This is an optimization exercise on Yosys and OpenROAD, whose aim is small area and a short achievable clock period, not a production implementation.
RTL that was checked went through simulation tests only; none was proved equivalent to the original.
Some runs may be left out. An edit can pass the tests and still lose a function that they never use.
No functional check of the RTL was part of runs 19, 32 and 33.

### Nets reached from selected ports, run 1

Scale: 1.5 px per um.
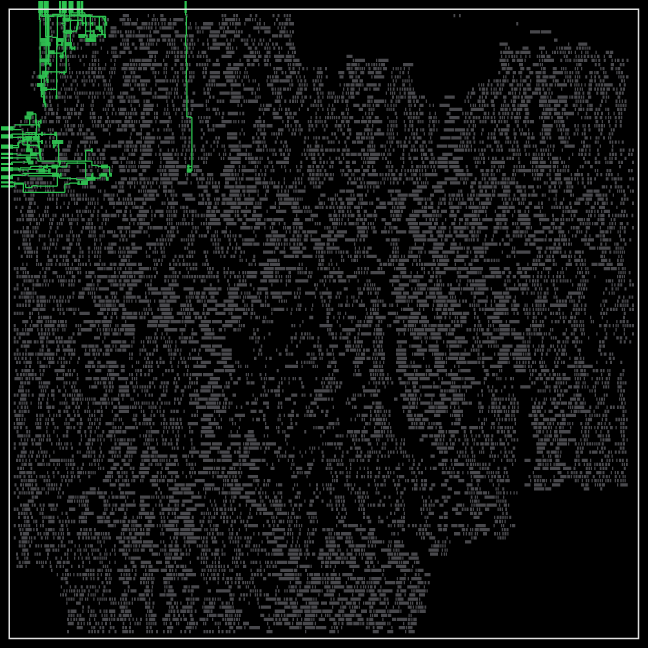
### Local utilization, run 1

Scale: 1 px per um. The die is cut into 21 by 21 equal tiles; black is low, pale yellow is high, 0 to 100% covered.
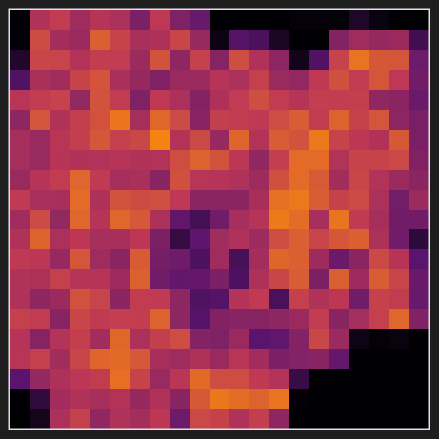
### Where the registers sit, run 1

Scale: 1 px per um. Other sequential cells in the stronger gray, the rest of the logic in the fainter gray.
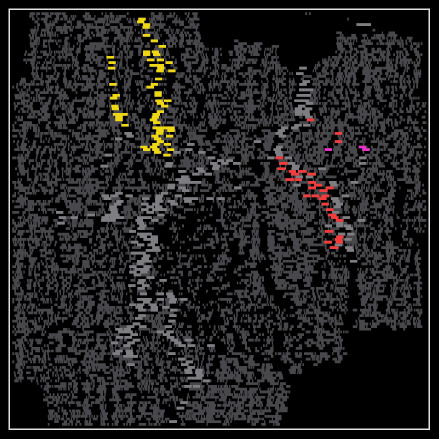
`standard.sh`:
```
#!/bin/bash
# synth_recipe.tcl (not shown) runs the flow's synth.tcl, then flattens the netlist and writes it again
# the make line also repeats each setting of config.mk as NAME=value (left out here)
make -C /OpenROAD-flow-scripts/flow DESIGN_CONFIG=/design/flow/config.mk WORK_HOME=/design/flow/orfs CLKGATE_MAP_FILE= SYNTH_SCRIPT=/design/flow/synth_recipe.tcl "${@:-finish}"
```
`flow/run.sh`:
```
#!/bin/bash
export SETUP_SLACK_MARGIN=48
export BUFFER_PORTS_ARGS="-buffer_cell sky130_fd_sc_hd__buf_2"
bash standard.sh > standard.log 2>&1
```
`design.v`:
```
module fa_pair(input [31:0] a, input [31:0] b, output [30:0] rs, output [30:0] rd,
               output sy, output sz, output eff);
  wire sa = a[31], sb = b[31];
  wire [7:0] ea = a[30:23], eb = b[30:23];
  wire [22:0] fa = a[22:0], fb = b[22:0];
  wire [7:0] d; wire dco; pa_a8 ud(.a(ea), .b(~eb), .cin(1'b1), .s(d), .cout(dco));
  wire [7:0] dn = eb - ea;
  wire [7:0] sh = d[7] ? dn : d;
  wire dz = (ea == eb);
  wire [22:0] cmps; wire fgt; pa_a23 uc(.a(fa), .b(~fb), .cin(1'b0), .s(cmps), .cout(fgt));
  wire swap = d[7] | (dz & ~fgt);
  wire [7:0] eg = swap ? eb : ea;
  wire [23:0] mg = {1'b1, swap ? fb : fa};
  wire [23:0] ml0 = {1'b1, swap ? fa : fb};
  wire big = (sh[7:5] != 3'd0) | (sh[4] & sh[3]);
  wire [23:0] ml = big ? 24'd0 : (ml0 >> sh[4:0]);
  wire [24:0] s; wire sco;
  pa_a25 as(.a({1'b0, mg}), .b({1'b0, ml}), .cin(1'b0), .s(s), .cout(sco));
  wire [22:0] fs = s[24] ? s[23:1] : s[22:0];
  wire [7:0] es = eg + {7'd0, s[24]};
  wire [23:0] df; wire dfco;
  pa_a24 adf(.a(mg), .b(~ml), .cin(1'b1), .s(df), .cout(dfco));
  reg [4:0] L;
  integer i_L;
  always @* begin
    L = 5'd23;
    for (i_L = 0; i_L < 24; i_L = i_L + 1)
      if (df[i_L]) L = 5'd23 - i_L[4:0];
  end
  wire [23:0] dn2 = df << L;
  wire [22:0] fd = dn2[22:0];
  wire [7:0] ed = eg - {3'd0, L};
  assign sy = swap ? sb : sa;
  assign sz = swap ? ~sb : sa;
  assign eff = sa ^ sb;
  assign rs = {es, fs};
  assign rd = {ed, fd};
endmodule
module fa_one(input [31:0] a, input [31:0] b, output [31:0] y);
  wire sa = a[31], sb = b[31];
  wire [7:0] ea = a[30:23], eb = b[30:23];
  wire [22:0] fa = a[22:0], fb = b[22:0];
  wire [7:0] d; wire dco; pa_a8 ud(.a(ea), .b(~eb), .cin(1'b1), .s(d), .cout(dco));
  wire [7:0] dn = eb - ea;
  wire [7:0] sh = d[7] ? dn : d;
  wire dz = (ea == eb);
  wire [22:0] cmps; wire fgt; pa_a23 uc(.a(fa), .b(~fb), .cin(1'b0), .s(cmps), .cout(fgt));
  wire swap = d[7] | (dz & ~fgt);
  wire [7:0] eg = swap ? eb : ea;
  wire [23:0] mg = {1'b1, swap ? fb : fa};
  wire [23:0] ml0 = {1'b1, swap ? fa : fb};
  wire big = (sh[7:5] != 3'd0) | (sh[4] & sh[3]);
  wire [23:0] ml = big ? 24'd0 : (ml0 >> sh[4:0]);
  wire eff = sa ^ sb;
  wire [24:0] r; wire rco;
  pa_a25 ad(.a({1'b0, mg}), .b({1'b0, ml} ^ {25{eff}}), .cin(eff), .s(r), .cout(rco));
  wire [24:0] rm = {r[24] & ~eff, r[23:0]};
  reg [4:0] L;
  integer i_L;
  always @* begin
    L = 5'd24;
    for (i_L = 0; i_L < 25; i_L = i_L + 1)
      if (rm[i_L]) L = 5'd24 - i_L[4:0];
  end
  wire [24:0] nr = rm << L;
  wire [7:0] e = eg + 8'd1 - {3'd0, L};
  assign y = {swap ? sb : sa, e, nr[23:1]};
endmodule
module pa_a8(input [7:0] a, input [7:0] b, input cin, output [7:0] s, output cout);
  wire [7:0] g0 = a & b; wire [7:0] p0 = a ^ b;
  wire G1 = g0[0] | (p0[0] & cin);
  wire G2 = g0[2] | (p0[2] & g0[1]);
  wire P2 = p0[2] & p0[1];
  wire G3 = g0[4] | (p0[4] & g0[3]);
  wire P3 = p0[4] & p0[3];
  wire G4 = g0[6] | (p0[6] & g0[5]);
  wire P4 = p0[6] & p0[5];
  wire G5 = G2 | (P2 & G1);
  wire G6 = G4 | (P4 & G3);
  wire P6 = P4 & P3;
  wire G7 = G6 | (P6 & G5);
  wire G8 = G3 | (P3 & G5);
  wire G9 = g0[1] | (p0[1] & G1);
  wire G10 = g0[3] | (p0[3] & G5);
  wire G11 = g0[5] | (p0[5] & G8);
  wire G12 = g0[7] | (p0[7] & G7);
  assign s[0] = p0[0] ^ cin;
  assign s[1] = p0[1] ^ G1;
  assign s[2] = p0[2] ^ G9;
  assign s[3] = p0[3] ^ G5;
  assign s[4] = p0[4] ^ G10;
  assign s[5] = p0[5] ^ G8;
  assign s[6] = p0[6] ^ G11;
  assign s[7] = p0[7] ^ G7;
  assign cout = G12;
endmodule
module pa_a23(input [22:0] a, input [22:0] b, input cin, output [22:0] s, output cout);
  wire [22:0] g0 = a & b; wire [22:0] p0 = a ^ b;
  wire G1 = g0[0] | (p0[0] & cin);
  wire G2 = g0[2] | (p0[2] & g0[1]);
  wire P2 = p0[2] & p0[1];
  wire G3 = g0[4] | (p0[4] & g0[3]);
  wire P3 = p0[4] & p0[3];
  wire G4 = g0[6] | (p0[6] & g0[5]);
  wire P4 = p0[6] & p0[5];
  wire G5 = g0[8] | (p0[8] & g0[7]);
  wire P5 = p0[8] & p0[7];
  wire G6 = g0[10] | (p0[10] & g0[9]);
  wire P6 = p0[10] & p0[9];
  wire G7 = g0[12] | (p0[12] & g0[11]);
  wire P7 = p0[12] & p0[11];
  wire G8 = g0[14] | (p0[14] & g0[13]);
  wire P8 = p0[14] & p0[13];
  wire G9 = g0[16] | (p0[16] & g0[15]);
  wire P9 = p0[16] & p0[15];
  wire G10 = g0[18] | (p0[18] & g0[17]);
  wire P10 = p0[18] & p0[17];
  wire G11 = g0[20] | (p0[20] & g0[19]);
  wire P11 = p0[20] & p0[19];
  wire G12 = g0[22] | (p0[22] & g0[21]);
  wire P12 = p0[22] & p0[21];
  wire G13 = G2 | (P2 & G1);
  wire G14 = G4 | (P4 & G3);
  wire P14 = P4 & P3;
  wire G15 = G6 | (P6 & G5);
  wire P15 = P6 & P5;
  wire G16 = G8 | (P8 & G7);
  wire P16 = P8 & P7;
  wire G17 = G10 | (P10 & G9);
  wire P17 = P10 & P9;
  wire G18 = G12 | (P12 & G11);
  wire P18 = P12 & P11;
  wire G19 = G14 | (P14 & G13);
  wire G20 = G16 | (P16 & G15);
  wire P20 = P16 & P15;
  wire G21 = G18 | (P18 & G17);
  wire P21 = P18 & P17;
  wire G22 = G20 | (P20 & G19);
  wire G23 = G21 | (P21 & G22);
  wire G24 = G15 | (P15 & G19);
  wire G25 = G17 | (P17 & G22);
  wire G26 = G3 | (P3 & G13);
  wire G27 = G5 | (P5 & G19);
  wire G28 = G7 | (P7 & G24);
  wire G29 = G9 | (P9 & G22);
  wire G30 = G11 | (P11 & G25);
  wire G31 = g0[1] | (p0[1] & G1);
  wire G32 = g0[3] | (p0[3] & G13);
  wire G33 = g0[5] | (p0[5] & G26);
  wire G34 = g0[7] | (p0[7] & G19);
  wire G35 = g0[9] | (p0[9] & G27);
  wire G36 = g0[11] | (p0[11] & G24);
  wire G37 = g0[13] | (p0[13] & G28);
  wire G38 = g0[15] | (p0[15] & G22);
  wire G39 = g0[17] | (p0[17] & G29);
  wire G40 = g0[19] | (p0[19] & G25);
  wire G41 = g0[21] | (p0[21] & G30);
  assign s[0] = p0[0] ^ cin;
  assign s[1] = p0[1] ^ G1;
  assign s[2] = p0[2] ^ G31;
  assign s[3] = p0[3] ^ G13;
  assign s[4] = p0[4] ^ G32;
  assign s[5] = p0[5] ^ G26;
  assign s[6] = p0[6] ^ G33;
  assign s[7] = p0[7] ^ G19;
  assign s[8] = p0[8] ^ G34;
  assign s[9] = p0[9] ^ G27;
  assign s[10] = p0[10] ^ G35;
  assign s[11] = p0[11] ^ G24;
  assign s[12] = p0[12] ^ G36;
  assign s[13] = p0[13] ^ G28;
  assign s[14] = p0[14] ^ G37;
  assign s[15] = p0[15] ^ G22;
  assign s[16] = p0[16] ^ G38;
  assign s[17] = p0[17] ^ G29;
  assign s[18] = p0[18] ^ G39;
  assign s[19] = p0[19] ^ G25;
  assign s[20] = p0[20] ^ G40;
  assign s[21] = p0[21] ^ G30;
  assign s[22] = p0[22] ^ G41;
  assign cout = G23;
endmodule
module pa_a24(input [23:0] a, input [23:0] b, input cin, output [23:0] s, output cout);
  wire [23:0] g0 = a & b; wire [23:0] p0 = a ^ b;
  wire G1 = g0[0] | (p0[0] & cin);
  wire G2 = g0[2] | (p0[2] & g0[1]);
  wire P2 = p0[2] & p0[1];
  wire G3 = g0[4] | (p0[4] & g0[3]);
  wire P3 = p0[4] & p0[3];
  wire G4 = g0[6] | (p0[6] & g0[5]);
  wire P4 = p0[6] & p0[5];
  wire G5 = g0[8] | (p0[8] & g0[7]);
  wire P5 = p0[8] & p0[7];
  wire G6 = g0[10] | (p0[10] & g0[9]);
  wire P6 = p0[10] & p0[9];
  wire G7 = g0[12] | (p0[12] & g0[11]);
  wire P7 = p0[12] & p0[11];
  wire G8 = g0[14] | (p0[14] & g0[13]);
  wire P8 = p0[14] & p0[13];
  wire G9 = g0[16] | (p0[16] & g0[15]);
  wire P9 = p0[16] & p0[15];
  wire G10 = g0[18] | (p0[18] & g0[17]);
  wire P10 = p0[18] & p0[17];
  wire G11 = g0[20] | (p0[20] & g0[19]);
  wire P11 = p0[20] & p0[19];
  wire G12 = g0[22] | (p0[22] & g0[21]);
  wire P12 = p0[22] & p0[21];
  wire G13 = G2 | (P2 & G1);
  wire G14 = G4 | (P4 & G3);
  wire P14 = P4 & P3;
  wire G15 = G6 | (P6 & G5);
  wire P15 = P6 & P5;
  wire G16 = G8 | (P8 & G7);
  wire P16 = P8 & P7;
  wire G17 = G10 | (P10 & G9);
  wire P17 = P10 & P9;
  wire G18 = G12 | (P12 & G11);
  wire P18 = P12 & P11;
  wire G19 = G14 | (P14 & G13);
  wire G20 = G16 | (P16 & G15);
  wire P20 = P16 & P15;
  wire G21 = G18 | (P18 & G17);
  wire P21 = P18 & P17;
  wire G22 = G20 | (P20 & G19);
  wire G23 = G21 | (P21 & G22);
  wire G24 = G15 | (P15 & G19);
  wire G25 = G17 | (P17 & G22);
  wire G26 = G3 | (P3 & G13);
  wire G27 = G5 | (P5 & G19);
  wire G28 = G7 | (P7 & G24);
  wire G29 = G9 | (P9 & G22);
  wire G30 = G11 | (P11 & G25);
  wire G31 = g0[1] | (p0[1] & G1);
  wire G32 = g0[3] | (p0[3] & G13);
  wire G33 = g0[5] | (p0[5] & G26);
  wire G34 = g0[7] | (p0[7] & G19);
  wire G35 = g0[9] | (p0[9] & G27);
  wire G36 = g0[11] | (p0[11] & G24);
  wire G37 = g0[13] | (p0[13] & G28);
  wire G38 = g0[15] | (p0[15] & G22);
  wire G39 = g0[17] | (p0[17] & G29);
  wire G40 = g0[19] | (p0[19] & G25);
  wire G41 = g0[21] | (p0[21] & G30);
  wire G42 = g0[23] | (p0[23] & G23);
  assign s[0] = p0[0] ^ cin;
  assign s[1] = p0[1] ^ G1;
  assign s[2] = p0[2] ^ G31;
  assign s[3] = p0[3] ^ G13;
  assign s[4] = p0[4] ^ G32;
  assign s[5] = p0[5] ^ G26;
  assign s[6] = p0[6] ^ G33;
  assign s[7] = p0[7] ^ G19;
  assign s[8] = p0[8] ^ G34;
  assign s[9] = p0[9] ^ G27;
  assign s[10] = p0[10] ^ G35;
  assign s[11] = p0[11] ^ G24;
  assign s[12] = p0[12] ^ G36;
  assign s[13] = p0[13] ^ G28;
  assign s[14] = p0[14] ^ G37;
  assign s[15] = p0[15] ^ G22;
  assign s[16] = p0[16] ^ G38;
  assign s[17] = p0[17] ^ G29;
  assign s[18] = p0[18] ^ G39;
  assign s[19] = p0[19] ^ G25;
  assign s[20] = p0[20] ^ G40;
  assign s[21] = p0[21] ^ G30;
  assign s[22] = p0[22] ^ G41;
  assign s[23] = p0[23] ^ G23;
  assign cout = G42;
endmodule
module pa_a25(input [24:0] a, input [24:0] b, input cin, output [24:0] s, output cout);
  wire [24:0] g0 = a & b; wire [24:0] p0 = a ^ b;
  wire G1 = g0[0] | (p0[0] & cin);
  wire G2 = g0[2] | (p0[2] & g0[1]);
  wire P2 = p0[2] & p0[1];
  wire G3 = g0[4] | (p0[4] & g0[3]);
  wire P3 = p0[4] & p0[3];
  wire G4 = g0[6] | (p0[6] & g0[5]);
  wire P4 = p0[6] & p0[5];
  wire G5 = g0[8] | (p0[8] & g0[7]);
  wire P5 = p0[8] & p0[7];
  wire G6 = g0[10] | (p0[10] & g0[9]);
  wire P6 = p0[10] & p0[9];
  wire G7 = g0[12] | (p0[12] & g0[11]);
  wire P7 = p0[12] & p0[11];
  wire G8 = g0[14] | (p0[14] & g0[13]);
  wire P8 = p0[14] & p0[13];
  wire G9 = g0[16] | (p0[16] & g0[15]);
  wire P9 = p0[16] & p0[15];
  wire G10 = g0[18] | (p0[18] & g0[17]);
  wire P10 = p0[18] & p0[17];
  wire G11 = g0[20] | (p0[20] & g0[19]);
  wire P11 = p0[20] & p0[19];
  wire G12 = g0[22] | (p0[22] & g0[21]);
  wire P12 = p0[22] & p0[21];
  wire G13 = g0[24] | (p0[24] & g0[23]);
  wire P13 = p0[24] & p0[23];
  wire G14 = G2 | (P2 & G1);
  wire G15 = G4 | (P4 & G3);
  wire P15 = P4 & P3;
  wire G16 = G6 | (P6 & G5);
  wire P16 = P6 & P5;
  wire G17 = G8 | (P8 & G7);
  wire P17 = P8 & P7;
  wire G18 = G10 | (P10 & G9);
  wire P18 = P10 & P9;
  wire G19 = G12 | (P12 & G11);
  wire P19 = P12 & P11;
  wire G20 = G15 | (P15 & G14);
  wire G21 = G17 | (P17 & G16);
  wire P21 = P17 & P16;
  wire G22 = G19 | (P19 & G18);
  wire P22 = P19 & P18;
  wire G23 = G21 | (P21 & G20);
  wire G24 = G22 | (P22 & G23);
  wire G25 = G16 | (P16 & G20);
  wire G26 = G18 | (P18 & G23);
  wire G27 = G3 | (P3 & G14);
  wire G28 = G5 | (P5 & G20);
  wire G29 = G7 | (P7 & G25);
  wire G30 = G9 | (P9 & G23);
  wire G31 = G11 | (P11 & G26);
  wire G32 = G13 | (P13 & G24);
  wire G33 = g0[1] | (p0[1] & G1);
  wire G34 = g0[3] | (p0[3] & G14);
  wire G35 = g0[5] | (p0[5] & G27);
  wire G36 = g0[7] | (p0[7] & G20);
  wire G37 = g0[9] | (p0[9] & G28);
  wire G38 = g0[11] | (p0[11] & G25);
  wire G39 = g0[13] | (p0[13] & G29);
  wire G40 = g0[15] | (p0[15] & G23);
  wire G41 = g0[17] | (p0[17] & G30);
  wire G42 = g0[19] | (p0[19] & G26);
  wire G43 = g0[21] | (p0[21] & G31);
  wire G44 = g0[23] | (p0[23] & G24);
  assign s[0] = p0[0] ^ cin;
  assign s[1] = p0[1] ^ G1;
  assign s[2] = p0[2] ^ G33;
  assign s[3] = p0[3] ^ G14;
  assign s[4] = p0[4] ^ G34;
  assign s[5] = p0[5] ^ G27;
  assign s[6] = p0[6] ^ G35;
  assign s[7] = p0[7] ^ G20;
  assign s[8] = p0[8] ^ G36;
  assign s[9] = p0[9] ^ G28;
  assign s[10] = p0[10] ^ G37;
  assign s[11] = p0[11] ^ G25;
  assign s[12] = p0[12] ^ G38;
  assign s[13] = p0[13] ^ G29;
  assign s[14] = p0[14] ^ G39;
  assign s[15] = p0[15] ^ G23;
  assign s[16] = p0[16] ^ G40;
  assign s[17] = p0[17] ^ G30;
  assign s[18] = p0[18] ^ G41;
  assign s[19] = p0[19] ^ G26;
  assign s[20] = p0[20] ^ G42;
  assign s[21] = p0[21] ^ G31;
  assign s[22] = p0[22] ^ G43;
  assign s[23] = p0[23] ^ G24;
  assign s[24] = p0[24] ^ G44;
  assign cout = G32;
endmodule
module stage1(x0,x4,x2,x6,P,Q);
  input [31:0] x0,x4,x2,x6;
  output [64:0] P,Q;
  fa_pair u0(.a(x0), .b(x4), .rs(P[61:31]), .rd(P[30:0]), .sy(P[64]), .eff(P[63]), .sz(P[62]));
  fa_pair u1(.a(x2), .b(x6), .rs(Q[61:31]), .rd(Q[30:0]), .sy(Q[64]), .eff(Q[63]), .sz(Q[62]));
endmodule
module fm707(input [31:0] a, output [31:0] y);
  wire [22:0] f = a[22:0];
  wire [22:0] fn = ~a[22:0];
  wire [24:0] F3; wire F3co;
  fm707_x3 u3(.a({2'b00, f}), .b({1'b0, f, 1'b0}), .cin(1'b0), .s(F3), .cout(F3co));
  wire [24:0] F3n = ~F3;
  wire t1 = F3n[0] ^ F3n[16];
  wire t2 = F3n[0] & F3n[16];
  wire t3 = F3n[1] ^ F3n[17];
  wire t4 = F3n[1] & F3n[17];
  wire t5 = F3n[2] ^ F3n[18];
  wire t6 = F3n[2] & F3n[18];
  wire t7 = F3n[3] ^ F3n[19];
  wire t8 = F3n[3] & F3n[19];
  wire t9 = F3[0] ^ F3n[4] ^ F3n[20];
  wire t10 = (F3[0] & F3n[4]) | (F3[0] & F3n[20]) | (F3n[4] & F3n[20]);
  wire t11 = F3[1] ^ F3n[5] ^ F3n[21];
  wire t12 = (F3[1] & F3n[5]) | (F3[1] & F3n[21]) | (F3n[5] & F3n[21]);
  wire t13 = F3[2] ^ F3n[6] ^ F3n[22];
  wire t14 = (F3[2] & F3n[6]) | (F3[2] & F3n[22]) | (F3n[6] & F3n[22]);
  wire t15 = F3[3] ^ F3n[7] ^ F3n[23];
  wire t16 = (F3[3] & F3n[7]) | (F3[3] & F3n[23]) | (F3n[7] & F3n[23]);
  wire t17 = f[9] ^ fn[16];
  wire t18 = f[9] & fn[16];
  wire t19 = F3[4] ^ F3n[8] ^ F3n[24];
  wire t20 = (F3[4] & F3n[8]) | (F3[4] & F3n[24]) | (F3n[8] & F3n[24]);
  wire t21 = f[10] ^ fn[17];
  wire t22 = f[10] & fn[17];
  wire t23 = F3[5] ^ F3n[9] ^ f[11];
  wire t24 = (F3[5] & F3n[9]) | (F3[5] & f[11]) | (F3n[9] & f[11]);
  wire t25 = F3[6] ^ F3n[10] ^ f[12];
  wire t26 = (F3[6] & F3n[10]) | (F3[6] & f[12]) | (F3n[10] & f[12]);
  wire t27 = F3[7] ^ F3n[11] ^ f[13];
  wire t28 = (F3[7] & F3n[11]) | (F3[7] & f[13]) | (F3n[11] & f[13]);
  wire t29 = F3[8] ^ F3n[12] ^ f[14];
  wire t30 = (F3[8] & F3n[12]) | (F3[8] & f[14]) | (F3n[12] & f[14]);
  wire t31 = F3[9] ^ F3n[13] ^ f[15];
  wire t32 = (F3[9] & F3n[13]) | (F3[9] & f[15]) | (F3n[13] & f[15]);
  wire t33 = F3[10] ^ F3n[14];
  wire t34 = F3[10] & F3n[14];
  wire t35 = f[2] ^ fn[9];
  wire t36 = f[2] & fn[9];
  wire t37 = t2 ^ f[3] ^ fn[10];
  wire t38 = (t2 & f[3]) | (t2 & fn[10]) | (f[3] & fn[10]);
  wire t39 = t4 ^ f[4] ^ fn[11];
  wire t40 = (t4 & f[4]) | (t4 & fn[11]) | (f[4] & fn[11]);
  wire t41 = t6 ^ f[5] ^ fn[12];
  wire t42 = (t6 & f[5]) | (t6 & fn[12]) | (f[5] & fn[12]);
  wire t43 = t8 ^ f[6] ^ fn[13];
  wire t44 = (t8 & f[6]) | (t8 & fn[13]) | (f[6] & fn[13]);
  wire t45 = t10 ^ f[7] ^ fn[14];
  wire t46 = (t10 & f[7]) | (t10 & fn[14]) | (f[7] & fn[14]);
  wire t47 = t12 ^ f[8] ^ fn[15];
  wire t48 = (t12 & f[8]) | (t12 & fn[15]) | (f[8] & fn[15]);
  wire t49 = t14 ^ 1'b1 ^ t15;
  wire t50 = (t14 & 1'b1) | (t14 & t15) | (1'b1 & t15);
  wire t51 = t16 ^ t18 ^ t19;
  wire t52 = (t16 & t18) | (t16 & t19) | (t18 & t19);
  wire t53 = t20 ^ t22 ^ fn[18];
  wire t54 = (t20 & t22) | (t20 & fn[18]) | (t22 & fn[18]);
  wire t55 = t24 ^ fn[19] ^ 1'b1;
  wire t56 = (t24 & fn[19]) | (t24 & 1'b1) | (fn[19] & 1'b1);
  wire t57 = t26 ^ fn[20] ^ 1'b1;
  wire t58 = (t26 & fn[20]) | (t26 & 1'b1) | (fn[20] & 1'b1);
  wire t59 = t28 ^ fn[21] ^ 1'b1;
  wire t60 = (t28 & fn[21]) | (t28 & 1'b1) | (fn[21] & 1'b1);
  wire t61 = t30 ^ fn[22] ^ 1'b1;
  wire t62 = (t30 & fn[22]) | (t30 & 1'b1) | (fn[22] & 1'b1);
  wire t63 = t32 ^ f[16] ^ 1'b1;
  wire t64 = (t32 & f[16]) | (t32 & 1'b1) | (f[16] & 1'b1);
  wire t65 = t34 ^ F3[11] ^ F3n[15];
  wire t66 = (t34 & F3[11]) | (t34 & F3n[15]) | (F3[11] & F3n[15]);
  wire t67 = F3[12] ^ F3n[16] ^ f[18];
  wire t68 = (F3[12] & F3n[16]) | (F3[12] & f[18]) | (F3n[16] & f[18]);
  wire t69 = F3[13] ^ F3n[17] ^ f[19];
  wire t70 = (F3[13] & F3n[17]) | (F3[13] & f[19]) | (F3n[17] & f[19]);
  wire t71 = F3[14] ^ F3n[18] ^ f[20];
  wire t72 = (F3[14] & F3n[18]) | (F3[14] & f[20]) | (F3n[18] & f[20]);
  wire t73 = F3[15] ^ F3n[19] ^ f[21];
  wire t74 = (F3[15] & F3n[19]) | (F3[15] & f[21]) | (F3n[19] & f[21]);
  wire t75 = F3[16] ^ F3n[20] ^ f[22];
  wire t76 = (F3[16] & F3n[20]) | (F3[16] & f[22]) | (F3n[20] & f[22]);
  wire t77 = F3n[7] ^ fn[0];
  wire t78 = F3n[7] & fn[0];
  wire t79 = F3n[8] ^ fn[1];
  wire t80 = F3n[8] & fn[1];
  wire t81 = F3n[9] ^ fn[2];
  wire t82 = F3n[9] & fn[2];
  wire t83 = F3n[10] ^ fn[3];
  wire t84 = F3n[10] & fn[3];
  wire t85 = F3n[11] ^ fn[4];
  wire t86 = F3n[11] & fn[4];
  wire t87 = F3n[12] ^ fn[5];
  wire t88 = F3n[12] & fn[5];
  wire t89 = F3n[13] ^ fn[6];
  wire t90 = F3n[13] & fn[6];
  wire t91 = F3n[14] ^ f[0] ^ fn[7];
  wire t92 = (F3n[14] & f[0]) | (F3n[14] & fn[7]) | (f[0] & fn[7]);
  wire t93 = F3n[15] ^ f[1] ^ fn[8];
  wire t94 = (F3n[15] & f[1]) | (F3n[15] & fn[8]) | (f[1] & fn[8]);
  wire t95 = 1'b1 ^ t1 ^ t35;
  wire t96 = (1'b1 & t1) | (1'b1 & t35) | (t1 & t35);
  wire t97 = t36 ^ t3 ^ t37;
  wire t98 = (t36 & t3) | (t36 & t37) | (t3 & t37);
  wire t99 = t38 ^ t5 ^ t39;
  wire t100 = (t38 & t5) | (t38 & t39) | (t5 & t39);
  wire t101 = t40 ^ t7 ^ t41;
  wire t102 = (t40 & t7) | (t40 & t41) | (t7 & t41);
  wire t103 = t42 ^ t9 ^ t43;
  wire t104 = (t42 & t9) | (t42 & t43) | (t9 & t43);
  wire t105 = t44 ^ t11 ^ t45;
  wire t106 = (t44 & t11) | (t44 & t45) | (t11 & t45);
  wire t107 = t46 ^ t13 ^ t47;
  wire t108 = (t46 & t13) | (t46 & t47) | (t13 & t47);
  wire t109 = t48 ^ t17 ^ t49;
  wire t110 = (t48 & t17) | (t48 & t49) | (t17 & t49);
  wire t111 = t50 ^ t21 ^ t51;
  wire t112 = (t50 & t21) | (t50 & t51) | (t21 & t51);
  wire t113 = t52 ^ t23 ^ t53;
  wire t114 = (t52 & t23) | (t52 & t53) | (t23 & t53);
  wire t115 = t54 ^ t25 ^ t55;
  wire t116 = (t54 & t25) | (t54 & t55) | (t25 & t55);
  wire t117 = t56 ^ t27 ^ t57;
  wire t118 = (t56 & t27) | (t56 & t57) | (t27 & t57);
  wire t119 = t58 ^ t29 ^ t59;
  wire t120 = (t58 & t29) | (t58 & t59) | (t29 & t59);
  wire t121 = t60 ^ t31 ^ t61;
  wire t122 = (t60 & t31) | (t60 & t61) | (t31 & t61);
  wire t123 = t62 ^ t33 ^ t63;
  wire t124 = (t62 & t33) | (t62 & t63) | (t33 & t63);
  wire t125 = t64 ^ f[17] ^ t65;
  wire t126 = (t64 & f[17]) | (t64 & t65) | (f[17] & t65);
  wire t127 = t66 ^ 1'b1 ^ t67;
  wire t128 = (t66 & 1'b1) | (t66 & t67) | (1'b1 & t67);
  wire t129 = t68 ^ 1'b1 ^ t69;
  wire t130 = (t68 & 1'b1) | (t68 & t69) | (1'b1 & t69);
  wire t131 = t70 ^ 1'b1 ^ t71;
  wire t132 = (t70 & 1'b1) | (t70 & t71) | (1'b1 & t71);
  wire t133 = t72 ^ 1'b1 ^ t73;
  wire t134 = (t72 & 1'b1) | (t72 & t73) | (1'b1 & t73);
  wire t135 = t74 ^ 1'b1 ^ t75;
  wire t136 = (t74 & 1'b1) | (t74 & t75) | (1'b1 & t75);
  wire t137 = t76 ^ F3[17] ^ F3n[21];
  wire t138 = (t76 & F3[17]) | (t76 & F3n[21]) | (F3[17] & F3n[21]);
  wire t139 = F3[18] ^ F3n[22];
  wire t140 = F3[18] & F3n[22];
  wire t141 = F3[19] ^ F3n[23] ^ 1'b1;
  wire t142 = (F3[19] & F3n[23]) | (F3[19] & 1'b1) | (F3n[23] & 1'b1);
  wire t143 = F3[20] ^ F3n[24];
  wire t144 = F3[20] & F3n[24];
  wire [45:0] ra = {1'b0, F3[24], F3[23], F3[22], t144, t142, t140, t138, t136, t134, t132, t130, t128, t126, t124, t122, t120, t118, t116, t114, t112, t110, t108, t106, t104, t102, t100, t98, t96, t94, t92, t90, t88, t86, t84, t82, t80, t78, 1'b1, F3n[6], F3n[5], F3n[4], F3n[3], F3n[2], F3n[1], F3n[0]};
  wire [45:0] rb = {1'b0, 1'b1, 1'b0, 1'b1, F3[21], t143, t141, t139, t137, t135, t133, t131, t129, t127, t125, t123, t121, t119, t117, t115, t113, t111, t109, t107, t105, t103, t101, t99, t97, t95, t93, t91, t89, t87, t85, t83, t81, t79, t77, 1'b0, 1'b0, 1'b0, 1'b0, 1'b0, 1'b0, 1'b1};
  wire [45:0] q; wire qco;
  fm707_add fin(.a(ra), .b(rb), .cin(1'b0), .s(q), .cout(qco));
  assign y = q[45] ? {a[31], a[30:23], q[44:22]} : {a[31], a[30:23] - 8'd1, q[43:21]};
endmodule
module fm707_add(input [45:0] a, input [45:0] b, input cin, output [45:0] s, output cout);
  wire [45:0] g0 = a & b; wire [45:0] p0 = a ^ b;
  wire G1 = g0[0] | (p0[0] & cin);
  wire G2 = g0[2] | (p0[2] & g0[1]);
  wire P2 = p0[2] & p0[1];
  wire G3 = g0[4] | (p0[4] & g0[3]);
  wire P3 = p0[4] & p0[3];
  wire G4 = g0[6] | (p0[6] & g0[5]);
  wire P4 = p0[6] & p0[5];
  wire G5 = g0[8] | (p0[8] & g0[7]);
  wire P5 = p0[8] & p0[7];
  wire G6 = g0[10] | (p0[10] & g0[9]);
  wire P6 = p0[10] & p0[9];
  wire G7 = g0[12] | (p0[12] & g0[11]);
  wire P7 = p0[12] & p0[11];
  wire G8 = g0[14] | (p0[14] & g0[13]);
  wire P8 = p0[14] & p0[13];
  wire G9 = g0[16] | (p0[16] & g0[15]);
  wire P9 = p0[16] & p0[15];
  wire G10 = g0[18] | (p0[18] & g0[17]);
  wire P10 = p0[18] & p0[17];
  wire G11 = g0[20] | (p0[20] & g0[19]);
  wire P11 = p0[20] & p0[19];
  wire G12 = g0[22] | (p0[22] & g0[21]);
  wire P12 = p0[22] & p0[21];
  wire G13 = g0[24] | (p0[24] & g0[23]);
  wire P13 = p0[24] & p0[23];
  wire G14 = g0[26] | (p0[26] & g0[25]);
  wire P14 = p0[26] & p0[25];
  wire G15 = g0[28] | (p0[28] & g0[27]);
  wire P15 = p0[28] & p0[27];
  wire G16 = g0[30] | (p0[30] & g0[29]);
  wire P16 = p0[30] & p0[29];
  wire G17 = g0[32] | (p0[32] & g0[31]);
  wire P17 = p0[32] & p0[31];
  wire G18 = g0[34] | (p0[34] & g0[33]);
  wire P18 = p0[34] & p0[33];
  wire G19 = g0[36] | (p0[36] & g0[35]);
  wire P19 = p0[36] & p0[35];
  wire G20 = g0[38] | (p0[38] & g0[37]);
  wire P20 = p0[38] & p0[37];
  wire G21 = g0[40] | (p0[40] & g0[39]);
  wire P21 = p0[40] & p0[39];
  wire G22 = g0[42] | (p0[42] & g0[41]);
  wire P22 = p0[42] & p0[41];
  wire G23 = g0[44] | (p0[44] & g0[43]);
  wire P23 = p0[44] & p0[43];
  wire G24 = G2 | (P2 & G1);
  wire G25 = G4 | (P4 & G3);
  wire P25 = P4 & P3;
  wire G26 = G6 | (P6 & G5);
  wire P26 = P6 & P5;
  wire G27 = G8 | (P8 & G7);
  wire P27 = P8 & P7;
  wire G28 = G10 | (P10 & G9);
  wire P28 = P10 & P9;
  wire G29 = G12 | (P12 & G11);
  wire P29 = P12 & P11;
  wire G30 = G14 | (P14 & G13);
  wire P30 = P14 & P13;
  wire G31 = G16 | (P16 & G15);
  wire P31 = P16 & P15;
  wire G32 = G18 | (P18 & G17);
  wire P32 = P18 & P17;
  wire G33 = G20 | (P20 & G19);
  wire P33 = P20 & P19;
  wire G34 = G22 | (P22 & G21);
  wire P34 = P22 & P21;
  wire G35 = G25 | (P25 & G24);
  wire G36 = G27 | (P27 & G26);
  wire P36 = P27 & P26;
  wire G37 = G29 | (P29 & G28);
  wire P37 = P29 & P28;
  wire G38 = G31 | (P31 & G30);
  wire P38 = P31 & P30;
  wire G39 = G33 | (P33 & G32);
  wire P39 = P33 & P32;
  wire G40 = G36 | (P36 & G35);
  wire G41 = G38 | (P38 & G37);
  wire P41 = P38 & P37;
  wire G42 = G41 | (P41 & G40);
  wire G43 = G37 | (P37 & G40);
  wire G44 = G39 | (P39 & G42);
  wire G45 = G26 | (P26 & G35);
  wire G46 = G28 | (P28 & G40);
  wire G47 = G30 | (P30 & G43);
  wire G48 = G32 | (P32 & G42);
  wire G49 = G34 | (P34 & G44);
  wire G50 = G3 | (P3 & G24);
  wire G51 = G5 | (P5 & G35);
  wire G52 = G7 | (P7 & G45);
  wire G53 = G9 | (P9 & G40);
  wire G54 = G11 | (P11 & G46);
  wire G55 = G13 | (P13 & G43);
  wire G56 = G15 | (P15 & G47);
  wire G57 = G17 | (P17 & G42);
  wire G58 = G19 | (P19 & G48);
  wire G59 = G21 | (P21 & G44);
  wire G60 = G23 | (P23 & G49);
  wire G61 = g0[1] | (p0[1] & G1);
  wire G62 = g0[3] | (p0[3] & G24);
  wire G63 = g0[5] | (p0[5] & G50);
  wire G64 = g0[7] | (p0[7] & G35);
  wire G65 = g0[9] | (p0[9] & G51);
  wire G66 = g0[11] | (p0[11] & G45);
  wire G67 = g0[13] | (p0[13] & G52);
  wire G68 = g0[15] | (p0[15] & G40);
  wire G69 = g0[17] | (p0[17] & G53);
  wire G70 = g0[19] | (p0[19] & G46);
  wire G71 = g0[21] | (p0[21] & G54);
  wire G72 = g0[23] | (p0[23] & G43);
  wire G73 = g0[25] | (p0[25] & G55);
  wire G74 = g0[27] | (p0[27] & G47);
  wire G75 = g0[29] | (p0[29] & G56);
  wire G76 = g0[31] | (p0[31] & G42);
  wire G77 = g0[33] | (p0[33] & G57);
  wire G78 = g0[35] | (p0[35] & G48);
  wire G79 = g0[37] | (p0[37] & G58);
  wire G80 = g0[39] | (p0[39] & G44);
  wire G81 = g0[41] | (p0[41] & G59);
  wire G82 = g0[43] | (p0[43] & G49);
  wire G83 = g0[45] | (p0[45] & G60);
  assign s[0] = p0[0] ^ cin;
  assign s[1] = p0[1] ^ G1;
  assign s[2] = p0[2] ^ G61;
  assign s[3] = p0[3] ^ G24;
  assign s[4] = p0[4] ^ G62;
  assign s[5] = p0[5] ^ G50;
  assign s[6] = p0[6] ^ G63;
  assign s[7] = p0[7] ^ G35;
  assign s[8] = p0[8] ^ G64;
  assign s[9] = p0[9] ^ G51;
  assign s[10] = p0[10] ^ G65;
  assign s[11] = p0[11] ^ G45;
  assign s[12] = p0[12] ^ G66;
  assign s[13] = p0[13] ^ G52;
  assign s[14] = p0[14] ^ G67;
  assign s[15] = p0[15] ^ G40;
  assign s[16] = p0[16] ^ G68;
  assign s[17] = p0[17] ^ G53;
  assign s[18] = p0[18] ^ G69;
  assign s[19] = p0[19] ^ G46;
  assign s[20] = p0[20] ^ G70;
  assign s[21] = p0[21] ^ G54;
  assign s[22] = p0[22] ^ G71;
  assign s[23] = p0[23] ^ G43;
  assign s[24] = p0[24] ^ G72;
  assign s[25] = p0[25] ^ G55;
  assign s[26] = p0[26] ^ G73;
  assign s[27] = p0[27] ^ G47;
  assign s[28] = p0[28] ^ G74;
  assign s[29] = p0[29] ^ G56;
  assign s[30] = p0[30] ^ G75;
  assign s[31] = p0[31] ^ G42;
  assign s[32] = p0[32] ^ G76;
  assign s[33] = p0[33] ^ G57;
  assign s[34] = p0[34] ^ G77;
  assign s[35] = p0[35] ^ G48;
  assign s[36] = p0[36] ^ G78;
  assign s[37] = p0[37] ^ G58;
  assign s[38] = p0[38] ^ G79;
  assign s[39] = p0[39] ^ G44;
  assign s[40] = p0[40] ^ G80;
  assign s[41] = p0[41] ^ G59;
  assign s[42] = p0[42] ^ G81;
  assign s[43] = p0[43] ^ G49;
  assign s[44] = p0[44] ^ G82;
  assign s[45] = p0[45] ^ G60;
  assign cout = G83;
endmodule
module fm707_x3(input [24:0] a, input [24:0] b, input cin, output [24:0] s, output cout);
  wire [24:0] g0 = a & b; wire [24:0] p0 = a ^ b;
  wire G1 = g0[0] | (p0[0] & cin);
  wire G2 = g0[2] | (p0[2] & g0[1]);
  wire P2 = p0[2] & p0[1];
  wire G3 = g0[4] | (p0[4] & g0[3]);
  wire P3 = p0[4] & p0[3];
  wire G4 = g0[6] | (p0[6] & g0[5]);
  wire P4 = p0[6] & p0[5];
  wire G5 = g0[8] | (p0[8] & g0[7]);
  wire P5 = p0[8] & p0[7];
  wire G6 = g0[10] | (p0[10] & g0[9]);
  wire P6 = p0[10] & p0[9];
  wire G7 = g0[12] | (p0[12] & g0[11]);
  wire P7 = p0[12] & p0[11];
  wire G8 = g0[14] | (p0[14] & g0[13]);
  wire P8 = p0[14] & p0[13];
  wire G9 = g0[16] | (p0[16] & g0[15]);
  wire P9 = p0[16] & p0[15];
  wire G10 = g0[18] | (p0[18] & g0[17]);
  wire P10 = p0[18] & p0[17];
  wire G11 = g0[20] | (p0[20] & g0[19]);
  wire P11 = p0[20] & p0[19];
  wire G12 = g0[22] | (p0[22] & g0[21]);
  wire P12 = p0[22] & p0[21];
  wire G13 = g0[24] | (p0[24] & g0[23]);
  wire P13 = p0[24] & p0[23];
  wire G14 = G2 | (P2 & G1);
  wire G15 = G4 | (P4 & G3);
  wire P15 = P4 & P3;
  wire G16 = G6 | (P6 & G5);
  wire P16 = P6 & P5;
  wire G17 = G8 | (P8 & G7);
  wire P17 = P8 & P7;
  wire G18 = G10 | (P10 & G9);
  wire P18 = P10 & P9;
  wire G19 = G12 | (P12 & G11);
  wire P19 = P12 & P11;
  wire G20 = G15 | (P15 & G14);
  wire G21 = G17 | (P17 & G16);
  wire P21 = P17 & P16;
  wire G22 = G19 | (P19 & G18);
  wire P22 = P19 & P18;
  wire G23 = G21 | (P21 & G20);
  wire G24 = G22 | (P22 & G23);
  wire G25 = G16 | (P16 & G20);
  wire G26 = G18 | (P18 & G23);
  wire G27 = G3 | (P3 & G14);
  wire G28 = G5 | (P5 & G20);
  wire G29 = G7 | (P7 & G25);
  wire G30 = G9 | (P9 & G23);
  wire G31 = G11 | (P11 & G26);
  wire G32 = G13 | (P13 & G24);
  wire G33 = g0[1] | (p0[1] & G1);
  wire G34 = g0[3] | (p0[3] & G14);
  wire G35 = g0[5] | (p0[5] & G27);
  wire G36 = g0[7] | (p0[7] & G20);
  wire G37 = g0[9] | (p0[9] & G28);
  wire G38 = g0[11] | (p0[11] & G25);
  wire G39 = g0[13] | (p0[13] & G29);
  wire G40 = g0[15] | (p0[15] & G23);
  wire G41 = g0[17] | (p0[17] & G30);
  wire G42 = g0[19] | (p0[19] & G26);
  wire G43 = g0[21] | (p0[21] & G31);
  wire G44 = g0[23] | (p0[23] & G24);
  assign s[0] = p0[0] ^ cin;
  assign s[1] = p0[1] ^ G1;
  assign s[2] = p0[2] ^ G33;
  assign s[3] = p0[3] ^ G14;
  assign s[4] = p0[4] ^ G34;
  assign s[5] = p0[5] ^ G27;
  assign s[6] = p0[6] ^ G35;
  assign s[7] = p0[7] ^ G20;
  assign s[8] = p0[8] ^ G36;
  assign s[9] = p0[9] ^ G28;
  assign s[10] = p0[10] ^ G37;
  assign s[11] = p0[11] ^ G25;
  assign s[12] = p0[12] ^ G38;
  assign s[13] = p0[13] ^ G29;
  assign s[14] = p0[14] ^ G39;
  assign s[15] = p0[15] ^ G23;
  assign s[16] = p0[16] ^ G40;
  assign s[17] = p0[17] ^ G30;
  assign s[18] = p0[18] ^ G41;
  assign s[19] = p0[19] ^ G26;
  assign s[20] = p0[20] ^ G42;
  assign s[21] = p0[21] ^ G31;
  assign s[22] = p0[22] ^ G43;
  assign s[23] = p0[23] ^ G24;
  assign s[24] = p0[24] ^ G44;
  assign cout = G32;
endmodule
module fm707s(input [31:0] a, output [31:0] y);
  wire [22:0] f = a[22:0];
  wire [22:0] fn = ~a[22:0];
  wire [24:0] F3; wire F3co;
  fm707s_x3 u3(.a({2'b00, f}), .b({1'b0, f, 1'b0}), .cin(1'b0), .s(F3), .cout(F3co));
  wire [24:0] F3n = ~F3;
  wire t1 = F3n[0] ^ F3n[16];
  wire t2 = F3n[0] & F3n[16];
  wire t3 = F3n[1] ^ F3n[17];
  wire t4 = F3n[1] & F3n[17];
  wire t5 = F3n[2] ^ F3n[18];
  wire t6 = F3n[2] & F3n[18];
  wire t7 = F3n[3] ^ F3n[19];
  wire t8 = F3n[3] & F3n[19];
  wire t9 = F3[0] ^ F3n[4] ^ F3n[20];
  wire t10 = (F3[0] & F3n[4]) | (F3[0] & F3n[20]) | (F3n[4] & F3n[20]);
  wire t11 = F3[1] ^ F3n[5] ^ F3n[21];
  wire t12 = (F3[1] & F3n[5]) | (F3[1] & F3n[21]) | (F3n[5] & F3n[21]);
  wire t13 = F3[2] ^ F3n[6] ^ F3n[22];
  wire t14 = (F3[2] & F3n[6]) | (F3[2] & F3n[22]) | (F3n[6] & F3n[22]);
  wire t15 = F3[3] ^ F3n[7] ^ F3n[23];
  wire t16 = (F3[3] & F3n[7]) | (F3[3] & F3n[23]) | (F3n[7] & F3n[23]);
  wire t17 = f[9] ^ fn[16];
  wire t18 = f[9] & fn[16];
  wire t19 = F3[4] ^ F3n[8] ^ F3n[24];
  wire t20 = (F3[4] & F3n[8]) | (F3[4] & F3n[24]) | (F3n[8] & F3n[24]);
  wire t21 = f[10] ^ fn[17];
  wire t22 = f[10] & fn[17];
  wire t23 = F3[5] ^ F3n[9] ^ f[11];
  wire t24 = (F3[5] & F3n[9]) | (F3[5] & f[11]) | (F3n[9] & f[11]);
  wire t25 = F3[6] ^ F3n[10] ^ f[12];
  wire t26 = (F3[6] & F3n[10]) | (F3[6] & f[12]) | (F3n[10] & f[12]);
  wire t27 = F3[7] ^ F3n[11] ^ f[13];
  wire t28 = (F3[7] & F3n[11]) | (F3[7] & f[13]) | (F3n[11] & f[13]);
  wire t29 = F3[8] ^ F3n[12] ^ f[14];
  wire t30 = (F3[8] & F3n[12]) | (F3[8] & f[14]) | (F3n[12] & f[14]);
  wire t31 = F3[9] ^ F3n[13] ^ f[15];
  wire t32 = (F3[9] & F3n[13]) | (F3[9] & f[15]) | (F3n[13] & f[15]);
  wire t33 = F3[10] ^ F3n[14];
  wire t34 = F3[10] & F3n[14];
  wire t35 = f[2] ^ fn[9];
  wire t36 = f[2] & fn[9];
  wire t37 = t2 ^ f[3] ^ fn[10];
  wire t38 = (t2 & f[3]) | (t2 & fn[10]) | (f[3] & fn[10]);
  wire t39 = t4 ^ f[4] ^ fn[11];
  wire t40 = (t4 & f[4]) | (t4 & fn[11]) | (f[4] & fn[11]);
  wire t41 = t6 ^ f[5] ^ fn[12];
  wire t42 = (t6 & f[5]) | (t6 & fn[12]) | (f[5] & fn[12]);
  wire t43 = t8 ^ f[6] ^ fn[13];
  wire t44 = (t8 & f[6]) | (t8 & fn[13]) | (f[6] & fn[13]);
  wire t45 = t10 ^ f[7] ^ fn[14];
  wire t46 = (t10 & f[7]) | (t10 & fn[14]) | (f[7] & fn[14]);
  wire t47 = t12 ^ f[8] ^ fn[15];
  wire t48 = (t12 & f[8]) | (t12 & fn[15]) | (f[8] & fn[15]);
  wire t49 = t14 ^ 1'b1 ^ t15;
  wire t50 = (t14 & 1'b1) | (t14 & t15) | (1'b1 & t15);
  wire t51 = t16 ^ t18 ^ t19;
  wire t52 = (t16 & t18) | (t16 & t19) | (t18 & t19);
  wire t53 = t20 ^ t22 ^ fn[18];
  wire t54 = (t20 & t22) | (t20 & fn[18]) | (t22 & fn[18]);
  wire t55 = t24 ^ fn[19] ^ 1'b1;
  wire t56 = (t24 & fn[19]) | (t24 & 1'b1) | (fn[19] & 1'b1);
  wire t57 = t26 ^ fn[20] ^ 1'b1;
  wire t58 = (t26 & fn[20]) | (t26 & 1'b1) | (fn[20] & 1'b1);
  wire t59 = t28 ^ fn[21] ^ 1'b1;
  wire t60 = (t28 & fn[21]) | (t28 & 1'b1) | (fn[21] & 1'b1);
  wire t61 = t30 ^ fn[22] ^ 1'b1;
  wire t62 = (t30 & fn[22]) | (t30 & 1'b1) | (fn[22] & 1'b1);
  wire t63 = t32 ^ f[16] ^ 1'b1;
  wire t64 = (t32 & f[16]) | (t32 & 1'b1) | (f[16] & 1'b1);
  wire t65 = t34 ^ F3[11] ^ F3n[15];
  wire t66 = (t34 & F3[11]) | (t34 & F3n[15]) | (F3[11] & F3n[15]);
  wire t67 = F3[12] ^ F3n[16] ^ f[18];
  wire t68 = (F3[12] & F3n[16]) | (F3[12] & f[18]) | (F3n[16] & f[18]);
  wire t69 = F3[13] ^ F3n[17] ^ f[19];
  wire t70 = (F3[13] & F3n[17]) | (F3[13] & f[19]) | (F3n[17] & f[19]);
  wire t71 = F3[14] ^ F3n[18] ^ f[20];
  wire t72 = (F3[14] & F3n[18]) | (F3[14] & f[20]) | (F3n[18] & f[20]);
  wire t73 = F3[15] ^ F3n[19] ^ f[21];
  wire t74 = (F3[15] & F3n[19]) | (F3[15] & f[21]) | (F3n[19] & f[21]);
  wire t75 = F3[16] ^ F3n[20] ^ f[22];
  wire t76 = (F3[16] & F3n[20]) | (F3[16] & f[22]) | (F3n[20] & f[22]);
  wire t77 = F3n[7] ^ fn[0];
  wire t78 = F3n[7] & fn[0];
  wire t79 = F3n[8] ^ fn[1];
  wire t80 = F3n[8] & fn[1];
  wire t81 = F3n[9] ^ fn[2];
  wire t82 = F3n[9] & fn[2];
  wire t83 = F3n[10] ^ fn[3];
  wire t84 = F3n[10] & fn[3];
  wire t85 = F3n[11] ^ fn[4];
  wire t86 = F3n[11] & fn[4];
  wire t87 = F3n[12] ^ fn[5];
  wire t88 = F3n[12] & fn[5];
  wire t89 = F3n[13] ^ fn[6];
  wire t90 = F3n[13] & fn[6];
  wire t91 = F3n[14] ^ f[0] ^ fn[7];
  wire t92 = (F3n[14] & f[0]) | (F3n[14] & fn[7]) | (f[0] & fn[7]);
  wire t93 = F3n[15] ^ f[1] ^ fn[8];
  wire t94 = (F3n[15] & f[1]) | (F3n[15] & fn[8]) | (f[1] & fn[8]);
  wire t95 = 1'b1 ^ t1 ^ t35;
  wire t96 = (1'b1 & t1) | (1'b1 & t35) | (t1 & t35);
  wire t97 = t36 ^ t3 ^ t37;
  wire t98 = (t36 & t3) | (t36 & t37) | (t3 & t37);
  wire t99 = t38 ^ t5 ^ t39;
  wire t100 = (t38 & t5) | (t38 & t39) | (t5 & t39);
  wire t101 = t40 ^ t7 ^ t41;
  wire t102 = (t40 & t7) | (t40 & t41) | (t7 & t41);
  wire t103 = t42 ^ t9 ^ t43;
  wire t104 = (t42 & t9) | (t42 & t43) | (t9 & t43);
  wire t105 = t44 ^ t11 ^ t45;
  wire t106 = (t44 & t11) | (t44 & t45) | (t11 & t45);
  wire t107 = t46 ^ t13 ^ t47;
  wire t108 = (t46 & t13) | (t46 & t47) | (t13 & t47);
  wire t109 = t48 ^ t17 ^ t49;
  wire t110 = (t48 & t17) | (t48 & t49) | (t17 & t49);
  wire t111 = t50 ^ t21 ^ t51;
  wire t112 = (t50 & t21) | (t50 & t51) | (t21 & t51);
  wire t113 = t52 ^ t23 ^ t53;
  wire t114 = (t52 & t23) | (t52 & t53) | (t23 & t53);
  wire t115 = t54 ^ t25 ^ t55;
  wire t116 = (t54 & t25) | (t54 & t55) | (t25 & t55);
  wire t117 = t56 ^ t27 ^ t57;
  wire t118 = (t56 & t27) | (t56 & t57) | (t27 & t57);
  wire t119 = t58 ^ t29 ^ t59;
  wire t120 = (t58 & t29) | (t58 & t59) | (t29 & t59);
  wire t121 = t60 ^ t31 ^ t61;
  wire t122 = (t60 & t31) | (t60 & t61) | (t31 & t61);
  wire t123 = t62 ^ t33 ^ t63;
  wire t124 = (t62 & t33) | (t62 & t63) | (t33 & t63);
  wire t125 = t64 ^ f[17] ^ t65;
  wire t126 = (t64 & f[17]) | (t64 & t65) | (f[17] & t65);
  wire t127 = t66 ^ 1'b1 ^ t67;
  wire t128 = (t66 & 1'b1) | (t66 & t67) | (1'b1 & t67);
  wire t129 = t68 ^ 1'b1 ^ t69;
  wire t130 = (t68 & 1'b1) | (t68 & t69) | (1'b1 & t69);
  wire t131 = t70 ^ 1'b1 ^ t71;
  wire t132 = (t70 & 1'b1) | (t70 & t71) | (1'b1 & t71);
  wire t133 = t72 ^ 1'b1 ^ t73;
  wire t134 = (t72 & 1'b1) | (t72 & t73) | (1'b1 & t73);
  wire t135 = t74 ^ 1'b1 ^ t75;
  wire t136 = (t74 & 1'b1) | (t74 & t75) | (1'b1 & t75);
  wire t137 = t76 ^ F3[17] ^ F3n[21];
  wire t138 = (t76 & F3[17]) | (t76 & F3n[21]) | (F3[17] & F3n[21]);
  wire t139 = F3[18] ^ F3n[22];
  wire t140 = F3[18] & F3n[22];
  wire t141 = F3[19] ^ F3n[23] ^ 1'b1;
  wire t142 = (F3[19] & F3n[23]) | (F3[19] & 1'b1) | (F3n[23] & 1'b1);
  wire t143 = F3[20] ^ F3n[24];
  wire t144 = F3[20] & F3n[24];
  wire [45:0] ra = {1'b0, F3[24], F3[23], F3[22], t144, t142, t140, t138, t136, t134, t132, t130, t128, t126, t124, t122, t120, t118, t116, t114, t112, t110, t108, t106, t104, t102, t100, t98, t96, t94, t92, t90, t88, t86, t84, t82, t80, t78, 1'b1, F3n[6], F3n[5], F3n[4], F3n[3], F3n[2], F3n[1], F3n[0]};
  wire [45:0] rb = {1'b0, 1'b1, 1'b0, 1'b1, F3[21], t143, t141, t139, t137, t135, t133, t131, t129, t127, t125, t123, t121, t119, t117, t115, t113, t111, t109, t107, t105, t103, t101, t99, t97, t95, t93, t91, t89, t87, t85, t83, t81, t79, t77, 1'b0, 1'b0, 1'b0, 1'b0, 1'b0, 1'b0, 1'b1};
  wire [45:0] q; wire qco;
  fm707s_add fin(.a(ra), .b(rb), .cin(1'b0), .s(q), .cout(qco));
  assign y = q[45] ? {a[31], a[30:23], q[44:22]} : {a[31], a[30:23] - 8'd1, q[43:21]};
endmodule
module fm707s_add(input [45:0] a, input [45:0] b, input cin, output [45:0] s, output cout);
  wire [45:0] g0 = a & b; wire [45:0] p0 = a ^ b;
  wire G1 = g0[0] | (p0[0] & cin);
  wire G2 = g0[1] | (p0[1] & G1);
  wire G3 = g0[2] | (p0[2] & G2);
  wire G4 = g0[3] | (p0[3] & G3);
  wire G5 = g0[4] | (p0[4] & G4);
  wire G6 = g0[5] | (p0[5] & G5);
  wire G7 = g0[6] | (p0[6] & G6);
  wire G8 = g0[7] | (p0[7] & G7);
  wire G9 = g0[8] | (p0[8] & G8);
  wire G10 = g0[9] | (p0[9] & G9);
  wire G11 = g0[10] | (p0[10] & G10);
  wire G12 = g0[11] | (p0[11] & G11);
  wire G13 = g0[12] | (p0[12] & G12);
  wire G14 = g0[13] | (p0[13] & G13);
  wire G15 = g0[14] | (p0[14] & G14);
  wire G16 = g0[15] | (p0[15] & G15);
  wire G17 = g0[16] | (p0[16] & G16);
  wire G18 = g0[17] | (p0[17] & G17);
  wire G19 = g0[18] | (p0[18] & G18);
  wire G20 = g0[19] | (p0[19] & G19);
  wire G21 = g0[20] | (p0[20] & G20);
  wire G22 = g0[21] | (p0[21] & G21);
  wire G23 = g0[22] | (p0[22] & G22);
  wire G24 = g0[23] | (p0[23] & G23);
  wire G25 = g0[24] | (p0[24] & G24);
  wire G26 = g0[25] | (p0[25] & G25);
  wire G27 = g0[26] | (p0[26] & G26);
  wire G28 = g0[27] | (p0[27] & G27);
  wire G29 = g0[28] | (p0[28] & G28);
  wire G30 = g0[29] | (p0[29] & G29);
  wire G31 = g0[30] | (p0[30] & G30);
  wire G32 = g0[31] | (p0[31] & G31);
  wire G33 = g0[32] | (p0[32] & G32);
  wire G34 = g0[33] | (p0[33] & G33);
  wire G35 = g0[34] | (p0[34] & G34);
  wire G36 = g0[35] | (p0[35] & G35);
  wire G37 = g0[36] | (p0[36] & G36);
  wire G38 = g0[37] | (p0[37] & G37);
  wire G39 = g0[38] | (p0[38] & G38);
  wire G40 = g0[39] | (p0[39] & G39);
  wire G41 = g0[40] | (p0[40] & G40);
  wire G42 = g0[41] | (p0[41] & G41);
  wire G43 = g0[42] | (p0[42] & G42);
  wire G44 = g0[43] | (p0[43] & G43);
  wire G45 = g0[44] | (p0[44] & G44);
  wire G46 = g0[45] | (p0[45] & G45);
  assign s[0] = p0[0] ^ cin;
  assign s[1] = p0[1] ^ G1;
  assign s[2] = p0[2] ^ G2;
  assign s[3] = p0[3] ^ G3;
  assign s[4] = p0[4] ^ G4;
  assign s[5] = p0[5] ^ G5;
  assign s[6] = p0[6] ^ G6;
  assign s[7] = p0[7] ^ G7;
  assign s[8] = p0[8] ^ G8;
  assign s[9] = p0[9] ^ G9;
  assign s[10] = p0[10] ^ G10;
  assign s[11] = p0[11] ^ G11;
  assign s[12] = p0[12] ^ G12;
  assign s[13] = p0[13] ^ G13;
  assign s[14] = p0[14] ^ G14;
  assign s[15] = p0[15] ^ G15;
  assign s[16] = p0[16] ^ G16;
  assign s[17] = p0[17] ^ G17;
  assign s[18] = p0[18] ^ G18;
  assign s[19] = p0[19] ^ G19;
  assign s[20] = p0[20] ^ G20;
  assign s[21] = p0[21] ^ G21;
  assign s[22] = p0[22] ^ G22;
  assign s[23] = p0[23] ^ G23;
  assign s[24] = p0[24] ^ G24;
  assign s[25] = p0[25] ^ G25;
  assign s[26] = p0[26] ^ G26;
  assign s[27] = p0[27] ^ G27;
  assign s[28] = p0[28] ^ G28;
  assign s[29] = p0[29] ^ G29;
  assign s[30] = p0[30] ^ G30;
  assign s[31] = p0[31] ^ G31;
  assign s[32] = p0[32] ^ G32;
  assign s[33] = p0[33] ^ G33;
  assign s[34] = p0[34] ^ G34;
  assign s[35] = p0[35] ^ G35;
  assign s[36] = p0[36] ^ G36;
  assign s[37] = p0[37] ^ G37;
  assign s[38] = p0[38] ^ G38;
  assign s[39] = p0[39] ^ G39;
  assign s[40] = p0[40] ^ G40;
  assign s[41] = p0[41] ^ G41;
  assign s[42] = p0[42] ^ G42;
  assign s[43] = p0[43] ^ G43;
  assign s[44] = p0[44] ^ G44;
  assign s[45] = p0[45] ^ G45;
  assign cout = G46;
endmodule
module fm707s_x3(input [24:0] a, input [24:0] b, input cin, output [24:0] s, output cout);
  wire [24:0] g0 = a & b; wire [24:0] p0 = a ^ b;
  wire G1 = g0[0] | (p0[0] & cin);
  wire G2 = g0[1] | (p0[1] & G1);
  wire G3 = g0[2] | (p0[2] & G2);
  wire G4 = g0[3] | (p0[3] & G3);
  wire G5 = g0[4] | (p0[4] & G4);
  wire G6 = g0[5] | (p0[5] & G5);
  wire G7 = g0[6] | (p0[6] & G6);
  wire G8 = g0[7] | (p0[7] & G7);
  wire G9 = g0[8] | (p0[8] & G8);
  wire G10 = g0[9] | (p0[9] & G9);
  wire G11 = g0[10] | (p0[10] & G10);
  wire G12 = g0[11] | (p0[11] & G11);
  wire G13 = g0[12] | (p0[12] & G12);
  wire G14 = g0[13] | (p0[13] & G13);
  wire G15 = g0[14] | (p0[14] & G14);
  wire G16 = g0[15] | (p0[15] & G15);
  wire G17 = g0[16] | (p0[16] & G16);
  wire G18 = g0[17] | (p0[17] & G17);
  wire G19 = g0[18] | (p0[18] & G18);
  wire G20 = g0[19] | (p0[19] & G19);
  wire G21 = g0[20] | (p0[20] & G20);
  wire G22 = g0[21] | (p0[21] & G21);
  wire G23 = g0[22] | (p0[22] & G22);
  wire G24 = g0[23] | (p0[23] & G23);
  wire G25 = g0[24] | (p0[24] & G24);
  assign s[0] = p0[0] ^ cin;
  assign s[1] = p0[1] ^ G1;
  assign s[2] = p0[2] ^ G2;
  assign s[3] = p0[3] ^ G3;
  assign s[4] = p0[4] ^ G4;
  assign s[5] = p0[5] ^ G5;
  assign s[6] = p0[6] ^ G6;
  assign s[7] = p0[7] ^ G7;
  assign s[8] = p0[8] ^ G8;
  assign s[9] = p0[9] ^ G9;
  assign s[10] = p0[10] ^ G10;
  assign s[11] = p0[11] ^ G11;
  assign s[12] = p0[12] ^ G12;
  assign s[13] = p0[13] ^ G13;
  assign s[14] = p0[14] ^ G14;
  assign s[15] = p0[15] ^ G15;
  assign s[16] = p0[16] ^ G16;
  assign s[17] = p0[17] ^ G17;
  assign s[18] = p0[18] ^ G18;
  assign s[19] = p0[19] ^ G19;
  assign s[20] = p0[20] ^ G20;
  assign s[21] = p0[21] ^ G21;
  assign s[22] = p0[22] ^ G22;
  assign s[23] = p0[23] ^ G23;
  assign s[24] = p0[24] ^ G24;
  assign cout = G25;
endmodule
module stage2(s,P1,Q1,P2,Q2,X,Y,M3);
  input [2:0] s;
  input [64:0] P1,Q1,P2,Q2;
  output [31:0] X,Y;
  output [31:0] M3;
  function [31:0] sum_of;
    input [64:0] p;
    sum_of = p[63] ? {p[64], p[30:0]} : {p[64], p[61:31]};
  endfunction
  function [31:0] diff_of;
    input [64:0] p;
    diff_of = p[63] ? {p[62], p[61:31]} : {p[62], p[30:0]};
  endfunction
  wire [30:0] mA1 = P1[63] ? P1[30:0] : P1[61:31];
  wire [30:0] mC1 = Q1[63] ? Q1[30:0] : Q1[61:31];
  wire [30:0] mD1 = Q1[63] ? Q1[61:31] : Q1[30:0];
  wire [30:0] mA2 = P2[63] ? P2[30:0] : P2[61:31];
  wire [30:0] mC2 = Q2[63] ? Q2[30:0] : Q2[61:31];
  wire [31:0] B2 = diff_of(P2), D2 = diff_of(Q2);
  wire [31:0] M1;
  fm707 m1(.a(B2), .y(M1));
  fm707s m3(.a(D2), .y(M3));
  wire odd = s[0];
  wire rho = s[1] ^ s[2];
  wire sg = odd ? rho : s[1];
  wire [31:0] ra = {odd ? P1[62] : P1[64], (odd == P1[63]) ? P1[61:31] : P1[30:0]};
  wire [31:0] rb = odd ? M1 : {Q1[64], mC1};
  wire [31:0] ia = odd ? {Q1[62], mD1} : {P2[64], mA2};
  wire [31:0] ib = odd ? M1 : {Q2[64], mC2};
  fa_one ur(.a(ra), .b({rb[31] ^ sg, rb[30:0]}), .y(X));
  fa_one ui(.a(ia), .b({ib[31] ^ sg, ib[30:0]}), .y(Y));
endmodule
module mux8to1(s,z,X,Y,W,M3s,real_out,img_out);
  input [2:0] s;
  input z;
  input [31:0] X,Y,W;
  input M3s;
  output [31:0] real_out,img_out;
  wire odd = s[0];
  wire [31:0] rs, is;
  fa_one ur(.a(X), .b(W), .y(rs));
  fa_one ui(.a(Y), .b({M3s, W[30:0]}), .y(is));
  reg [31:0] zr, zi;
  always @* begin
    case (s)
      3'd0: begin zr = 32'h01800000; zi = 32'h00000000; end
      3'd1: begin zr = 32'hf4800000; zi = 32'h751a7efa; end
      3'd2: begin zr = 32'hf5000000; zi = 32'h75000000; end
      3'd3: begin zr = 32'hf4800000; zi = 32'hf4800000; end
      3'd4: begin zr = 32'h01800000; zi = 32'h00000000; end
      3'd5: begin zr = 32'hf4800000; zi = 32'h74800000; end
      3'd6: begin zr = 32'hf5000000; zi = 32'hf5000000; end
      default: begin zr = 32'hf4800000; zi = 32'hf51a7efa; end
    endcase
  end
  assign real_out = z ? zr : (odd | ~s[1]) ? rs : X;
  assign img_out = z ? zi : odd ? {is[31] ^ ~s[1], is[30:0]} :
                   (~s[1] ? 32'd0 : {Y[31] ^ ~s[2], Y[30:0]});
endmodule
module fft(rst,s,x0,x1,x2,x3,x4,x5,x6,x7,real_out,img_out,clk);
input rst;
input [31:0] x0,x1,x2,x3,x4,x5,x6,x7;
input [2:0] s;
input clk;
output [31:0] real_out,img_out;
wire [64:0] P1,Q1,P2,Q2;
stage1 s1(.x0(x0),.x4(x4),.x2(x2),.x6(x6),.P(P1),.Q(Q1));
stage1 s2(.x0(x1),.x4(x5),.x2(x3),.x6(x7),.P(P2),.Q(Q2));
reg [64:0] qP1,qQ1,qP2,qQ2;
reg rst1, rst2;
always @(posedge clk)
begin
qP1<=P1; qQ1<=Q1; qP2<=P2; qQ2<=Q2;
rst1<=rst; rst2<=rst1;
end
wire [31:0] X,Y,M3;
stage2 st2(.s(s),.P1(qP1),.Q1(qQ1),.P2(qP2),.Q2(qQ2),.X(X),.Y(Y),.M3(M3));
wire [31:0] W = s[0] ? {M3[31] ^ ~(s[1] ^ s[2]), M3[30:0]} : Y;
reg [31:0] qX,qY,qW;
reg qM3s;
reg [2:0] qs;
always @(posedge clk)
begin
qX<=X; qY<=Y; qW<=W; qM3s<=M3[31]; qs<=s;
end
mux8to1 m1(.s(qs),.z(rst2),.X(qX),.Y(qY),.W(qW),.M3s(qM3s),.real_out(real_out),.img_out(img_out));
endmodule
```
`config.mk`:
```
export PLATFORM = sky130hd
export DESIGN_NAME = fft
export DESIGN_NICKNAME = fft
export VERILOG_FILES = /design/flow/design.v
export SDC_FILE = /design/flow/constraint.sdc
export NUM_CORES = 8
export LEC_CHECK = 0
export ABC_AREA = 1
export CAP_MARGIN = 20
export CORE_MARGIN = 2
export CORE_UTILIZATION = 40
export SLEW_MARGIN = 20
```
`constraint.sdc`:
```
create_clock -name core_clock -period 72.0 [get_ports {clk}]
set_input_delay 14.4000 -clock core_clock [delete_from_list [all_inputs] [get_ports {clk}]]
set_output_delay 14.4000 -clock core_clock [all_outputs]
set_load 0.01 [all_outputs]
```
==> qor.txt, run 1 <==
Met2 Use GR -> 46.9%
Non-clock buffers, area share -> 4.17%
Largest net degree at the start of global routing -> 86
Synth Cell Area -> 68700 um^2
Multi-input combinational area share -> 71.7%
Start point of the critical path -> qW[24]
Starting density of the core -> 40.2%
Number of global-route vias before repair -> 67526
Clock Buffer Count -> 51
Total of max-cap violations -> 0
Synthesized-area fraction occupied by and/or/nand/nor cells -> 29.1%
WP buf/inv -> 12
First-pass GRT wire length -> 391 mm
1st-iter DRT viols -> 6085
Setup ws final -> 48410 ps
CP max-delay cell -> dfxtp_4
Routability congestion estimate -> 1.05
Die footprint -> 175000 um^2
Syn Inst Count -> 11108
Placement row count -> 152
Layout cell share with drive strength beyond 1 -> 8.77%
WP data required -> 57600 ps
Antenna violations before repair -> 3
Asr flop ratio synth -> 0%
Routing usage on met1 -> 38.0%
TNS Setup -> 0 ps
Hold buffers post-CTS -> 0
#FFs+latches synth -> 362
Critical path capture point type -> primary output
Die width -> 419 um
Final worst path period share -> 32.8%
Synth Flop Type -> dfxtp_1
Status -> finished clean
Distinct cells, synth -> 78
Mux share of post-synthesis cell area -> 0.870%
Post-cts resize count -> 120
Vias per cell -> 5.44
Top delay family on crit path -> compound AO/OA/AOI/OAI gates
Synth top area share -> 15.0%
Total Routing Usage GR -> 28.3%
Synth area leaders -> nand2_1 15%, ha_1 14%, dfxtp_1 11%, fa_1 9.3%, inv_1 9.1%
Worst Max-Slew Pin Slew -> 1150 ps
Slowest stage delay, CP -> 400 ps
Nets -> 12509
Post-placement cell area -> 71700 um^2
R2R cell count -> 65
Non-clock inverters -> 1731
Final WL -> 259 mm
Multi-input gate area -> 54000 um^2
Back to the opening pictures, 'Nets reached from selected ports':
green -> x0  # direction input, end cells 89, buffers 32, wire 1500 um
IO Count: 325
buffers added on ports: 324

Back to the opening pictures, 'Local utilization':
fullest tile = 73%
nearly empty tiles = 9.3%
mean over tiles = 41%
emptiest ninth of the die = lower right

Back to the opening pictures, 'Where the registers sit':
yellow -> qP1  # placed flops 65
red -> qW  # placed flops 32, where middle right
magenta -> qs  # placed flops 3
register area: 7300 um^2
Final Util: 44.0%
Seq/total area: 9.68%

## Run 2: what changed since run 1
==> flow/run.sh (replaced) <==
#!/bin/bash
export SETUP_SLACK_MARGIN=47
export BUFFER_PORTS_ARGS="-buffer_cell sky130_fd_sc_hd__buf_2"
bash standard.sh > standard.log 2>&1
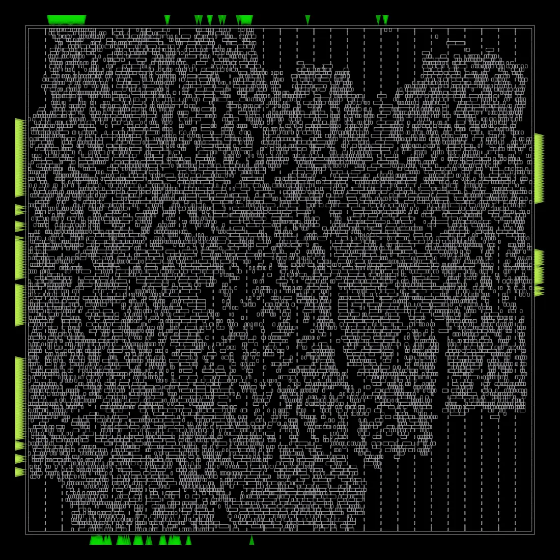
*Placed standard cells, run 2*
FFs & Latches: 362
Tap Count: 2233
placement row count: 152

==> run 2 against run 1 <==
Flip-flop and latch count stayed put. Area after synthesis stayed put. Die area stayed put. Via count is 0.82% lower. Global-route usage is 0.23 points lower. Critical path depth is 5 higher. Wire length is 1.2% lower. Utilization is 0.86 points lower. Synthesized cell count stayed put. Critical path type unchanged. Largest cell class unchanged.
==> qor.txt, run 2 <==
Synth top area share -> 15.0% (unchanged)
Die footprint -> 175000 um^2 (unchanged)
Synthesized-area fraction occupied by and/or/nand/nor cells -> 29.1% (unchanged)
Final Util -> 43.2% (-0.86 points)
Layout cell share with drive strength beyond 1 -> 7.24% (-1.5 points)
Multi-input gate area -> 53400 um^2 (-1.2%)
Post-placement cell area -> 71700 um^2 (unchanged)
Post-cts resize count -> 38 (-68%)
Worst Max-Slew Pin Slew -> 1140 ps (-18.2 ps)
Synth area leaders -> nand2_1 15%, ha_1 14%, dfxtp_1 11%, fa_1 9.3%, inv_1 9.1%
Status -> finished clean
Start point of the critical path -> qW[4]
Slowest stage delay, CP -> 600 ps (+200 ps)
CP max-delay cell -> dfxtp_1
Synth Flop Type -> dfxtp_1
Vias per cell -> 5.41 (-0.40%)
Setup ws final -> 47700 ps (-710 ps)
Nets -> 12451 (-0.46%)
Die width -> 419 um (unchanged)
TNS Setup -> 0 ps (unchanged)
1st-iter DRT viols -> 5870 (-3.5%)
Total of max-cap violations -> 0 (unchanged)
#FFs+latches synth -> 362 (unchanged)
Register area -> 7260 um^2 (-0.57%)
Routability congestion estimate -> 1.05 (unchanged)
Hold buffers post-CTS -> 0 (unchanged)
Routing usage on met1 -> 37.8% (-0.16 points)
Non-clock inverters -> 1728 (-0.17%)
Largest net degree at the start of global routing -> 93 (+8.1%)
WP buf/inv -> 7 (-5)
Number of global-route vias before repair -> 67108 (-0.62%)
Critical path capture point type -> primary output
Non-clock buffers, area share -> 3.39% (-0.79 points)
Clock Buffer Count -> 51 (unchanged)
Distinct cells, synth -> 78 (unchanged)
Multi-input combinational area share -> 72.2% (+0.52 points)
Total Routing Usage GR -> 28.1% (-0.23 points)
Synth Cell Area -> 68700 um^2 (unchanged)
Antenna violations before repair -> 3 (unchanged)
Final worst path period share -> 33.8% (+0.99 points)
Mux share of post-synthesis cell area -> 0.870% (unchanged)
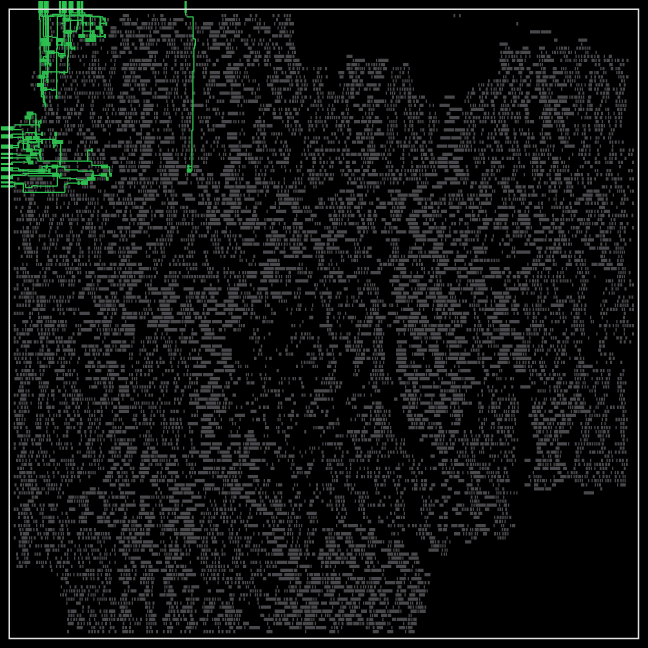
*Nets reached from selected ports, run 2*
Scale: 1.5 px per um.
green -> x0  # direction input, end cells 89, buffers 32, wire 1490 um

## Run 3: what changed since run 2
==> flow/run.sh (replaced) <==
#!/bin/bash
export SETUP_SLACK_MARGIN=50
export BUFFER_PORTS_ARGS="-buffer_cell sky130_fd_sc_hd__buf_2"
bash standard.sh > standard.log 2>&1
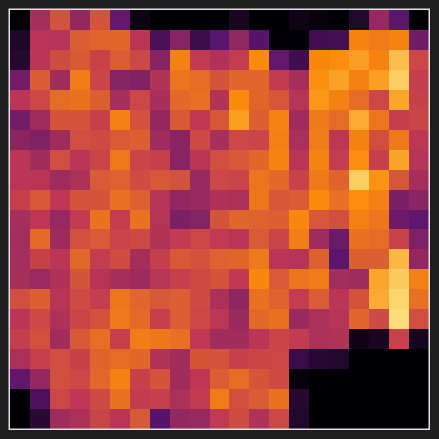
*Local utilization, run 3*
Scale: 1 px per um. The die is cut into 21 by 21 equal tiles; black is low, pale yellow is high, 0 to 100% covered.
densest ninth of the die = middle right
emptiest ninth of the die = lower right
tiles over 75% full = 5.0%
fullest tile = 93%

==> run 3 against run 2 <==
Utilization up 8.7 points. Setup slack better by 1100 ps. Design area up 20%. Critical path type unchanged. Largest cell class unchanged.
==> qor.txt, run 3 <==
Clock Buffer Count -> 52 (+2.0%)
FFs & Latches -> 362 (unchanged)
Post-placement cell area -> 71900 um^2 (+0.24%)
Mux share of post-synthesis cell area -> 0.870% (unchanged)
Distinct cells, synth -> 78 (unchanged)
Final worst path period share -> 32.2% (-1.6 points)
Status -> finished clean
1st-iter DRT viols -> 6880 (+17%)
Multi-input combinational area share -> 68.5% (-3.7 points)
Final Util -> 51.8% (+8.7 points)
Start point of the critical path -> qW[14]
Setup ws final -> 48840 ps (+1150 ps)
Layout cell share with drive strength beyond 1 -> 22.8% (+16 points)
Multi-input gate area -> 60800 um^2 (+14%)
Register area -> 7340 um^2 (+1.1%)
Vias per cell -> 5.54 (+2.3%)
Hold buffers post-CTS -> 0 (unchanged)
Synth top area share -> 15.0% (unchanged)
Routing usage on met1 -> 39.8% (+2.0 points)
#FFs+latches synth -> 362 (unchanged)
Largest net degree at the start of global routing -> 97 (+4.3%)
Number of global-route vias before repair -> 72092 (+7.4%)
Total Routing Usage GR -> 29.8% (+1.8 points)
Die footprint -> 175000 um^2 (unchanged)
Critical path capture point type -> primary output
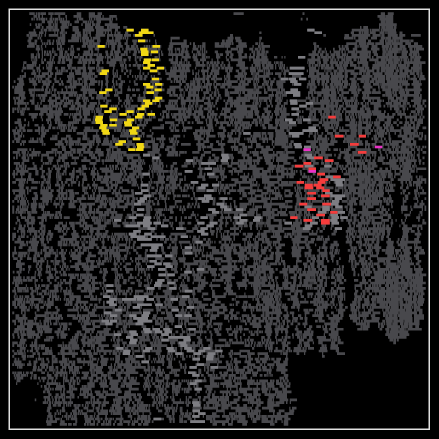
*Where the registers sit, run 3*
Scale: 1 px per um. Other sequential cells in the stronger gray, the rest of the logic in the fainter gray.
yellow -> qP1  # placed flops 65
magenta -> qs  # placed flops 3
red -> qW  # placed flops 32, where middle right
not colored = 262

## Run 4: what changed since run 3
==> flow/run.sh (replaced) <==
#!/bin/bash
export SETUP_SLACK_MARGIN=49
export BUFFER_PORTS_ARGS="-buffer_cell sky130_fd_sc_hd__buf_2"
bash standard.sh > standard.log 2>&1
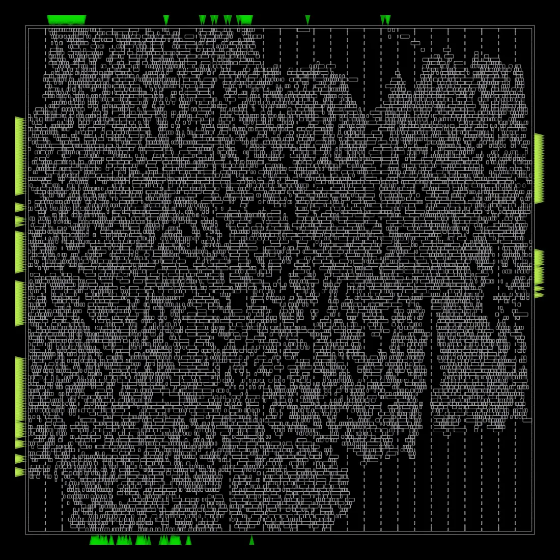
*Placed standard cells, run 4*
Final Util: 47.0%
Final Non-Filler Cells: 13673

==> run 4 against run 3 <==
Still clean on timing, DRC and antenna. Die area did not move. Utilization fell by 4.8 points. Critical path depth fell by 9. Area after synthesis did not move. Setup slack improved by 59 ps. Register-to-register slack improved by 40 ps.
==> qor.txt, run 4 <==
Routing usage on met1 -> 38.9% (-0.90 points)
FFs & Latches -> 362 (unchanged)
Hold buffers post-CTS -> 0 (unchanged)
# fillers -> 17938
M3 GR Usage -> 2.30%
Xor and xnor area share after synthesis -> 4.95%
Worst R2R Start -> qQ2[63]
Commonest non-fill, non-tap cells in the layout -> 2680 x nand2_1, 1600 x inv_1, 1018 x o21ai_0
Critical path capture point type -> primary output
Synthesized-area fraction occupied by and/or/nand/nor cells -> 29.1%
CTS tree -> built
1st-iter DRT viols -> 6439 (-6.4%)
Vias per cell -> 5.49 (-0.78%)
Start point of the critical path -> qW[15]
Number of global-route vias before repair -> 69430 (-3.7%)
Multi-input gate area -> 56400 um^2 (-7.3%)
Antenna violations before repair -> 4
Final worst path period share -> 32.1% (-0.082 points)
Largest net degree at the start of global routing -> 97 (unchanged)
Mux share of post-synthesis cell area -> 0.870% (unchanged)
Post-placement cell area -> 71800 um^2 (-0.22%)
Clock Buffer Count -> 51 (-1.9%)
Non-clock buffers, area share -> 7.06%
IO Count -> 325
DRT Pass-1 Iters -> 8
#FFs+latches synth -> 362 (unchanged)
Status -> finished clean
Layout cell share with drive strength beyond 1 -> 14.1% (-8.6 points)
Total Routing Usage GR -> 29.0% (-0.86 points)
Synth top area share -> 15.0% (unchanged)
Distinct cells, synth -> 78 (unchanged)
Multi-input combinational area share -> 70.0% (+1.5 points)
Hold Violations, Final -> 0
Setup ws final -> 48900 ps (+59.0 ps)
WP data arrival -> 8700 ps
Critical path class -> flop to primary output
Register area -> 7320 um^2 (-0.27%)
Die footprint -> 175000 um^2 (unchanged)
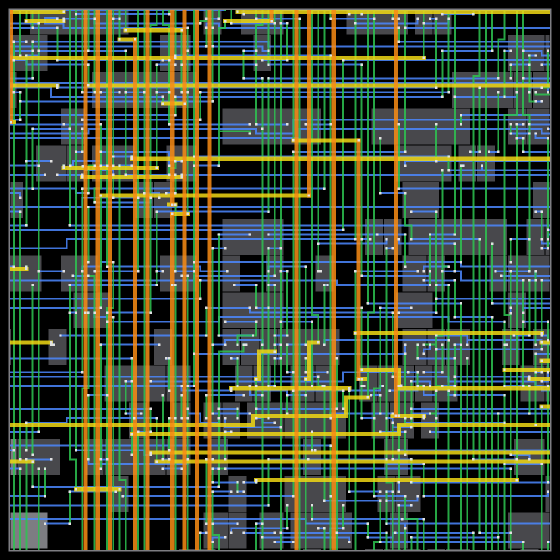
*Close-up of the layout, run 4*
Region (189, 106) to (229, 146) um. Cells in gray, sequential cells in the stronger gray; small squares are vias.
orange -> met4
blue -> met1
yellow -> met3
green -> met2
sequential cells in the window = 0
cells with their middle in the window = 100
most frequent = nand2_1 (26), inv_1 (19), ha_1 (10)

## Run 5: what changed since run 4
==> flow/run.sh (replaced) <==
#!/bin/bash
# The standard layout (standard.sh) with three changes:
#  - synthesis maps the logic with ABC's area mapper: the standard flow's synthesis script
#    (synth_recipe.tcl, unchanged) runs with the ABC script flow/abc_amap.script
#    in place of ORFS's abc_area.script. Registers are mapped before ABC runs,
#    so they are the standard synthesis's;
#  - the timing repair steps (floorplan, CTS, global route) aim for a setup
#    slack of SETUP_SLACK_MARGIN ns; the SDC and clock period are unchanged;
#  - every input and output port gets a buf_2 as its buffer.
# Tool output: standard.log here, and ORFS's logs under orfs/logs.
set -e
W=$PWD
cat > $W/synth_abc.tcl <<EOT
proc abc {args} {
  set i [lsearch -exact \$args -script]
  if {\$i >= 0} { lset args [expr {\$i + 1}] $W/flow/abc_amap.script }
  yosys abc {*}\$args
}
source $W/synth_recipe.tcl
EOT
sed -e "s|SYNTH_SCRIPT=[^ ]*|SYNTH_SCRIPT=$W/synth_abc.tcl|" standard.sh > standard_abc.sh
export SETUP_SLACK_MARGIN=48
export BUFFER_PORTS_ARGS="-buffer_cell sky130_fd_sc_hd__buf_2"
bash standard_abc.sh > standard.log 2>&1
==> flow/abc_amap.script (new file) <==
strash
dch
amap
topo
stime -c
buffer -c
upsize -c
dnsize -c
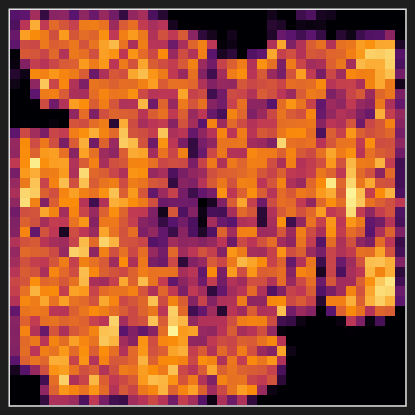
*Local utilization, run 5*
Scale: 1 px per um. The die is cut into 40 by 40 equal tiles; black is low, pale yellow is high, 0 to 100% covered.
tiles over 75% full = 13%
emptiest ninth of the die = lower right
nearly empty tiles = 11%
core area: 152000 um^2
Final Util: 51.7%
starting density of the core: 40.3%

==> run 5 against run 4 <==
Clock skew grew 5.4 ps. Non-clock buffer count is 269 higher. Die area fell by 11%. Still clean on timing, DRC and antenna. Final cell count is 16% lower. Via count down 7.6%. Count of clock-buffer cells in the layout fell by 2.
==> qor.txt, run 5 <==
# fillers -> 14597 (-19%)
Number of global-route vias before repair -> 62496 (-10%)
FFs & Latches -> 362 (unchanged)
Commonest non-fill, non-tap cells in the layout -> 1123 x nor2_1, 1006 x inv_1, 740 x o22ai_1
Total Routing Usage GR -> 29.7% (+0.78 points)
Clock latency on the worst-skew pair -> 610 ps
Post-placement cell area -> 64600 um^2 (-9.9%)
Multi-input gate area -> 54200 um^2 (-3.8%)
Antenna violations before repair -> 15 (+11)
Status -> finished clean
Vias per cell -> 6.06 (+10%)
Clock Buffer Count -> 49 (-3.9%)
IO Count -> 325 (unchanged)
Hold Violations, Final -> 0 (unchanged)
CTS tree -> built
Worst-path clk slew -> 60 ps
#FFs+latches synth -> 362 (unchanged)
Synthesized-area fraction occupied by and/or/nand/nor cells -> 16.2% (-13 points)
1st-iter DRT viols -> 7253 (+13%)
Synth top area share -> 15.9% (+0.82 points)
Seq/total area -> 9.26%
Worst R2R Start -> qP2[63]
Setup slack, reg-to-reg -> 49280 ps
Start point of the critical path -> qW[24]
Non-clock buffers, area share -> 10.0% (+3.0 points)
Final Non-Filler Cells -> 11443 (-16%)
Xor and xnor area share after synthesis -> 0.0143% (-4.9 points)
Multi-input combinational area share -> 69.0% (-1.0 points)
Critical path class -> flop to primary output
Critical path capture point type -> primary output
Mux share of post-synthesis cell area -> 0% (-0.87 points)
Area growth, synth to finish -> 28.3%
DRT Pass-1 Iters -> 8 (unchanged)
FF-to-FF End -> qW[30]
Register area -> 7280 um^2 (-0.55%)
CP Depth -> 51
Distinct cells, synth -> 85 (+9.0%)
Number of enable flip-flop cells after synthesis -> 0
Layout cell share with drive strength beyond 1 -> 26.2% (+12 points)
Final worst path period share -> 34.7% (+2.6 points)
WP data arrival -> 10570 ps (+1870 ps)
WP buf/inv -> 9
Die footprint -> 156000 um^2 (-11%)
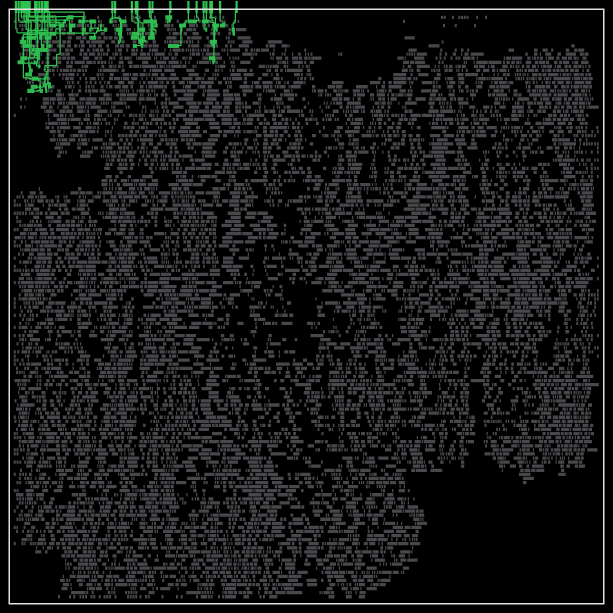
*Nets reached from selected ports, run 5*
Scale: 1.5 px per um.
green -> x0  # direction input, end cells 88, buffers 32, wire 1250 um

## Run 6: what changed since run 5
==> flow/run.sh (replaced) <==
#!/bin/bash
# The standard layout (standard.sh) with these changes:
#  - synthesis: the standard flow's synthesis script (synth_recipe.tcl, unchanged) runs
#    with ORFS's own ABC script, and without Yosys's extract_fa, so ABC maps the adders too. Registers are mapped before either step, so they
#    are the standard synthesis's;
#  - the timing repair steps (floorplan, CTS, global route) aim for a setup
#    slack of SETUP_SLACK_MARGIN ns; the SDC and clock period are unchanged;
#  - every input and output port gets a buf_2 as its buffer.
# Tool output: standard.log here, and ORFS's logs under orfs/logs.
set -e
W=$PWD
cat > $W/synth_own.tcl <<EOT
proc extract_fa {args} { puts "extract_fa skipped" }
proc abc {args} {
  set i [lsearch -exact \$args -script]
  if {\$i >= 0 && "" ne ""} { lset args [expr {\$i + 1}] $W/flow/ }
  yosys abc {*}\$args
}
source $W/synth_recipe.tcl
EOT
sed -e "s|SYNTH_SCRIPT=[^ ]*|SYNTH_SCRIPT=$W/synth_own.tcl|" standard.sh > standard_own.sh
export SETUP_SLACK_MARGIN=48
export BUFFER_PORTS_ARGS="-buffer_cell sky130_fd_sc_hd__buf_2"
bash standard_own.sh > standard.log 2>&1
removed: flow/abc_amap.script
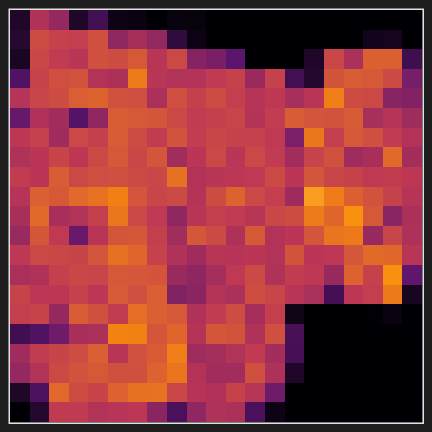
*Local utilization, run 6*
Scale: 1 px per um. The die is cut into 21 by 21 equal tiles; black is low, pale yellow is high, 0 to 100% covered.
nearly empty tiles = 14%
mean over tiles = 42%
fullest tile = 78%
Final Util: 44.9%
starting density of the core: 40.4%
core area: 165000 um^2

==> run 6 against run 5 <==
First-iteration DRC count grew 22%. Register-to-register slack improved by 9400 ps. Highest routed layer unchanged.
==> qor.txt, run 6 <==
FF-to-FF End -> qX[30]
Worst R2R Start -> qP2[63]
Register area -> 7290 um^2 (+0.22%)
Setup slack, reg-to-reg -> 58680 ps (+9400 ps)
Critical path capture point type -> primary output
DRT Pass-1 Iters -> 8 (unchanged)
IO Count -> 325 (unchanged)
Critical path class -> flop to primary output
#MultiIn Comb -> 10785
Routability congestion estimate -> 1.05
Multi-input combinational area share -> 69.9% (+0.85 points)
WP data arrival -> 8870 ps (-1700 ps)
Slowest stage delay, CP -> 390 ps
Xor and xnor area share after synthesis -> 6.11% (+6.1 points)
Number of global-route vias before repair -> 69815 (+12%)
Distinct cells, synth -> 83 (-2.4%)
CTS tree -> built
Hold Violations, Final -> 0 (unchanged)
Final Non-Filler Cells -> 15826 (+38%)
Seq/total area -> 9.83% (+0.56 points)
Die footprint -> 170000 um^2 (+8.9%)
Hold Crit Depth -> 0
1st-iter DRT viols -> 8853 (+22%)
Vias per cell -> 5.25 (-13%)
Synth top area share -> 28.3% (+12 points)
CP Depth -> 62 (+22%)
# fillers -> 18696 (+28%)
FFs & Latches -> 362 (unchanged)
WL met1 -> 116 mm
Post-placement cell area -> 69700 um^2 (+7.8%)
Start point of the critical path -> qX[25]
Mux share of post-synthesis cell area -> 0.600% (+0.60 points)
Status -> finished clean
Antenna violations before repair -> 11 (-4)
WP buf/inv -> 6 (-3)
#FFs+latches synth -> 362 (unchanged)
Total Routing Usage GR -> 27.3% (-2.4 points)
Non-clock buffers, area share -> 5.14% (-4.9 points)
Non-clock inverters -> 1854
Clock latency on the worst-skew pair -> 640 ps (+30 ps)
Final worst path period share -> 32.3% (-2.4 points)
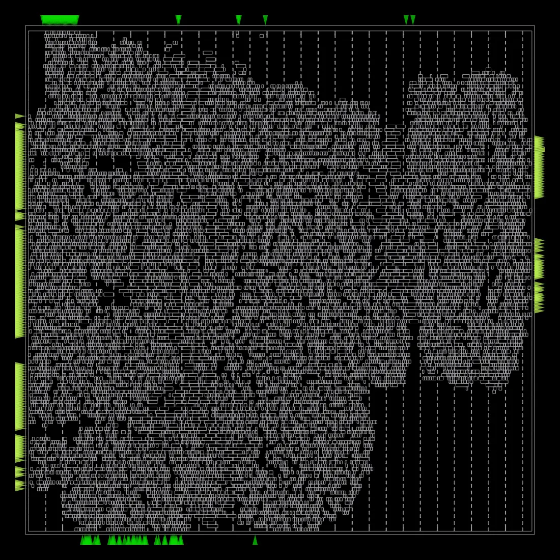
*Placed standard cells, run 6*
placement row count: 149
Tap Count: 2189

## Run 7: what changed since run 6
--- a/flow/run.sh
+++ b/flow/run.sh
@@ -1,7 +1,7 @@
 #!/bin/bash
 # The standard layout (standard.sh) with these changes:
 #  - synthesis: the standard flow's synthesis script (synth_recipe.tcl, unchanged) runs
-#    with ORFS's own ABC script, and without Yosys's extract_fa, so ABC maps the adders too. Registers are mapped before either step, so they
+#    with ABC's area mapper (flow/abc_amap.script) in place of ORFS's abc_area.script, and without Yosys's extract_fa, so ABC maps the adders too. Registers are mapped before either step, so they
 #    are the standard synthesis's;
 #  - the timing repair steps (floorplan, CTS, global route) aim for a setup
 #    slack of SETUP_SLACK_MARGIN ns; the SDC and clock period are unchanged;
@@ -13,7 +13,7 @@
 proc extract_fa {args} { puts "extract_fa skipped" }
 proc abc {args} {
   set i [lsearch -exact \$args -script]
-  if {\$i >= 0 && "" ne ""} { lset args [expr {\$i + 1}] $W/flow/ }
+  if {\$i >= 0 && "abc_amap.script" ne ""} { lset args [expr {\$i + 1}] $W/flow/abc_amap.script }
   yosys abc {*}\$args
 }
 source $W/synth_recipe.tcl
==> flow/abc_amap.script (new file) <==
strash
dch
amap
topo
stime -c
buffer -c
upsize -c
dnsize -c
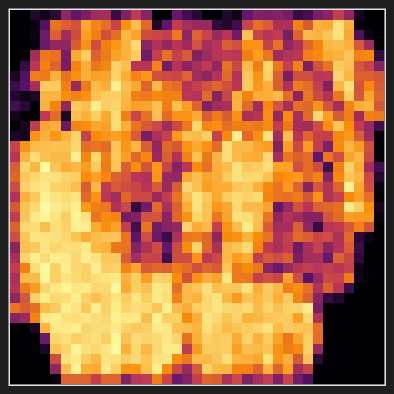
*Local utilization, run 7*
Scale: 1 px per um. The die is cut into 37 by 37 equal tiles; black is low, pale yellow is high, 0 to 100% covered.
mean over tiles = 62%
tiles over 75% full = 44%
fullest tile = 99%
emptiest ninth of the die = lower right
nearly empty tiles = 8.5%

==> run 7 against run 6 <==
The layout now fails its checks (max-capacitance violations, max-slew violations). Count of clock-buffer cells in the layout decreased by 2. Largest cell class unchanged. Clock skew down 34 ps. Sequential share of layout area is 1.7 points lower. Synthesized cell count decreased by 30%. Flip-flop and latch count is the same.
==> qor.txt, run 7 <==
Status -> complete, but fails checks
Fail Reasons -> max-capacitance violations, max-slew violations
Total Routing Usage GR -> 37.1% (+9.7 points)
Core area -> 136000 um^2 (-18%)
Critical path capture point type -> primary output
WP data arrival -> 13170 ps (+4300 ps)
Clock latency on the worst-skew pair -> 590 ps (-50 ps)
Critical path class -> flop to primary output
Hold Violations, Final -> 0 (unchanged)
Distinct cells, synth -> 120 (+45%)
Antenna violations before repair -> 10 (-1)
WL met1 -> 116 mm (about the same)
Multi-input combinational area share -> 60.9% (-9.0 points)
Register area -> 7280 um^2 (-0.24%)
Total of max-cap violations -> 1
Hold Crit Depth -> 0 (unchanged)
Vias per cell -> 6.66 (+27%)
#MultiIn Comb -> 7757 (-28%)
Non-clock buffers, area share -> 22.5% (+17 points)
#FFs+latches synth -> 362 (unchanged)
Mux share of post-synthesis cell area -> 0% (-0.60 points)
Slowest stage delay, CP -> 470 ps (+80 ps)
# fillers -> 10717 (-43%)
Setup slack, reg-to-reg -> 51760 ps (-6920 ps)
DRT Pass-1 Iters -> 35 (+27)
Seq/total area -> 8.12% (-1.7 points)
Slew Viols, Final -> 4
Tap Count -> 1781 (-19%)
Post-placement cell area -> 59000 um^2 (-15%)
CTS tree -> built
Start point of the critical path -> qW[24]
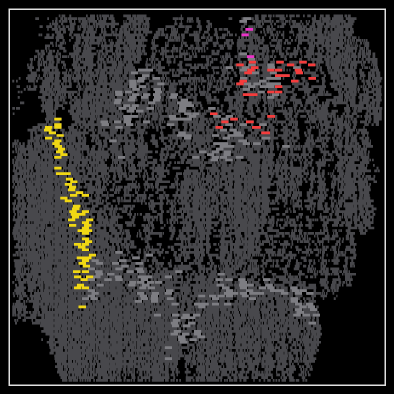
*Where the registers sit, run 7*
Scale: 1 px per um. Other sequential cells in the stronger gray, the rest of the logic in the fainter gray.
red -> qW  # placed flops 32
magenta -> qs  # placed flops 3
yellow -> qP1  # placed flops 65, where middle left
not colored = 262

## Run 8: what changed since run 7
--- a/flow/run.sh
+++ b/flow/run.sh
@@ -19,6 +19,6 @@
 source $W/synth_recipe.tcl
 EOT
 sed -e "s|SYNTH_SCRIPT=[^ ]*|SYNTH_SCRIPT=$W/synth_own.tcl|" standard.sh > standard_own.sh
-export SETUP_SLACK_MARGIN=48
+export SETUP_SLACK_MARGIN=46
 export BUFFER_PORTS_ARGS="-buffer_cell sky130_fd_sc_hd__buf_2"
 bash standard_own.sh > standard.log 2>&1
==> flow/abc_amap.script (replaced) <==
strash
balance
rewrite
refactor
balance
rewrite
rewrite -z
balance
refactor -z
rewrite -z
balance
dch
amap
topo
stime -c
buffer -c
upsize -c
dnsize -c
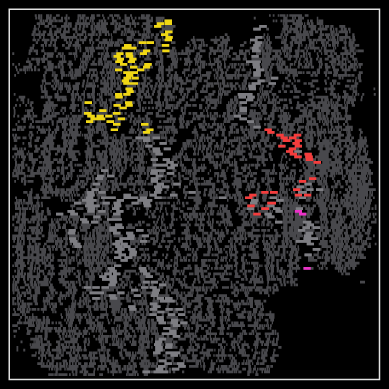
*Where the registers sit, run 8*
Scale: 1 px per um. Other sequential cells in the stronger gray, the rest of the logic in the fainter gray.
magenta -> qs  # placed flops 3
yellow -> qP1  # placed flops 65
red -> qW  # placed flops 32, where middle right
not colored = 262
register area: 7280 um^2
Final Util: 47.8%

==> run 8 against run 7 <==
Fmax grew 6.3%. The run now finishes clean. First-iteration DRC count decreased by 39%. Critical path depth shrank 5. Utilization down 18 points.
==> qor.txt, run 8 <==
Non-clock inverters -> 952
WP data arrival -> 11540 ps (-1630 ps)
Final WL -> 233 mm
#FFs+latches synth -> 362 (unchanged)
Hold Violations, Final -> 0 (unchanged)
Number of non-clock buffers in the layout -> 700
H-tree depth -> 2
Distinct cells, synth -> 93 (-23%)
Synth area leaders -> o22ai_1 15%, dfxtp_1 14%, nor2_1 12%, a21oi_1 8.6%, o21ai_0 7.8%
Clock latency on the worst-skew pair -> 610 ps (+20 ps)
DR WL/cell -> 20.6 um
CP most frequent cell -> nand2_2
Mux share of post-synthesis cell area -> 0% (unchanged)
Maximum fanout along the worst path -> 11
Critical path capture point type -> primary output
Die footprint -> 136000 um^2
CP Depth -> 88
Vias per cell -> 6.36 (-4.5%)
Tap Count -> 1755 (-1.5%)
Multi-input combinational area share -> 68.7% (+7.9 points)
CP max-delay cell -> or4_4
Seq/total area -> 11.5% (+3.4 points)
Non-clock buffers, area share -> 8.05% (-14 points)
Setup slack, reg-to-reg -> 52290 ps (+530 ps)
Slew Viols, Final -> 0 (-4)
Die width -> 369 um
#MultiIn Comb -> 7463 (-3.8%)
Synth top area share -> 15.1%
Worst R2R Start -> qP2[63]
Total of max-cap violations -> 0 (-1)
DRT Pass-1 Iters -> 7 (-80%)
Slowest stage delay, CP -> 430 ps (-40 ps)
Total Routing Usage GR -> 30.9% (-6.1 points)
Start point of the critical path -> qY[1]
WL met1 -> 100 mm (-13%)
GRT busiest layer -> met2
Routability congestion estimate -> 1.06
Hold Crit Depth -> 0 (unchanged)
Clk root buf -> clkbuf_16
Antenna violations before repair -> 13 (+3)
Seq/Total Area, Yosys -> 13.6%
CTS tree -> built
Status -> finished clean
Post-placement cell area -> 56000 um^2 (-5.2%)
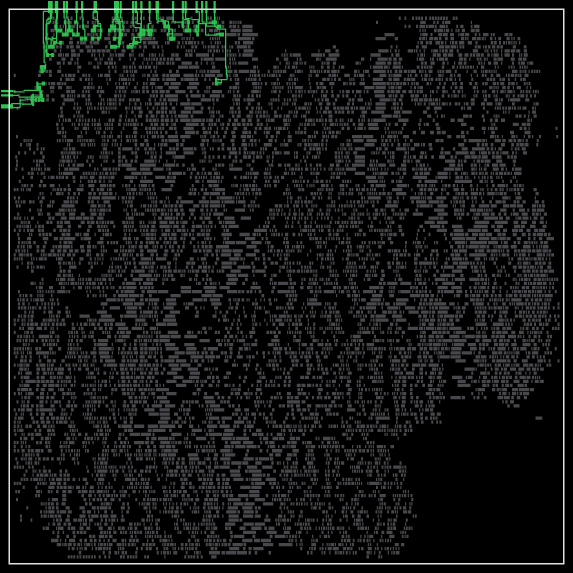
*Nets reached from selected ports, run 8*
Scale: 1.5 px per um.
green -> x0  # direction input, end cells 91, buffers 32, wire 848 um

## Run 9: what changed since run 8
--- a/flow/run.sh
+++ b/flow/run.sh
@@ -19,6 +19,6 @@
 source $W/synth_recipe.tcl
 EOT
 sed -e "s|SYNTH_SCRIPT=[^ ]*|SYNTH_SCRIPT=$W/synth_own.tcl|" standard.sh > standard_own.sh
-export SETUP_SLACK_MARGIN=46
+export SETUP_SLACK_MARGIN=42
 export BUFFER_PORTS_ARGS="-buffer_cell sky130_fd_sc_hd__buf_2"
 bash standard_own.sh > standard.log 2>&1
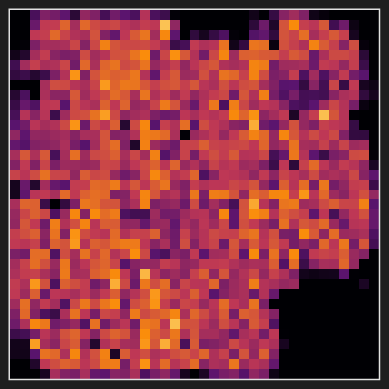
*Local utilization, run 9*
Scale: 1 px per um. The die is cut into 37 by 37 equal tiles; black is low, pale yellow is high, 0 to 100% covered.
tiles over 75% full = 2.1%
nearly empty tiles = 12%
emptiest ninth of the die = lower right
fullest tile = 87%
mean over tiles = 41%
Final Util: 43.6%
starting density of the core: 40.4%
core area: 132000 um^2

==> run 9 against run 8 <==
Non-clock buffer count shrank 271. Sequential share of layout area is 1.1 points higher. Register-to-register slack got worse by 1100 ps.
==> qor.txt, run 9 <==
Status -> finished clean
Routability congestion estimate -> 1.06 (unchanged)
Hold Crit Depth -> 0 (unchanged)
Start point of the critical path -> qX[1]
Non-clock buffers, area share -> 4.24% (-3.8 points)
Die width -> 369 um (unchanged)
Number of non-clock buffers in the layout -> 429 (-39%)
Multi-input combinational area share -> 70.9% (+2.1 points)
CTS tree -> built
CP Depth -> 90 (+2.3%)
Clk root buf -> clkbuf_16
WP data arrival -> 13910 ps (+2370 ps)
Antenna violations before repair -> 13 (unchanged)
Mux share of post-synthesis cell area -> 0% (unchanged)
#MultiIn Comb -> 7452 (-0.15%)
Worst R2R Start -> qP2[63]
Commonest non-fill, non-tap cell in the layout -> nor2_1
Total Routing Usage GR -> 30.4% (-0.58 points)
Clock Buffer Count -> 51
Maximum fanout along the worst path -> 38 (+27)
#FFs+latches synth -> 362 (unchanged)
CP most frequent cell -> nand2_1
Vias per cell -> 6.25 (-1.7%)
Setup slack, reg-to-reg -> 51220 ps (-1070 ps)
Slowest stage delay, CP -> 610 ps (+180 ps)
Slew Viols, Final -> 0 (unchanged)
DRT Pass-1 Iters -> 8 (+1)
Distinct cells, synth -> 93 (unchanged)
Die footprint -> 136000 um^2 (unchanged)
DR WL/cell -> 20.0 um (-2.8%)
Synth top area share -> 15.1% (unchanged)
Non-clock inverters -> 927 (-2.6%)
WL met1 -> 98.5 mm (-1.8%)
CP max-delay cell -> or4_1
Critical path capture point type -> primary output
GRT busiest layer -> met2
Total of max-cap violations -> 0 (unchanged)
Synth area leaders -> o22ai_1 15%, dfxtp_1 14%, nor2_1 12%, a21oi_1 8.6%, o21ai_0 7.8%
H-tree depth -> 2 (unchanged)
Hold Violations, Final -> 0 (unchanged)
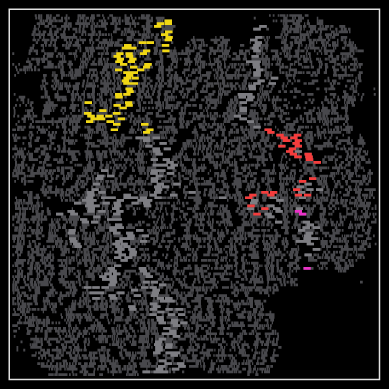
*Where the registers sit, run 9*
Scale: 1 px per um. Other sequential cells in the stronger gray, the rest of the logic in the fainter gray.
red -> qW  # placed flops 32, where middle right
magenta -> qs  # placed flops 3
yellow -> qP1  # placed flops 65
not colored = 262
register area: 7250 um^2
Seq/total area: 12.6%

## Run 10: what changed since run 9
--- a/flow/run.sh
+++ b/flow/run.sh
@@ -19,6 +19,6 @@
 source $W/synth_recipe.tcl
 EOT
 sed -e "s|SYNTH_SCRIPT=[^ ]*|SYNTH_SCRIPT=$W/synth_own.tcl|" standard.sh > standard_own.sh
-export SETUP_SLACK_MARGIN=42
+export SETUP_SLACK_MARGIN=40
 export BUFFER_PORTS_ARGS="-buffer_cell sky130_fd_sc_hd__buf_2"
 bash standard_own.sh > standard.log 2>&1
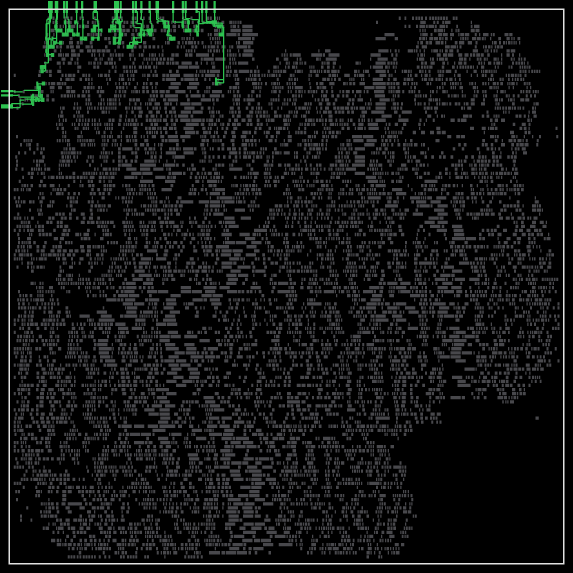
*Nets reached from selected ports, run 10*
Scale: 1.5 px per um.
green -> x0  # direction input, end cells 91, buffers 32, wire 840 um

==> run 10 against run 9 <==
Critical endpoint unchanged. Design area did not move. Worst hold slack did not move. Final cell count did not move. Die area did not move. Fmax did not move. First-iteration DRC count did not move. Clock skew did not move. Largest cell class unchanged.
==> qor.txt, run 10 <==
Status -> finished clean
Starting density of the core -> 40.4% (unchanged)
Final Util -> 43.6% (unchanged)
Mux share of post-synthesis cell area -> 0% (unchanged)
Number of non-clock buffers in the layout -> 429 (unchanged)
#MultiIn Comb -> 7452 (unchanged)
Clk root buf -> clkbuf_16
Slew Viols, Final -> 0 (unchanged)
WL met1 -> 98.5 mm (unchanged)
Distinct cells, synth -> 93 (unchanged)
Hold Crit Depth -> 0 (unchanged)
Antenna violations before repair -> 13 (unchanged)
Multi-input combinational area share -> 70.9% (unchanged)
Setup slack, reg-to-reg -> 51220 ps (about the same)
Slowest stage delay, CP -> 610 ps (about the same)
H-tree depth -> 2 (unchanged)
#FFs+latches synth -> 362 (unchanged)
CP Depth -> 90 (unchanged)
Die footprint -> 136000 um^2 (unchanged)
DRT Pass-1 Iters -> 8 (unchanged)
Worst R2R Start -> qP2[63]
Core area -> 132000 um^2 (unchanged)
Synth top area share -> 15.1% (unchanged)
Total Routing Usage GR -> 30.4% (unchanged)
WP data arrival -> 13910 ps (about the same)
CP max-delay cell -> or4_1
Routability congestion estimate -> 1.06 (unchanged)
Maximum fanout along the worst path -> 38 (unchanged)
Die width -> 369 um (unchanged)
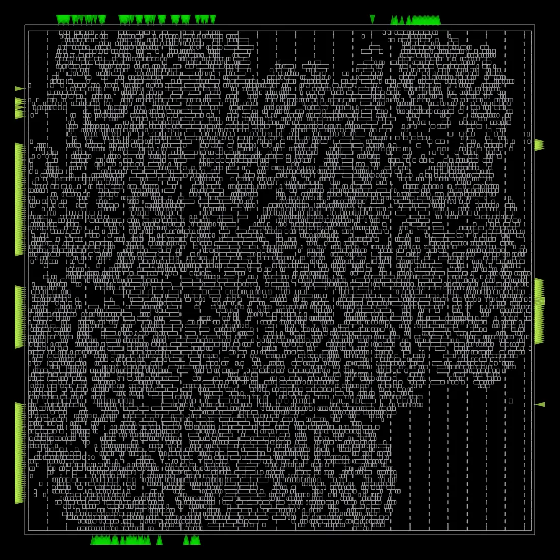
*Placed standard cells, run 10*
# fillers: 14372
Final Non-Filler Cells: 11002
Tap Count: 1755
placement row count: 133

## Run 11: what changed since run 10
--- a/flow/run.sh
+++ b/flow/run.sh
@@ -19,6 +19,6 @@
 source $W/synth_recipe.tcl
 EOT
 sed -e "s|SYNTH_SCRIPT=[^ ]*|SYNTH_SCRIPT=$W/synth_own.tcl|" standard.sh > standard_own.sh
-export SETUP_SLACK_MARGIN=40
+export SETUP_SLACK_MARGIN=44
 export BUFFER_PORTS_ARGS="-buffer_cell sky130_fd_sc_hd__buf_2"
 bash standard_own.sh > standard.log 2>&1
--- a/flow/abc_amap.script
+++ b/flow/abc_amap.script
@@ -10,7 +10,7 @@
 rewrite -z
 balance
 dch
-amap
+amap -m -F 2 -A 8
 topo
 stime -c
 buffer -c
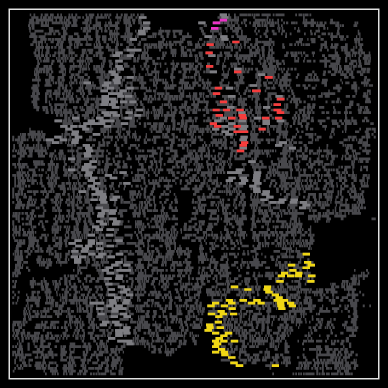
*Where the registers sit, run 11*
Scale: 1 px per um. Other sequential cells in the stronger gray, the rest of the logic in the fainter gray.
yellow -> qP1  # placed flops 65
red -> qW  # placed flops 32
magenta -> qs  # placed flops 3
Final Util: 44.3%
Seq/total area: 12.5%

==> run 11 against run 10 <==
Die area is 0.39% lower. Area after synthesis is 0.40% lower. Design area is 1.4% higher. Wire length is 2.0% higher. Largest cell class unchanged.
==> qor.txt, run 11 <==
Status -> finished clean
Die footprint -> 135000 um^2 (-0.39%)
Post-synthesis adder-cell area fraction -> 0%
IO Count -> 325
Distinct cells, synth -> 100 (+7.5%)
Final Non-Filler Cells -> 10945 (-0.52%)
Maximum fanout along the worst path -> 26 (-32%)
Placement row count -> 133 (unchanged)
Slowest stage delay, CP -> 780 ps (+170 ps)
CP max-delay cell -> a2111oi_0
Syn_area_per_cell -> 5.81 um^2
Clock Path Buffers -> 3
#MultiIn Comb -> 7375 (-1.0%)
H-tree depth -> 2 (unchanged)
Slew Viols, Final -> 0 (unchanged)
Antenna violations before repair -> 2 (-11)
WP data arrival -> 12740 ps (-1170 ps)
Met2 WL -> 100 mm
# fillers -> 14240 (-0.92%)
Synth top area share -> 15.6% (+0.51 points)
DRT Pass-1 Iters -> 9 (+1)
Clk root buf -> clkbuf_16
Hold Crit Depth -> 0 (unchanged)
Synth area leader -> o22ai_1
Mux share of post-synthesis cell area -> 0% (unchanged)
Number of non-clock buffers in the layout -> 471 (+9.8%)
Setup violators final -> 0
Multi-input combinational area share -> 70.4% (-0.51 points)
Routability congestion estimate -> 0.982 (-7.1%)
Final worst path period share -> 37.7%
Tap Count -> 1755 (unchanged)
CP Depth -> 81 (-10%)
Die width -> 368 um (-0.20%)
WL met1 -> 99.4 mm (+0.91%)
Worst R2R Start -> qP2[63]
Total Routing Usage GR -> 30.9% (+0.56 points)
#FFs+latches synth -> 362 (unchanged)
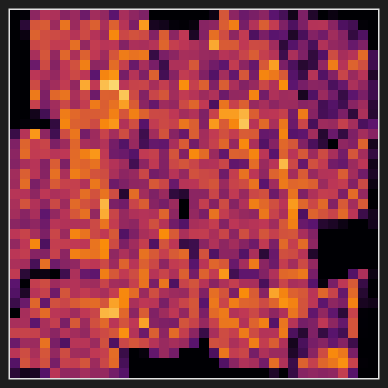
*Local utilization, run 11*
Scale: 1 px per um. The die is cut into 37 by 37 equal tiles; black is low, pale yellow is high, 0 to 100% covered.
nearly empty tiles = 9.1%
densest ninth of the die = middle left
fullest tile = 91%
mean over tiles = 41%
tiles over 75% full = 2.4%
core area: 131000 um^2
starting density of the core: 40.3%

## Run 12: what changed since run 11
==> flow/abc_amap.script (replaced) <==
strash
balance
rewrite
refactor
balance
rewrite
rewrite -z
balance
refactor -z
rewrite -z
balance
dch
amap
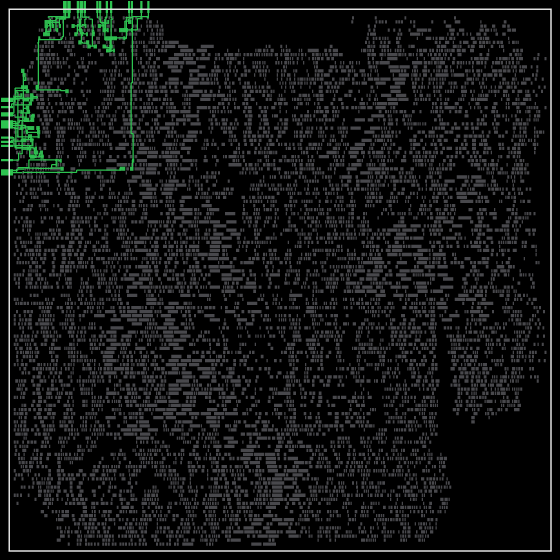
*Nets reached from selected ports, run 12*
Scale: 1.5 px per um.
green -> x0  # direction input, end cells 91, buffers 32, wire 1160 um

==> run 12 against run 11 <==
Worst hold slack worse by 12 ps. Flip-flop and latch count stayed put. First-iteration DRC count is 9.2% higher. Register-to-register slack worse by 3700 ps. Highest routed layer unchanged. Count of clock-buffer cells in the layout is 1 lower. Setup slack better by 68 ps. Global-route usage is 1.6 points higher. Die area is 4.1% lower. Fmax is 0.25% higher.
==> qor.txt, run 12 <==
Multi-input combinational area share -> 70.3% (about the same)
Final Non-Filler Cells -> 10950 (+0.046%)
#MultiIn Comb -> 7454 (+1.1%)
Core area -> 126000 um^2 (-4.4%)
Hold Crit Depth -> 0 (unchanged)
Final worst path period share -> 37.6% (-0.094 points)
Worst R2R Start -> qP2[63]
Starting density of the core -> 40.4% (+0.073 points)
Total Routing Usage GR -> 32.5% (+1.6 points)
Placement row count -> 130 (-2.3%)
Mux share of post-synthesis cell area -> 0% (unchanged)
WL met1 -> 101 mm (+1.6%)
# fillers -> 13586 (-4.6%)
Clock Path Buffers -> 3 (unchanged)
Met2 WL -> 95.7 mm (-4.3%)
WP data arrival -> 27540 ps (+14800 ps)
Final Util -> 45.9% (+1.6 points)
Synth area leader -> o22ai_1
H-tree depth -> 2 (unchanged)
IO Count -> 325 (unchanged)
Post-synthesis adder-cell area fraction -> 0% (unchanged)
Maximum fanout along the worst path -> 59 (+130%)
Status -> finished clean
Synth top area share -> 16.1% (+0.42 points)
Die footprint -> 130000 um^2 (-4.1%)
Setup violators final -> 0 (unchanged)
Number of non-clock buffers in the layout -> 473 (+0.42%)
Tap Count -> 1650 (-6.0%)
DRT Pass-1 Iters -> 10 (+1)
#FFs+latches synth -> 362 (unchanged)
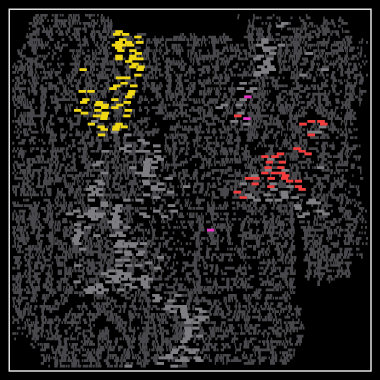
*Where the registers sit, run 12*
Scale: 1 px per um. Other sequential cells in the stronger gray, the rest of the logic in the fainter gray.
red -> qW  # placed flops 32, where middle right
yellow -> qP1  # placed flops 65
magenta -> qs  # placed flops 3
not colored = 262

## Run 13: what changed since run 12
--- a/flow/run.sh
+++ b/flow/run.sh
@@ -19,6 +19,6 @@
 source $W/synth_recipe.tcl
 EOT
 sed -e "s|SYNTH_SCRIPT=[^ ]*|SYNTH_SCRIPT=$W/synth_own.tcl|" standard.sh > standard_own.sh
-export SETUP_SLACK_MARGIN=44
+export SETUP_SLACK_MARGIN=45
 export BUFFER_PORTS_ARGS="-buffer_cell sky130_fd_sc_hd__buf_2"
 bash standard_own.sh > standard.log 2>&1
--- a/flow/abc_amap.script
+++ b/flow/abc_amap.script
@@ -11,3 +11,8 @@
 balance
 dch
 amap
+topo
+stime -c
+buffer -c
+upsize -c
+dnsize -c
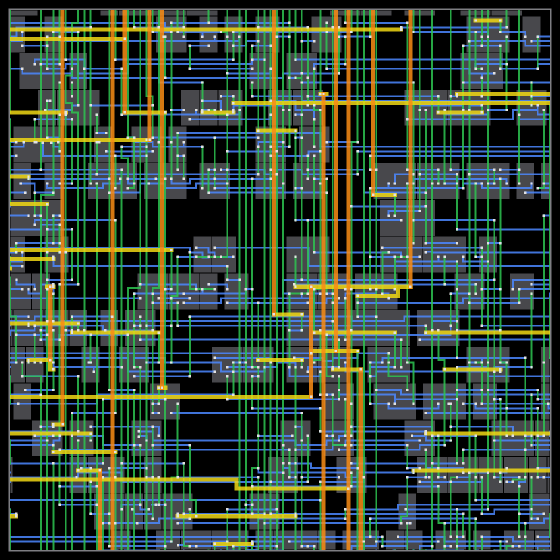
*Close-up of the layout, run 13*
Region (164, 91) to (204, 131) um. Cells in gray, sequential cells in the stronger gray; small squares are vias.
yellow -> met3
orange -> met4
green -> met2
blue -> met1
cells with their middle in the window = 125
most frequent = o22ai_1 (37), inv_1 (16), nor2_1 (16)
sequential cells in the window = 0

==> run 13 against run 12 <==
Still clean on timing, DRC and antenna. Sequential share of layout area is 0.40 points lower. Worst hold slack got worse by 22 ps. Final cell count up 1.7%. Clock skew increased by 1.5 ps. Wire length is 0.91% lower. Fmax up 3.1%. Via count rose by 0.66%. Largest cell class unchanged.
==> qor.txt, run 13 <==
Met2 WL -> 96.3 mm (+0.67%)
Placement row count -> 133 (+2.3%)
CTS Buf Count -> 40
Setup bufs post-CTS -> 3
#FFs+latches synth -> 362 (unchanged)
Final worst path period share -> 36.5% (-1.1 points)
Top delay family on crit path -> compound AO/OA/AOI/OAI gates
Clock Path Buffers -> 3 (unchanged)
Tap Count -> 1755 (+6.4%)
Maximum fanout along the worst path -> 27 (-54%)
WL met1 -> 99.1 mm (-2.0%)
Worst R2R Start -> qP2[63]
Status -> finished clean
Setup violators final -> 0 (unchanged)
Starting density of the core -> 40.4% (about the same)
DRT Pass-1 Iters -> 8 (-2)
Hold Crit Depth -> 0 (unchanged)
Synth top area share -> 15.1% (-0.93 points)
Mux share of post-synthesis cell area -> 0% (unchanged)
Die footprint -> 136000 um^2 (+4.7%)
Post-synthesis adder-cell area fraction -> 0% (unchanged)
Total Routing Usage GR -> 30.4% (-2.1 points)
Multi-input combinational area share -> 69.8% (-0.48 points)
IO Count -> 325 (unchanged)
#MultiIn Comb -> 7458 (+0.054%)
F_max -> 0.0381 GHz
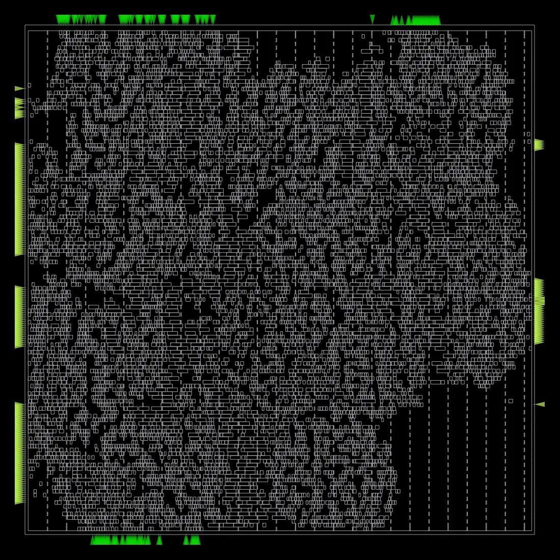
*Placed standard cells, run 13*
core area: 132000 um^2
# fillers: 14236
Final Non-Filler Cells: 11133
Seq/total area: 12.2%

## Run 14: what changed since run 13
--- a/flow/run.sh
+++ b/flow/run.sh
@@ -19,6 +19,6 @@
 source $W/synth_recipe.tcl
 EOT
 sed -e "s|SYNTH_SCRIPT=[^ ]*|SYNTH_SCRIPT=$W/synth_own.tcl|" standard.sh > standard_own.sh
-export SETUP_SLACK_MARGIN=45
+export SETUP_SLACK_MARGIN=43
 export BUFFER_PORTS_ARGS="-buffer_cell sky130_fd_sc_hd__buf_2"
 bash standard_own.sh > standard.log 2>&1
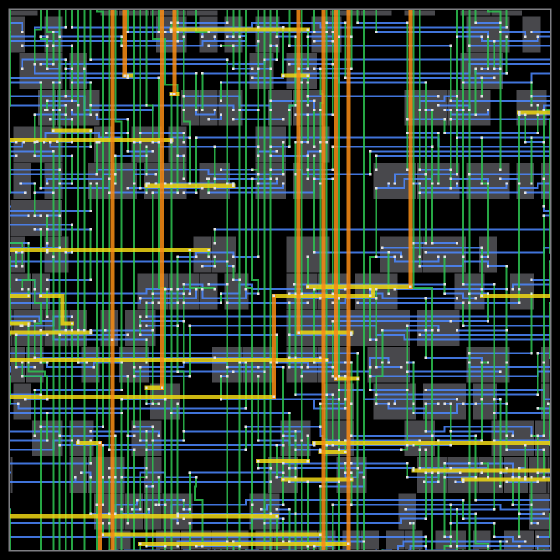
*Close-up of the layout, run 14*
Region (164, 91) to (204, 131) um. Cells in gray, sequential cells in the stronger gray; small squares are vias.
orange -> met4
green -> met2
yellow -> met3
blue -> met1
most frequent = o22ai_1 (37), inv_1 (16), nor2_1 (16)
cells with their middle in the window = 123
sequential cells in the window = 0

==> run 14 against run 13 <==
Fmax fell by 5.2%. Setup slack lost 1400 ps. First-iteration DRC count shrank 1.5%. Clock skew decreased by 3.1 ps. Critical endpoint is now real_out[30].
==> qor.txt, run 14 <==
Largest net degree at the start of global routing -> 68
Synth Cell Area -> 53200 um^2
Hold Crit Depth -> 0 (unchanged)
Seq/Total Area, Yosys -> 13.6%
Maximum fanout along the worst path -> 56 (+110%)
Detail Route met3 WL -> 17.9 mm
DRT Pass-1 Iters -> 8 (unchanged)
Antenna violations before repair -> 13
Non-clock inverters -> 929
Mux share of post-synthesis cell area -> 0% (unchanged)
Tap Count -> 1755 (unchanged)
IO Count -> 325 (unchanged)
Total Routing Usage GR -> 30.4% (-0.068 points)
#FFs+latches synth -> 362 (unchanged)
Clock Path Buffers -> 3 (unchanged)
Top delay family on crit path -> compound AO/OA/AOI/OAI gates
Setup bufs post-CTS -> 0 (-3)
Final Non-Filler Cells -> 11012 (-1.1%)
Setup violators final -> 0 (unchanged)
# fillers -> 14359 (+0.86%)
R2R cell count -> 89
Slowest stage delay, CP -> 610 ps
Synth top area share -> 15.1% (unchanged)
F_max -> 0.0361 GHz (-5.2%)
Status -> finished clean
Core area -> 132000 um^2 (unchanged)
GRT busiest layer -> met2
Non-clock buffers, area share -> 4.37%
Syn Inst Count -> 9227
WL met1 -> 98.3 mm (-0.75%)
Clock Buffer Count -> 51
Die footprint -> 136000 um^2 (unchanged)
CTS Buf Count -> 40 (unchanged)
Largest cell class -> multi-input combinational cells
Synthesized-area fraction occupied by and/or/nand/nor cells -> 24.9%
Starting density of the core -> 40.4% (unchanged)
Multi-input combinational area share -> 70.8% (+0.94 points)
Seq/total area -> 12.6% (+0.42 points)
Register area -> 7250 um^2
Worst R2R Start -> qP2[63]
Final worst path period share -> 38.5% (+2.0 points)
Placement row count -> 133 (unchanged)
Syn_area_per_cell -> 5.76 um^2
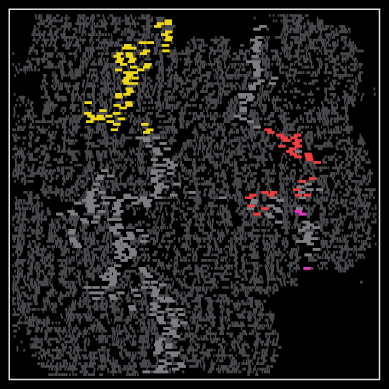
*Where the registers sit, run 14*
Scale: 1 px per um. Other sequential cells in the stronger gray, the rest of the logic in the fainter gray.
magenta -> qs  # placed flops 3
red -> qW  # placed flops 32, where middle right
yellow -> qP1  # placed flops 65

## Run 15: what changed since run 14
--- a/flow/run.sh
+++ b/flow/run.sh
@@ -19,6 +19,6 @@
 source $W/synth_recipe.tcl
 EOT
 sed -e "s|SYNTH_SCRIPT=[^ ]*|SYNTH_SCRIPT=$W/synth_own.tcl|" standard.sh > standard_own.sh
-export SETUP_SLACK_MARGIN=43
+export SETUP_SLACK_MARGIN=44
 export BUFFER_PORTS_ARGS="-buffer_cell sky130_fd_sc_hd__buf_2"
 bash standard_own.sh > standard.log 2>&1
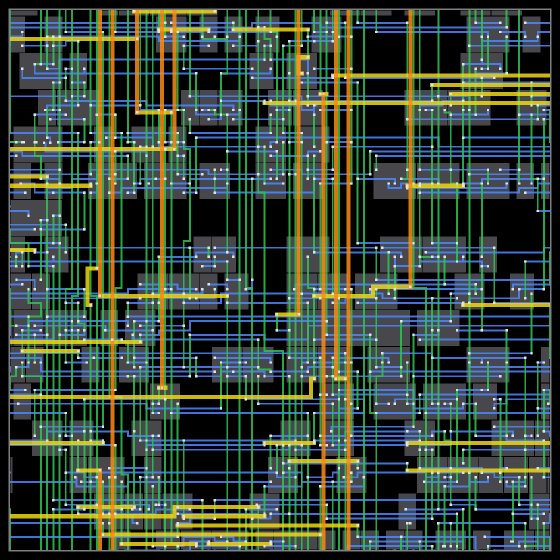
*Close-up of the layout, run 15*
Region (164, 91) to (204, 131) um. Cells in gray, sequential cells in the stronger gray; small squares are vias.
green -> met2
orange -> met4
blue -> met1
yellow -> met3
cells with their middle in the window = 123
sequential cells in the window = 0
most frequent = o22ai_1 (37), inv_1 (16), nor2_1 (16)

==> run 15 against run 14 <==
Final cell count grew 0.21%. Synthesized cell count is the same. Highest routed layer unchanged. Via count grew 0.55%. Wire length grew 0.45%. Die area is the same.
==> qor.txt, run 15 <==
Status -> finished clean
Final Non-Filler Cells -> 11035 (+0.21%)
R2R cell count -> 84 (-5.6%)
# fillers -> 14343 (-0.11%)
Final Cell Area -> 58000 um^2
Worst R2R Start -> qP2[63]
Detail Route met3 WL -> 18.1 mm (+1.2%)
FFs & Latches -> 362
Total Routing Usage GR -> 30.4% (about the same)
TNS Setup -> 0 ps
DRT Pass-1 Iters -> 6 (-2)
Largest net degree at the start of global routing -> 68 (unchanged)
Multi-input gate area -> 41000 um^2
Seq/total area -> 12.5% (-0.091 points)
Slowest stage delay, CP -> 420 ps (-190 ps)
Hold Crit Depth -> 0 (unchanged)
Top delay family on crit path -> compound AO/OA/AOI/OAI gates
Worst-path clk slew -> 80 ps
1st-iter DRT viols -> 7717
Syn_area_per_cell -> 5.76 um^2 (unchanged)
Synthesized-area fraction occupied by and/or/nand/nor cells -> 24.9% (unchanged)
Setup bufs post-CTS -> 0 (unchanged)
IO Count -> 325 (unchanged)
Core area -> 132000 um^2 (unchanged)
CTS sink cnt -> 362
Syn Inst Count -> 9227 (unchanged)
Synth Cell Area -> 53200 um^2 (unchanged)
Non-clock buffers, area share -> 4.66% (+0.29 points)
Largest cell class -> multi-input combinational cells
Synth top area share -> 15.1% (unchanged)
F_max -> 0.0372 GHz (+3.2%)
Register area -> 7260 um^2 (about the same)
WL met1 -> 98.6 mm (+0.27%)
Mux share of post-synthesis cell area -> 0% (unchanged)
Final worst path period share -> 37.3% (-1.2 points)
Die footprint -> 136000 um^2 (unchanged)
Clock Buffer Count -> 51 (unchanged)
Seq/Total Area, Yosys -> 13.6% (unchanged)
Maximum fanout along the worst path -> 53 (-5.4%)
DR WL/cell -> 20.1 um
Antenna violations before repair -> 13 (unchanged)
Starting density of the core -> 40.4% (unchanged)
Area growth, synth to finish -> 9.13%
Unrepaired setup endpoints after global routing -> false
Clock Path Buffers -> 3 (unchanged)
Setup violators final -> 0 (unchanged)
CTS Buf Count -> 40 (unchanged)
Non-clock inverters -> 934 (+0.54%)
GRT busiest layer -> met2
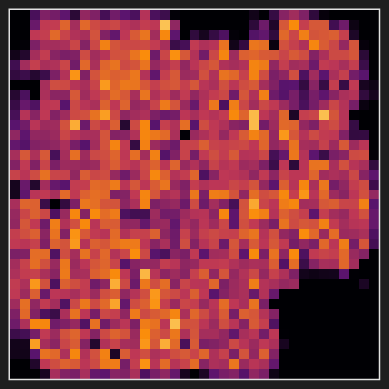
*Local utilization, run 15*
Scale: 1 px per um. The die is cut into 37 by 37 equal tiles; black is low, pale yellow is high, 0 to 100% covered.
mean over tiles = 41%
tiles over 75% full = 2.2%
fullest tile = 87%
nearly empty tiles = 12%
emptiest ninth of the die = lower right

## Run 16: what changed since run 15
--- a/config.mk
+++ b/config.mk
@@ -8,5 +8,6 @@
 export ABC_AREA = 1
 export CAP_MARGIN = 20
 export CORE_MARGIN = 2
-export CORE_UTILIZATION = 40
+export CORE_UTILIZATION = 65
+export PLACE_DENSITY = 0.8
 export SLEW_MARGIN = 20
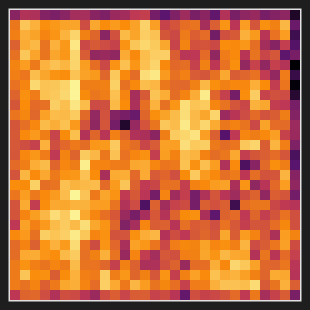
*Local utilization, run 16*
Scale: 1 px per um. The die is cut into 29 by 29 equal tiles; black is low, pale yellow is high, 0 to 100% covered.
tiles over 75% full = 35%
mean over tiles = 67%
fullest tile = 98%
nearly empty tiles = 0.20%
core area: 80800 um^2
starting density of the core: 65.8%

==> run 16 against run 15 <==
Register-to-register slack got worse by 520 ps. Largest cell class unchanged. Die area is 38% lower. Clock skew fell by 7.3 ps.
==> qor.txt, run 16 <==
Register area -> 7250 um^2 (about the same)
Clock Buffer Count -> 53 (+3.9%)
IO Count -> 325 (unchanged)
Multi-input gate area -> 41100 um^2 (+0.25%)
Syn Inst Count -> 9227 (unchanged)
Seq/Total Area, Yosys -> 13.6% (unchanged)
Final Non-Filler Cells -> 10346 (-6.2%)
Setup violators final -> 0 (unchanged)
Detail Route met3 WL -> 31.6 mm (+75%)
Unrepaired setup endpoints after global routing -> false
Maximum fanout along the worst path -> 26 (-51%)
Worst R2R Start -> qP2[63]
Area growth, synth to finish -> 7.88%
WL met1 -> 81.7 mm (-17%)
CTS Buf Count -> 41 (+2.5%)
GRT busiest layer -> met2
Total Routing Usage GR -> 46.6% (+16 points)
Final Cell Area -> 57400 um^2 (-1.1%)
DRT Pass-1 Iters -> 10 (+4)
# fillers -> 7169 (-50%)
Syn_area_per_cell -> 5.76 um^2 (unchanged)
Final worst path period share -> 37.8% (+0.50 points)
Largest cell class -> multi-input combinational cells
Non-clock buffers, area share -> 4.86% (+0.20 points)
Status -> finished clean
Worst-path clk slew -> 70 ps (about the same)
FFs & Latches -> 362 (unchanged)
Synth top area share -> 15.1% (unchanged)
R2R cell count -> 86 (+2.4%)
DR WL/cell -> 20.7 um (+3.1%)
Mux share of post-synthesis cell area -> 0% (unchanged)
Setup bufs post-CTS -> 1 (+1)
Slowest stage delay, CP -> 560 ps (+140 ps)
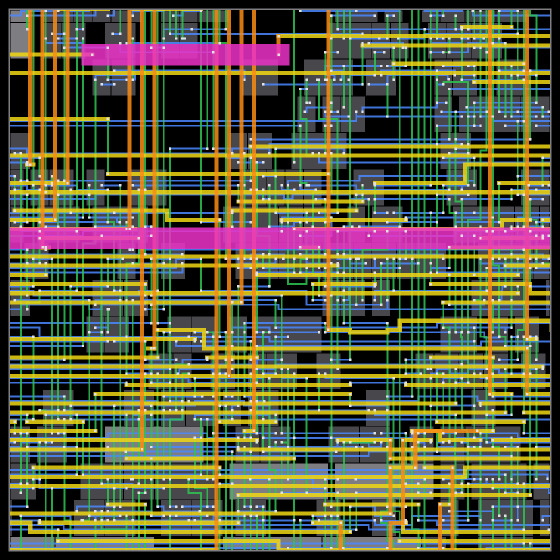
*Close-up of the layout, run 16*
Region (125, 67) to (165, 107) um. Cells in gray, sequential cells in the stronger gray; small squares are vias.
yellow -> met3
green -> met2
magenta -> met5
blue -> met1
orange -> met4
most frequent = o22ai_1 (28), o21ai_0 (24), nor2_1 (21)
sequential cells in the window = 3
cells with their middle in the window = 129
netlist names of flops here include = qP2 (3)

## Run 17: what changed since run 16
--- a/flow/run.sh
+++ b/flow/run.sh
@@ -19,6 +19,6 @@
 source $W/synth_recipe.tcl
 EOT
 sed -e "s|SYNTH_SCRIPT=[^ ]*|SYNTH_SCRIPT=$W/synth_own.tcl|" standard.sh > standard_own.sh
-export SETUP_SLACK_MARGIN=44
+export SETUP_SLACK_MARGIN=45
 export BUFFER_PORTS_ARGS="-buffer_cell sky130_fd_sc_hd__buf_2"
 bash standard_own.sh > standard.log 2>&1
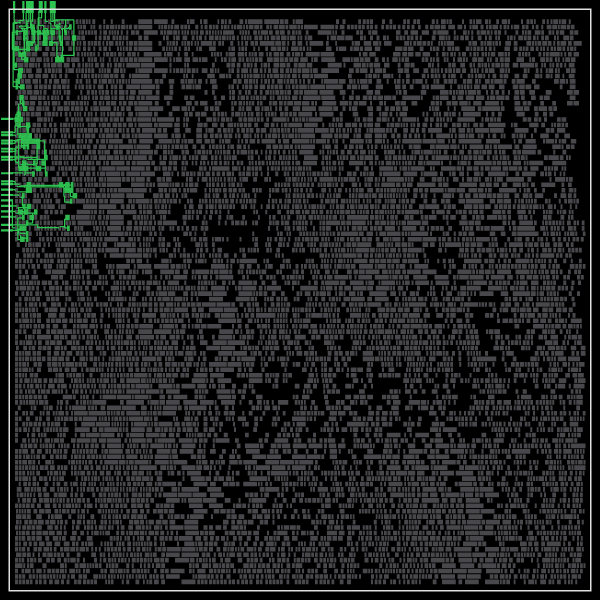
*Nets reached from selected ports, run 17*
Scale: 2 px per um.
green -> x0  # direction input, end cells 91, buffers 32, wire 857 um

==> run 17 against run 16 <==
Critical path type unchanged. Setup slack better by 300 ps. Sequential share of layout area is 0.35 points lower. Still clean on timing, DRC and antenna. Utilization is 2.1 points higher.
==> qor.txt, run 17 <==
Slowest stage delay, CP -> 550 ps (about the same)
Setup violators final -> 0 (unchanged)
Syn Inst Count -> 9227 (unchanged)
Detail Route met3 WL -> 33.9 mm (+7.1%)
Final Cell Area -> 59100 um^2 (+3.0%)
Xor and xnor area share after synthesis -> 0%
DRT Pass-1 Iters -> 12 (+2)
Non-clock buffers, area share -> 6.00% (+1.1 points)
Antenna violations before repair -> 11
Synthesized Nets -> 9488
Hold Crit Depth -> 0
CP Depth -> 87
Clock Buffer Count -> 53 (unchanged)
Worst R2R Start -> qP2[63]
CTS Buf Count -> 41 (unchanged)
Total Routing Usage GR -> 46.8% (+0.14 points)
Setup crit end -> img_out[29]
Register area -> 7260 um^2 (+0.14%)
FFs & Latches -> 362 (unchanged)
Synth top area share -> 15.1% (unchanged)
Via count -> 74183
Final worst path period share -> 37.4% (-0.42 points)
Multi-input gate area -> 41900 um^2 (+2.1%)
Syn_area_per_cell -> 5.76 um^2 (unchanged)
Largest cell class -> multi-input combinational cells
Unrepaired setup endpoints after global routing -> false
WL met1 -> 82.0 mm (+0.35%)
IO Count -> 325 (unchanged)
Status -> finished clean
Area growth, synth to finish -> 11.1%
Mux share of post-synthesis cell area -> 0% (unchanged)
Worst-path clk slew -> 70 ps (about the same)
Seq/Total Area, Yosys -> 13.6% (unchanged)
Setup ws final -> 45080 ps
R2R cell count -> 90 (+4.7%)
Maximum fanout along the worst path -> 11 (-58%)
Critical path capture point type -> primary output
Buffers added on ports -> 324
DR WL/cell -> 21.1 um (+2.1%)
GRT busiest layer -> met2
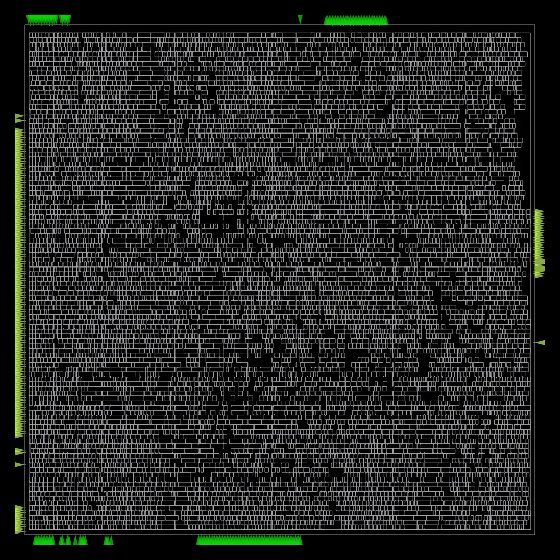
*Placed standard cells, run 17*
Seq/total area: 12.3%
Tap Count: 1060
Final Non-Filler Cells: 10431
placement row count: 104
# fillers: 6919

## Run 18: what changed since run 17
--- a/flow/run.sh
+++ b/flow/run.sh
@@ -5,7 +5,7 @@
 #    are the standard synthesis's;
 #  - the timing repair steps (floorplan, CTS, global route) aim for a setup
 #    slack of SETUP_SLACK_MARGIN ns; the SDC and clock period are unchanged;
-#  - every input and output port gets a buf_2 as its buffer.
+#  - every input and output port gets a buf_1 as its buffer.
 # Tool output: standard.log here, and ORFS's logs under orfs/logs.
 set -e
 W=$PWD
@@ -19,6 +19,6 @@
 source $W/synth_recipe.tcl
 EOT
 sed -e "s|SYNTH_SCRIPT=[^ ]*|SYNTH_SCRIPT=$W/synth_own.tcl|" standard.sh > standard_own.sh
-export SETUP_SLACK_MARGIN=45
-export BUFFER_PORTS_ARGS="-buffer_cell sky130_fd_sc_hd__buf_2"
+export SETUP_SLACK_MARGIN=44
+export BUFFER_PORTS_ARGS="-buffer_cell sky130_fd_sc_hd__buf_1"
 bash standard_own.sh > standard.log 2>&1
--- a/config.mk
+++ b/config.mk
@@ -8,6 +8,5 @@
 export ABC_AREA = 1
 export CAP_MARGIN = 20
 export CORE_MARGIN = 2
-export CORE_UTILIZATION = 65
-export PLACE_DENSITY = 0.8
+export CORE_UTILIZATION = 40
 export SLEW_MARGIN = 20
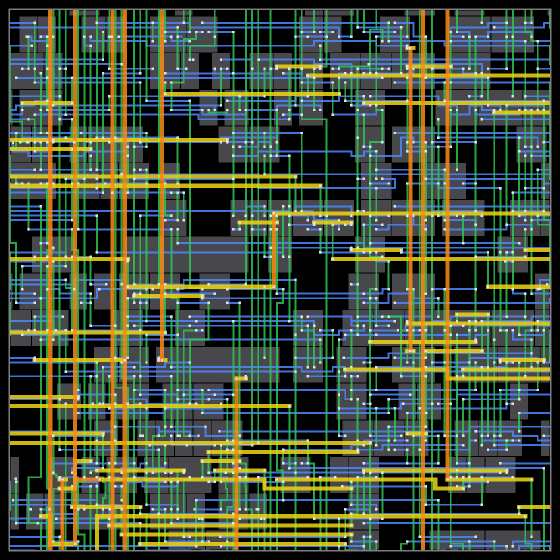
*Close-up of the layout, run 18*
Region (164, 91) to (204, 131) um. Cells in gray, sequential cells in the stronger gray; small squares are vias.
orange -> met4
yellow -> met3
blue -> met1
green -> met2
cells with their middle in the window = 139
sequential cells in the window = 0
most frequent = o22ai_1 (44), inv_1 (20), o22a_1 (15)

==> run 18 against run 17 <==
Design area shrank 2.7%. Critical path type unchanged. Still clean. Sequential share of layout area grew 0.33 points. Highest routed layer unchanged. Register-to-register slack gained 680 ps.
==> qor.txt, run 18 <==
Detail Route met3 WL -> 18.3 mm (-46%)
Setup violators final -> 0 (unchanged)
# fillers -> 14284 (+110%)
Seq/Total Area, Yosys -> 13.6% (unchanged)
Tap Count -> 1755 (+66%)
WL met1 -> 97.9 mm (+19%)
Setup crit end -> img_out[22]
Placement row count -> 133 (+28%)
DR WL/cell -> 20.0 um (-5.5%)
GRT busiest layer -> met2
Mux share of post-synthesis cell area -> 0% (unchanged)
Antenna violations before repair -> 8 (-3)
Critical path capture point type -> primary output
Total Routing Usage GR -> 30.2% (-17 points)
R2R cell count -> 88 (-2.2%)
Final Cell Area -> 57500 um^2 (-2.7%)
Layout cell share with drive strength beyond 1 -> 6.37%
Area growth, synth to finish -> 8.09%
Multi-input gate area -> 40900 um^2 (-2.4%)
Largest cell class -> multi-input combinational cells
Via count -> 69109 (-6.8%)
Die footprint -> 136000 um^2
Xor and xnor area share after synthesis -> 0% (unchanged)
DRT Pass-1 Iters -> 9 (-3)
Syn_area_per_cell -> 5.76 um^2 (unchanged)
Synth top area share -> 15.1% (unchanged)
Clock Buffer Count -> 51 (-3.8%)
Synthesized Nets -> 9488 (unchanged)
Final worst path period share -> 37.5% (+0.085 points)
Syn Inst Count -> 9227 (unchanged)
FFs & Latches -> 362 (unchanged)
IO Count -> 325 (unchanged)
Setup ws final -> 45020 ps (-61.3 ps)
Placement Setup Slack -> 44220 ps
Slowest stage delay, CP -> 410 ps (-140 ps)
CP Depth -> 78 (-10%)
Register area -> 7260 um^2 (-0.12%)
Hold Crit Depth -> 0 (unchanged)
Unrepaired setup endpoints after global routing -> true
Final Non-Filler Cells -> 11026 (+5.7%)
Status -> finished clean
Synth Flop Type -> dfxtp_1
Non-clock buffers, area share -> 3.84% (-2.2 points)
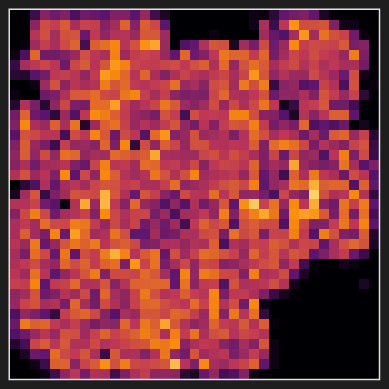
*Local utilization, run 18*
Scale: 1 px per um. The die is cut into 37 by 37 equal tiles; black is low, pale yellow is high, 0 to 100% covered.
tiles over 75% full = 2.2%
emptiest ninth of the die = lower right
nearly empty tiles = 13%
fullest tile = 90%
mean over tiles = 41%

## Run 19: what changed since run 18
--- a/design.v
+++ b/design.v
@@ -1,5 +1,5 @@
-module fa_pair(input [31:0] a, input [31:0] b, output [30:0] rs, output [30:0] rd,
-               output sy, output sz, output eff);
+module fa_pair_front(input [31:0] a, input [31:0] b, output [22:0] mgf, output [23:0] mla,
+               output [7:0] eg, output sy, output sz, output eff);
   wire sa = a[31], sb = b[31];
   wire [7:0] ea = a[30:23], eb = b[30:23];
   wire [22:0] fa = a[22:0], fb = b[22:0];
@@ -9,11 +9,20 @@
   wire dz = (ea == eb);
   wire [22:0] cmps; wire fgt; pa_a23 uc(.a(fa), .b(~fb), .cin(1'b0), .s(cmps), .cout(fgt));
   wire swap = d[7] | (dz & ~fgt);
-  wire [7:0] eg = swap ? eb : ea;
+  assign eg = swap ? eb : ea;
   wire [23:0] mg = {1'b1, swap ? fb : fa};
   wire [23:0] ml0 = {1'b1, swap ? fa : fb};
   wire big = (sh[7:5] != 3'd0) | (sh[4] & sh[3]);
   wire [23:0] ml = big ? 24'd0 : (ml0 >> sh[4:0]);
+  assign mgf = mg[22:0];
+  assign mla = ml;
+  assign sy = swap ? sb : sa;
+  assign sz = swap ? ~sb : sa;
+  assign eff = sa ^ sb;
+endmodule
+module fa_pair_back(input [22:0] mgf, input [23:0] mla, input [7:0] eg, output [30:0] rs, output [30:0] rd);
+  wire [23:0] mg = {1'b1, mgf};
+  wire [23:0] ml = mla;
   wire [24:0] s; wire sco;
   pa_a25 as(.a({1'b0, mg}), .b({1'b0, ml}), .cin(1'b0), .s(s), .cout(sco));
   wire [22:0] fs = s[24] ? s[23:1] : s[22:0];
@@ -30,9 +39,6 @@
   wire [23:0] dn2 = df << L;
   wire [22:0] fd = dn2[22:0];
   wire [7:0] ed = eg - {3'd0, L};
-  assign sy = swap ? sb : sa;
-  assign sz = swap ? ~sb : sa;
-  assign eff = sa ^ sb;
   assign rs = {es, fs};
   assign rd = {ed, fd};
 endmodule
@@ -362,9 +368,9 @@
 endmodule
 module stage1(x0,x4,x2,x6,P,Q);
   input [31:0] x0,x4,x2,x6;
-  output [64:0] P,Q;
-  fa_pair u0(.a(x0), .b(x4), .rs(P[61:31]), .rd(P[30:0]), .sy(P[64]), .eff(P[63]), .sz(P[62]));
-  fa_pair u1(.a(x2), .b(x6), .rs(Q[61:31]), .rd(Q[30:0]), .sy(Q[64]), .eff(Q[63]), .sz(Q[62]));
+  output [57:0] P,Q;
+  fa_pair_front u0(.a(x0), .b(x4), .mgf(P[22:0]), .mla(P[46:23]), .eg(P[54:47]), .sz(P[55]), .eff(P[56]), .sy(P[57]));
+  fa_pair_front u1(.a(x2), .b(x6), .mgf(Q[22:0]), .mla(Q[46:23]), .eg(Q[54:47]), .sz(Q[55]), .eff(Q[56]), .sy(Q[57]));
 endmodule
 module fm707(input [31:0] a, output [31:0] y);
   wire [22:0] f = a[22:0];
@@ -1090,11 +1096,20 @@
   assign s[24] = p0[24] ^ G24;
   assign cout = G25;
 endmodule
-module stage2(s,P1,Q1,P2,Q2,X,Y,M3);
+module stage2(s,R1,S1,R2,S2,X,Y,M3);
   input [2:0] s;
-  input [64:0] P1,Q1,P2,Q2;
+  input [57:0] R1,S1,R2,S2;
   output [31:0] X,Y;
   output [31:0] M3;
+  wire [64:0] P1,Q1,P2,Q2;
+  fa_pair_back n1(.mgf(R1[22:0]), .mla(R1[46:23]), .eg(R1[54:47]), .rs(P1[61:31]), .rd(P1[30:0]));
+  fa_pair_back n2(.mgf(S1[22:0]), .mla(S1[46:23]), .eg(S1[54:47]), .rs(Q1[61:31]), .rd(Q1[30:0]));
+  fa_pair_back n3(.mgf(R2[22:0]), .mla(R2[46:23]), .eg(R2[54:47]), .rs(P2[61:31]), .rd(P2[30:0]));
+  fa_pair_back n4(.mgf(S2[22:0]), .mla(S2[46:23]), .eg(S2[54:47]), .rs(Q2[61:31]), .rd(Q2[30:0]));
+  assign P1[64:62] = R1[57:55];
+  assign Q1[64:62] = S1[57:55];
+  assign P2[64:62] = R2[57:55];
+  assign Q2[64:62] = S2[57:55];
   function [31:0] sum_of;
     input [64:0] p;
     sum_of = p[63] ? {p[64], p[30:0]} : {p[64], p[61:31]};
@@ -1155,18 +1170,18 @@
 input [2:0] s;
 input clk;
 output [31:0] real_out,img_out;
-wire [64:0] P1,Q1,P2,Q2;
-stage1 s1(.x0(x0),.x4(x4),.x2(x2),.x6(x6),.P(P1),.Q(Q1));
-stage1 s2(.x0(x1),.x4(x5),.x2(x3),.x6(x7),.P(P2),.Q(Q2));
-reg [64:0] qP1,qQ1,qP2,qQ2;
+wire [57:0] R1,S1,R2,S2;
+stage1 s1(.x0(x0),.x4(x4),.x2(x2),.x6(x6),.P(R1),.Q(S1));
+stage1 s2(.x0(x1),.x4(x5),.x2(x3),.x6(x7),.P(R2),.Q(S2));
+reg [57:0] qR1,qS1,qR2,qS2;
 reg rst1, rst2;
 always @(posedge clk)
 begin
-qP1<=P1; qQ1<=Q1; qP2<=P2; qQ2<=Q2;
+qR1<=R1; qS1<=S1; qR2<=R2; qS2<=S2;
 rst1<=rst; rst2<=rst1;
 end
 wire [31:0] X,Y,M3;
-stage2 st2(.s(s),.P1(qP1),.Q1(qQ1),.P2(qP2),.Q2(qQ2),.X(X),.Y(Y),.M3(M3));
+stage2 st2(.s(s),.R1(qR1),.S1(qS1),.R2(qR2),.S2(qS2),.X(X),.Y(Y),.M3(M3));
 wire [31:0] W = s[0] ? {M3[31] ^ ~(s[1] ^ s[2]), M3[30:0]} : Y;
 reg [31:0] qX,qY,qW;
 reg qM3s;
--- a/flow/run.sh
+++ b/flow/run.sh
@@ -5,7 +5,7 @@
 #    are the standard synthesis's;
 #  - the timing repair steps (floorplan, CTS, global route) aim for a setup
 #    slack of SETUP_SLACK_MARGIN ns; the SDC and clock period are unchanged;
-#  - every input and output port gets a buf_1 as its buffer.
+#  - every input and output port gets a buf_2 as its buffer.
 # Tool output: standard.log here, and ORFS's logs under orfs/logs.
 set -e
 W=$PWD
@@ -20,5 +20,5 @@
 EOT
 sed -e "s|SYNTH_SCRIPT=[^ ]*|SYNTH_SCRIPT=$W/synth_own.tcl|" standard.sh > standard_own.sh
 export SETUP_SLACK_MARGIN=44
-export BUFFER_PORTS_ARGS="-buffer_cell sky130_fd_sc_hd__buf_1"
+export BUFFER_PORTS_ARGS="-buffer_cell sky130_fd_sc_hd__buf_2"
 bash standard_own.sh > standard.log 2>&1
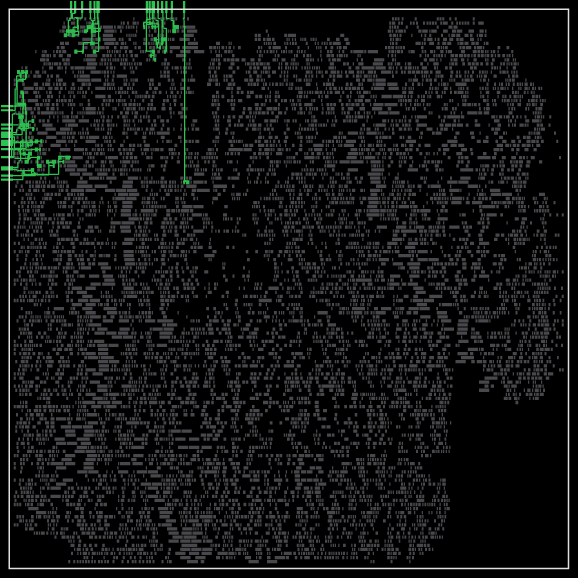
*Nets reached from selected ports, run 19*
Scale: 1.5 px per um.
green -> x0  # direction input, end cells 81, buffers 32, wire 1020 um

==> run 19 against run 18 <==
Global-route usage rose by 1.5 points. Area after synthesis rose by 1.8%. Sequential share of layout area fell by 1.2 points. Register-to-register slack got worse by 4200 ps. Clock skew rose by 25 ps. Largest cell class unchanged. Highest routed layer unchanged.
==> qor.txt, run 19 <==
Status -> finished clean
FFs & Latches -> 334 (-7.7%)
Placement row count -> 134 (+0.75%)
WL met1 -> 104 mm (+6.5%)
Syn Inst Count -> 9430 (+2.2%)
# fillers -> 14668 (+2.7%)
Mux share of post-synthesis cell area -> 0% (unchanged)
Syn_area_per_cell -> 5.74 um^2 (-0.43%)
Seq/Total Area, Yosys -> 12.4% (-1.3 points)
DRT Pass-1 Iters -> 14 (+5)
Tap Count -> 1768 (+0.74%)
Setup violators final -> 0 (unchanged)
Final worst path period share -> 37.4% (-0.059 points)
Final Non-Filler Cells -> 11245 (+2.0%)
GRT busiest layer -> met2
Non-clock buffers, area share -> 4.45% (+0.62 points)
DR WL/cell -> 20.7 um (+3.6%)
Setup ws final -> 45060 ps (+42.8 ps)
Via count -> 70093 (+1.4%)
CP Depth -> 91 (+17%)
Detail Route met3 WL -> 19.6 mm (+7.2%)
Final Cell Area -> 58600 um^2 (+2.0%)
Synth Flop Type -> dfxtp_1
Antenna violations before repair -> 5 (-3)
Total Routing Usage GR -> 31.7% (+1.5 points)
Synth top area share -> 14.2% (-0.90 points)
Area growth, synth to finish -> 8.36%
Placement Setup Slack -> 44780 ps (+563 ps)
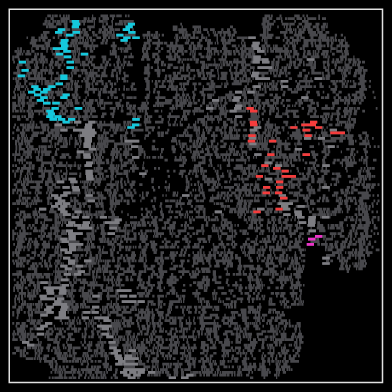
*Where the registers sit, run 19*
Scale: 1 px per um. Other sequential cells in the stronger gray, the rest of the logic in the fainter gray.
magenta -> qs  # placed flops 3
red -> qW  # placed flops 32
cyan -> qR1  # placed flops 58, where upper left

## Run 20: what changed since run 19
--- a/design.v
+++ b/design.v
@@ -42,7 +42,7 @@
   assign rs = {es, fs};
   assign rd = {ed, fd};
 endmodule
-module fa_one(input [31:0] a, input [31:0] b, output [31:0] y);
+module fa_one_ctl(input [31:0] a, input [31:0] b, output [6:0] c);
   wire sa = a[31], sb = b[31];
   wire [7:0] ea = a[30:23], eb = b[30:23];
   wire [22:0] fa = a[22:0], fb = b[22:0];
@@ -52,10 +52,18 @@
   wire dz = (ea == eb);
   wire [22:0] cmps; wire fgt; pa_a23 uc(.a(fa), .b(~fb), .cin(1'b0), .s(cmps), .cout(fgt));
   wire swap = d[7] | (dz & ~fgt);
+  wire big = (sh[7:5] != 3'd0) | (sh[4] & sh[3]);
+  assign c = {swap, big, sh[4:0]};
+endmodule
+module fa_one_dp(input [31:0] a, input [31:0] b, input [6:0] c, output [31:0] y);
+  wire sa = a[31], sb = b[31];
+  wire [7:0] ea = a[30:23], eb = b[30:23];
+  wire [22:0] fa = a[22:0], fb = b[22:0];
+  wire swap = c[6], big = c[5];
+  wire [7:0] sh = {3'd0, c[4:0]};
   wire [7:0] eg = swap ? eb : ea;
   wire [23:0] mg = {1'b1, swap ? fb : fa};
   wire [23:0] ml0 = {1'b1, swap ? fa : fb};
-  wire big = (sh[7:5] != 3'd0) | (sh[4] & sh[3]);
   wire [23:0] ml = big ? 24'd0 : (ml0 >> sh[4:0]);
   wire eff = sa ^ sb;
   wire [24:0] r; wire rco;
@@ -1118,35 +1126,38 @@
     input [64:0] p;
     diff_of = p[63] ? {p[62], p[61:31]} : {p[62], p[30:0]};
   endfunction
-  wire [30:0] mA1 = P1[63] ? P1[30:0] : P1[61:31];
-  wire [30:0] mC1 = Q1[63] ? Q1[30:0] : Q1[61:31];
-  wire [30:0] mD1 = Q1[63] ? Q1[61:31] : Q1[30:0];
-  wire [30:0] mA2 = P2[63] ? P2[30:0] : P2[61:31];
-  wire [30:0] mC2 = Q2[63] ? Q2[30:0] : Q2[61:31];
-  wire [31:0] B2 = diff_of(P2), D2 = diff_of(Q2);
+  wire [31:0] A1 = sum_of(P1), B1 = diff_of(P1), C1 = sum_of(Q1), D1 = diff_of(Q1);
+  wire [31:0] A2 = sum_of(P2), B2 = diff_of(P2), C2 = sum_of(Q2);
+  wire [31:0] D2 = diff_of(Q2);
   wire [31:0] M1;
   fm707 m1(.a(B2), .y(M1));
   fm707s m3(.a(D2), .y(M3));
+  wire [6:0] c_re, c_ro, c_ie, c_io;
+  fa_one_ctl fre(.a(A1), .b(C1), .c(c_re));
+  fa_one_ctl fro(.a(B1), .b(M1), .c(c_ro));
+  fa_one_ctl fie(.a(A2), .b(C2), .c(c_ie));
+  fa_one_ctl fio(.a(D1), .b(M1), .c(c_io));
   wire odd = s[0];
   wire rho = s[1] ^ s[2];
   wire sg = odd ? rho : s[1];
-  wire [31:0] ra = {odd ? P1[62] : P1[64], (odd == P1[63]) ? P1[61:31] : P1[30:0]};
-  wire [31:0] rb = odd ? M1 : {Q1[64], mC1};
-  wire [31:0] ia = odd ? {Q1[62], mD1} : {P2[64], mA2};
-  wire [31:0] ib = odd ? M1 : {Q2[64], mC2};
-  fa_one ur(.a(ra), .b({rb[31] ^ sg, rb[30:0]}), .y(X));
-  fa_one ui(.a(ia), .b({ib[31] ^ sg, ib[30:0]}), .y(Y));
+  wire [31:0] ra = odd ? B1 : A1;
+  wire [31:0] rb = odd ? M1 : C1;
+  wire [31:0] ia = odd ? D1 : A2;
+  wire [31:0] ib = odd ? M1 : C2;
+  fa_one_dp ur(.a(ra), .b({rb[31] ^ sg, rb[30:0]}), .c(odd ? c_ro : c_re), .y(X));
+  fa_one_dp ui(.a(ia), .b({ib[31] ^ sg, ib[30:0]}), .c(odd ? c_io : c_ie), .y(Y));
 endmodule
-module mux8to1(s,z,X,Y,W,M3s,real_out,img_out);
+module mux8to1(s,z,X,Y,W,M3s,cR,cI,real_out,img_out);
   input [2:0] s;
   input z;
   input [31:0] X,Y,W;
   input M3s;
+  input [6:0] cR,cI;
   output [31:0] real_out,img_out;
   wire odd = s[0];
   wire [31:0] rs, is;
-  fa_one ur(.a(X), .b(W), .y(rs));
-  fa_one ui(.a(Y), .b({M3s, W[30:0]}), .y(is));
+  fa_one_dp ur(.a(X), .b(W), .c(cR), .y(rs));
+  fa_one_dp ui(.a(Y), .b({M3s, W[30:0]}), .c(cI), .y(is));
   reg [31:0] zr, zi;
   always @* begin
     case (s)
@@ -1183,12 +1194,16 @@
 wire [31:0] X,Y,M3;
 stage2 st2(.s(s),.R1(qR1),.S1(qS1),.R2(qR2),.S2(qS2),.X(X),.Y(Y),.M3(M3));
 wire [31:0] W = s[0] ? {M3[31] ^ ~(s[1] ^ s[2]), M3[30:0]} : Y;
+wire [6:0] cR, cI;
+fa_one_ctl kr(.a(X), .b(W), .c(cR));
+fa_one_ctl ki(.a(Y), .b(W), .c(cI));
 reg [31:0] qX,qY,qW;
+reg [6:0] qcR,qcI;
 reg qM3s;
 reg [2:0] qs;
 always @(posedge clk)
 begin
-qX<=X; qY<=Y; qW<=W; qM3s<=M3[31]; qs<=s;
+qX<=X; qY<=Y; qW<=W; qM3s<=M3[31]; qs<=s; qcR<=cR; qcI<=cI;
 end
-mux8to1 m1(.s(qs),.z(rst2),.X(qX),.Y(qY),.W(qW),.M3s(qM3s),.real_out(real_out),.img_out(img_out));
+mux8to1 m1(.s(qs),.z(rst2),.X(qX),.Y(qY),.W(qW),.M3s(qM3s),.cR(qcR),.cI(qcI),.real_out(real_out),.img_out(img_out));
 endmodule
--- a/flow/run.sh
+++ b/flow/run.sh
@@ -19,6 +19,6 @@
 source $W/synth_recipe.tcl
 EOT
 sed -e "s|SYNTH_SCRIPT=[^ ]*|SYNTH_SCRIPT=$W/synth_own.tcl|" standard.sh > standard_own.sh
-export SETUP_SLACK_MARGIN=44
+export SETUP_SLACK_MARGIN=46
 export BUFFER_PORTS_ARGS="-buffer_cell sky130_fd_sc_hd__buf_2"
 bash standard_own.sh > standard.log 2>&1
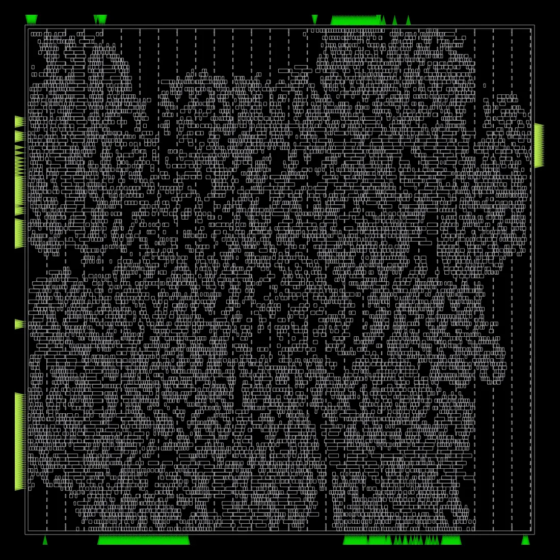
*Placed standard cells, run 20*
Tap Count: 1876
FFs & Latches: 348

==> run 20 against run 19 <==
Still clean. Wire length increased by 5.1%. Synthesized cell count is 3.7% higher. First-iteration DRC count decreased by 9.6%. Setup slack improved by 2000 ps. Area after synthesis up 3.5%. Global-route usage up 0.40 points. Die area increased by 3.4%. Worst hold slack lost 2.9 ps. Critical path type unchanged. Highest routed layer unchanged.
==> qor.txt, run 20 <==
Status -> finished clean
DRT Pass-1 Iters -> 8 (-6)
Unrepaired setup endpoints after global routing -> true
Area growth, synth to finish -> 9.08%
Placement row count -> 137 (+2.2%)
Largest family of logic cells by synthesized area -> compound AO/OA/AOI/OAI gates
Setup ws final -> 47020 ps (+1960 ps)
Synth Flop Type -> dfxtp_1
Start point of the critical path -> qcR[6]
Xor and xnor area share after synthesis -> 0.110%
Worst R2R Start -> qR2[1]
Final worst path period share -> 34.7% (-2.7 points)
Multi-input gate area -> 43200 um^2
Syn Inst Count -> 9780 (+3.7%)
Final Util -> 43.9%
Antenna violations before repair -> 12 (+7)
DRC Markers -> 0
Clock Path Buffers -> 3
Slowest stage delay, CP -> 570 ps
#FFs+latches synth -> 348
WP buf/inv -> 6
Total Routing Usage GR -> 32.1% (+0.40 points)
Maximum fanout along the worst path -> 26
Dpl cells -> 11582
HP Class -> flop to flop
Via count -> 73315 (+4.6%)
DR WL/cell -> 20.9 um (+0.92%)
Post-cts resize count -> 2
Setup violators final -> 0 (unchanged)
Detail Route met3 WL -> 19.6 mm (-0.43%)
TNS Setup -> 0 ps
Post-route clock skew -> 35.9 ps
Setup crit end -> real_out[30]
Final Cell Area -> 61100 um^2 (+4.1%)
Met2 WL -> 109 mm
Synth top area share -> 15.9% (+1.7 points)
Mux share of post-synthesis cell area -> 0% (unchanged)
# fillers -> 15168 (+3.4%)
Final Non-Filler Cells -> 11707 (+4.1%)
Seq/Total Area, Yosys -> 12.4% (+0.088 points)
M3 GR Usage -> 4.38%
Syn_area_per_cell -> 5.72 um^2 (-0.25%)
CP Depth -> 72 (-21%)
R2R cell count -> 123
Routing usage on met1 -> 41.8%
Non-clock buffers, area share -> 4.37% (-0.079 points)
Asr flop ratio synth -> 0%
Placement Setup Slack -> 45620 ps (+837 ps)
Synth Cell Area -> 56000 um^2
WL met1 -> 104 mm (-0.39%)
Clock latency on the worst-skew pair -> 630 ps
Vias per cell -> 6.26
Register area -> 6980 um^2
GRT busiest layer -> met2
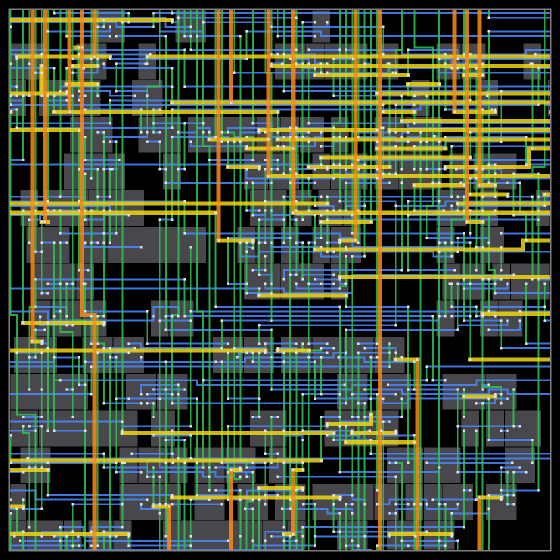
*Close-up of the layout, run 20*
Region (169, 93) to (209, 133) um. Cells in gray, sequential cells in the stronger gray; small squares are vias.
blue -> met1
yellow -> met3
green -> met2
orange -> met4
sequential cells in the window = 0
cells with their middle in the window = 135
most frequent = o22ai_1 (35), nor2_1 (19), nand2_1 (14)

## Run 21: what changed since run 20
--- a/flow/run.sh
+++ b/flow/run.sh
@@ -19,6 +19,6 @@
 source $W/synth_recipe.tcl
 EOT
 sed -e "s|SYNTH_SCRIPT=[^ ]*|SYNTH_SCRIPT=$W/synth_own.tcl|" standard.sh > standard_own.sh
-export SETUP_SLACK_MARGIN=46
+export SETUP_SLACK_MARGIN=45
 export BUFFER_PORTS_ARGS="-buffer_cell sky130_fd_sc_hd__buf_2"
 bash standard_own.sh > standard.log 2>&1
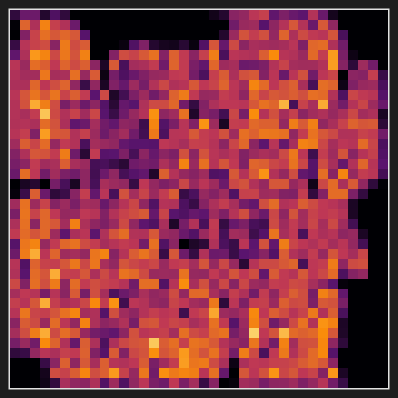
*Local utilization, run 21*
Scale: 1 px per um. The die is cut into 38 by 38 equal tiles; black is low, pale yellow is high, 0 to 100% covered.
fullest tile = 90%
densest ninth of the die = bottom center
tiles over 75% full = 2.1%
nearly empty tiles = 11%
mean over tiles = 41%

==> run 21 against run 20 <==
Synthesized cell count unchanged. Setup slack got worse by 840 ps. Wire length decreased by 0.55%. Critical endpoint is now qcR[5].
==> qor.txt, run 21 <==
Status -> finished clean
WL met1 -> 103 mm (-0.58%)
Placement Setup Slack -> 45620 ps (unchanged)
Seq/Total Area, Yosys -> 12.4% (unchanged)
Maximum fanout along the worst path -> 86 (+230%)
Area growth, synth to finish -> 8.06%
#FFs+latches synth -> 348 (unchanged)
Setup violators final -> 0 (unchanged)
Synth top area share -> 15.9% (unchanged)
Synth Cell Area -> 56000 um^2 (unchanged)
Syn Inst Count -> 9780 (unchanged)
Total Routing Usage GR -> 32.1% (unchanged)
Antenna violations before repair -> 12 (unchanged)
Mux share of post-synthesis cell area -> 0% (unchanged)
FFs & Latches -> 348 (unchanged)
Vias per cell -> 6.26 (about the same)
Xor and xnor area share after synthesis -> 0.110% (unchanged)
Met2 WL -> 108 mm (-0.26%)
Final Non-Filler Cells -> 11678 (-0.25%)
Placement row count -> 137 (unchanged)
# fillers -> 15217 (+0.32%)
Final Cell Area -> 60500 um^2 (-0.94%)
TNS Setup -> 0 ps (unchanged)
Multi-input gate area -> 43000 um^2 (-0.56%)
GRT busiest layer -> met2
HP Class -> flop to flop
Setup crit end -> qcR[5]
Worst R2R Start -> qR2[1]
M3 GR Usage -> 4.38% (unchanged)
WP buf/inv -> 9 (+3)
Largest family of logic cells by synthesized area -> compound AO/OA/AOI/OAI gates
Unrepaired setup endpoints after global routing -> true
DRT Pass-1 Iters -> 19 (+11)
Post-route clock skew -> 37.7 ps (+1.81 ps)
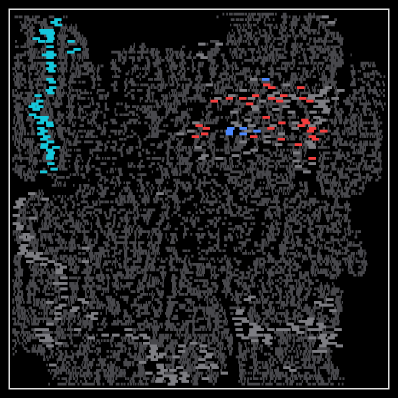
*Where the registers sit, run 21*
Scale: 1 px per um. Other sequential cells in the stronger gray, the rest of the logic in the fainter gray.
blue -> qcI  # placed flops 7
red -> qW  # placed flops 32
cyan -> qR1  # placed flops 58, where upper left
not colored = 251
Final Util: 43.5%
Seq/total area: 11.5%
register area: 6970 um^2

## Run 22: what changed since run 21
--- a/flow/run.sh
+++ b/flow/run.sh
@@ -5,7 +5,7 @@
 #    are the standard synthesis's;
 #  - the timing repair steps (floorplan, CTS, global route) aim for a setup
 #    slack of SETUP_SLACK_MARGIN ns; the SDC and clock period are unchanged;
-#  - every input and output port gets a buf_2 as its buffer.
+#  - every input and output port gets a buf_1 as its buffer.
 # Tool output: standard.log here, and ORFS's logs under orfs/logs.
 set -e
 W=$PWD
@@ -19,6 +19,6 @@
 source $W/synth_recipe.tcl
 EOT
 sed -e "s|SYNTH_SCRIPT=[^ ]*|SYNTH_SCRIPT=$W/synth_own.tcl|" standard.sh > standard_own.sh
-export SETUP_SLACK_MARGIN=45
-export BUFFER_PORTS_ARGS="-buffer_cell sky130_fd_sc_hd__buf_2"
+export SETUP_SLACK_MARGIN=48
+export BUFFER_PORTS_ARGS="-buffer_cell sky130_fd_sc_hd__buf_1"
 bash standard_own.sh > standard.log 2>&1
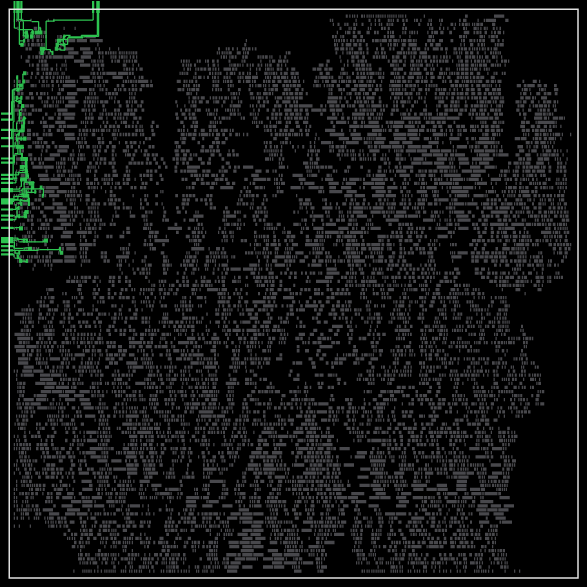
*Nets reached from selected ports, run 22*
Scale: 1.5 px per um.
green -> x0  # direction input, end cells 79, buffers 32, wire 902 um

==> run 22 against run 21 <==
Critical path depth rose by 21. Non-clock buffer count rose by 208. Sequential share of layout area fell by 0.60 points. Count of clock-buffer cells in the layout rose by 4. Die area did not move. Wire length rose by 4.6%. Largest cell class unchanged.
==> qor.txt, run 22 <==
Status -> finished clean
Synth Cell Area -> 56000 um^2 (unchanged)
DRT Pass-1 Iters -> 9 (-10)
Xor and xnor area share after synthesis -> 0.110% (unchanged)
Area growth, synth to finish -> 14.3%
Mux share of post-synthesis cell area -> 0% (unchanged)
Unrepaired setup endpoints after global routing -> true
Total Routing Usage GR -> 32.7% (+0.69 points)
Final Util -> 46.0% (+2.5 points)
HP Class -> flop to flop
WP buf/inv -> 6 (-3)
Placement Setup Slack -> 45950 ps (+335 ps)
Multi-input gate area -> 44600 um^2 (+3.7%)
Setup violators final -> 0 (unchanged)
Vias per cell -> 6.34 (+1.2%)
Register area -> 6990 um^2 (+0.25%)
Seq/Total Area, Yosys -> 12.4% (unchanged)
Met2 WL -> 113 mm (+4.6%)
WL met1 -> 106 mm (+2.5%)
# fillers -> 14904 (-2.1%)
#FFs+latches synth -> 348 (unchanged)
Synth top area share -> 15.9% (unchanged)
M3 GR Usage -> 4.67% (+0.30 points)
GRT busiest layer -> met2
Final Cell Area -> 64000 um^2 (+5.7%)
Largest family of logic cells by synthesized area -> compound AO/OA/AOI/OAI gates
Post-route clock skew -> 34.4 ps (-3.29 ps)
Maximum fanout along the worst path -> 7 (-92%)
Core area -> 139000 um^2
Antenna violations before repair -> 4 (-8)
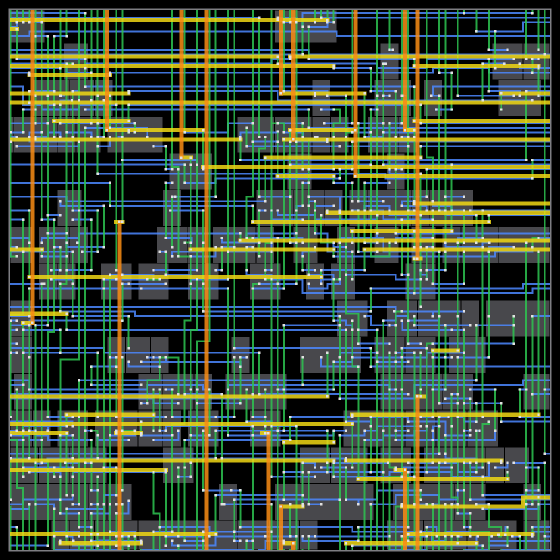
*Close-up of the layout, run 22*
Region (169, 93) to (209, 133) um. Cells in gray, sequential cells in the stronger gray; small squares are vias.
blue -> met1
green -> met2
yellow -> met3
orange -> met4
most frequent = o22ai_1 (29), nor2_1 (19), nand2_1 (10)
cells with their middle in the window = 122
sequential cells in the window = 0

## Run 23: what changed since run 22
--- a/flow/run.sh
+++ b/flow/run.sh
@@ -19,6 +19,6 @@
 source $W/synth_recipe.tcl
 EOT
 sed -e "s|SYNTH_SCRIPT=[^ ]*|SYNTH_SCRIPT=$W/synth_own.tcl|" standard.sh > standard_own.sh
-export SETUP_SLACK_MARGIN=48
+export SETUP_SLACK_MARGIN=47
 export BUFFER_PORTS_ARGS="-buffer_cell sky130_fd_sc_hd__buf_1"
 bash standard_own.sh > standard.log 2>&1
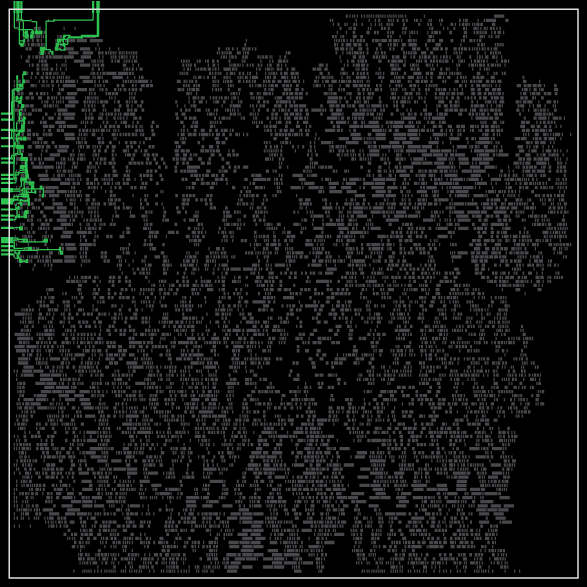
*Nets reached from selected ports, run 23*
Scale: 1.5 px per um.
green -> x0  # direction input, end cells 79, buffers 32, wire 898 um

==> run 23 against run 22 <==
Utilization fell by 1.6 points. Area after synthesis did not move. Worst hold slack barely moved. Design area is 3.4% lower. Final cell count is 1.1% lower. Critical endpoint is now real_out[28]. Synthesized cell count is the same. Register-to-register slack worse by 470 ps. Largest cell class unchanged.
==> qor.txt, run 23 <==
Met2 WL -> 111 mm (-1.8%)
Clock Path Buffers -> 3
1st-iter DRT viols -> 8600
Post-cts resize count -> 32
Synth Cell Area -> 56000 um^2 (unchanged)
Seq/Total Area, Yosys -> 12.4% (unchanged)
Post-synthesis adder-cell area fraction -> 0%
Final Non-Filler Cells -> 11766
Unrepaired setup endpoints after global routing -> true
Routability congestion estimate -> 1.04
Core area -> 139000 um^2 (unchanged)
Vias per cell -> 6.30 (-0.63%)
Status -> finished clean
Number of enable flip-flop cells after synthesis -> 0
Xor and xnor area share after synthesis -> 0.110% (unchanged)
M3 GR Usage -> 4.36% (-0.31 points)
# fillers -> 15103 (+1.3%)
WP buf/inv -> 9 (+3)
Mux share of post-synthesis cell area -> 0% (unchanged)
Area growth, synth to finish -> 10.4%
#MultiIn Comb -> 7813
WL met1 -> 104 mm (-1.5%)
CP max-delay cell -> dfxtp_4
Final Cell Area -> 61800 um^2 (-3.4%)
Post-route clock skew -> 35.0 ps (+0.519 ps)
Final Util -> 44.4% (-1.6 points)
Synth top area share -> 15.9% (unchanged)
Post-placement cell area -> 58400 um^2
Final WL -> 249 mm
Multi-input gate area -> 43700 um^2 (-2.0%)
First-pass GRT wire length -> 366 mm
Maximum fanout along the worst path -> 27 (+20)
HP Class -> flop to flop
DRT Pass-1 Iters -> 9 (unchanged)
GRT busiest layer -> met2
Largest family of logic cells by synthesized area -> compound AO/OA/AOI/OAI gates
Antenna violations before repair -> 3 (-1)
Setup violators final -> 0 (unchanged)
Placement Setup Slack -> 45950 ps (unchanged)
Dpl cells -> 11586
Total Routing Usage GR -> 32.3% (-0.49 points)
Register area -> 6990 um^2 (about the same)
#FFs+latches synth -> 348 (unchanged)
R2R cell count -> 117
CTS sink cnt -> 348
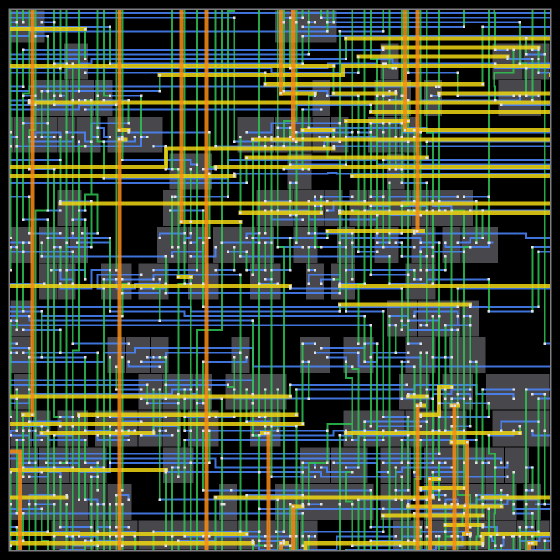
*Close-up of the layout, run 23*
Region (169, 93) to (209, 133) um. Cells in gray, sequential cells in the stronger gray; small squares are vias.
blue -> met1
orange -> met4
yellow -> met3
green -> met2
cells with their middle in the window = 123
sequential cells in the window = 0
most frequent = o22ai_1 (33), nor2_1 (20), nand2_1 (10)

## Run 24: what changed since run 23
--- a/design.v
+++ b/design.v
@@ -1,4 +1,4 @@
-module fa_pair_front(input [31:0] a, input [31:0] b, output [22:0] mgf, output [23:0] mla,
+module fa_pair_raw(input [31:0] a, input [31:0] b, output [24:0] s, output [23:0] df,
                output [7:0] eg, output sy, output sz, output eff);
   wire sa = a[31], sb = b[31];
   wire [7:0] ea = a[30:23], eb = b[30:23];
@@ -14,21 +14,17 @@
   wire [23:0] ml0 = {1'b1, swap ? fa : fb};
   wire big = (sh[7:5] != 3'd0) | (sh[4] & sh[3]);
   wire [23:0] ml = big ? 24'd0 : (ml0 >> sh[4:0]);
-  assign mgf = mg[22:0];
-  assign mla = ml;
+  wire sco;
+  pa_a25 as(.a({1'b0, mg}), .b({1'b0, ml}), .cin(1'b0), .s(s), .cout(sco));
+  wire dfco;
+  pa_a24 adf(.a(mg), .b(~ml), .cin(1'b1), .s(df), .cout(dfco));
   assign sy = swap ? sb : sa;
   assign sz = swap ? ~sb : sa;
   assign eff = sa ^ sb;
 endmodule
-module fa_pair_back(input [22:0] mgf, input [23:0] mla, input [7:0] eg, output [30:0] rs, output [30:0] rd);
-  wire [23:0] mg = {1'b1, mgf};
-  wire [23:0] ml = mla;
-  wire [24:0] s; wire sco;
-  pa_a25 as(.a({1'b0, mg}), .b({1'b0, ml}), .cin(1'b0), .s(s), .cout(sco));
+module fa_pair_norm(input [24:0] s, input [23:0] df, input [7:0] eg, output [30:0] rs, output [30:0] rd);
   wire [22:0] fs = s[24] ? s[23:1] : s[22:0];
   wire [7:0] es = eg + {7'd0, s[24]};
-  wire [23:0] df; wire dfco;
-  pa_a24 adf(.a(mg), .b(~ml), .cin(1'b1), .s(df), .cout(dfco));
   reg [4:0] L;
   integer i_L;
   always @* begin
@@ -376,9 +372,9 @@
 endmodule
 module stage1(x0,x4,x2,x6,P,Q);
   input [31:0] x0,x4,x2,x6;
-  output [57:0] P,Q;
-  fa_pair_front u0(.a(x0), .b(x4), .mgf(P[22:0]), .mla(P[46:23]), .eg(P[54:47]), .sz(P[55]), .eff(P[56]), .sy(P[57]));
-  fa_pair_front u1(.a(x2), .b(x6), .mgf(Q[22:0]), .mla(Q[46:23]), .eg(Q[54:47]), .sz(Q[55]), .eff(Q[56]), .sy(Q[57]));
+  output [59:0] P,Q;
+  fa_pair_raw u0(.a(x0), .b(x4), .s(P[24:0]), .df(P[48:25]), .eg(P[56:49]), .sz(P[57]), .eff(P[58]), .sy(P[59]));
+  fa_pair_raw u1(.a(x2), .b(x6), .s(Q[24:0]), .df(Q[48:25]), .eg(Q[56:49]), .sz(Q[57]), .eff(Q[58]), .sy(Q[59]));
 endmodule
 module fm707(input [31:0] a, output [31:0] y);
   wire [22:0] f = a[22:0];
@@ -1106,18 +1102,18 @@
 endmodule
 module stage2(s,R1,S1,R2,S2,X,Y,M3);
   input [2:0] s;
-  input [57:0] R1,S1,R2,S2;
+  input [59:0] R1,S1,R2,S2;
   output [31:0] X,Y;
   output [31:0] M3;
   wire [64:0] P1,Q1,P2,Q2;
-  fa_pair_back n1(.mgf(R1[22:0]), .mla(R1[46:23]), .eg(R1[54:47]), .rs(P1[61:31]), .rd(P1[30:0]));
-  fa_pair_back n2(.mgf(S1[22:0]), .mla(S1[46:23]), .eg(S1[54:47]), .rs(Q1[61:31]), .rd(Q1[30:0]));
-  fa_pair_back n3(.mgf(R2[22:0]), .mla(R2[46:23]), .eg(R2[54:47]), .rs(P2[61:31]), .rd(P2[30:0]));
-  fa_pair_back n4(.mgf(S2[22:0]), .mla(S2[46:23]), .eg(S2[54:47]), .rs(Q2[61:31]), .rd(Q2[30:0]));
-  assign P1[64:62] = R1[57:55];
-  assign Q1[64:62] = S1[57:55];
-  assign P2[64:62] = R2[57:55];
-  assign Q2[64:62] = S2[57:55];
+  fa_pair_norm n1(.s(R1[24:0]), .df(R1[48:25]), .eg(R1[56:49]), .rs(P1[61:31]), .rd(P1[30:0]));
+  fa_pair_norm n2(.s(S1[24:0]), .df(S1[48:25]), .eg(S1[56:49]), .rs(Q1[61:31]), .rd(Q1[30:0]));
+  fa_pair_norm n3(.s(R2[24:0]), .df(R2[48:25]), .eg(R2[56:49]), .rs(P2[61:31]), .rd(P2[30:0]));
+  fa_pair_norm n4(.s(S2[24:0]), .df(S2[48:25]), .eg(S2[56:49]), .rs(Q2[61:31]), .rd(Q2[30:0]));
+  assign P1[64:62] = R1[59:57];
+  assign Q1[64:62] = S1[59:57];
+  assign P2[64:62] = R2[59:57];
+  assign Q2[64:62] = S2[59:57];
   function [31:0] sum_of;
     input [64:0] p;
     sum_of = p[63] ? {p[64], p[30:0]} : {p[64], p[61:31]};
@@ -1181,10 +1177,10 @@
 input [2:0] s;
 input clk;
 output [31:0] real_out,img_out;
-wire [57:0] R1,S1,R2,S2;
+wire [59:0] R1,S1,R2,S2;
 stage1 s1(.x0(x0),.x4(x4),.x2(x2),.x6(x6),.P(R1),.Q(S1));
 stage1 s2(.x0(x1),.x4(x5),.x2(x3),.x6(x7),.P(R2),.Q(S2));
-reg [57:0] qR1,qS1,qR2,qS2;
+reg [59:0] qR1,qS1,qR2,qS2;
 reg rst1, rst2;
 always @(posedge clk)
 begin
--- a/flow/run.sh
+++ b/flow/run.sh
@@ -19,6 +19,6 @@
 source $W/synth_recipe.tcl
 EOT
 sed -e "s|SYNTH_SCRIPT=[^ ]*|SYNTH_SCRIPT=$W/synth_own.tcl|" standard.sh > standard_own.sh
-export SETUP_SLACK_MARGIN=47
+export SETUP_SLACK_MARGIN=46
 export BUFFER_PORTS_ARGS="-buffer_cell sky130_fd_sc_hd__buf_1"
 bash standard_own.sh > standard.log 2>&1
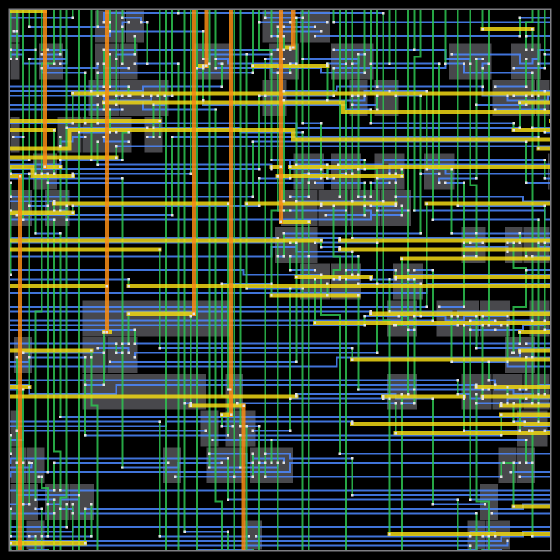
*Close-up of the layout, run 24*
Region (169, 93) to (209, 133) um. Cells in gray, sequential cells in the stronger gray; small squares are vias.
green -> met2
blue -> met1
orange -> met4
yellow -> met3
cells with their middle in the window = 76
sequential cells in the window = 0
most frequent = o22ai_1 (25), inv_1 (8), nor2_1 (7)

==> run 24 against run 23 <==
Die area fell by 0.45%. Still clean on timing, DRC and antenna. Synthesized cell count fell by 1.9%. Setup slack got worse by 770 ps.
==> qor.txt, run 24 <==
Status -> finished clean
Setup violators final -> 0 (unchanged)
Number of enable flip-flop cells after synthesis -> 0 (unchanged)
1st-iter DRT viols -> 8001 (-7.0%)
Antenna violations before repair -> 3 (unchanged)
Area growth, synth to finish -> 7.50%
Xor and xnor area share after synthesis -> 0.110% (+0.00050 points)
Largest family of logic cells by synthesized area -> compound AO/OA/AOI/OAI gates
Hold Path Origin -> rst1
Compound-gate portion of the synthesized area -> 52.2%
Post-route clock skew -> 46.6 ps (+11.7 ps)
Post-cts resize count -> 2 (-94%)
Seq/Total Area, Yosys -> 12.6% (+0.20 points)
Antenna Nets Post-Route -> 0
M3 GR Usage -> 3.85% (-0.51 points)
Synth Flop Type -> dfxtp_1
WP buf/inv -> 9 (unchanged)
Final Util -> 43.5% (-0.92 points)
Placement Setup Slack -> 45060 ps (-893 ps)
Mux share of post-synthesis cell area -> 0% (unchanged)
Clock Path Buffers -> 3 (unchanged)
Top delay family on crit path -> compound AO/OA/AOI/OAI gates
Register area -> 7060 um^2 (+0.97%)
Post-synthesis adder-cell area fraction -> 0% (unchanged)
Synth top area share -> 16.8% (+0.93 points)
TNS Setup -> 0 ps
Core area -> 138000 um^2 (-0.97%)
Final Non-Filler Cells -> 11446 (-2.7%)
R2R cell count -> 124 (+6.0%)
GRT busiest layer -> met2
HP Class -> flop to flop
Multi-input gate area -> 42700 um^2 (-2.3%)
CTS sink cnt -> 352 (+1.1%)
Final WL -> 254 mm (+2.1%)
Largest net degree at the start of global routing -> 67
Post-placement cell area -> 57900 um^2 (-0.95%)
Dpl cells -> 11349 (-2.0%)
DRT Pass-1 Iters -> 7 (-2)
Final Cell Area -> 59900 um^2 (-3.0%)
#MultiIn Comb -> 7712 (-1.3%)
Met2 WL -> 110 mm (-0.89%)
Vias per cell -> 6.32 (+0.33%)
WL met1 -> 112 mm (+8.0%)
# fillers -> 14964 (-0.92%)
Routability congestion estimate -> 1.05 (+0.59%)
#FFs+latches synth -> 352 (+1.1%)
First-pass GRT wire length -> 374 mm (+2.1%)
CP max-delay cell -> buf_4
Unrepaired setup endpoints after global routing -> true
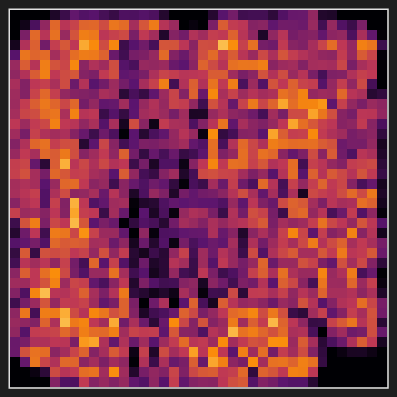
*Local utilization, run 24*
Scale: 1 px per um. The die is cut into 38 by 38 equal tiles; black is low, pale yellow is high, 0 to 100% covered.
emptiest ninth of the die = center
mean over tiles = 41%
fullest tile = 86%
tiles over 75% full = 2.0%

## Run 25: what changed since run 24
--- a/flow/run.sh
+++ b/flow/run.sh
@@ -19,6 +19,6 @@
 source $W/synth_recipe.tcl
 EOT
 sed -e "s|SYNTH_SCRIPT=[^ ]*|SYNTH_SCRIPT=$W/synth_own.tcl|" standard.sh > standard_own.sh
-export SETUP_SLACK_MARGIN=46
+export SETUP_SLACK_MARGIN=48
 export BUFFER_PORTS_ARGS="-buffer_cell sky130_fd_sc_hd__buf_1"
 bash standard_own.sh > standard.log 2>&1
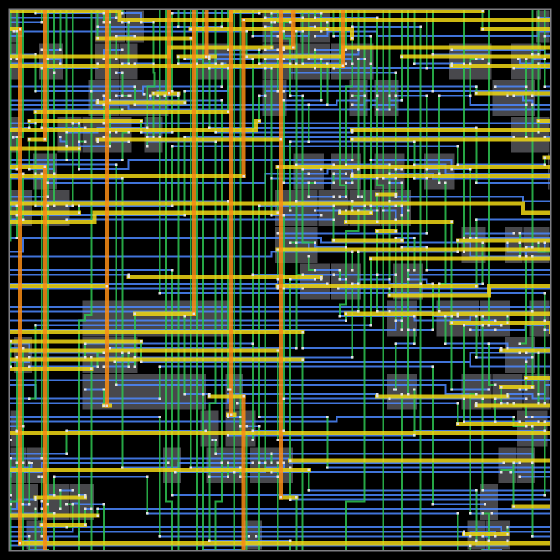
*Close-up of the layout, run 25*
Region (169, 93) to (209, 133) um. Cells in gray, sequential cells in the stronger gray; small squares are vias.
blue -> met1
orange -> met4
yellow -> met3
green -> met2
cells with their middle in the window = 77
sequential cells in the window = 0
most frequent = o22ai_1 (25), inv_1 (8), nor2_1 (7)

==> run 25 against run 24 <==
Setup slack better by 1300 ps. Wire length grew 4.9%. Final cell count is 2.0% higher. Fmax rose by 5.3%. Die area stayed put. Largest cell class unchanged.
==> qor.txt, run 25 <==
R2R cell count -> 116 (-6.5%)
# fillers -> 14594 (-2.5%)
Clock Path Buffers -> 3 (unchanged)
Mux share of post-synthesis cell area -> 0% (unchanged)
DRT Pass-1 Iters -> 10 (+3)
Number of enable flip-flop cells after synthesis -> 0 (unchanged)
Final Util -> 46.9% (+3.4 points)
Synth top area share -> 16.8% (unchanged)
WP buf/inv -> 9 (unchanged)
Multi-input gate area -> 44900 um^2 (+5.3%)
Final Cell Area -> 64600 um^2 (+7.9%)
Post-cts resize count -> 189 (+187)
CP max-delay cell -> a221oi_1
Core area -> 138000 um^2 (unchanged)
CP most frequent cell -> nand2_2
Die H -> 377 um
HP Class -> flop to flop
1st-iter DRT viols -> 7974 (-0.34%)
Vias per cell -> 6.39 (+1.0%)
Unrepaired setup endpoints after global routing -> true
Area growth, synth to finish -> 16.0%
Largest family of logic cells by synthesized area -> compound AO/OA/AOI/OAI gates
Setup slack, reg-to-reg -> 49820 ps
Final Non-Filler Cells -> 11672 (+2.0%)
Antenna Nets Post-Route -> 0 (unchanged)
Post-placement cell area -> 57900 um^2 (unchanged)
Commonest non-fill, non-tap cell in the layout -> nor2_1
M3 GR Usage -> 4.32% (+0.46 points)
Xor and xnor area share after synthesis -> 0.110% (unchanged)
Critical path capture point type -> primary output
CTS tree -> built
Hold Path Origin -> rst1
Met2 WL -> 116 mm (+4.7%)
TNS Setup -> 0 ps (unchanged)
GRT busiest layer -> met2
Status -> finished clean
Synth Flop Type -> dfxtp_1
Number of global-route vias before repair -> 63701
Antenna violations before repair -> 6 (+3)
Routability congestion estimate -> 1.05 (unchanged)
Placement Setup Slack -> 45060 ps (unchanged)
Compound-gate portion of the synthesized area -> 52.2% (unchanged)
Register area -> 7070 um^2 (+0.19%)
First-pass GRT wire length -> 381 mm (+2.0%)
Final WL -> 266 mm (+4.9%)
Top delay family on crit path -> simple AND/OR/NAND/NOR gates
Dpl cells -> 11349 (unchanged)
Largest net degree at the start of global routing -> 64 (-4.5%)
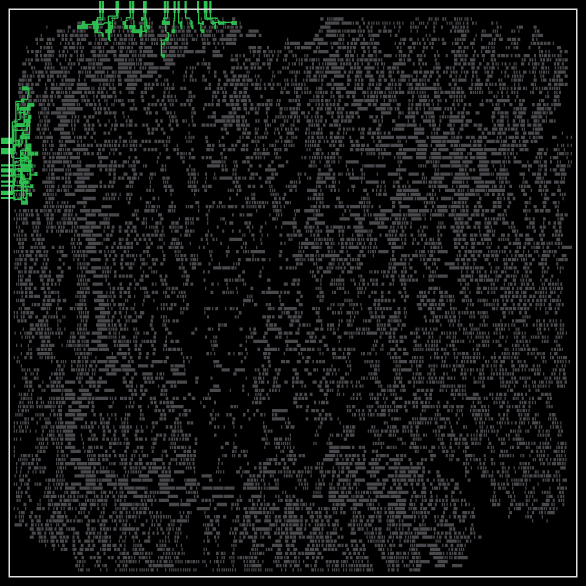
*Nets reached from selected ports, run 25*
Scale: 1.5 px per um.
green -> x0  # direction input, end cells 86, buffers 32, wire 899 um

## Run 26: what changed since run 25
--- a/flow/run.sh
+++ b/flow/run.sh
@@ -19,6 +19,6 @@
 source $W/synth_recipe.tcl
 EOT
 sed -e "s|SYNTH_SCRIPT=[^ ]*|SYNTH_SCRIPT=$W/synth_own.tcl|" standard.sh > standard_own.sh
-export SETUP_SLACK_MARGIN=48
+export SETUP_SLACK_MARGIN=47
 export BUFFER_PORTS_ARGS="-buffer_cell sky130_fd_sc_hd__buf_1"
 bash standard_own.sh > standard.log 2>&1
==> flow/abc_amap.script (replaced) <==
strash
balance
rewrite
refactor
balance
rewrite
rewrite -z
balance
refactor -z
rewrite -z
balance
dch
amap
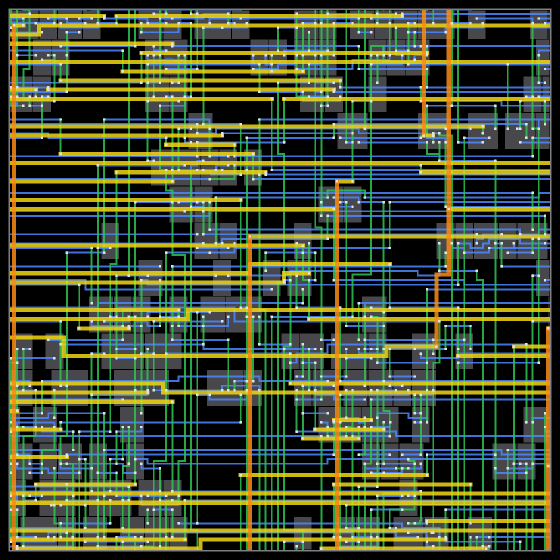
*Close-up of the layout, run 26*
Region (163, 90) to (203, 130) um. Cells in gray, sequential cells in the stronger gray; small squares are vias.
green -> met2
orange -> met4
blue -> met1
yellow -> met3
sequential cells in the window = 0
most frequent = nor2_1 (30), a21oi_1 (21), nand2_1 (17)
cells with their middle in the window = 127

==> run 26 against run 25 <==
Final cell count is 1.8% lower. Still clean on timing, DRC and antenna. Critical endpoint is now qR2[48]. Sequential share of layout area is 0.67 points higher. Fmax is 2.0% lower. Clock skew is 4.4 ps lower. Global-route usage is 0.47 points higher. Count of clock-buffer cells in the layout is 9 higher. Utilization hardly changed.
==> qor.txt, run 26 <==
TNS Setup -> 0 ps (unchanged)
CP most frequent cell -> nor2_1
Number of enable flip-flop cells after synthesis -> 0 (unchanged)
Dpl cells -> 11288 (-0.54%)
Setup slack, reg-to-reg -> 48960 ps (-860 ps)
Final Util -> 46.9% (about the same)
Final Non-Filler Cells -> 11462 (-1.8%)
Placement Setup Slack -> 44130 ps (-933 ps)
WP buf/inv -> 14 (+5)
CP max-delay cell -> o21ai_4
CTS tree -> built
Core area -> 130000 um^2 (-5.7%)
Synth top area share -> 18.0% (+1.2 points)
Unrepaired setup endpoints after global routing -> true
R2R cell count -> 121 (+4.3%)
Clock Path Buffers -> 3 (unchanged)
Final WL -> 252 mm (-5.3%)
Routability congestion estimate -> 1.13 (+7.5%)
Commonest non-fill, non-tap cell in the layout -> nor2_1
M3 GR Usage -> 5.66% (+1.3 points)
Hold Path Origin -> rst1
1st-iter DRT viols -> 8184 (+2.6%)
Vias per cell -> 6.39 (about the same)
HP Class -> flop to flop
DRT Pass-1 Iters -> 9 (-1)
Met2 WL -> 108 mm (-7.0%)
Largest family of logic cells by synthesized area -> compound AO/OA/AOI/OAI gates
Post-placement cell area -> 57200 um^2 (-1.2%)
Compound-gate portion of the synthesized area -> 54.5% (+2.3 points)
Mux share of post-synthesis cell area -> 0% (unchanged)
Top delay family on crit path -> compound AO/OA/AOI/OAI gates
First-pass GRT wire length -> 368 mm (-3.3%)
Synth Flop Type -> dfxtp_1
Number of global-route vias before repair -> 61960 (-2.7%)
Largest net degree at the start of global routing -> 78 (+22%)
Status -> finished clean
Final Cell Area -> 60900 um^2 (-5.7%)
Post-cts resize count -> 100 (-47%)
Register area -> 7070 um^2 (about the same)
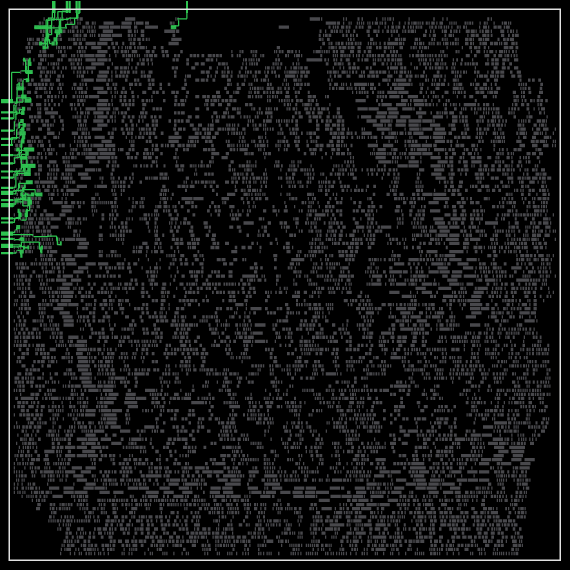
*Nets reached from selected ports, run 26*
Scale: 1.5 px per um.
green -> x0  # direction input, end cells 86, buffers 32, wire 816 um

## Run 27: what changed since run 26
--- a/flow/abc_amap.script
+++ b/flow/abc_amap.script
@@ -11,3 +11,8 @@
 balance
 dch
 amap
+topo
+stime -c
+buffer -c
+upsize -c
+dnsize -c
--- a/config.mk
+++ b/config.mk
@@ -9,4 +9,5 @@
 export CAP_MARGIN = 20
 export CORE_MARGIN = 2
 export CORE_UTILIZATION = 40
+export PLACE_DENSITY = 0.45
 export SLEW_MARGIN = 20
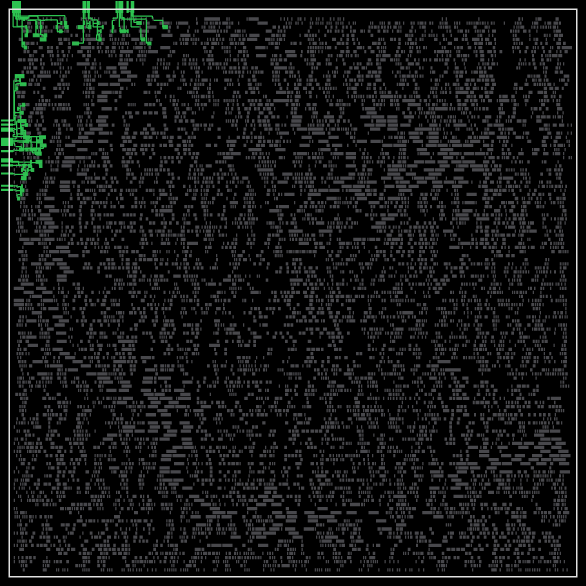
*Nets reached from selected ports, run 27*
Scale: 1.5 px per um.
green -> x0  # direction input, end cells 86, buffers 32, wire 908 um

==> run 27 against run 26 <==
Register-to-register slack improved by 70 ps. Critical path depth down 8. Critical endpoint is now img_out[30].
==> qor.txt, run 27 <==
Status -> finished clean
CP most frequent cell -> nand2_1
Vias per cell -> 6.33 (-0.87%)
Largest family of logic cells by synthesized area -> compound AO/OA/AOI/OAI gates
Unrepaired setup endpoints after global routing -> true
Commonest non-fill, non-tap cell in the layout -> nor2_1
Final Cell Area -> 61000 um^2 (+0.14%)
Clock Path Buffers -> 3 (unchanged)
Placement Setup Slack -> 45940 ps (+1820 ps)
Number of global-route vias before repair -> 62195 (+0.38%)
Synth top area share -> 16.8% (-1.2 points)
Number of enable flip-flop cells after synthesis -> 0 (unchanged)
Routability congestion estimate -> 1.03 (-8.6%)
Final Util -> 44.3% (-2.6 points)
DRT Pass-1 Iters -> 6 (-3)
Final WL -> 258 mm (+2.1%)
Mux share of post-synthesis cell area -> 0% (unchanged)
Hold Path Origin -> rst1
Core area -> 138000 um^2 (+6.0%)
R2R cell count -> 107 (-12%)
First-pass GRT wire length -> 374 mm (+1.6%)
HP Class -> flop to flop
Top delay family on crit path -> compound AO/OA/AOI/OAI gates
Largest net degree at the start of global routing -> 77 (-1.3%)
TNS Setup -> 0 ps (unchanged)
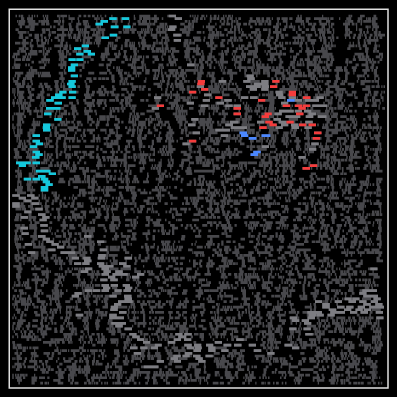
*Where the registers sit, run 27*
Scale: 1 px per um. Other sequential cells in the stronger gray, the rest of the logic in the fainter gray.
cyan -> qR1  # placed flops 59
red -> qW  # placed flops 32
blue -> qcI  # placed flops 7

## Run 28: what changed since run 27
--- a/config.mk
+++ b/config.mk
@@ -9,5 +9,4 @@
 export CAP_MARGIN = 20
 export CORE_MARGIN = 2
 export CORE_UTILIZATION = 40
-export PLACE_DENSITY = 0.45
 export SLEW_MARGIN = 20
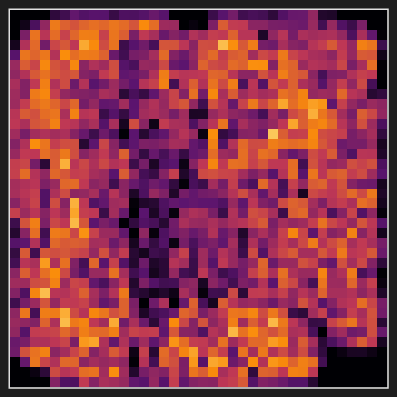
*Local utilization, run 28*
Scale: 1 px per um. The die is cut into 38 by 38 equal tiles; black is low, pale yellow is high, 0 to 100% covered.
fullest tile = 88%
mean over tiles = 42%
nearly empty tiles = 4.6%
core area: 138000 um^2
starting density of the core: 40.4%
Final Util: 44.5%

==> run 28 against run 27 <==
Still clean on timing, DRC and antenna. Non-clock buffer count is 29 higher. Design area is 0.54% higher. Critical path depth is 20 lower. Utilization is 0.24 points higher.
==> qor.txt, run 28 <==
Status -> finished clean
Mux share of post-synthesis cell area -> 0% (unchanged)
HP Class -> flop to flop
Routability congestion estimate -> 1.05 (+1.8%)
Placement Setup Slack -> 45060 ps (-886 ps)
Largest family of logic cells by synthesized area -> compound AO/OA/AOI/OAI gates
Final Cell Area -> 61300 um^2 (+0.54%)
Commonest non-fill, non-tap cell in the layout -> nor2_1
Top delay family on crit path -> compound AO/OA/AOI/OAI gates
Number of global-route vias before repair -> 62920 (+1.2%)
Number of enable flip-flop cells after synthesis -> 0 (unchanged)
Final WL -> 259 mm (+0.45%)
First-pass GRT wire length -> 375 mm (+0.22%)
TNS Setup -> 0 ps (unchanged)
Vias per cell -> 6.35 (+0.30%)
CP most frequent cell -> nor2_1
DRT Pass-1 Iters -> 9 (+3)
Clock Path Buffers -> 3 (unchanged)
R2R cell count -> 117 (+9.3%)
Synth top area share -> 16.8% (unchanged)
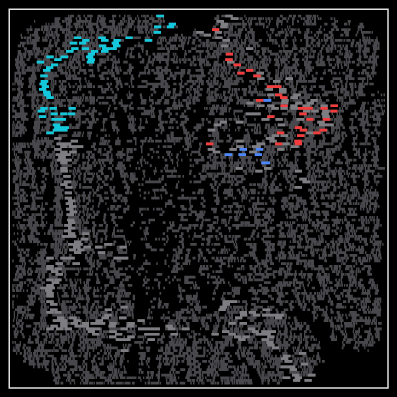
*Where the registers sit, run 28*
Scale: 1 px per um. Other sequential cells in the stronger gray, the rest of the logic in the fainter gray.
blue -> qcI  # placed flops 7
red -> qW  # placed flops 32, where upper right
cyan -> qR1  # placed flops 59, where upper left

## Run 29: what changed since run 28
--- a/config.mk
+++ b/config.mk
@@ -9,4 +9,5 @@
 export CAP_MARGIN = 20
 export CORE_MARGIN = 2
 export CORE_UTILIZATION = 40
+export PLACE_DENSITY = 0.75
 export SLEW_MARGIN = 20
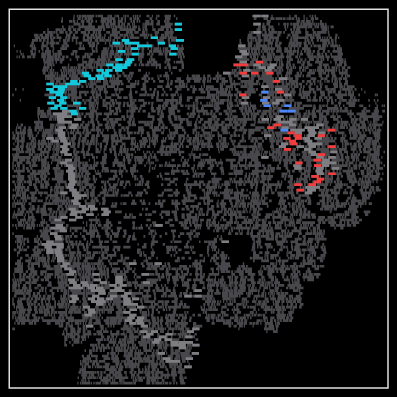
*Where the registers sit, run 29*
Scale: 1 px per um. Other sequential cells in the stronger gray, the rest of the logic in the fainter gray.
blue -> qcI  # placed flops 7, where upper right
cyan -> qR1  # placed flops 59, where upper left
red -> qW  # placed flops 32
not colored = 254

==> run 29 against run 28 <==
Die area unchanged. Register-to-register slack better by 240 ps. Critical path type is now flop to primary output. Sequential share of layout area up 0.10 points. Utilization down 0.41 points.
==> qor.txt, run 29 <==
Number of global-route vias before repair -> 63611 (+1.1%)
Mux share of post-synthesis cell area -> 0% (unchanged)
Clock Path Buffers -> 3 (unchanged)
TNS Setup -> 0 ps (unchanged)
# fillers -> 14495
Hold Path End -> rst2
Final Util -> 44.1% (-0.41 points)
Die H -> 377 um
Vias per cell -> 6.45 (+1.5%)
First-pass GRT wire length -> 351 mm (-6.5%)
Placement Setup Slack -> 46120 ps (+1060 ps)
Final Cell Area -> 60800 um^2 (-0.92%)
Non-clock inverters -> 1033
Routability congestion estimate -> 1.12 (+6.9%)
Hold buffers post-CTS -> 0
Most frequent cells after synthesis -> 1767 x nor2_1, 1501 x o22ai_1, 956 x inv_1, 866 x nand2_1, 834 x o21ai_0
Worst-path clk slew -> 70 ps
1st-iter DRT viols -> 9823
Largest family of logic cells by synthesized area -> compound AO/OA/AOI/OAI gates
Commonest non-fill, non-tap cell in the layout -> nor2_1
Setup crit end -> real_out[30]
Clock Buffer Count -> 48
HP Class -> flop to flop
Detail Route met3 WL -> 23.2 mm
CP most frequent cell -> nand2_1
R2R cell count -> 116 (-0.85%)
Setup ws final -> 47410 ps
Critical path capture point type -> primary output
CTS Buf Count -> 39
Xor and xnor area share after synthesis -> 0.110%
#FFs+latches synth -> 352
DRT Pass-1 Iters -> 18 (+9)
Hold Crit Depth -> 0
Top delay family on crit path -> simple AND/OR/NAND/NOR gates
Core area -> 138000 um^2 (unchanged)
Startpoint Class -> flop
Worst R2R Start -> qR2[28]
Final WL -> 237 mm (-8.7%)
Synth top area share -> 16.8% (unchanged)
CP max-delay cell -> or4_4
Period minus WS final -> 24590 ps
Status -> finished clean
Number of enable flip-flop cells after synthesis -> 0 (unchanged)
Hold Path Origin -> rst1
Starting density of the core -> 40.4% (unchanged)
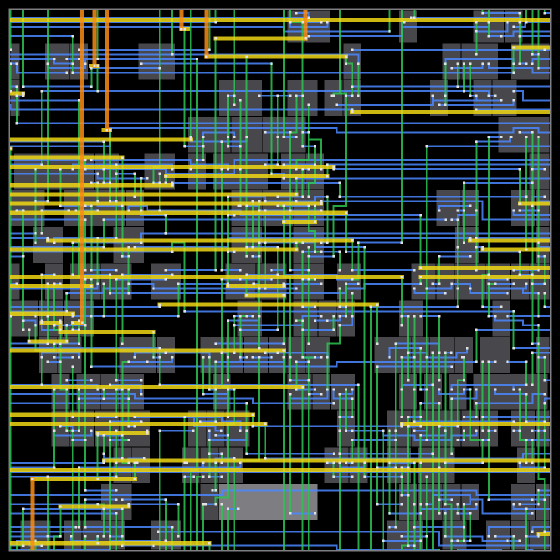
*Close-up of the layout, run 29*
Region (169, 93) to (209, 133) um. Cells in gray, sequential cells in the stronger gray; small squares are vias.
green -> met2
blue -> met1
orange -> met4
yellow -> met3
most frequent = nor2_1 (26), nand2_1 (24)
sequential cells in the window = 1
netlist names of flops here include = qR2 (1)
cells with their middle in the window = 143

## Run 30: what changed since run 29
--- a/flow/run.sh
+++ b/flow/run.sh
@@ -3,8 +3,9 @@
 #  - synthesis: the standard flow's synthesis script (synth_recipe.tcl, unchanged) runs
 #    with ABC's area mapper (flow/abc_amap.script) in place of ORFS's abc_area.script, and without Yosys's extract_fa, so ABC maps the adders too. Registers are mapped before either step, so they
 #    are the standard synthesis's;
-#  - the timing repair steps (floorplan, CTS, global route) aim for a setup
-#    slack of SETUP_SLACK_MARGIN ns; the SDC and clock period are unchanged;
+#  - the timing repair steps aim for a setup slack of SETUP_SLACK_MARGIN ns
+#    (0 up to CTS, 47 after global routing); the SDC and clock period
+#    are unchanged;
 #  - every input and output port gets a buf_1 as its buffer.
 # Tool output: standard.log here, and ORFS's logs under orfs/logs.
 set -e
@@ -19,6 +20,8 @@
 source $W/synth_recipe.tcl
 EOT
 sed -e "s|SYNTH_SCRIPT=[^ ]*|SYNTH_SCRIPT=$W/synth_own.tcl|" standard.sh > standard_own.sh
-export SETUP_SLACK_MARGIN=47
 export BUFFER_PORTS_ARGS="-buffer_cell sky130_fd_sc_hd__buf_1"
-bash standard_own.sh > standard.log 2>&1
+# repair up to CTS aims for SETUP_SLACK_MARGIN=0, the one after global
+# routing (with its better parasitics) for 47
+SETUP_SLACK_MARGIN=0 bash standard_own.sh cts > standard.log 2>&1
+SETUP_SLACK_MARGIN=47 bash standard_own.sh > standard_finish.log 2>&1
--- a/config.mk
+++ b/config.mk
@@ -9,5 +9,4 @@
 export CAP_MARGIN = 20
 export CORE_MARGIN = 2
 export CORE_UTILIZATION = 40
-export PLACE_DENSITY = 0.75
 export SLEW_MARGIN = 20
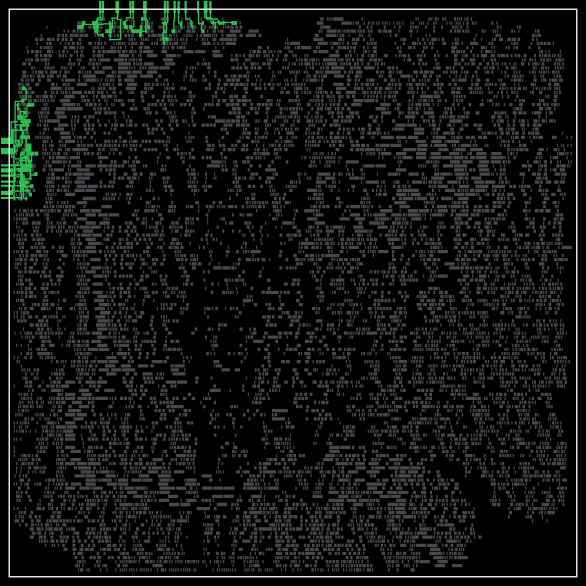
*Nets reached from selected ports, run 30*
Scale: 1.5 px per um.
green -> x0  # direction input, end cells 86, buffers 32, wire 889 um

==> run 30 against run 29 <==
First-iteration DRC count shrank 16%. Final cell count grew 0.41%. Die area is the same. Count of clock-buffer cells in the layout shrank 5. Non-clock buffer count grew 42. Via count shrank 1.0%.
==> qor.txt, run 30 <==
Period minus WS final -> 24330 ps (-256 ps)
Hold Path Origin -> rst1
CP max-delay cell -> inv_1
Xor and xnor area share after synthesis -> 0.110% (unchanged)
Most frequent cells after synthesis -> 1767 x nor2_1, 1501 x o22ai_1, 956 x inv_1, 866 x nand2_1, 834 x o21ai_0
Hold Crit Depth -> 0 (unchanged)
Clock Buffer Count -> 43 (-10%)
Non-clock inverters -> 1039 (+0.58%)
Detail Route met3 WL -> 20.8 mm (-10%)
First-pass GRT wire length -> 373 mm (+6.4%)
Final Cell Area -> 61500 um^2 (+1.1%)
Status -> finished clean
Hold Path End -> rst2
Starting density of the core -> 40.4% (unchanged)
Critical path capture point type -> flop
DRT Pass-1 Iters -> 8 (-10)
Mux share of post-synthesis cell area -> 0% (unchanged)
TNS Setup -> 0 ps (unchanged)
CTS Buf Count -> 40 (+2.6%)
Worst R2R Start -> qR2[26]
1st-iter DRT viols -> 8268 (-16%)
Setup crit end -> qcI[6]
Top delay family on crit path -> compound AO/OA/AOI/OAI gates
Vias per cell -> 6.36 (-1.4%)
Hold buffers post-CTS -> 0 (unchanged)
#FFs+latches synth -> 352 (unchanged)
Worst-path clk slew -> 60 ps (about the same)
Core area -> 138000 um^2 (unchanged)
Setup ws final -> 47670 ps (+256 ps)
Number of enable flip-flop cells after synthesis -> 0 (unchanged)
# fillers -> 14844 (+2.4%)
Largest family of logic cells by synthesized area -> compound AO/OA/AOI/OAI gates
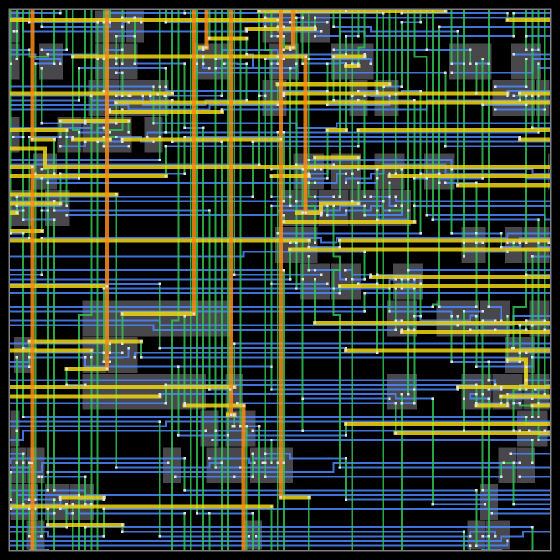
*Close-up of the layout, run 30*
Region (169, 93) to (209, 133) um. Cells in gray, sequential cells in the stronger gray; small squares are vias.
yellow -> met3
orange -> met4
green -> met2
blue -> met1
cells with their middle in the window = 76
most frequent = o22ai_1 (25), inv_1 (8), nor2_1 (7)
sequential cells in the window = 0

## Run 31: what changed since run 30
--- a/flow/run.sh
+++ b/flow/run.sh
@@ -4,7 +4,7 @@
 #    with ABC's area mapper (flow/abc_amap.script) in place of ORFS's abc_area.script, and without Yosys's extract_fa, so ABC maps the adders too. Registers are mapped before either step, so they
 #    are the standard synthesis's;
 #  - the timing repair steps aim for a setup slack of SETUP_SLACK_MARGIN ns
-#    (0 up to CTS, 47 after global routing); the SDC and clock period
+#    (45 up to CTS, 47 after global routing); the SDC and clock period
 #    are unchanged;
 #  - every input and output port gets a buf_1 as its buffer.
 # Tool output: standard.log here, and ORFS's logs under orfs/logs.
@@ -21,7 +21,7 @@
 EOT
 sed -e "s|SYNTH_SCRIPT=[^ ]*|SYNTH_SCRIPT=$W/synth_own.tcl|" standard.sh > standard_own.sh
 export BUFFER_PORTS_ARGS="-buffer_cell sky130_fd_sc_hd__buf_1"
-# repair up to CTS aims for SETUP_SLACK_MARGIN=0, the one after global
+# repair up to CTS aims for SETUP_SLACK_MARGIN=45, the one after global
 # routing (with its better parasitics) for 47
-SETUP_SLACK_MARGIN=0 bash standard_own.sh cts > standard.log 2>&1
+SETUP_SLACK_MARGIN=45 bash standard_own.sh cts > standard.log 2>&1
 SETUP_SLACK_MARGIN=47 bash standard_own.sh > standard_finish.log 2>&1
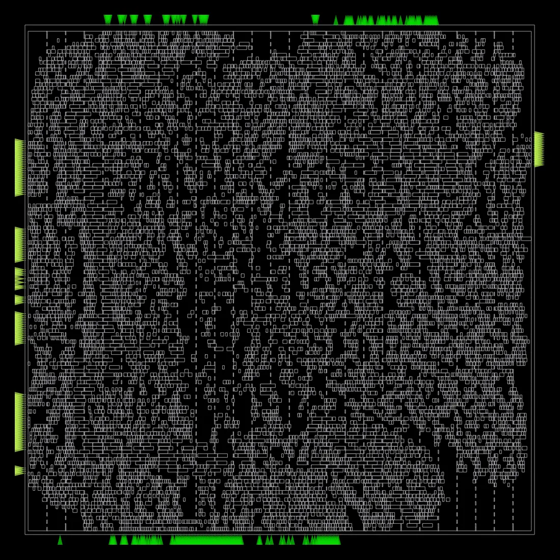
*Placed standard cells, run 31*
FFs & Latches: 352
Final Util: 44.6%

==> run 31 against run 30 <==
Still clean. Die area unchanged. Via count unchanged. Critical path type unchanged.
==> qor.txt, run 31 <==
Period minus WS final -> 24330 ps (unchanged)
Setup crit end -> qcI[6]
Core area -> 138000 um^2 (unchanged)
First-pass GRT wire length -> 373 mm (unchanged)
Mux share of post-synthesis cell area -> 0% (unchanged)
Non-clock inverters -> 1039 (unchanged)
TNS Setup -> 0 ps (unchanged)
Critical path capture point type -> flop
Top delay family on crit path -> compound AO/OA/AOI/OAI gates
Worst R2R Start -> qR2[26]
Hold Path Origin -> rst1
Clock Buffer Count -> 43 (unchanged)
Most frequent cells after synthesis -> 1767 x nor2_1, 1501 x o22ai_1, 956 x inv_1, 866 x nand2_1, 834 x o21ai_0
DRT Pass-1 Iters -> 8 (unchanged)
Worst-path clk slew -> 60 ps (about the same)
Starting density of the core -> 40.4% (unchanged)
Final Cell Area -> 61500 um^2 (unchanged)
Status -> finished clean
CP max-delay cell -> inv_1
# fillers -> 14844 (unchanged)
Setup ws final -> 47670 ps (unchanged)
#FFs+latches synth -> 352 (unchanged)
Hold Path End -> rst2
Number of enable flip-flop cells after synthesis -> 0 (unchanged)
CTS Buf Count -> 40 (unchanged)
Hold Crit Depth -> 0 (unchanged)
1st-iter DRT viols -> 8268 (unchanged)
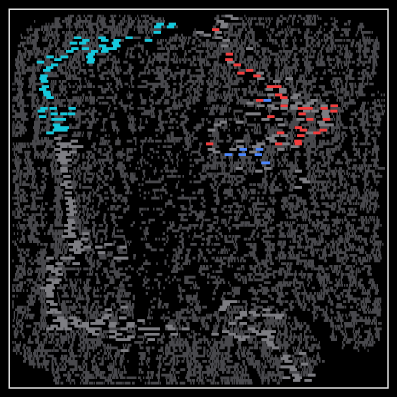
*Where the registers sit, run 31*
Scale: 1 px per um. Other sequential cells in the stronger gray, the rest of the logic in the fainter gray.
cyan -> qR1  # placed flops 59, where upper left
blue -> qcI  # placed flops 7
red -> qW  # placed flops 32, where upper right
not colored = 254
register area: 7070 um^2
Seq/total area: 11.5%

## Run 32: what changed since run 31
--- a/design.v
+++ b/design.v
@@ -38,6 +38,36 @@
   assign rs = {es, fs};
   assign rd = {ed, fd};
 endmodule
+module fa_one(input [31:0] a, input [31:0] b, output [31:0] y);
+  wire sa = a[31], sb = b[31];
+  wire [7:0] ea = a[30:23], eb = b[30:23];
+  wire [22:0] fa = a[22:0], fb = b[22:0];
+  wire [7:0] d; wire dco; pa_a8 ud(.a(ea), .b(~eb), .cin(1'b1), .s(d), .cout(dco));
+  wire [7:0] dn = eb - ea;
+  wire [7:0] sh = d[7] ? dn : d;
+  wire dz = (ea == eb);
+  wire [22:0] cmps; wire fgt; pa_a23 uc(.a(fa), .b(~fb), .cin(1'b0), .s(cmps), .cout(fgt));
+  wire swap = d[7] | (dz & ~fgt);
+  wire [7:0] eg = swap ? eb : ea;
+  wire [23:0] mg = {1'b1, swap ? fb : fa};
+  wire [23:0] ml0 = {1'b1, swap ? fa : fb};
+  wire big = (sh[7:5] != 3'd0) | (sh[4] & sh[3]);
+  wire [23:0] ml = big ? 24'd0 : (ml0 >> sh[4:0]);
+  wire eff = sa ^ sb;
+  wire [24:0] r; wire rco;
+  pa_a25 ad(.a({1'b0, mg}), .b({1'b0, ml} ^ {25{eff}}), .cin(eff), .s(r), .cout(rco));
+  wire [24:0] rm = {r[24] & ~eff, r[23:0]};
+  reg [4:0] L;
+  integer i_L;
+  always @* begin
+    L = 5'd24;
+    for (i_L = 0; i_L < 25; i_L = i_L + 1)
+      if (rm[i_L]) L = 5'd24 - i_L[4:0];
+  end
+  wire [24:0] nr = rm << L;
+  wire [7:0] e = eg + 8'd1 - {3'd0, L};
+  assign y = {swap ? sb : sa, e, nr[23:1]};
+endmodule
 module fa_one_ctl(input [31:0] a, input [31:0] b, output [6:0] c);
   wire sa = a[31], sb = b[31];
   wire [7:0] ea = a[30:23], eb = b[30:23];
@@ -1122,26 +1152,24 @@
     input [64:0] p;
     diff_of = p[63] ? {p[62], p[61:31]} : {p[62], p[30:0]};
   endfunction
-  wire [31:0] A1 = sum_of(P1), B1 = diff_of(P1), C1 = sum_of(Q1), D1 = diff_of(Q1);
-  wire [31:0] A2 = sum_of(P2), B2 = diff_of(P2), C2 = sum_of(Q2);
-  wire [31:0] D2 = diff_of(Q2);
+  wire [30:0] mA1 = P1[63] ? P1[30:0] : P1[61:31];
+  wire [30:0] mC1 = Q1[63] ? Q1[30:0] : Q1[61:31];
+  wire [30:0] mD1 = Q1[63] ? Q1[61:31] : Q1[30:0];
+  wire [30:0] mA2 = P2[63] ? P2[30:0] : P2[61:31];
+  wire [30:0] mC2 = Q2[63] ? Q2[30:0] : Q2[61:31];
+  wire [31:0] B2 = diff_of(P2), D2 = diff_of(Q2);
   wire [31:0] M1;
   fm707 m1(.a(B2), .y(M1));
   fm707s m3(.a(D2), .y(M3));
-  wire [6:0] c_re, c_ro, c_ie, c_io;
-  fa_one_ctl fre(.a(A1), .b(C1), .c(c_re));
-  fa_one_ctl fro(.a(B1), .b(M1), .c(c_ro));
-  fa_one_ctl fie(.a(A2), .b(C2), .c(c_ie));
-  fa_one_ctl fio(.a(D1), .b(M1), .c(c_io));
   wire odd = s[0];
   wire rho = s[1] ^ s[2];
   wire sg = odd ? rho : s[1];
-  wire [31:0] ra = odd ? B1 : A1;
-  wire [31:0] rb = odd ? M1 : C1;
-  wire [31:0] ia = odd ? D1 : A2;
-  wire [31:0] ib = odd ? M1 : C2;
-  fa_one_dp ur(.a(ra), .b({rb[31] ^ sg, rb[30:0]}), .c(odd ? c_ro : c_re), .y(X));
-  fa_one_dp ui(.a(ia), .b({ib[31] ^ sg, ib[30:0]}), .c(odd ? c_io : c_ie), .y(Y));
+  wire [31:0] ra = {odd ? P1[62] : P1[64], (odd == P1[63]) ? P1[61:31] : P1[30:0]};
+  wire [31:0] rb = odd ? M1 : {Q1[64], mC1};
+  wire [31:0] ia = odd ? {Q1[62], mD1} : {P2[64], mA2};
+  wire [31:0] ib = odd ? M1 : {Q2[64], mC2};
+  fa_one ur(.a(ra), .b({rb[31] ^ sg, rb[30:0]}), .y(X));
+  fa_one ui(.a(ia), .b({ib[31] ^ sg, ib[30:0]}), .y(Y));
 endmodule
 module mux8to1(s,z,X,Y,W,M3s,cR,cI,real_out,img_out);
   input [2:0] s;
==> flow/run.sh (replaced) <==
#!/bin/bash
# The standard layout (standard.sh) with these changes:
#  - synthesis: the standard flow's synthesis script (synth_recipe.tcl, unchanged) runs
#    with ORFS's own ABC script, and without Yosys's extract_fa, so ABC maps the adders too. Registers are mapped before either step, so they
#    are the standard synthesis's;
#  - the timing repair steps (floorplan, CTS, global route) aim for a setup
#    slack of SETUP_SLACK_MARGIN ns; the SDC and clock period are unchanged;
#  - every input and output port gets a buf_2 as its buffer.
# Tool output: standard.log here, and ORFS's logs under orfs/logs.
set -e
W=$PWD
cat > $W/synth_own.tcl <<EOT
proc extract_fa {args} { puts "extract_fa skipped" }
proc abc {args} {
  set i [lsearch -exact \$args -script]
  if {\$i >= 0 && "" ne ""} { lset args [expr {\$i + 1}] $W/flow/ }
  yosys abc {*}\$args
}
source $W/synth_recipe.tcl
EOT
sed -e "s|SYNTH_SCRIPT=[^ ]*|SYNTH_SCRIPT=$W/synth_own.tcl|" standard.sh > standard_own.sh
export SETUP_SLACK_MARGIN=48
export BUFFER_PORTS_ARGS="-buffer_cell sky130_fd_sc_hd__buf_2"
bash standard_own.sh > standard.log 2>&1
removed: flow/abc_amap.script
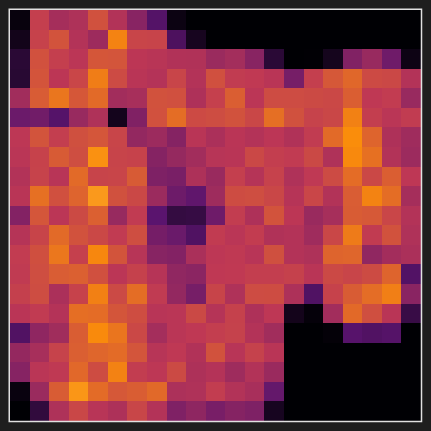
*Local utilization, run 32*
Scale: 1 px per um. The die is cut into 21 by 21 equal tiles; black is low, pale yellow is high, 0 to 100% covered.
emptiest ninth of the die = lower right
nearly empty tiles = 13%
fullest tile = 78%
mean over tiles = 42%
Final Util: 45.1%
starting density of the core: 40.2%
core area: 165000 um^2

==> run 32 against run 31 <==
Die area up 19%. Setup slack better by 860 ps. Design area up 21%. Synthesized cell count up 37%. Area after synthesis up 19%. Final cell count up 35%. Worst hold slack better by 8.2 ps. Sequential share of layout area down 2.0 points. Flip-flop and latch count unchanged.
==> qor.txt, run 32 <==
Worst-path clk slew -> 90 ps (+30 ps)
Top delay family on crit path -> simple AND/OR/NAND/NOR gates
Setup ws final -> 48530 ps (+856 ps)
Maximum fanout along the worst path -> 16
First-pass GRT wire length -> 381 mm (+2.0%)
Setup crit end -> real_out[30]
TNS Setup -> 0 ps (unchanged)
Hold Path Origin -> rst1
Critical path capture point type -> primary output
1st-iter DRT viols -> 8217 (-0.62%)
# fillers -> 18499 (+25%)
Hold Crit Depth -> 0 (unchanged)
Hold Path End -> rst2
CP max-delay cell -> dfxtp_4
Most frequent cells after synthesis -> 4743 x nand2_1, 1705 x inv_1, 1335 x o21ai_0, 1220 x nand3_1, 1007 x nor2_1
Final Cell Area -> 74200 um^2 (+21%)
Register area -> 7070 um^2 (unchanged)
FFs & Latches -> 352 (unchanged)
CTS Buf Count -> 41 (+2.5%)
Worst R2R Start -> qR2[27]
Status -> finished clean
Clock Buffer Count -> 50 (+16%)
Non-clock inverters -> 1806 (+74%)
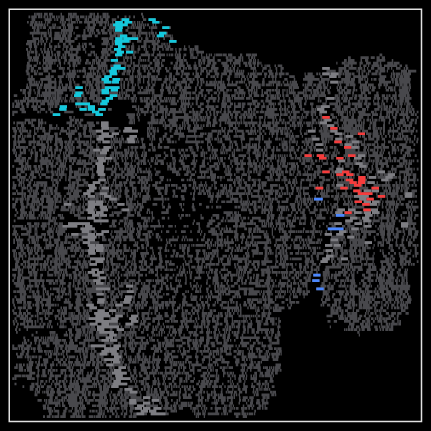
*Where the registers sit, run 32*
Scale: 1 px per um. Other sequential cells in the stronger gray, the rest of the logic in the fainter gray.
blue -> qcI  # placed flops 7, where middle right
cyan -> qR1  # placed flops 59, where upper left
red -> qW  # placed flops 32, where middle right
not colored = 254
Seq/total area: 9.53%

--- run 33: outline of the changes from run 32 ---
design.v: 1233 -> 1293 lines; modules unchanged: 10
  fa_pair: new, 95 lines
  fa_one: edited, 30 -> 87 lines
  stage1: edited, 6 -> 6 lines
  stage2: edited, 41 -> 32 lines
  mux8to1: edited, 28 -> 27 lines
  fft: edited, 32 -> 28 lines
  removed: fa_pair_raw, fa_pair_norm, fa_one_ctl, fa_one_dp
==> module mux8to1 as of run 33 <==
module mux8to1(s,z,X,Y,W,M3s,real_out,img_out);
  input [2:0] s;
  input z;
  input [31:0] X,Y,W;
  input M3s;
  output [31:0] real_out,img_out;
  wire odd = s[0];
  wire [31:0] rs, is;
  fa_one ur(.a(X), .b(W), .y(rs));
  fa_one ui(.a(Y), .b({M3s, W[30:0]}), .y(is));
  reg [31:0] zr, zi;
  always @* begin
    case (s)
      3'd0: begin zr = 32'h01800000; zi = 32'h00000000; end
      3'd1: begin zr = 32'hf4800000; zi = 32'h751a7efa; end
      3'd2: begin zr = 32'hf5000000; zi = 32'h75000000; end
      3'd3: begin zr = 32'hf4800000; zi = 32'hf4800000; end
      3'd4: begin zr = 32'h01800000; zi = 32'h00000000; end
      3'd5: begin zr = 32'hf4800000; zi = 32'h74800000; end
      3'd6: begin zr = 32'hf5000000; zi = 32'hf5000000; end
      default: begin zr = 32'hf4800000; zi = 32'hf51a7efa; end
    endcase
  end
  assign real_out = z ? zr : (odd | ~s[1]) ? rs : X;
  assign img_out = z ? zi : odd ? {is[31] ^ ~s[1], is[30:0]} :
                   (~s[1] ? 32'd0 : {Y[31] ^ ~s[2], Y[30:0]});
endmodule
==> module stage2 as of run 33 <==
module stage2(s,P1,Q1,P2,Q2,X,Y,M3);
  input [2:0] s;
  input [64:0] P1,Q1,P2,Q2;
  output [31:0] X,Y;
  output [31:0] M3;
  function [31:0] sum_of;
    input [64:0] p;
    sum_of = p[63] ? {p[64], p[30:0]} : {p[64], p[61:31]};
  endfunction
  function [31:0] diff_of;
    input [64:0] p;
    diff_of = p[63] ? {p[62], p[61:31]} : {p[62], p[30:0]};
  endfunction
  wire [30:0] mA1 = P1[63] ? P1[30:0] : P1[61:31];
  wire [30:0] mC1 = Q1[63] ? Q1[30:0] : Q1[61:31];
  wire [30:0] mD1 = Q1[63] ? Q1[61:31] : Q1[30:0];
  wire [30:0] mA2 = P2[63] ? P2[30:0] : P2[61:31];
  wire [30:0] mC2 = Q2[63] ? Q2[30:0] : Q2[61:31];
  wire [31:0] B2 = diff_of(P2), D2 = diff_of(Q2);
  wire [31:0] M1;
  fm707 m1(.a(B2), .y(M1));
  fm707s m3(.a(D2), .y(M3));
  wire odd = s[0];
  wire rho = s[1] ^ s[2];
  wire sg = odd ? rho : s[1];
  wire [31:0] ra = {odd ? P1[62] : P1[64], (odd == P1[63]) ? P1[61:31] : P1[30:0]};
  wire [31:0] rb = odd ? M1 : {Q1[64], mC1};
  wire [31:0] ia = odd ? {Q1[62], mD1} : {P2[64], mA2};
  wire [31:0] ib = odd ? M1 : {Q2[64], mC2};
  fa_one ur(.a(ra), .b({rb[31] ^ sg, rb[30:0]}), .y(X));
  fa_one ui(.a(ia), .b({ib[31] ^ sg, ib[30:0]}), .y(Y));
endmodule
==> module stage1 as of run 33 <==
module stage1(x0,x4,x2,x6,P,Q);
  input [31:0] x0,x4,x2,x6;
  output [64:0] P,Q;
  fa_pair u0(.a(x0), .b(x4), .rs(P[61:31]), .rd(P[30:0]), .sy(P[64]), .eff(P[63]), .sz(P[62]));
  fa_pair u1(.a(x2), .b(x6), .rs(Q[61:31]), .rd(Q[30:0]), .sy(Q[64]), .eff(Q[63]), .sz(Q[62]));
endmodule
==> module fft as of run 33 <==
module fft(rst,s,x0,x1,x2,x3,x4,x5,x6,x7,real_out,img_out,clk);
input rst;
input [31:0] x0,x1,x2,x3,x4,x5,x6,x7;
input [2:0] s;
input clk;
output [31:0] real_out,img_out;
wire [64:0] P1,Q1,P2,Q2;
stage1 s1(.x0(x0),.x4(x4),.x2(x2),.x6(x6),.P(P1),.Q(Q1));
stage1 s2(.x0(x1),.x4(x5),.x2(x3),.x6(x7),.P(P2),.Q(Q2));
reg [64:0] qP1,qQ1,qP2,qQ2;
reg rst1, rst2;
always @(posedge clk)
begin
qP1<=P1; qQ1<=Q1; qP2<=P2; qQ2<=Q2;
rst1<=rst; rst2<=rst1;
end
wire [31:0] X,Y,M3;
stage2 st2(.s(s),.P1(qP1),.Q1(qQ1),.P2(qP2),.Q2(qQ2),.X(X),.Y(Y),.M3(M3));
wire [31:0] W = s[0] ? {M3[31] ^ ~(s[1] ^ s[2]), M3[30:0]} : Y;
reg [31:0] qX,qY,qW;
reg qM3s;
reg [2:0] qs;
always @(posedge clk)
begin
qX<=X; qY<=Y; qW<=W; qM3s<=M3[31]; qs<=s;
end
mux8to1 m1(.s(qs),.z(rst2),.X(qX),.Y(qY),.W(qW),.M3s(qM3s),.real_out(real_out),.img_out(img_out));
endmodule
==> flow/run.sh (replaced) <==
#!/bin/bash
# The standard layout (standard.sh) with these changes:
#  - synthesis: the standard flow's synthesis script (synth_recipe.tcl, unchanged) runs
#    with ABC's area mapper (flow/abc_amap.script) in place of ORFS's abc_area.script, and without Yosys's extract_fa, so ABC maps the adders too. Registers are mapped before either step, so they
#    are the standard synthesis's;
#  - the timing repair steps (floorplan, CTS, global route) aim for a setup
#    slack of SETUP_SLACK_MARGIN ns; the SDC and clock period are unchanged;
#  - every input and output port gets a buf_2 as its buffer.
# Tool output: standard.log here, and ORFS's logs under orfs/logs.
set -e
W=$PWD
cat > $W/synth_own.tcl <<EOT
proc extract_fa {args} { puts "extract_fa skipped" }
proc abc {args} {
  set i [lsearch -exact \$args -script]
  if {\$i >= 0 && "abc_amap.script" ne ""} { lset args [expr {\$i + 1}] $W/flow/abc_amap.script }
  yosys abc {*}\$args
}
source $W/synth_recipe.tcl
EOT
sed -e "s|SYNTH_SCRIPT=[^ ]*|SYNTH_SCRIPT=$W/synth_own.tcl|" standard.sh > standard_own.sh
export SETUP_SLACK_MARGIN=44
export BUFFER_PORTS_ARGS="-buffer_cell sky130_fd_sc_hd__buf_2"
bash standard_own.sh > standard.log 2>&1
==> flow/abc_amap.script (new file) <==
strash
balance
rewrite
refactor
balance
rewrite
rewrite -z
balance
refactor -z
rewrite -z
balance
dch
amap
topo
stime -c
buffer -c
upsize -c
dnsize -c
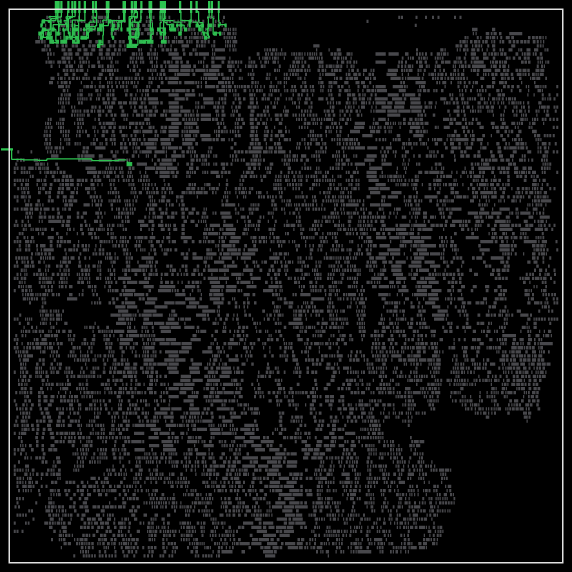
*Nets reached from selected ports, run 33*
Scale: 1.5 px per um.
green -> x0  # direction input, end cells 94, buffers 32, wire 920 um

==> run 33 against run 32 <==
Critical path depth rose by 23. First-iteration DRC count fell by 2.4%. Setup slack got worse by 3600 ps. Critical path type unchanged. Highest routed layer unchanged.
==> qor.txt, run 33 <==
Status -> finished clean
Slew Viols, Final -> 0
WP data required -> 57600 ps
M3 GR Usage -> 3.00%
Period minus WS final -> 27070 ps
Final Cell Area -> 58800 um^2 (-21%)
Worst-path clk slew -> 60 ps (-30 ps)
Hold Path Origin -> rst1
First-pass GRT wire length -> 342 mm (-10%)
Setup crit end -> img_out[30]
Setup ws final -> 44930 ps (-3600 ps)
Final Util -> 44.7% (-0.37 points)
FFs & Latches -> 362 (+2.8%)
Maximum fanout along the worst path -> 13 (-3)
CTS Buf Count -> 42 (+2.4%)
Non-clock inverters -> 961 (-47%)
CP max-delay cell -> or4b_2
Critical path capture point type -> primary output
Register area -> 7260 um^2 (+2.7%)
Top delay family on crit path -> compound AO/OA/AOI/OAI gates
1st-iter DRT viols -> 8019 (-2.4%)
Starting density of the core -> 40.3% (+0.11 points)
TNS Setup -> 0 ps (unchanged)
Hold Path End -> rst2
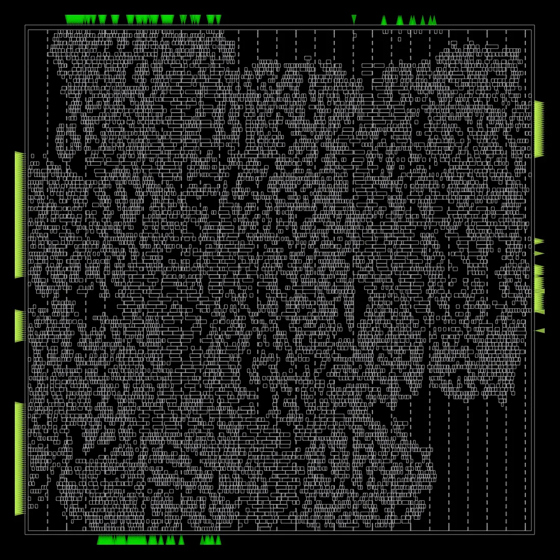
*Placed standard cells, run 33*
Seq/total area: 12.4%
Final Non-Filler Cells: 11060


## Gallery

Nets reached from selected ports.
shot_01.png
Scale: 1.5 px per um.
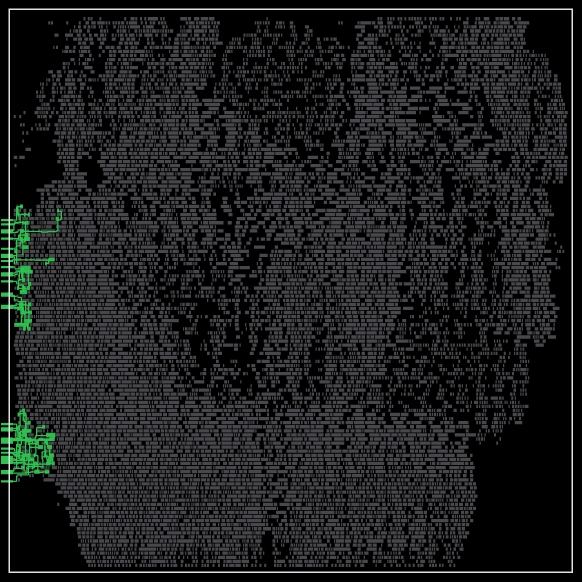
shot_02.png
Scale: 1.5 px per um.
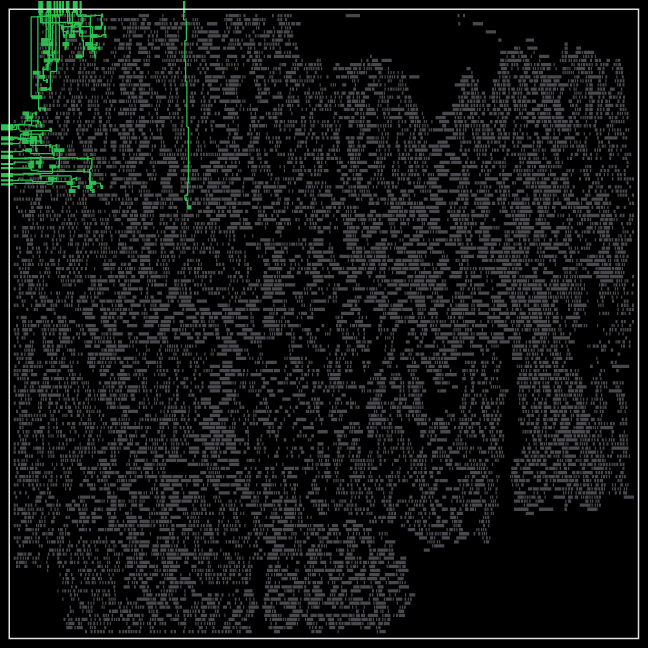
shot_03.png
Scale: 1.5 px per um.
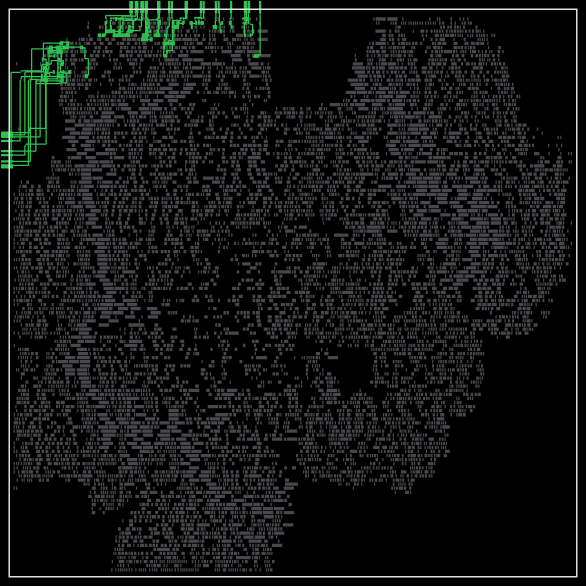
shot_04.png
Scale: 1.5 px per um.
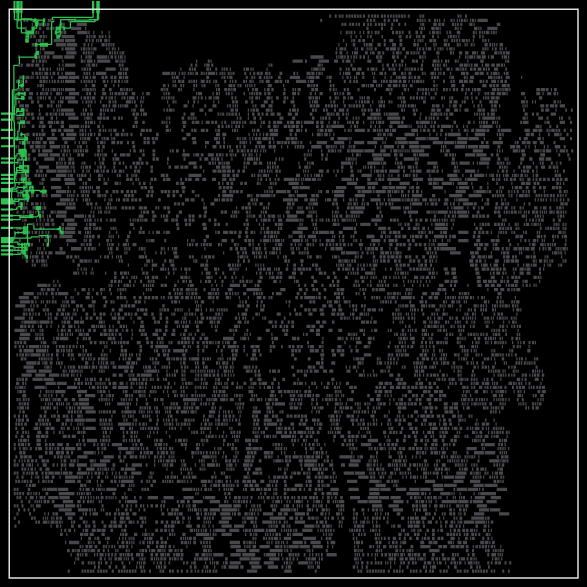
shot_05.png
Scale: 1.5 px per um.
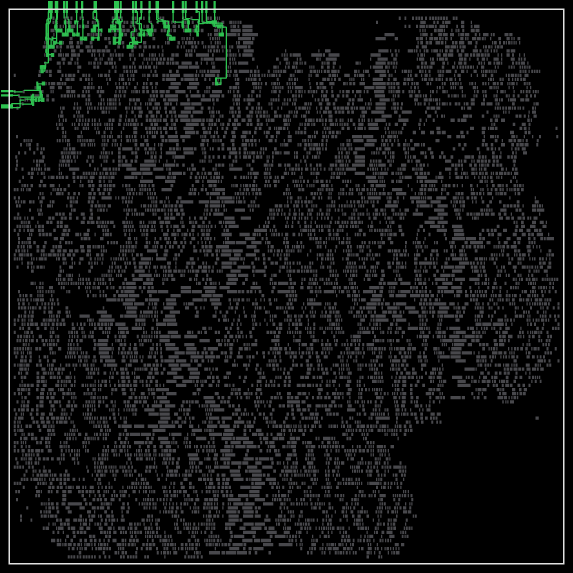
shot_06.png
Scale: 2 px per um.
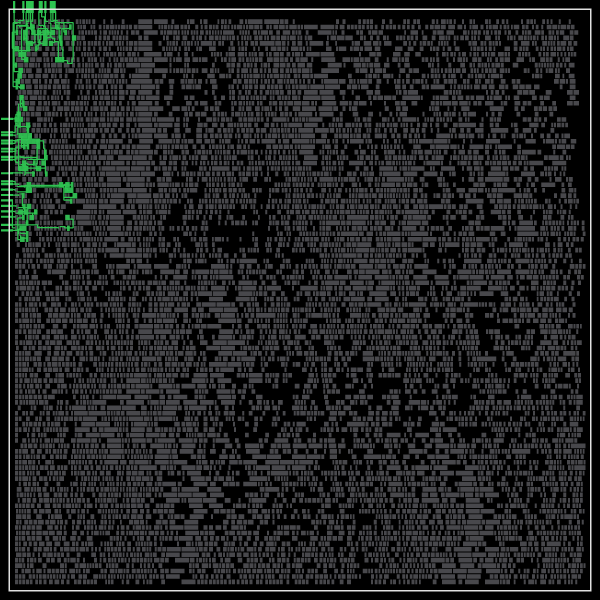
- shot_02.png = run 4
- shot_01.png = run 7
- shot_05.png = run 15
- shot_03.png = run 29
- shot_04.png = run 21
- shot_06.png = run 16
- largest die: shot_02.png
- smallest die: shot_06.png

Key to shot_03.png:
green -> x0  # direction input, end cells 86, buffers 32, wire 1550 um


==> layout pictures side by side <==
Where the registers sit.
(a)
Scale: 1 px per um. Other sequential cells in the stronger gray, the rest of the logic in the fainter gray.
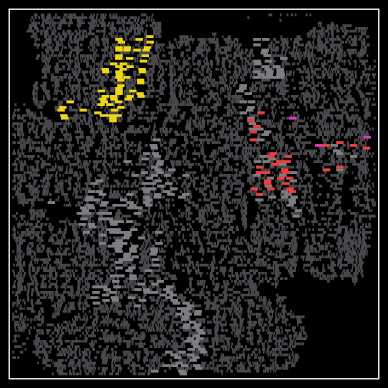
(b)
Scale: 1 px per um. Other sequential cells in the stronger gray, the rest of the logic in the fainter gray.
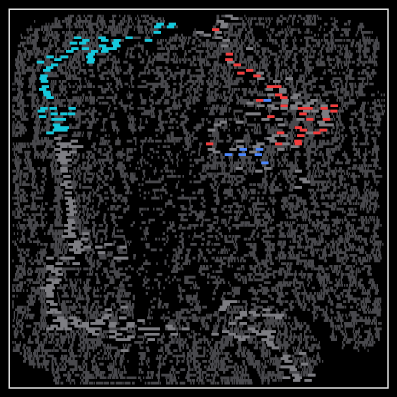
(c)
Scale: 1 px per um. Other sequential cells in the stronger gray, the rest of the logic in the fainter gray.
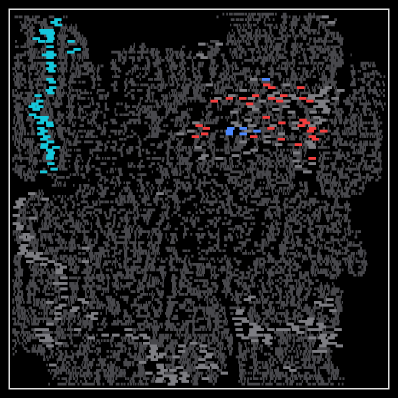
(d)
Scale: 1.5 px per um. Other sequential cells in the stronger gray, the rest of the logic in the fainter gray.
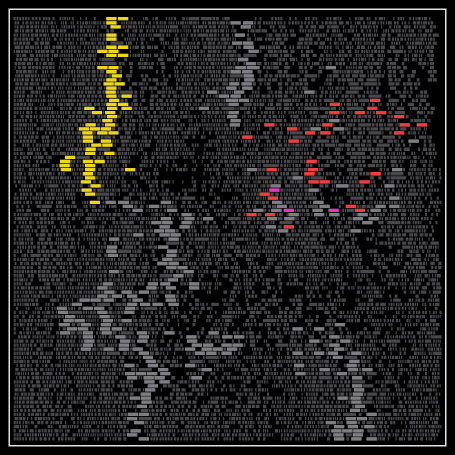
(e)
Scale: 1 px per um. Other sequential cells in the stronger gray, the rest of the logic in the fainter gray.
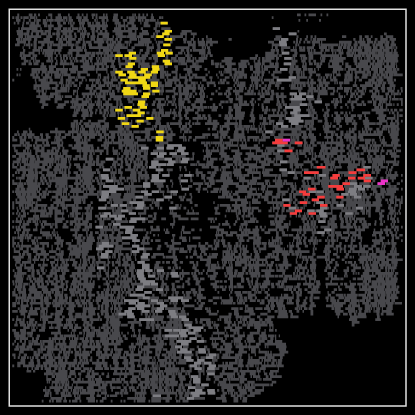
(f)
Scale: 1 px per um. Other sequential cells in the stronger gray, the rest of the logic in the fainter gray.
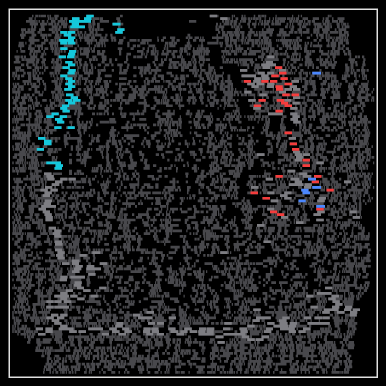
run 5 -> (e)
run 17 -> (d)
run 20 -> (c)
run 33 -> (a)
run 26 -> (f)
run 24 -> (b)
- smallest die: (d)

what the ideal ports hide:
The flow's constraints put no driver on any port. The routed layouts listed below were extracted and timed again, unchanged, in two steps.
Step 1 (the two cells are an assumption about what drives the block):
set clk [get_ports {clk}]
set_driving_cell -lib_cell sky130_fd_sc_hd__clkbuf_16 $clk
set_driving_cell -lib_cell sky130_fd_sc_hd__buf_2 [delete_from_list [all_inputs] $clk]
Step 2 moves the port delays by t, midway between the first and last clock arrival at a register: inputs arrive t later, outputs are due t later. That takes back most of the time a late clock gives input paths.
Three values: no drivers, after step 1, after step 2; two values: the first two.
run	t, ns	setup WS [ns]	worst hold slack (ns)	worst register clock-pin slew, ns	worst data-port slew with drivers (ns)
run 1	0.665	48.406 / 48.341 / 47.981	0.328 / 0.328 / 0.328	0.07 / 0.07	0.14
run 2	0.667	47.696 / 47.631 / 47.209	0.328 / 0.328 / 0.328	0.07 / 0.07	0.13
run 3	0.669	48.842 / 48.773 / 49.144	0.334 / 0.334 / 0.334	0.09 / 0.09	0.14
run 4	0.685	48.901 / 48.832 / 48.894	0.333 / 0.333 / 0.333	0.08 / 0.08	0.09
run 5	0.657	47.026 / 46.963 / 47.350	0.339 / 0.339 / 0.339	0.08 / 0.08	0.22
run 6	0.674	48.726 / 48.664 / 48.306	0.334 / 0.334 / 0.334	0.07 / 0.07	0.15
run 7	0.655	44.429 / 44.360 / 44.469	0.328 / 0.328 / 0.328	0.07 / 0.07	0.09
run 8	0.661	46.064 / 45.990 / 46.088	0.307 / 0.307 / 0.307	0.08 / 0.08	0.13
run 9	0.657	43.686 / 43.613 / 43.593	0.308 / 0.308 / 0.308	0.08 / 0.08	0.13
run 10	0.657	43.686 / 43.613 / 43.593	0.308 / 0.308 / 0.308	0.08 / 0.08	0.13
run 11	0.652	44.855 / 44.787 / 44.998	0.339 / 0.339 / 0.339	0.08 / 0.08	0.06
run 12	0.674	44.923 / 44.828 / 44.153	0.327 / 0.327 / 0.327	0.08 / 0.08	0.16
run 13	0.664	45.732 / 45.658 / 45.378	0.305 / 0.305 / 0.305	0.08 / 0.08	0.13
run 14	0.661	44.289 / 44.215 / 44.414	0.308 / 0.308 / 0.308	0.08 / 0.08	0.13
run 15	0.661	45.142 / 45.068 / 44.575	0.307 / 0.307 / 0.307	0.08 / 0.08	0.14
run 16	0.663	44.781 / 44.708 / 44.505	0.317 / 0.317 / 0.317	0.08 / 0.08	0.07
run 17	0.664	45.080 / 45.006 / 45.035	0.314 / 0.314 / 0.314	0.08 / 0.08	0.07
run 18	0.663	45.019 / 44.947 / 44.622	0.333 / 0.333 / 0.333	0.07 / 0.07	0.15
run 19	0.707	45.062 / 44.986 / 44.729	0.336 / 0.336 / 0.336	0.07 / 0.07	0.13
run 20	0.700	47.018 / 46.932 / 46.450	0.333 / 0.333 / 0.333	0.08 / 0.08	0.11
run 21	0.697	46.175 / 46.153 / 45.456	0.332 / 0.332 / 0.332	0.07 / 0.07	0.10
run 22	0.712	47.944 / 47.864 / 47.790	0.327 / 0.327 / 0.327	0.08 / 0.08	0.22
run 23	0.713	47.664 / 47.583 / 47.228	0.327 / 0.327 / 0.327	0.09 / 0.09	0.08
run 24	0.659	46.891 / 46.938 / 46.279	0.326 / 0.326 / 0.326	0.07 / 0.07	0.07
run 25	0.669	48.163 / 48.081 / 47.845	0.326 / 0.326 / 0.326	0.07 / 0.07	0.07
run 26	0.682	47.674 / 47.607 / 47.044	0.337 / 0.337 / 0.337	0.07 / 0.07	0.09
run 27	0.708	47.725 / 47.637 / 47.122	0.326 / 0.326 / 0.326	0.07 / 0.07	0.11
run 28	0.660	47.736 / 47.730 / 47.123	0.325 / 0.325 / 0.325	0.07 / 0.07	0.07
run 29	0.676	47.413 / 47.329 / 47.136	0.325 / 0.325 / 0.325	0.08 / 0.08	0.21
run 30	0.661	47.669 / 47.689 / 47.056	0.326 / 0.326 / 0.326	0.07 / 0.07	0.07
run 31	0.661	47.669 / 47.689 / 47.056	0.326 / 0.326 / 0.326	0.07 / 0.07	0.07
run 32	0.667	48.525 / 48.464 / 48.129	0.334 / 0.334 / 0.334	0.09 / 0.09	0.07
run 33	0.695	44.928 / 44.857 / 44.598	0.329 / 0.329 / 0.329	0.07 / 0.07	0.10
The setup slack of run 12, which loses most, moves by -0.095 ns with the drivers and by -0.770 ns with both steps.
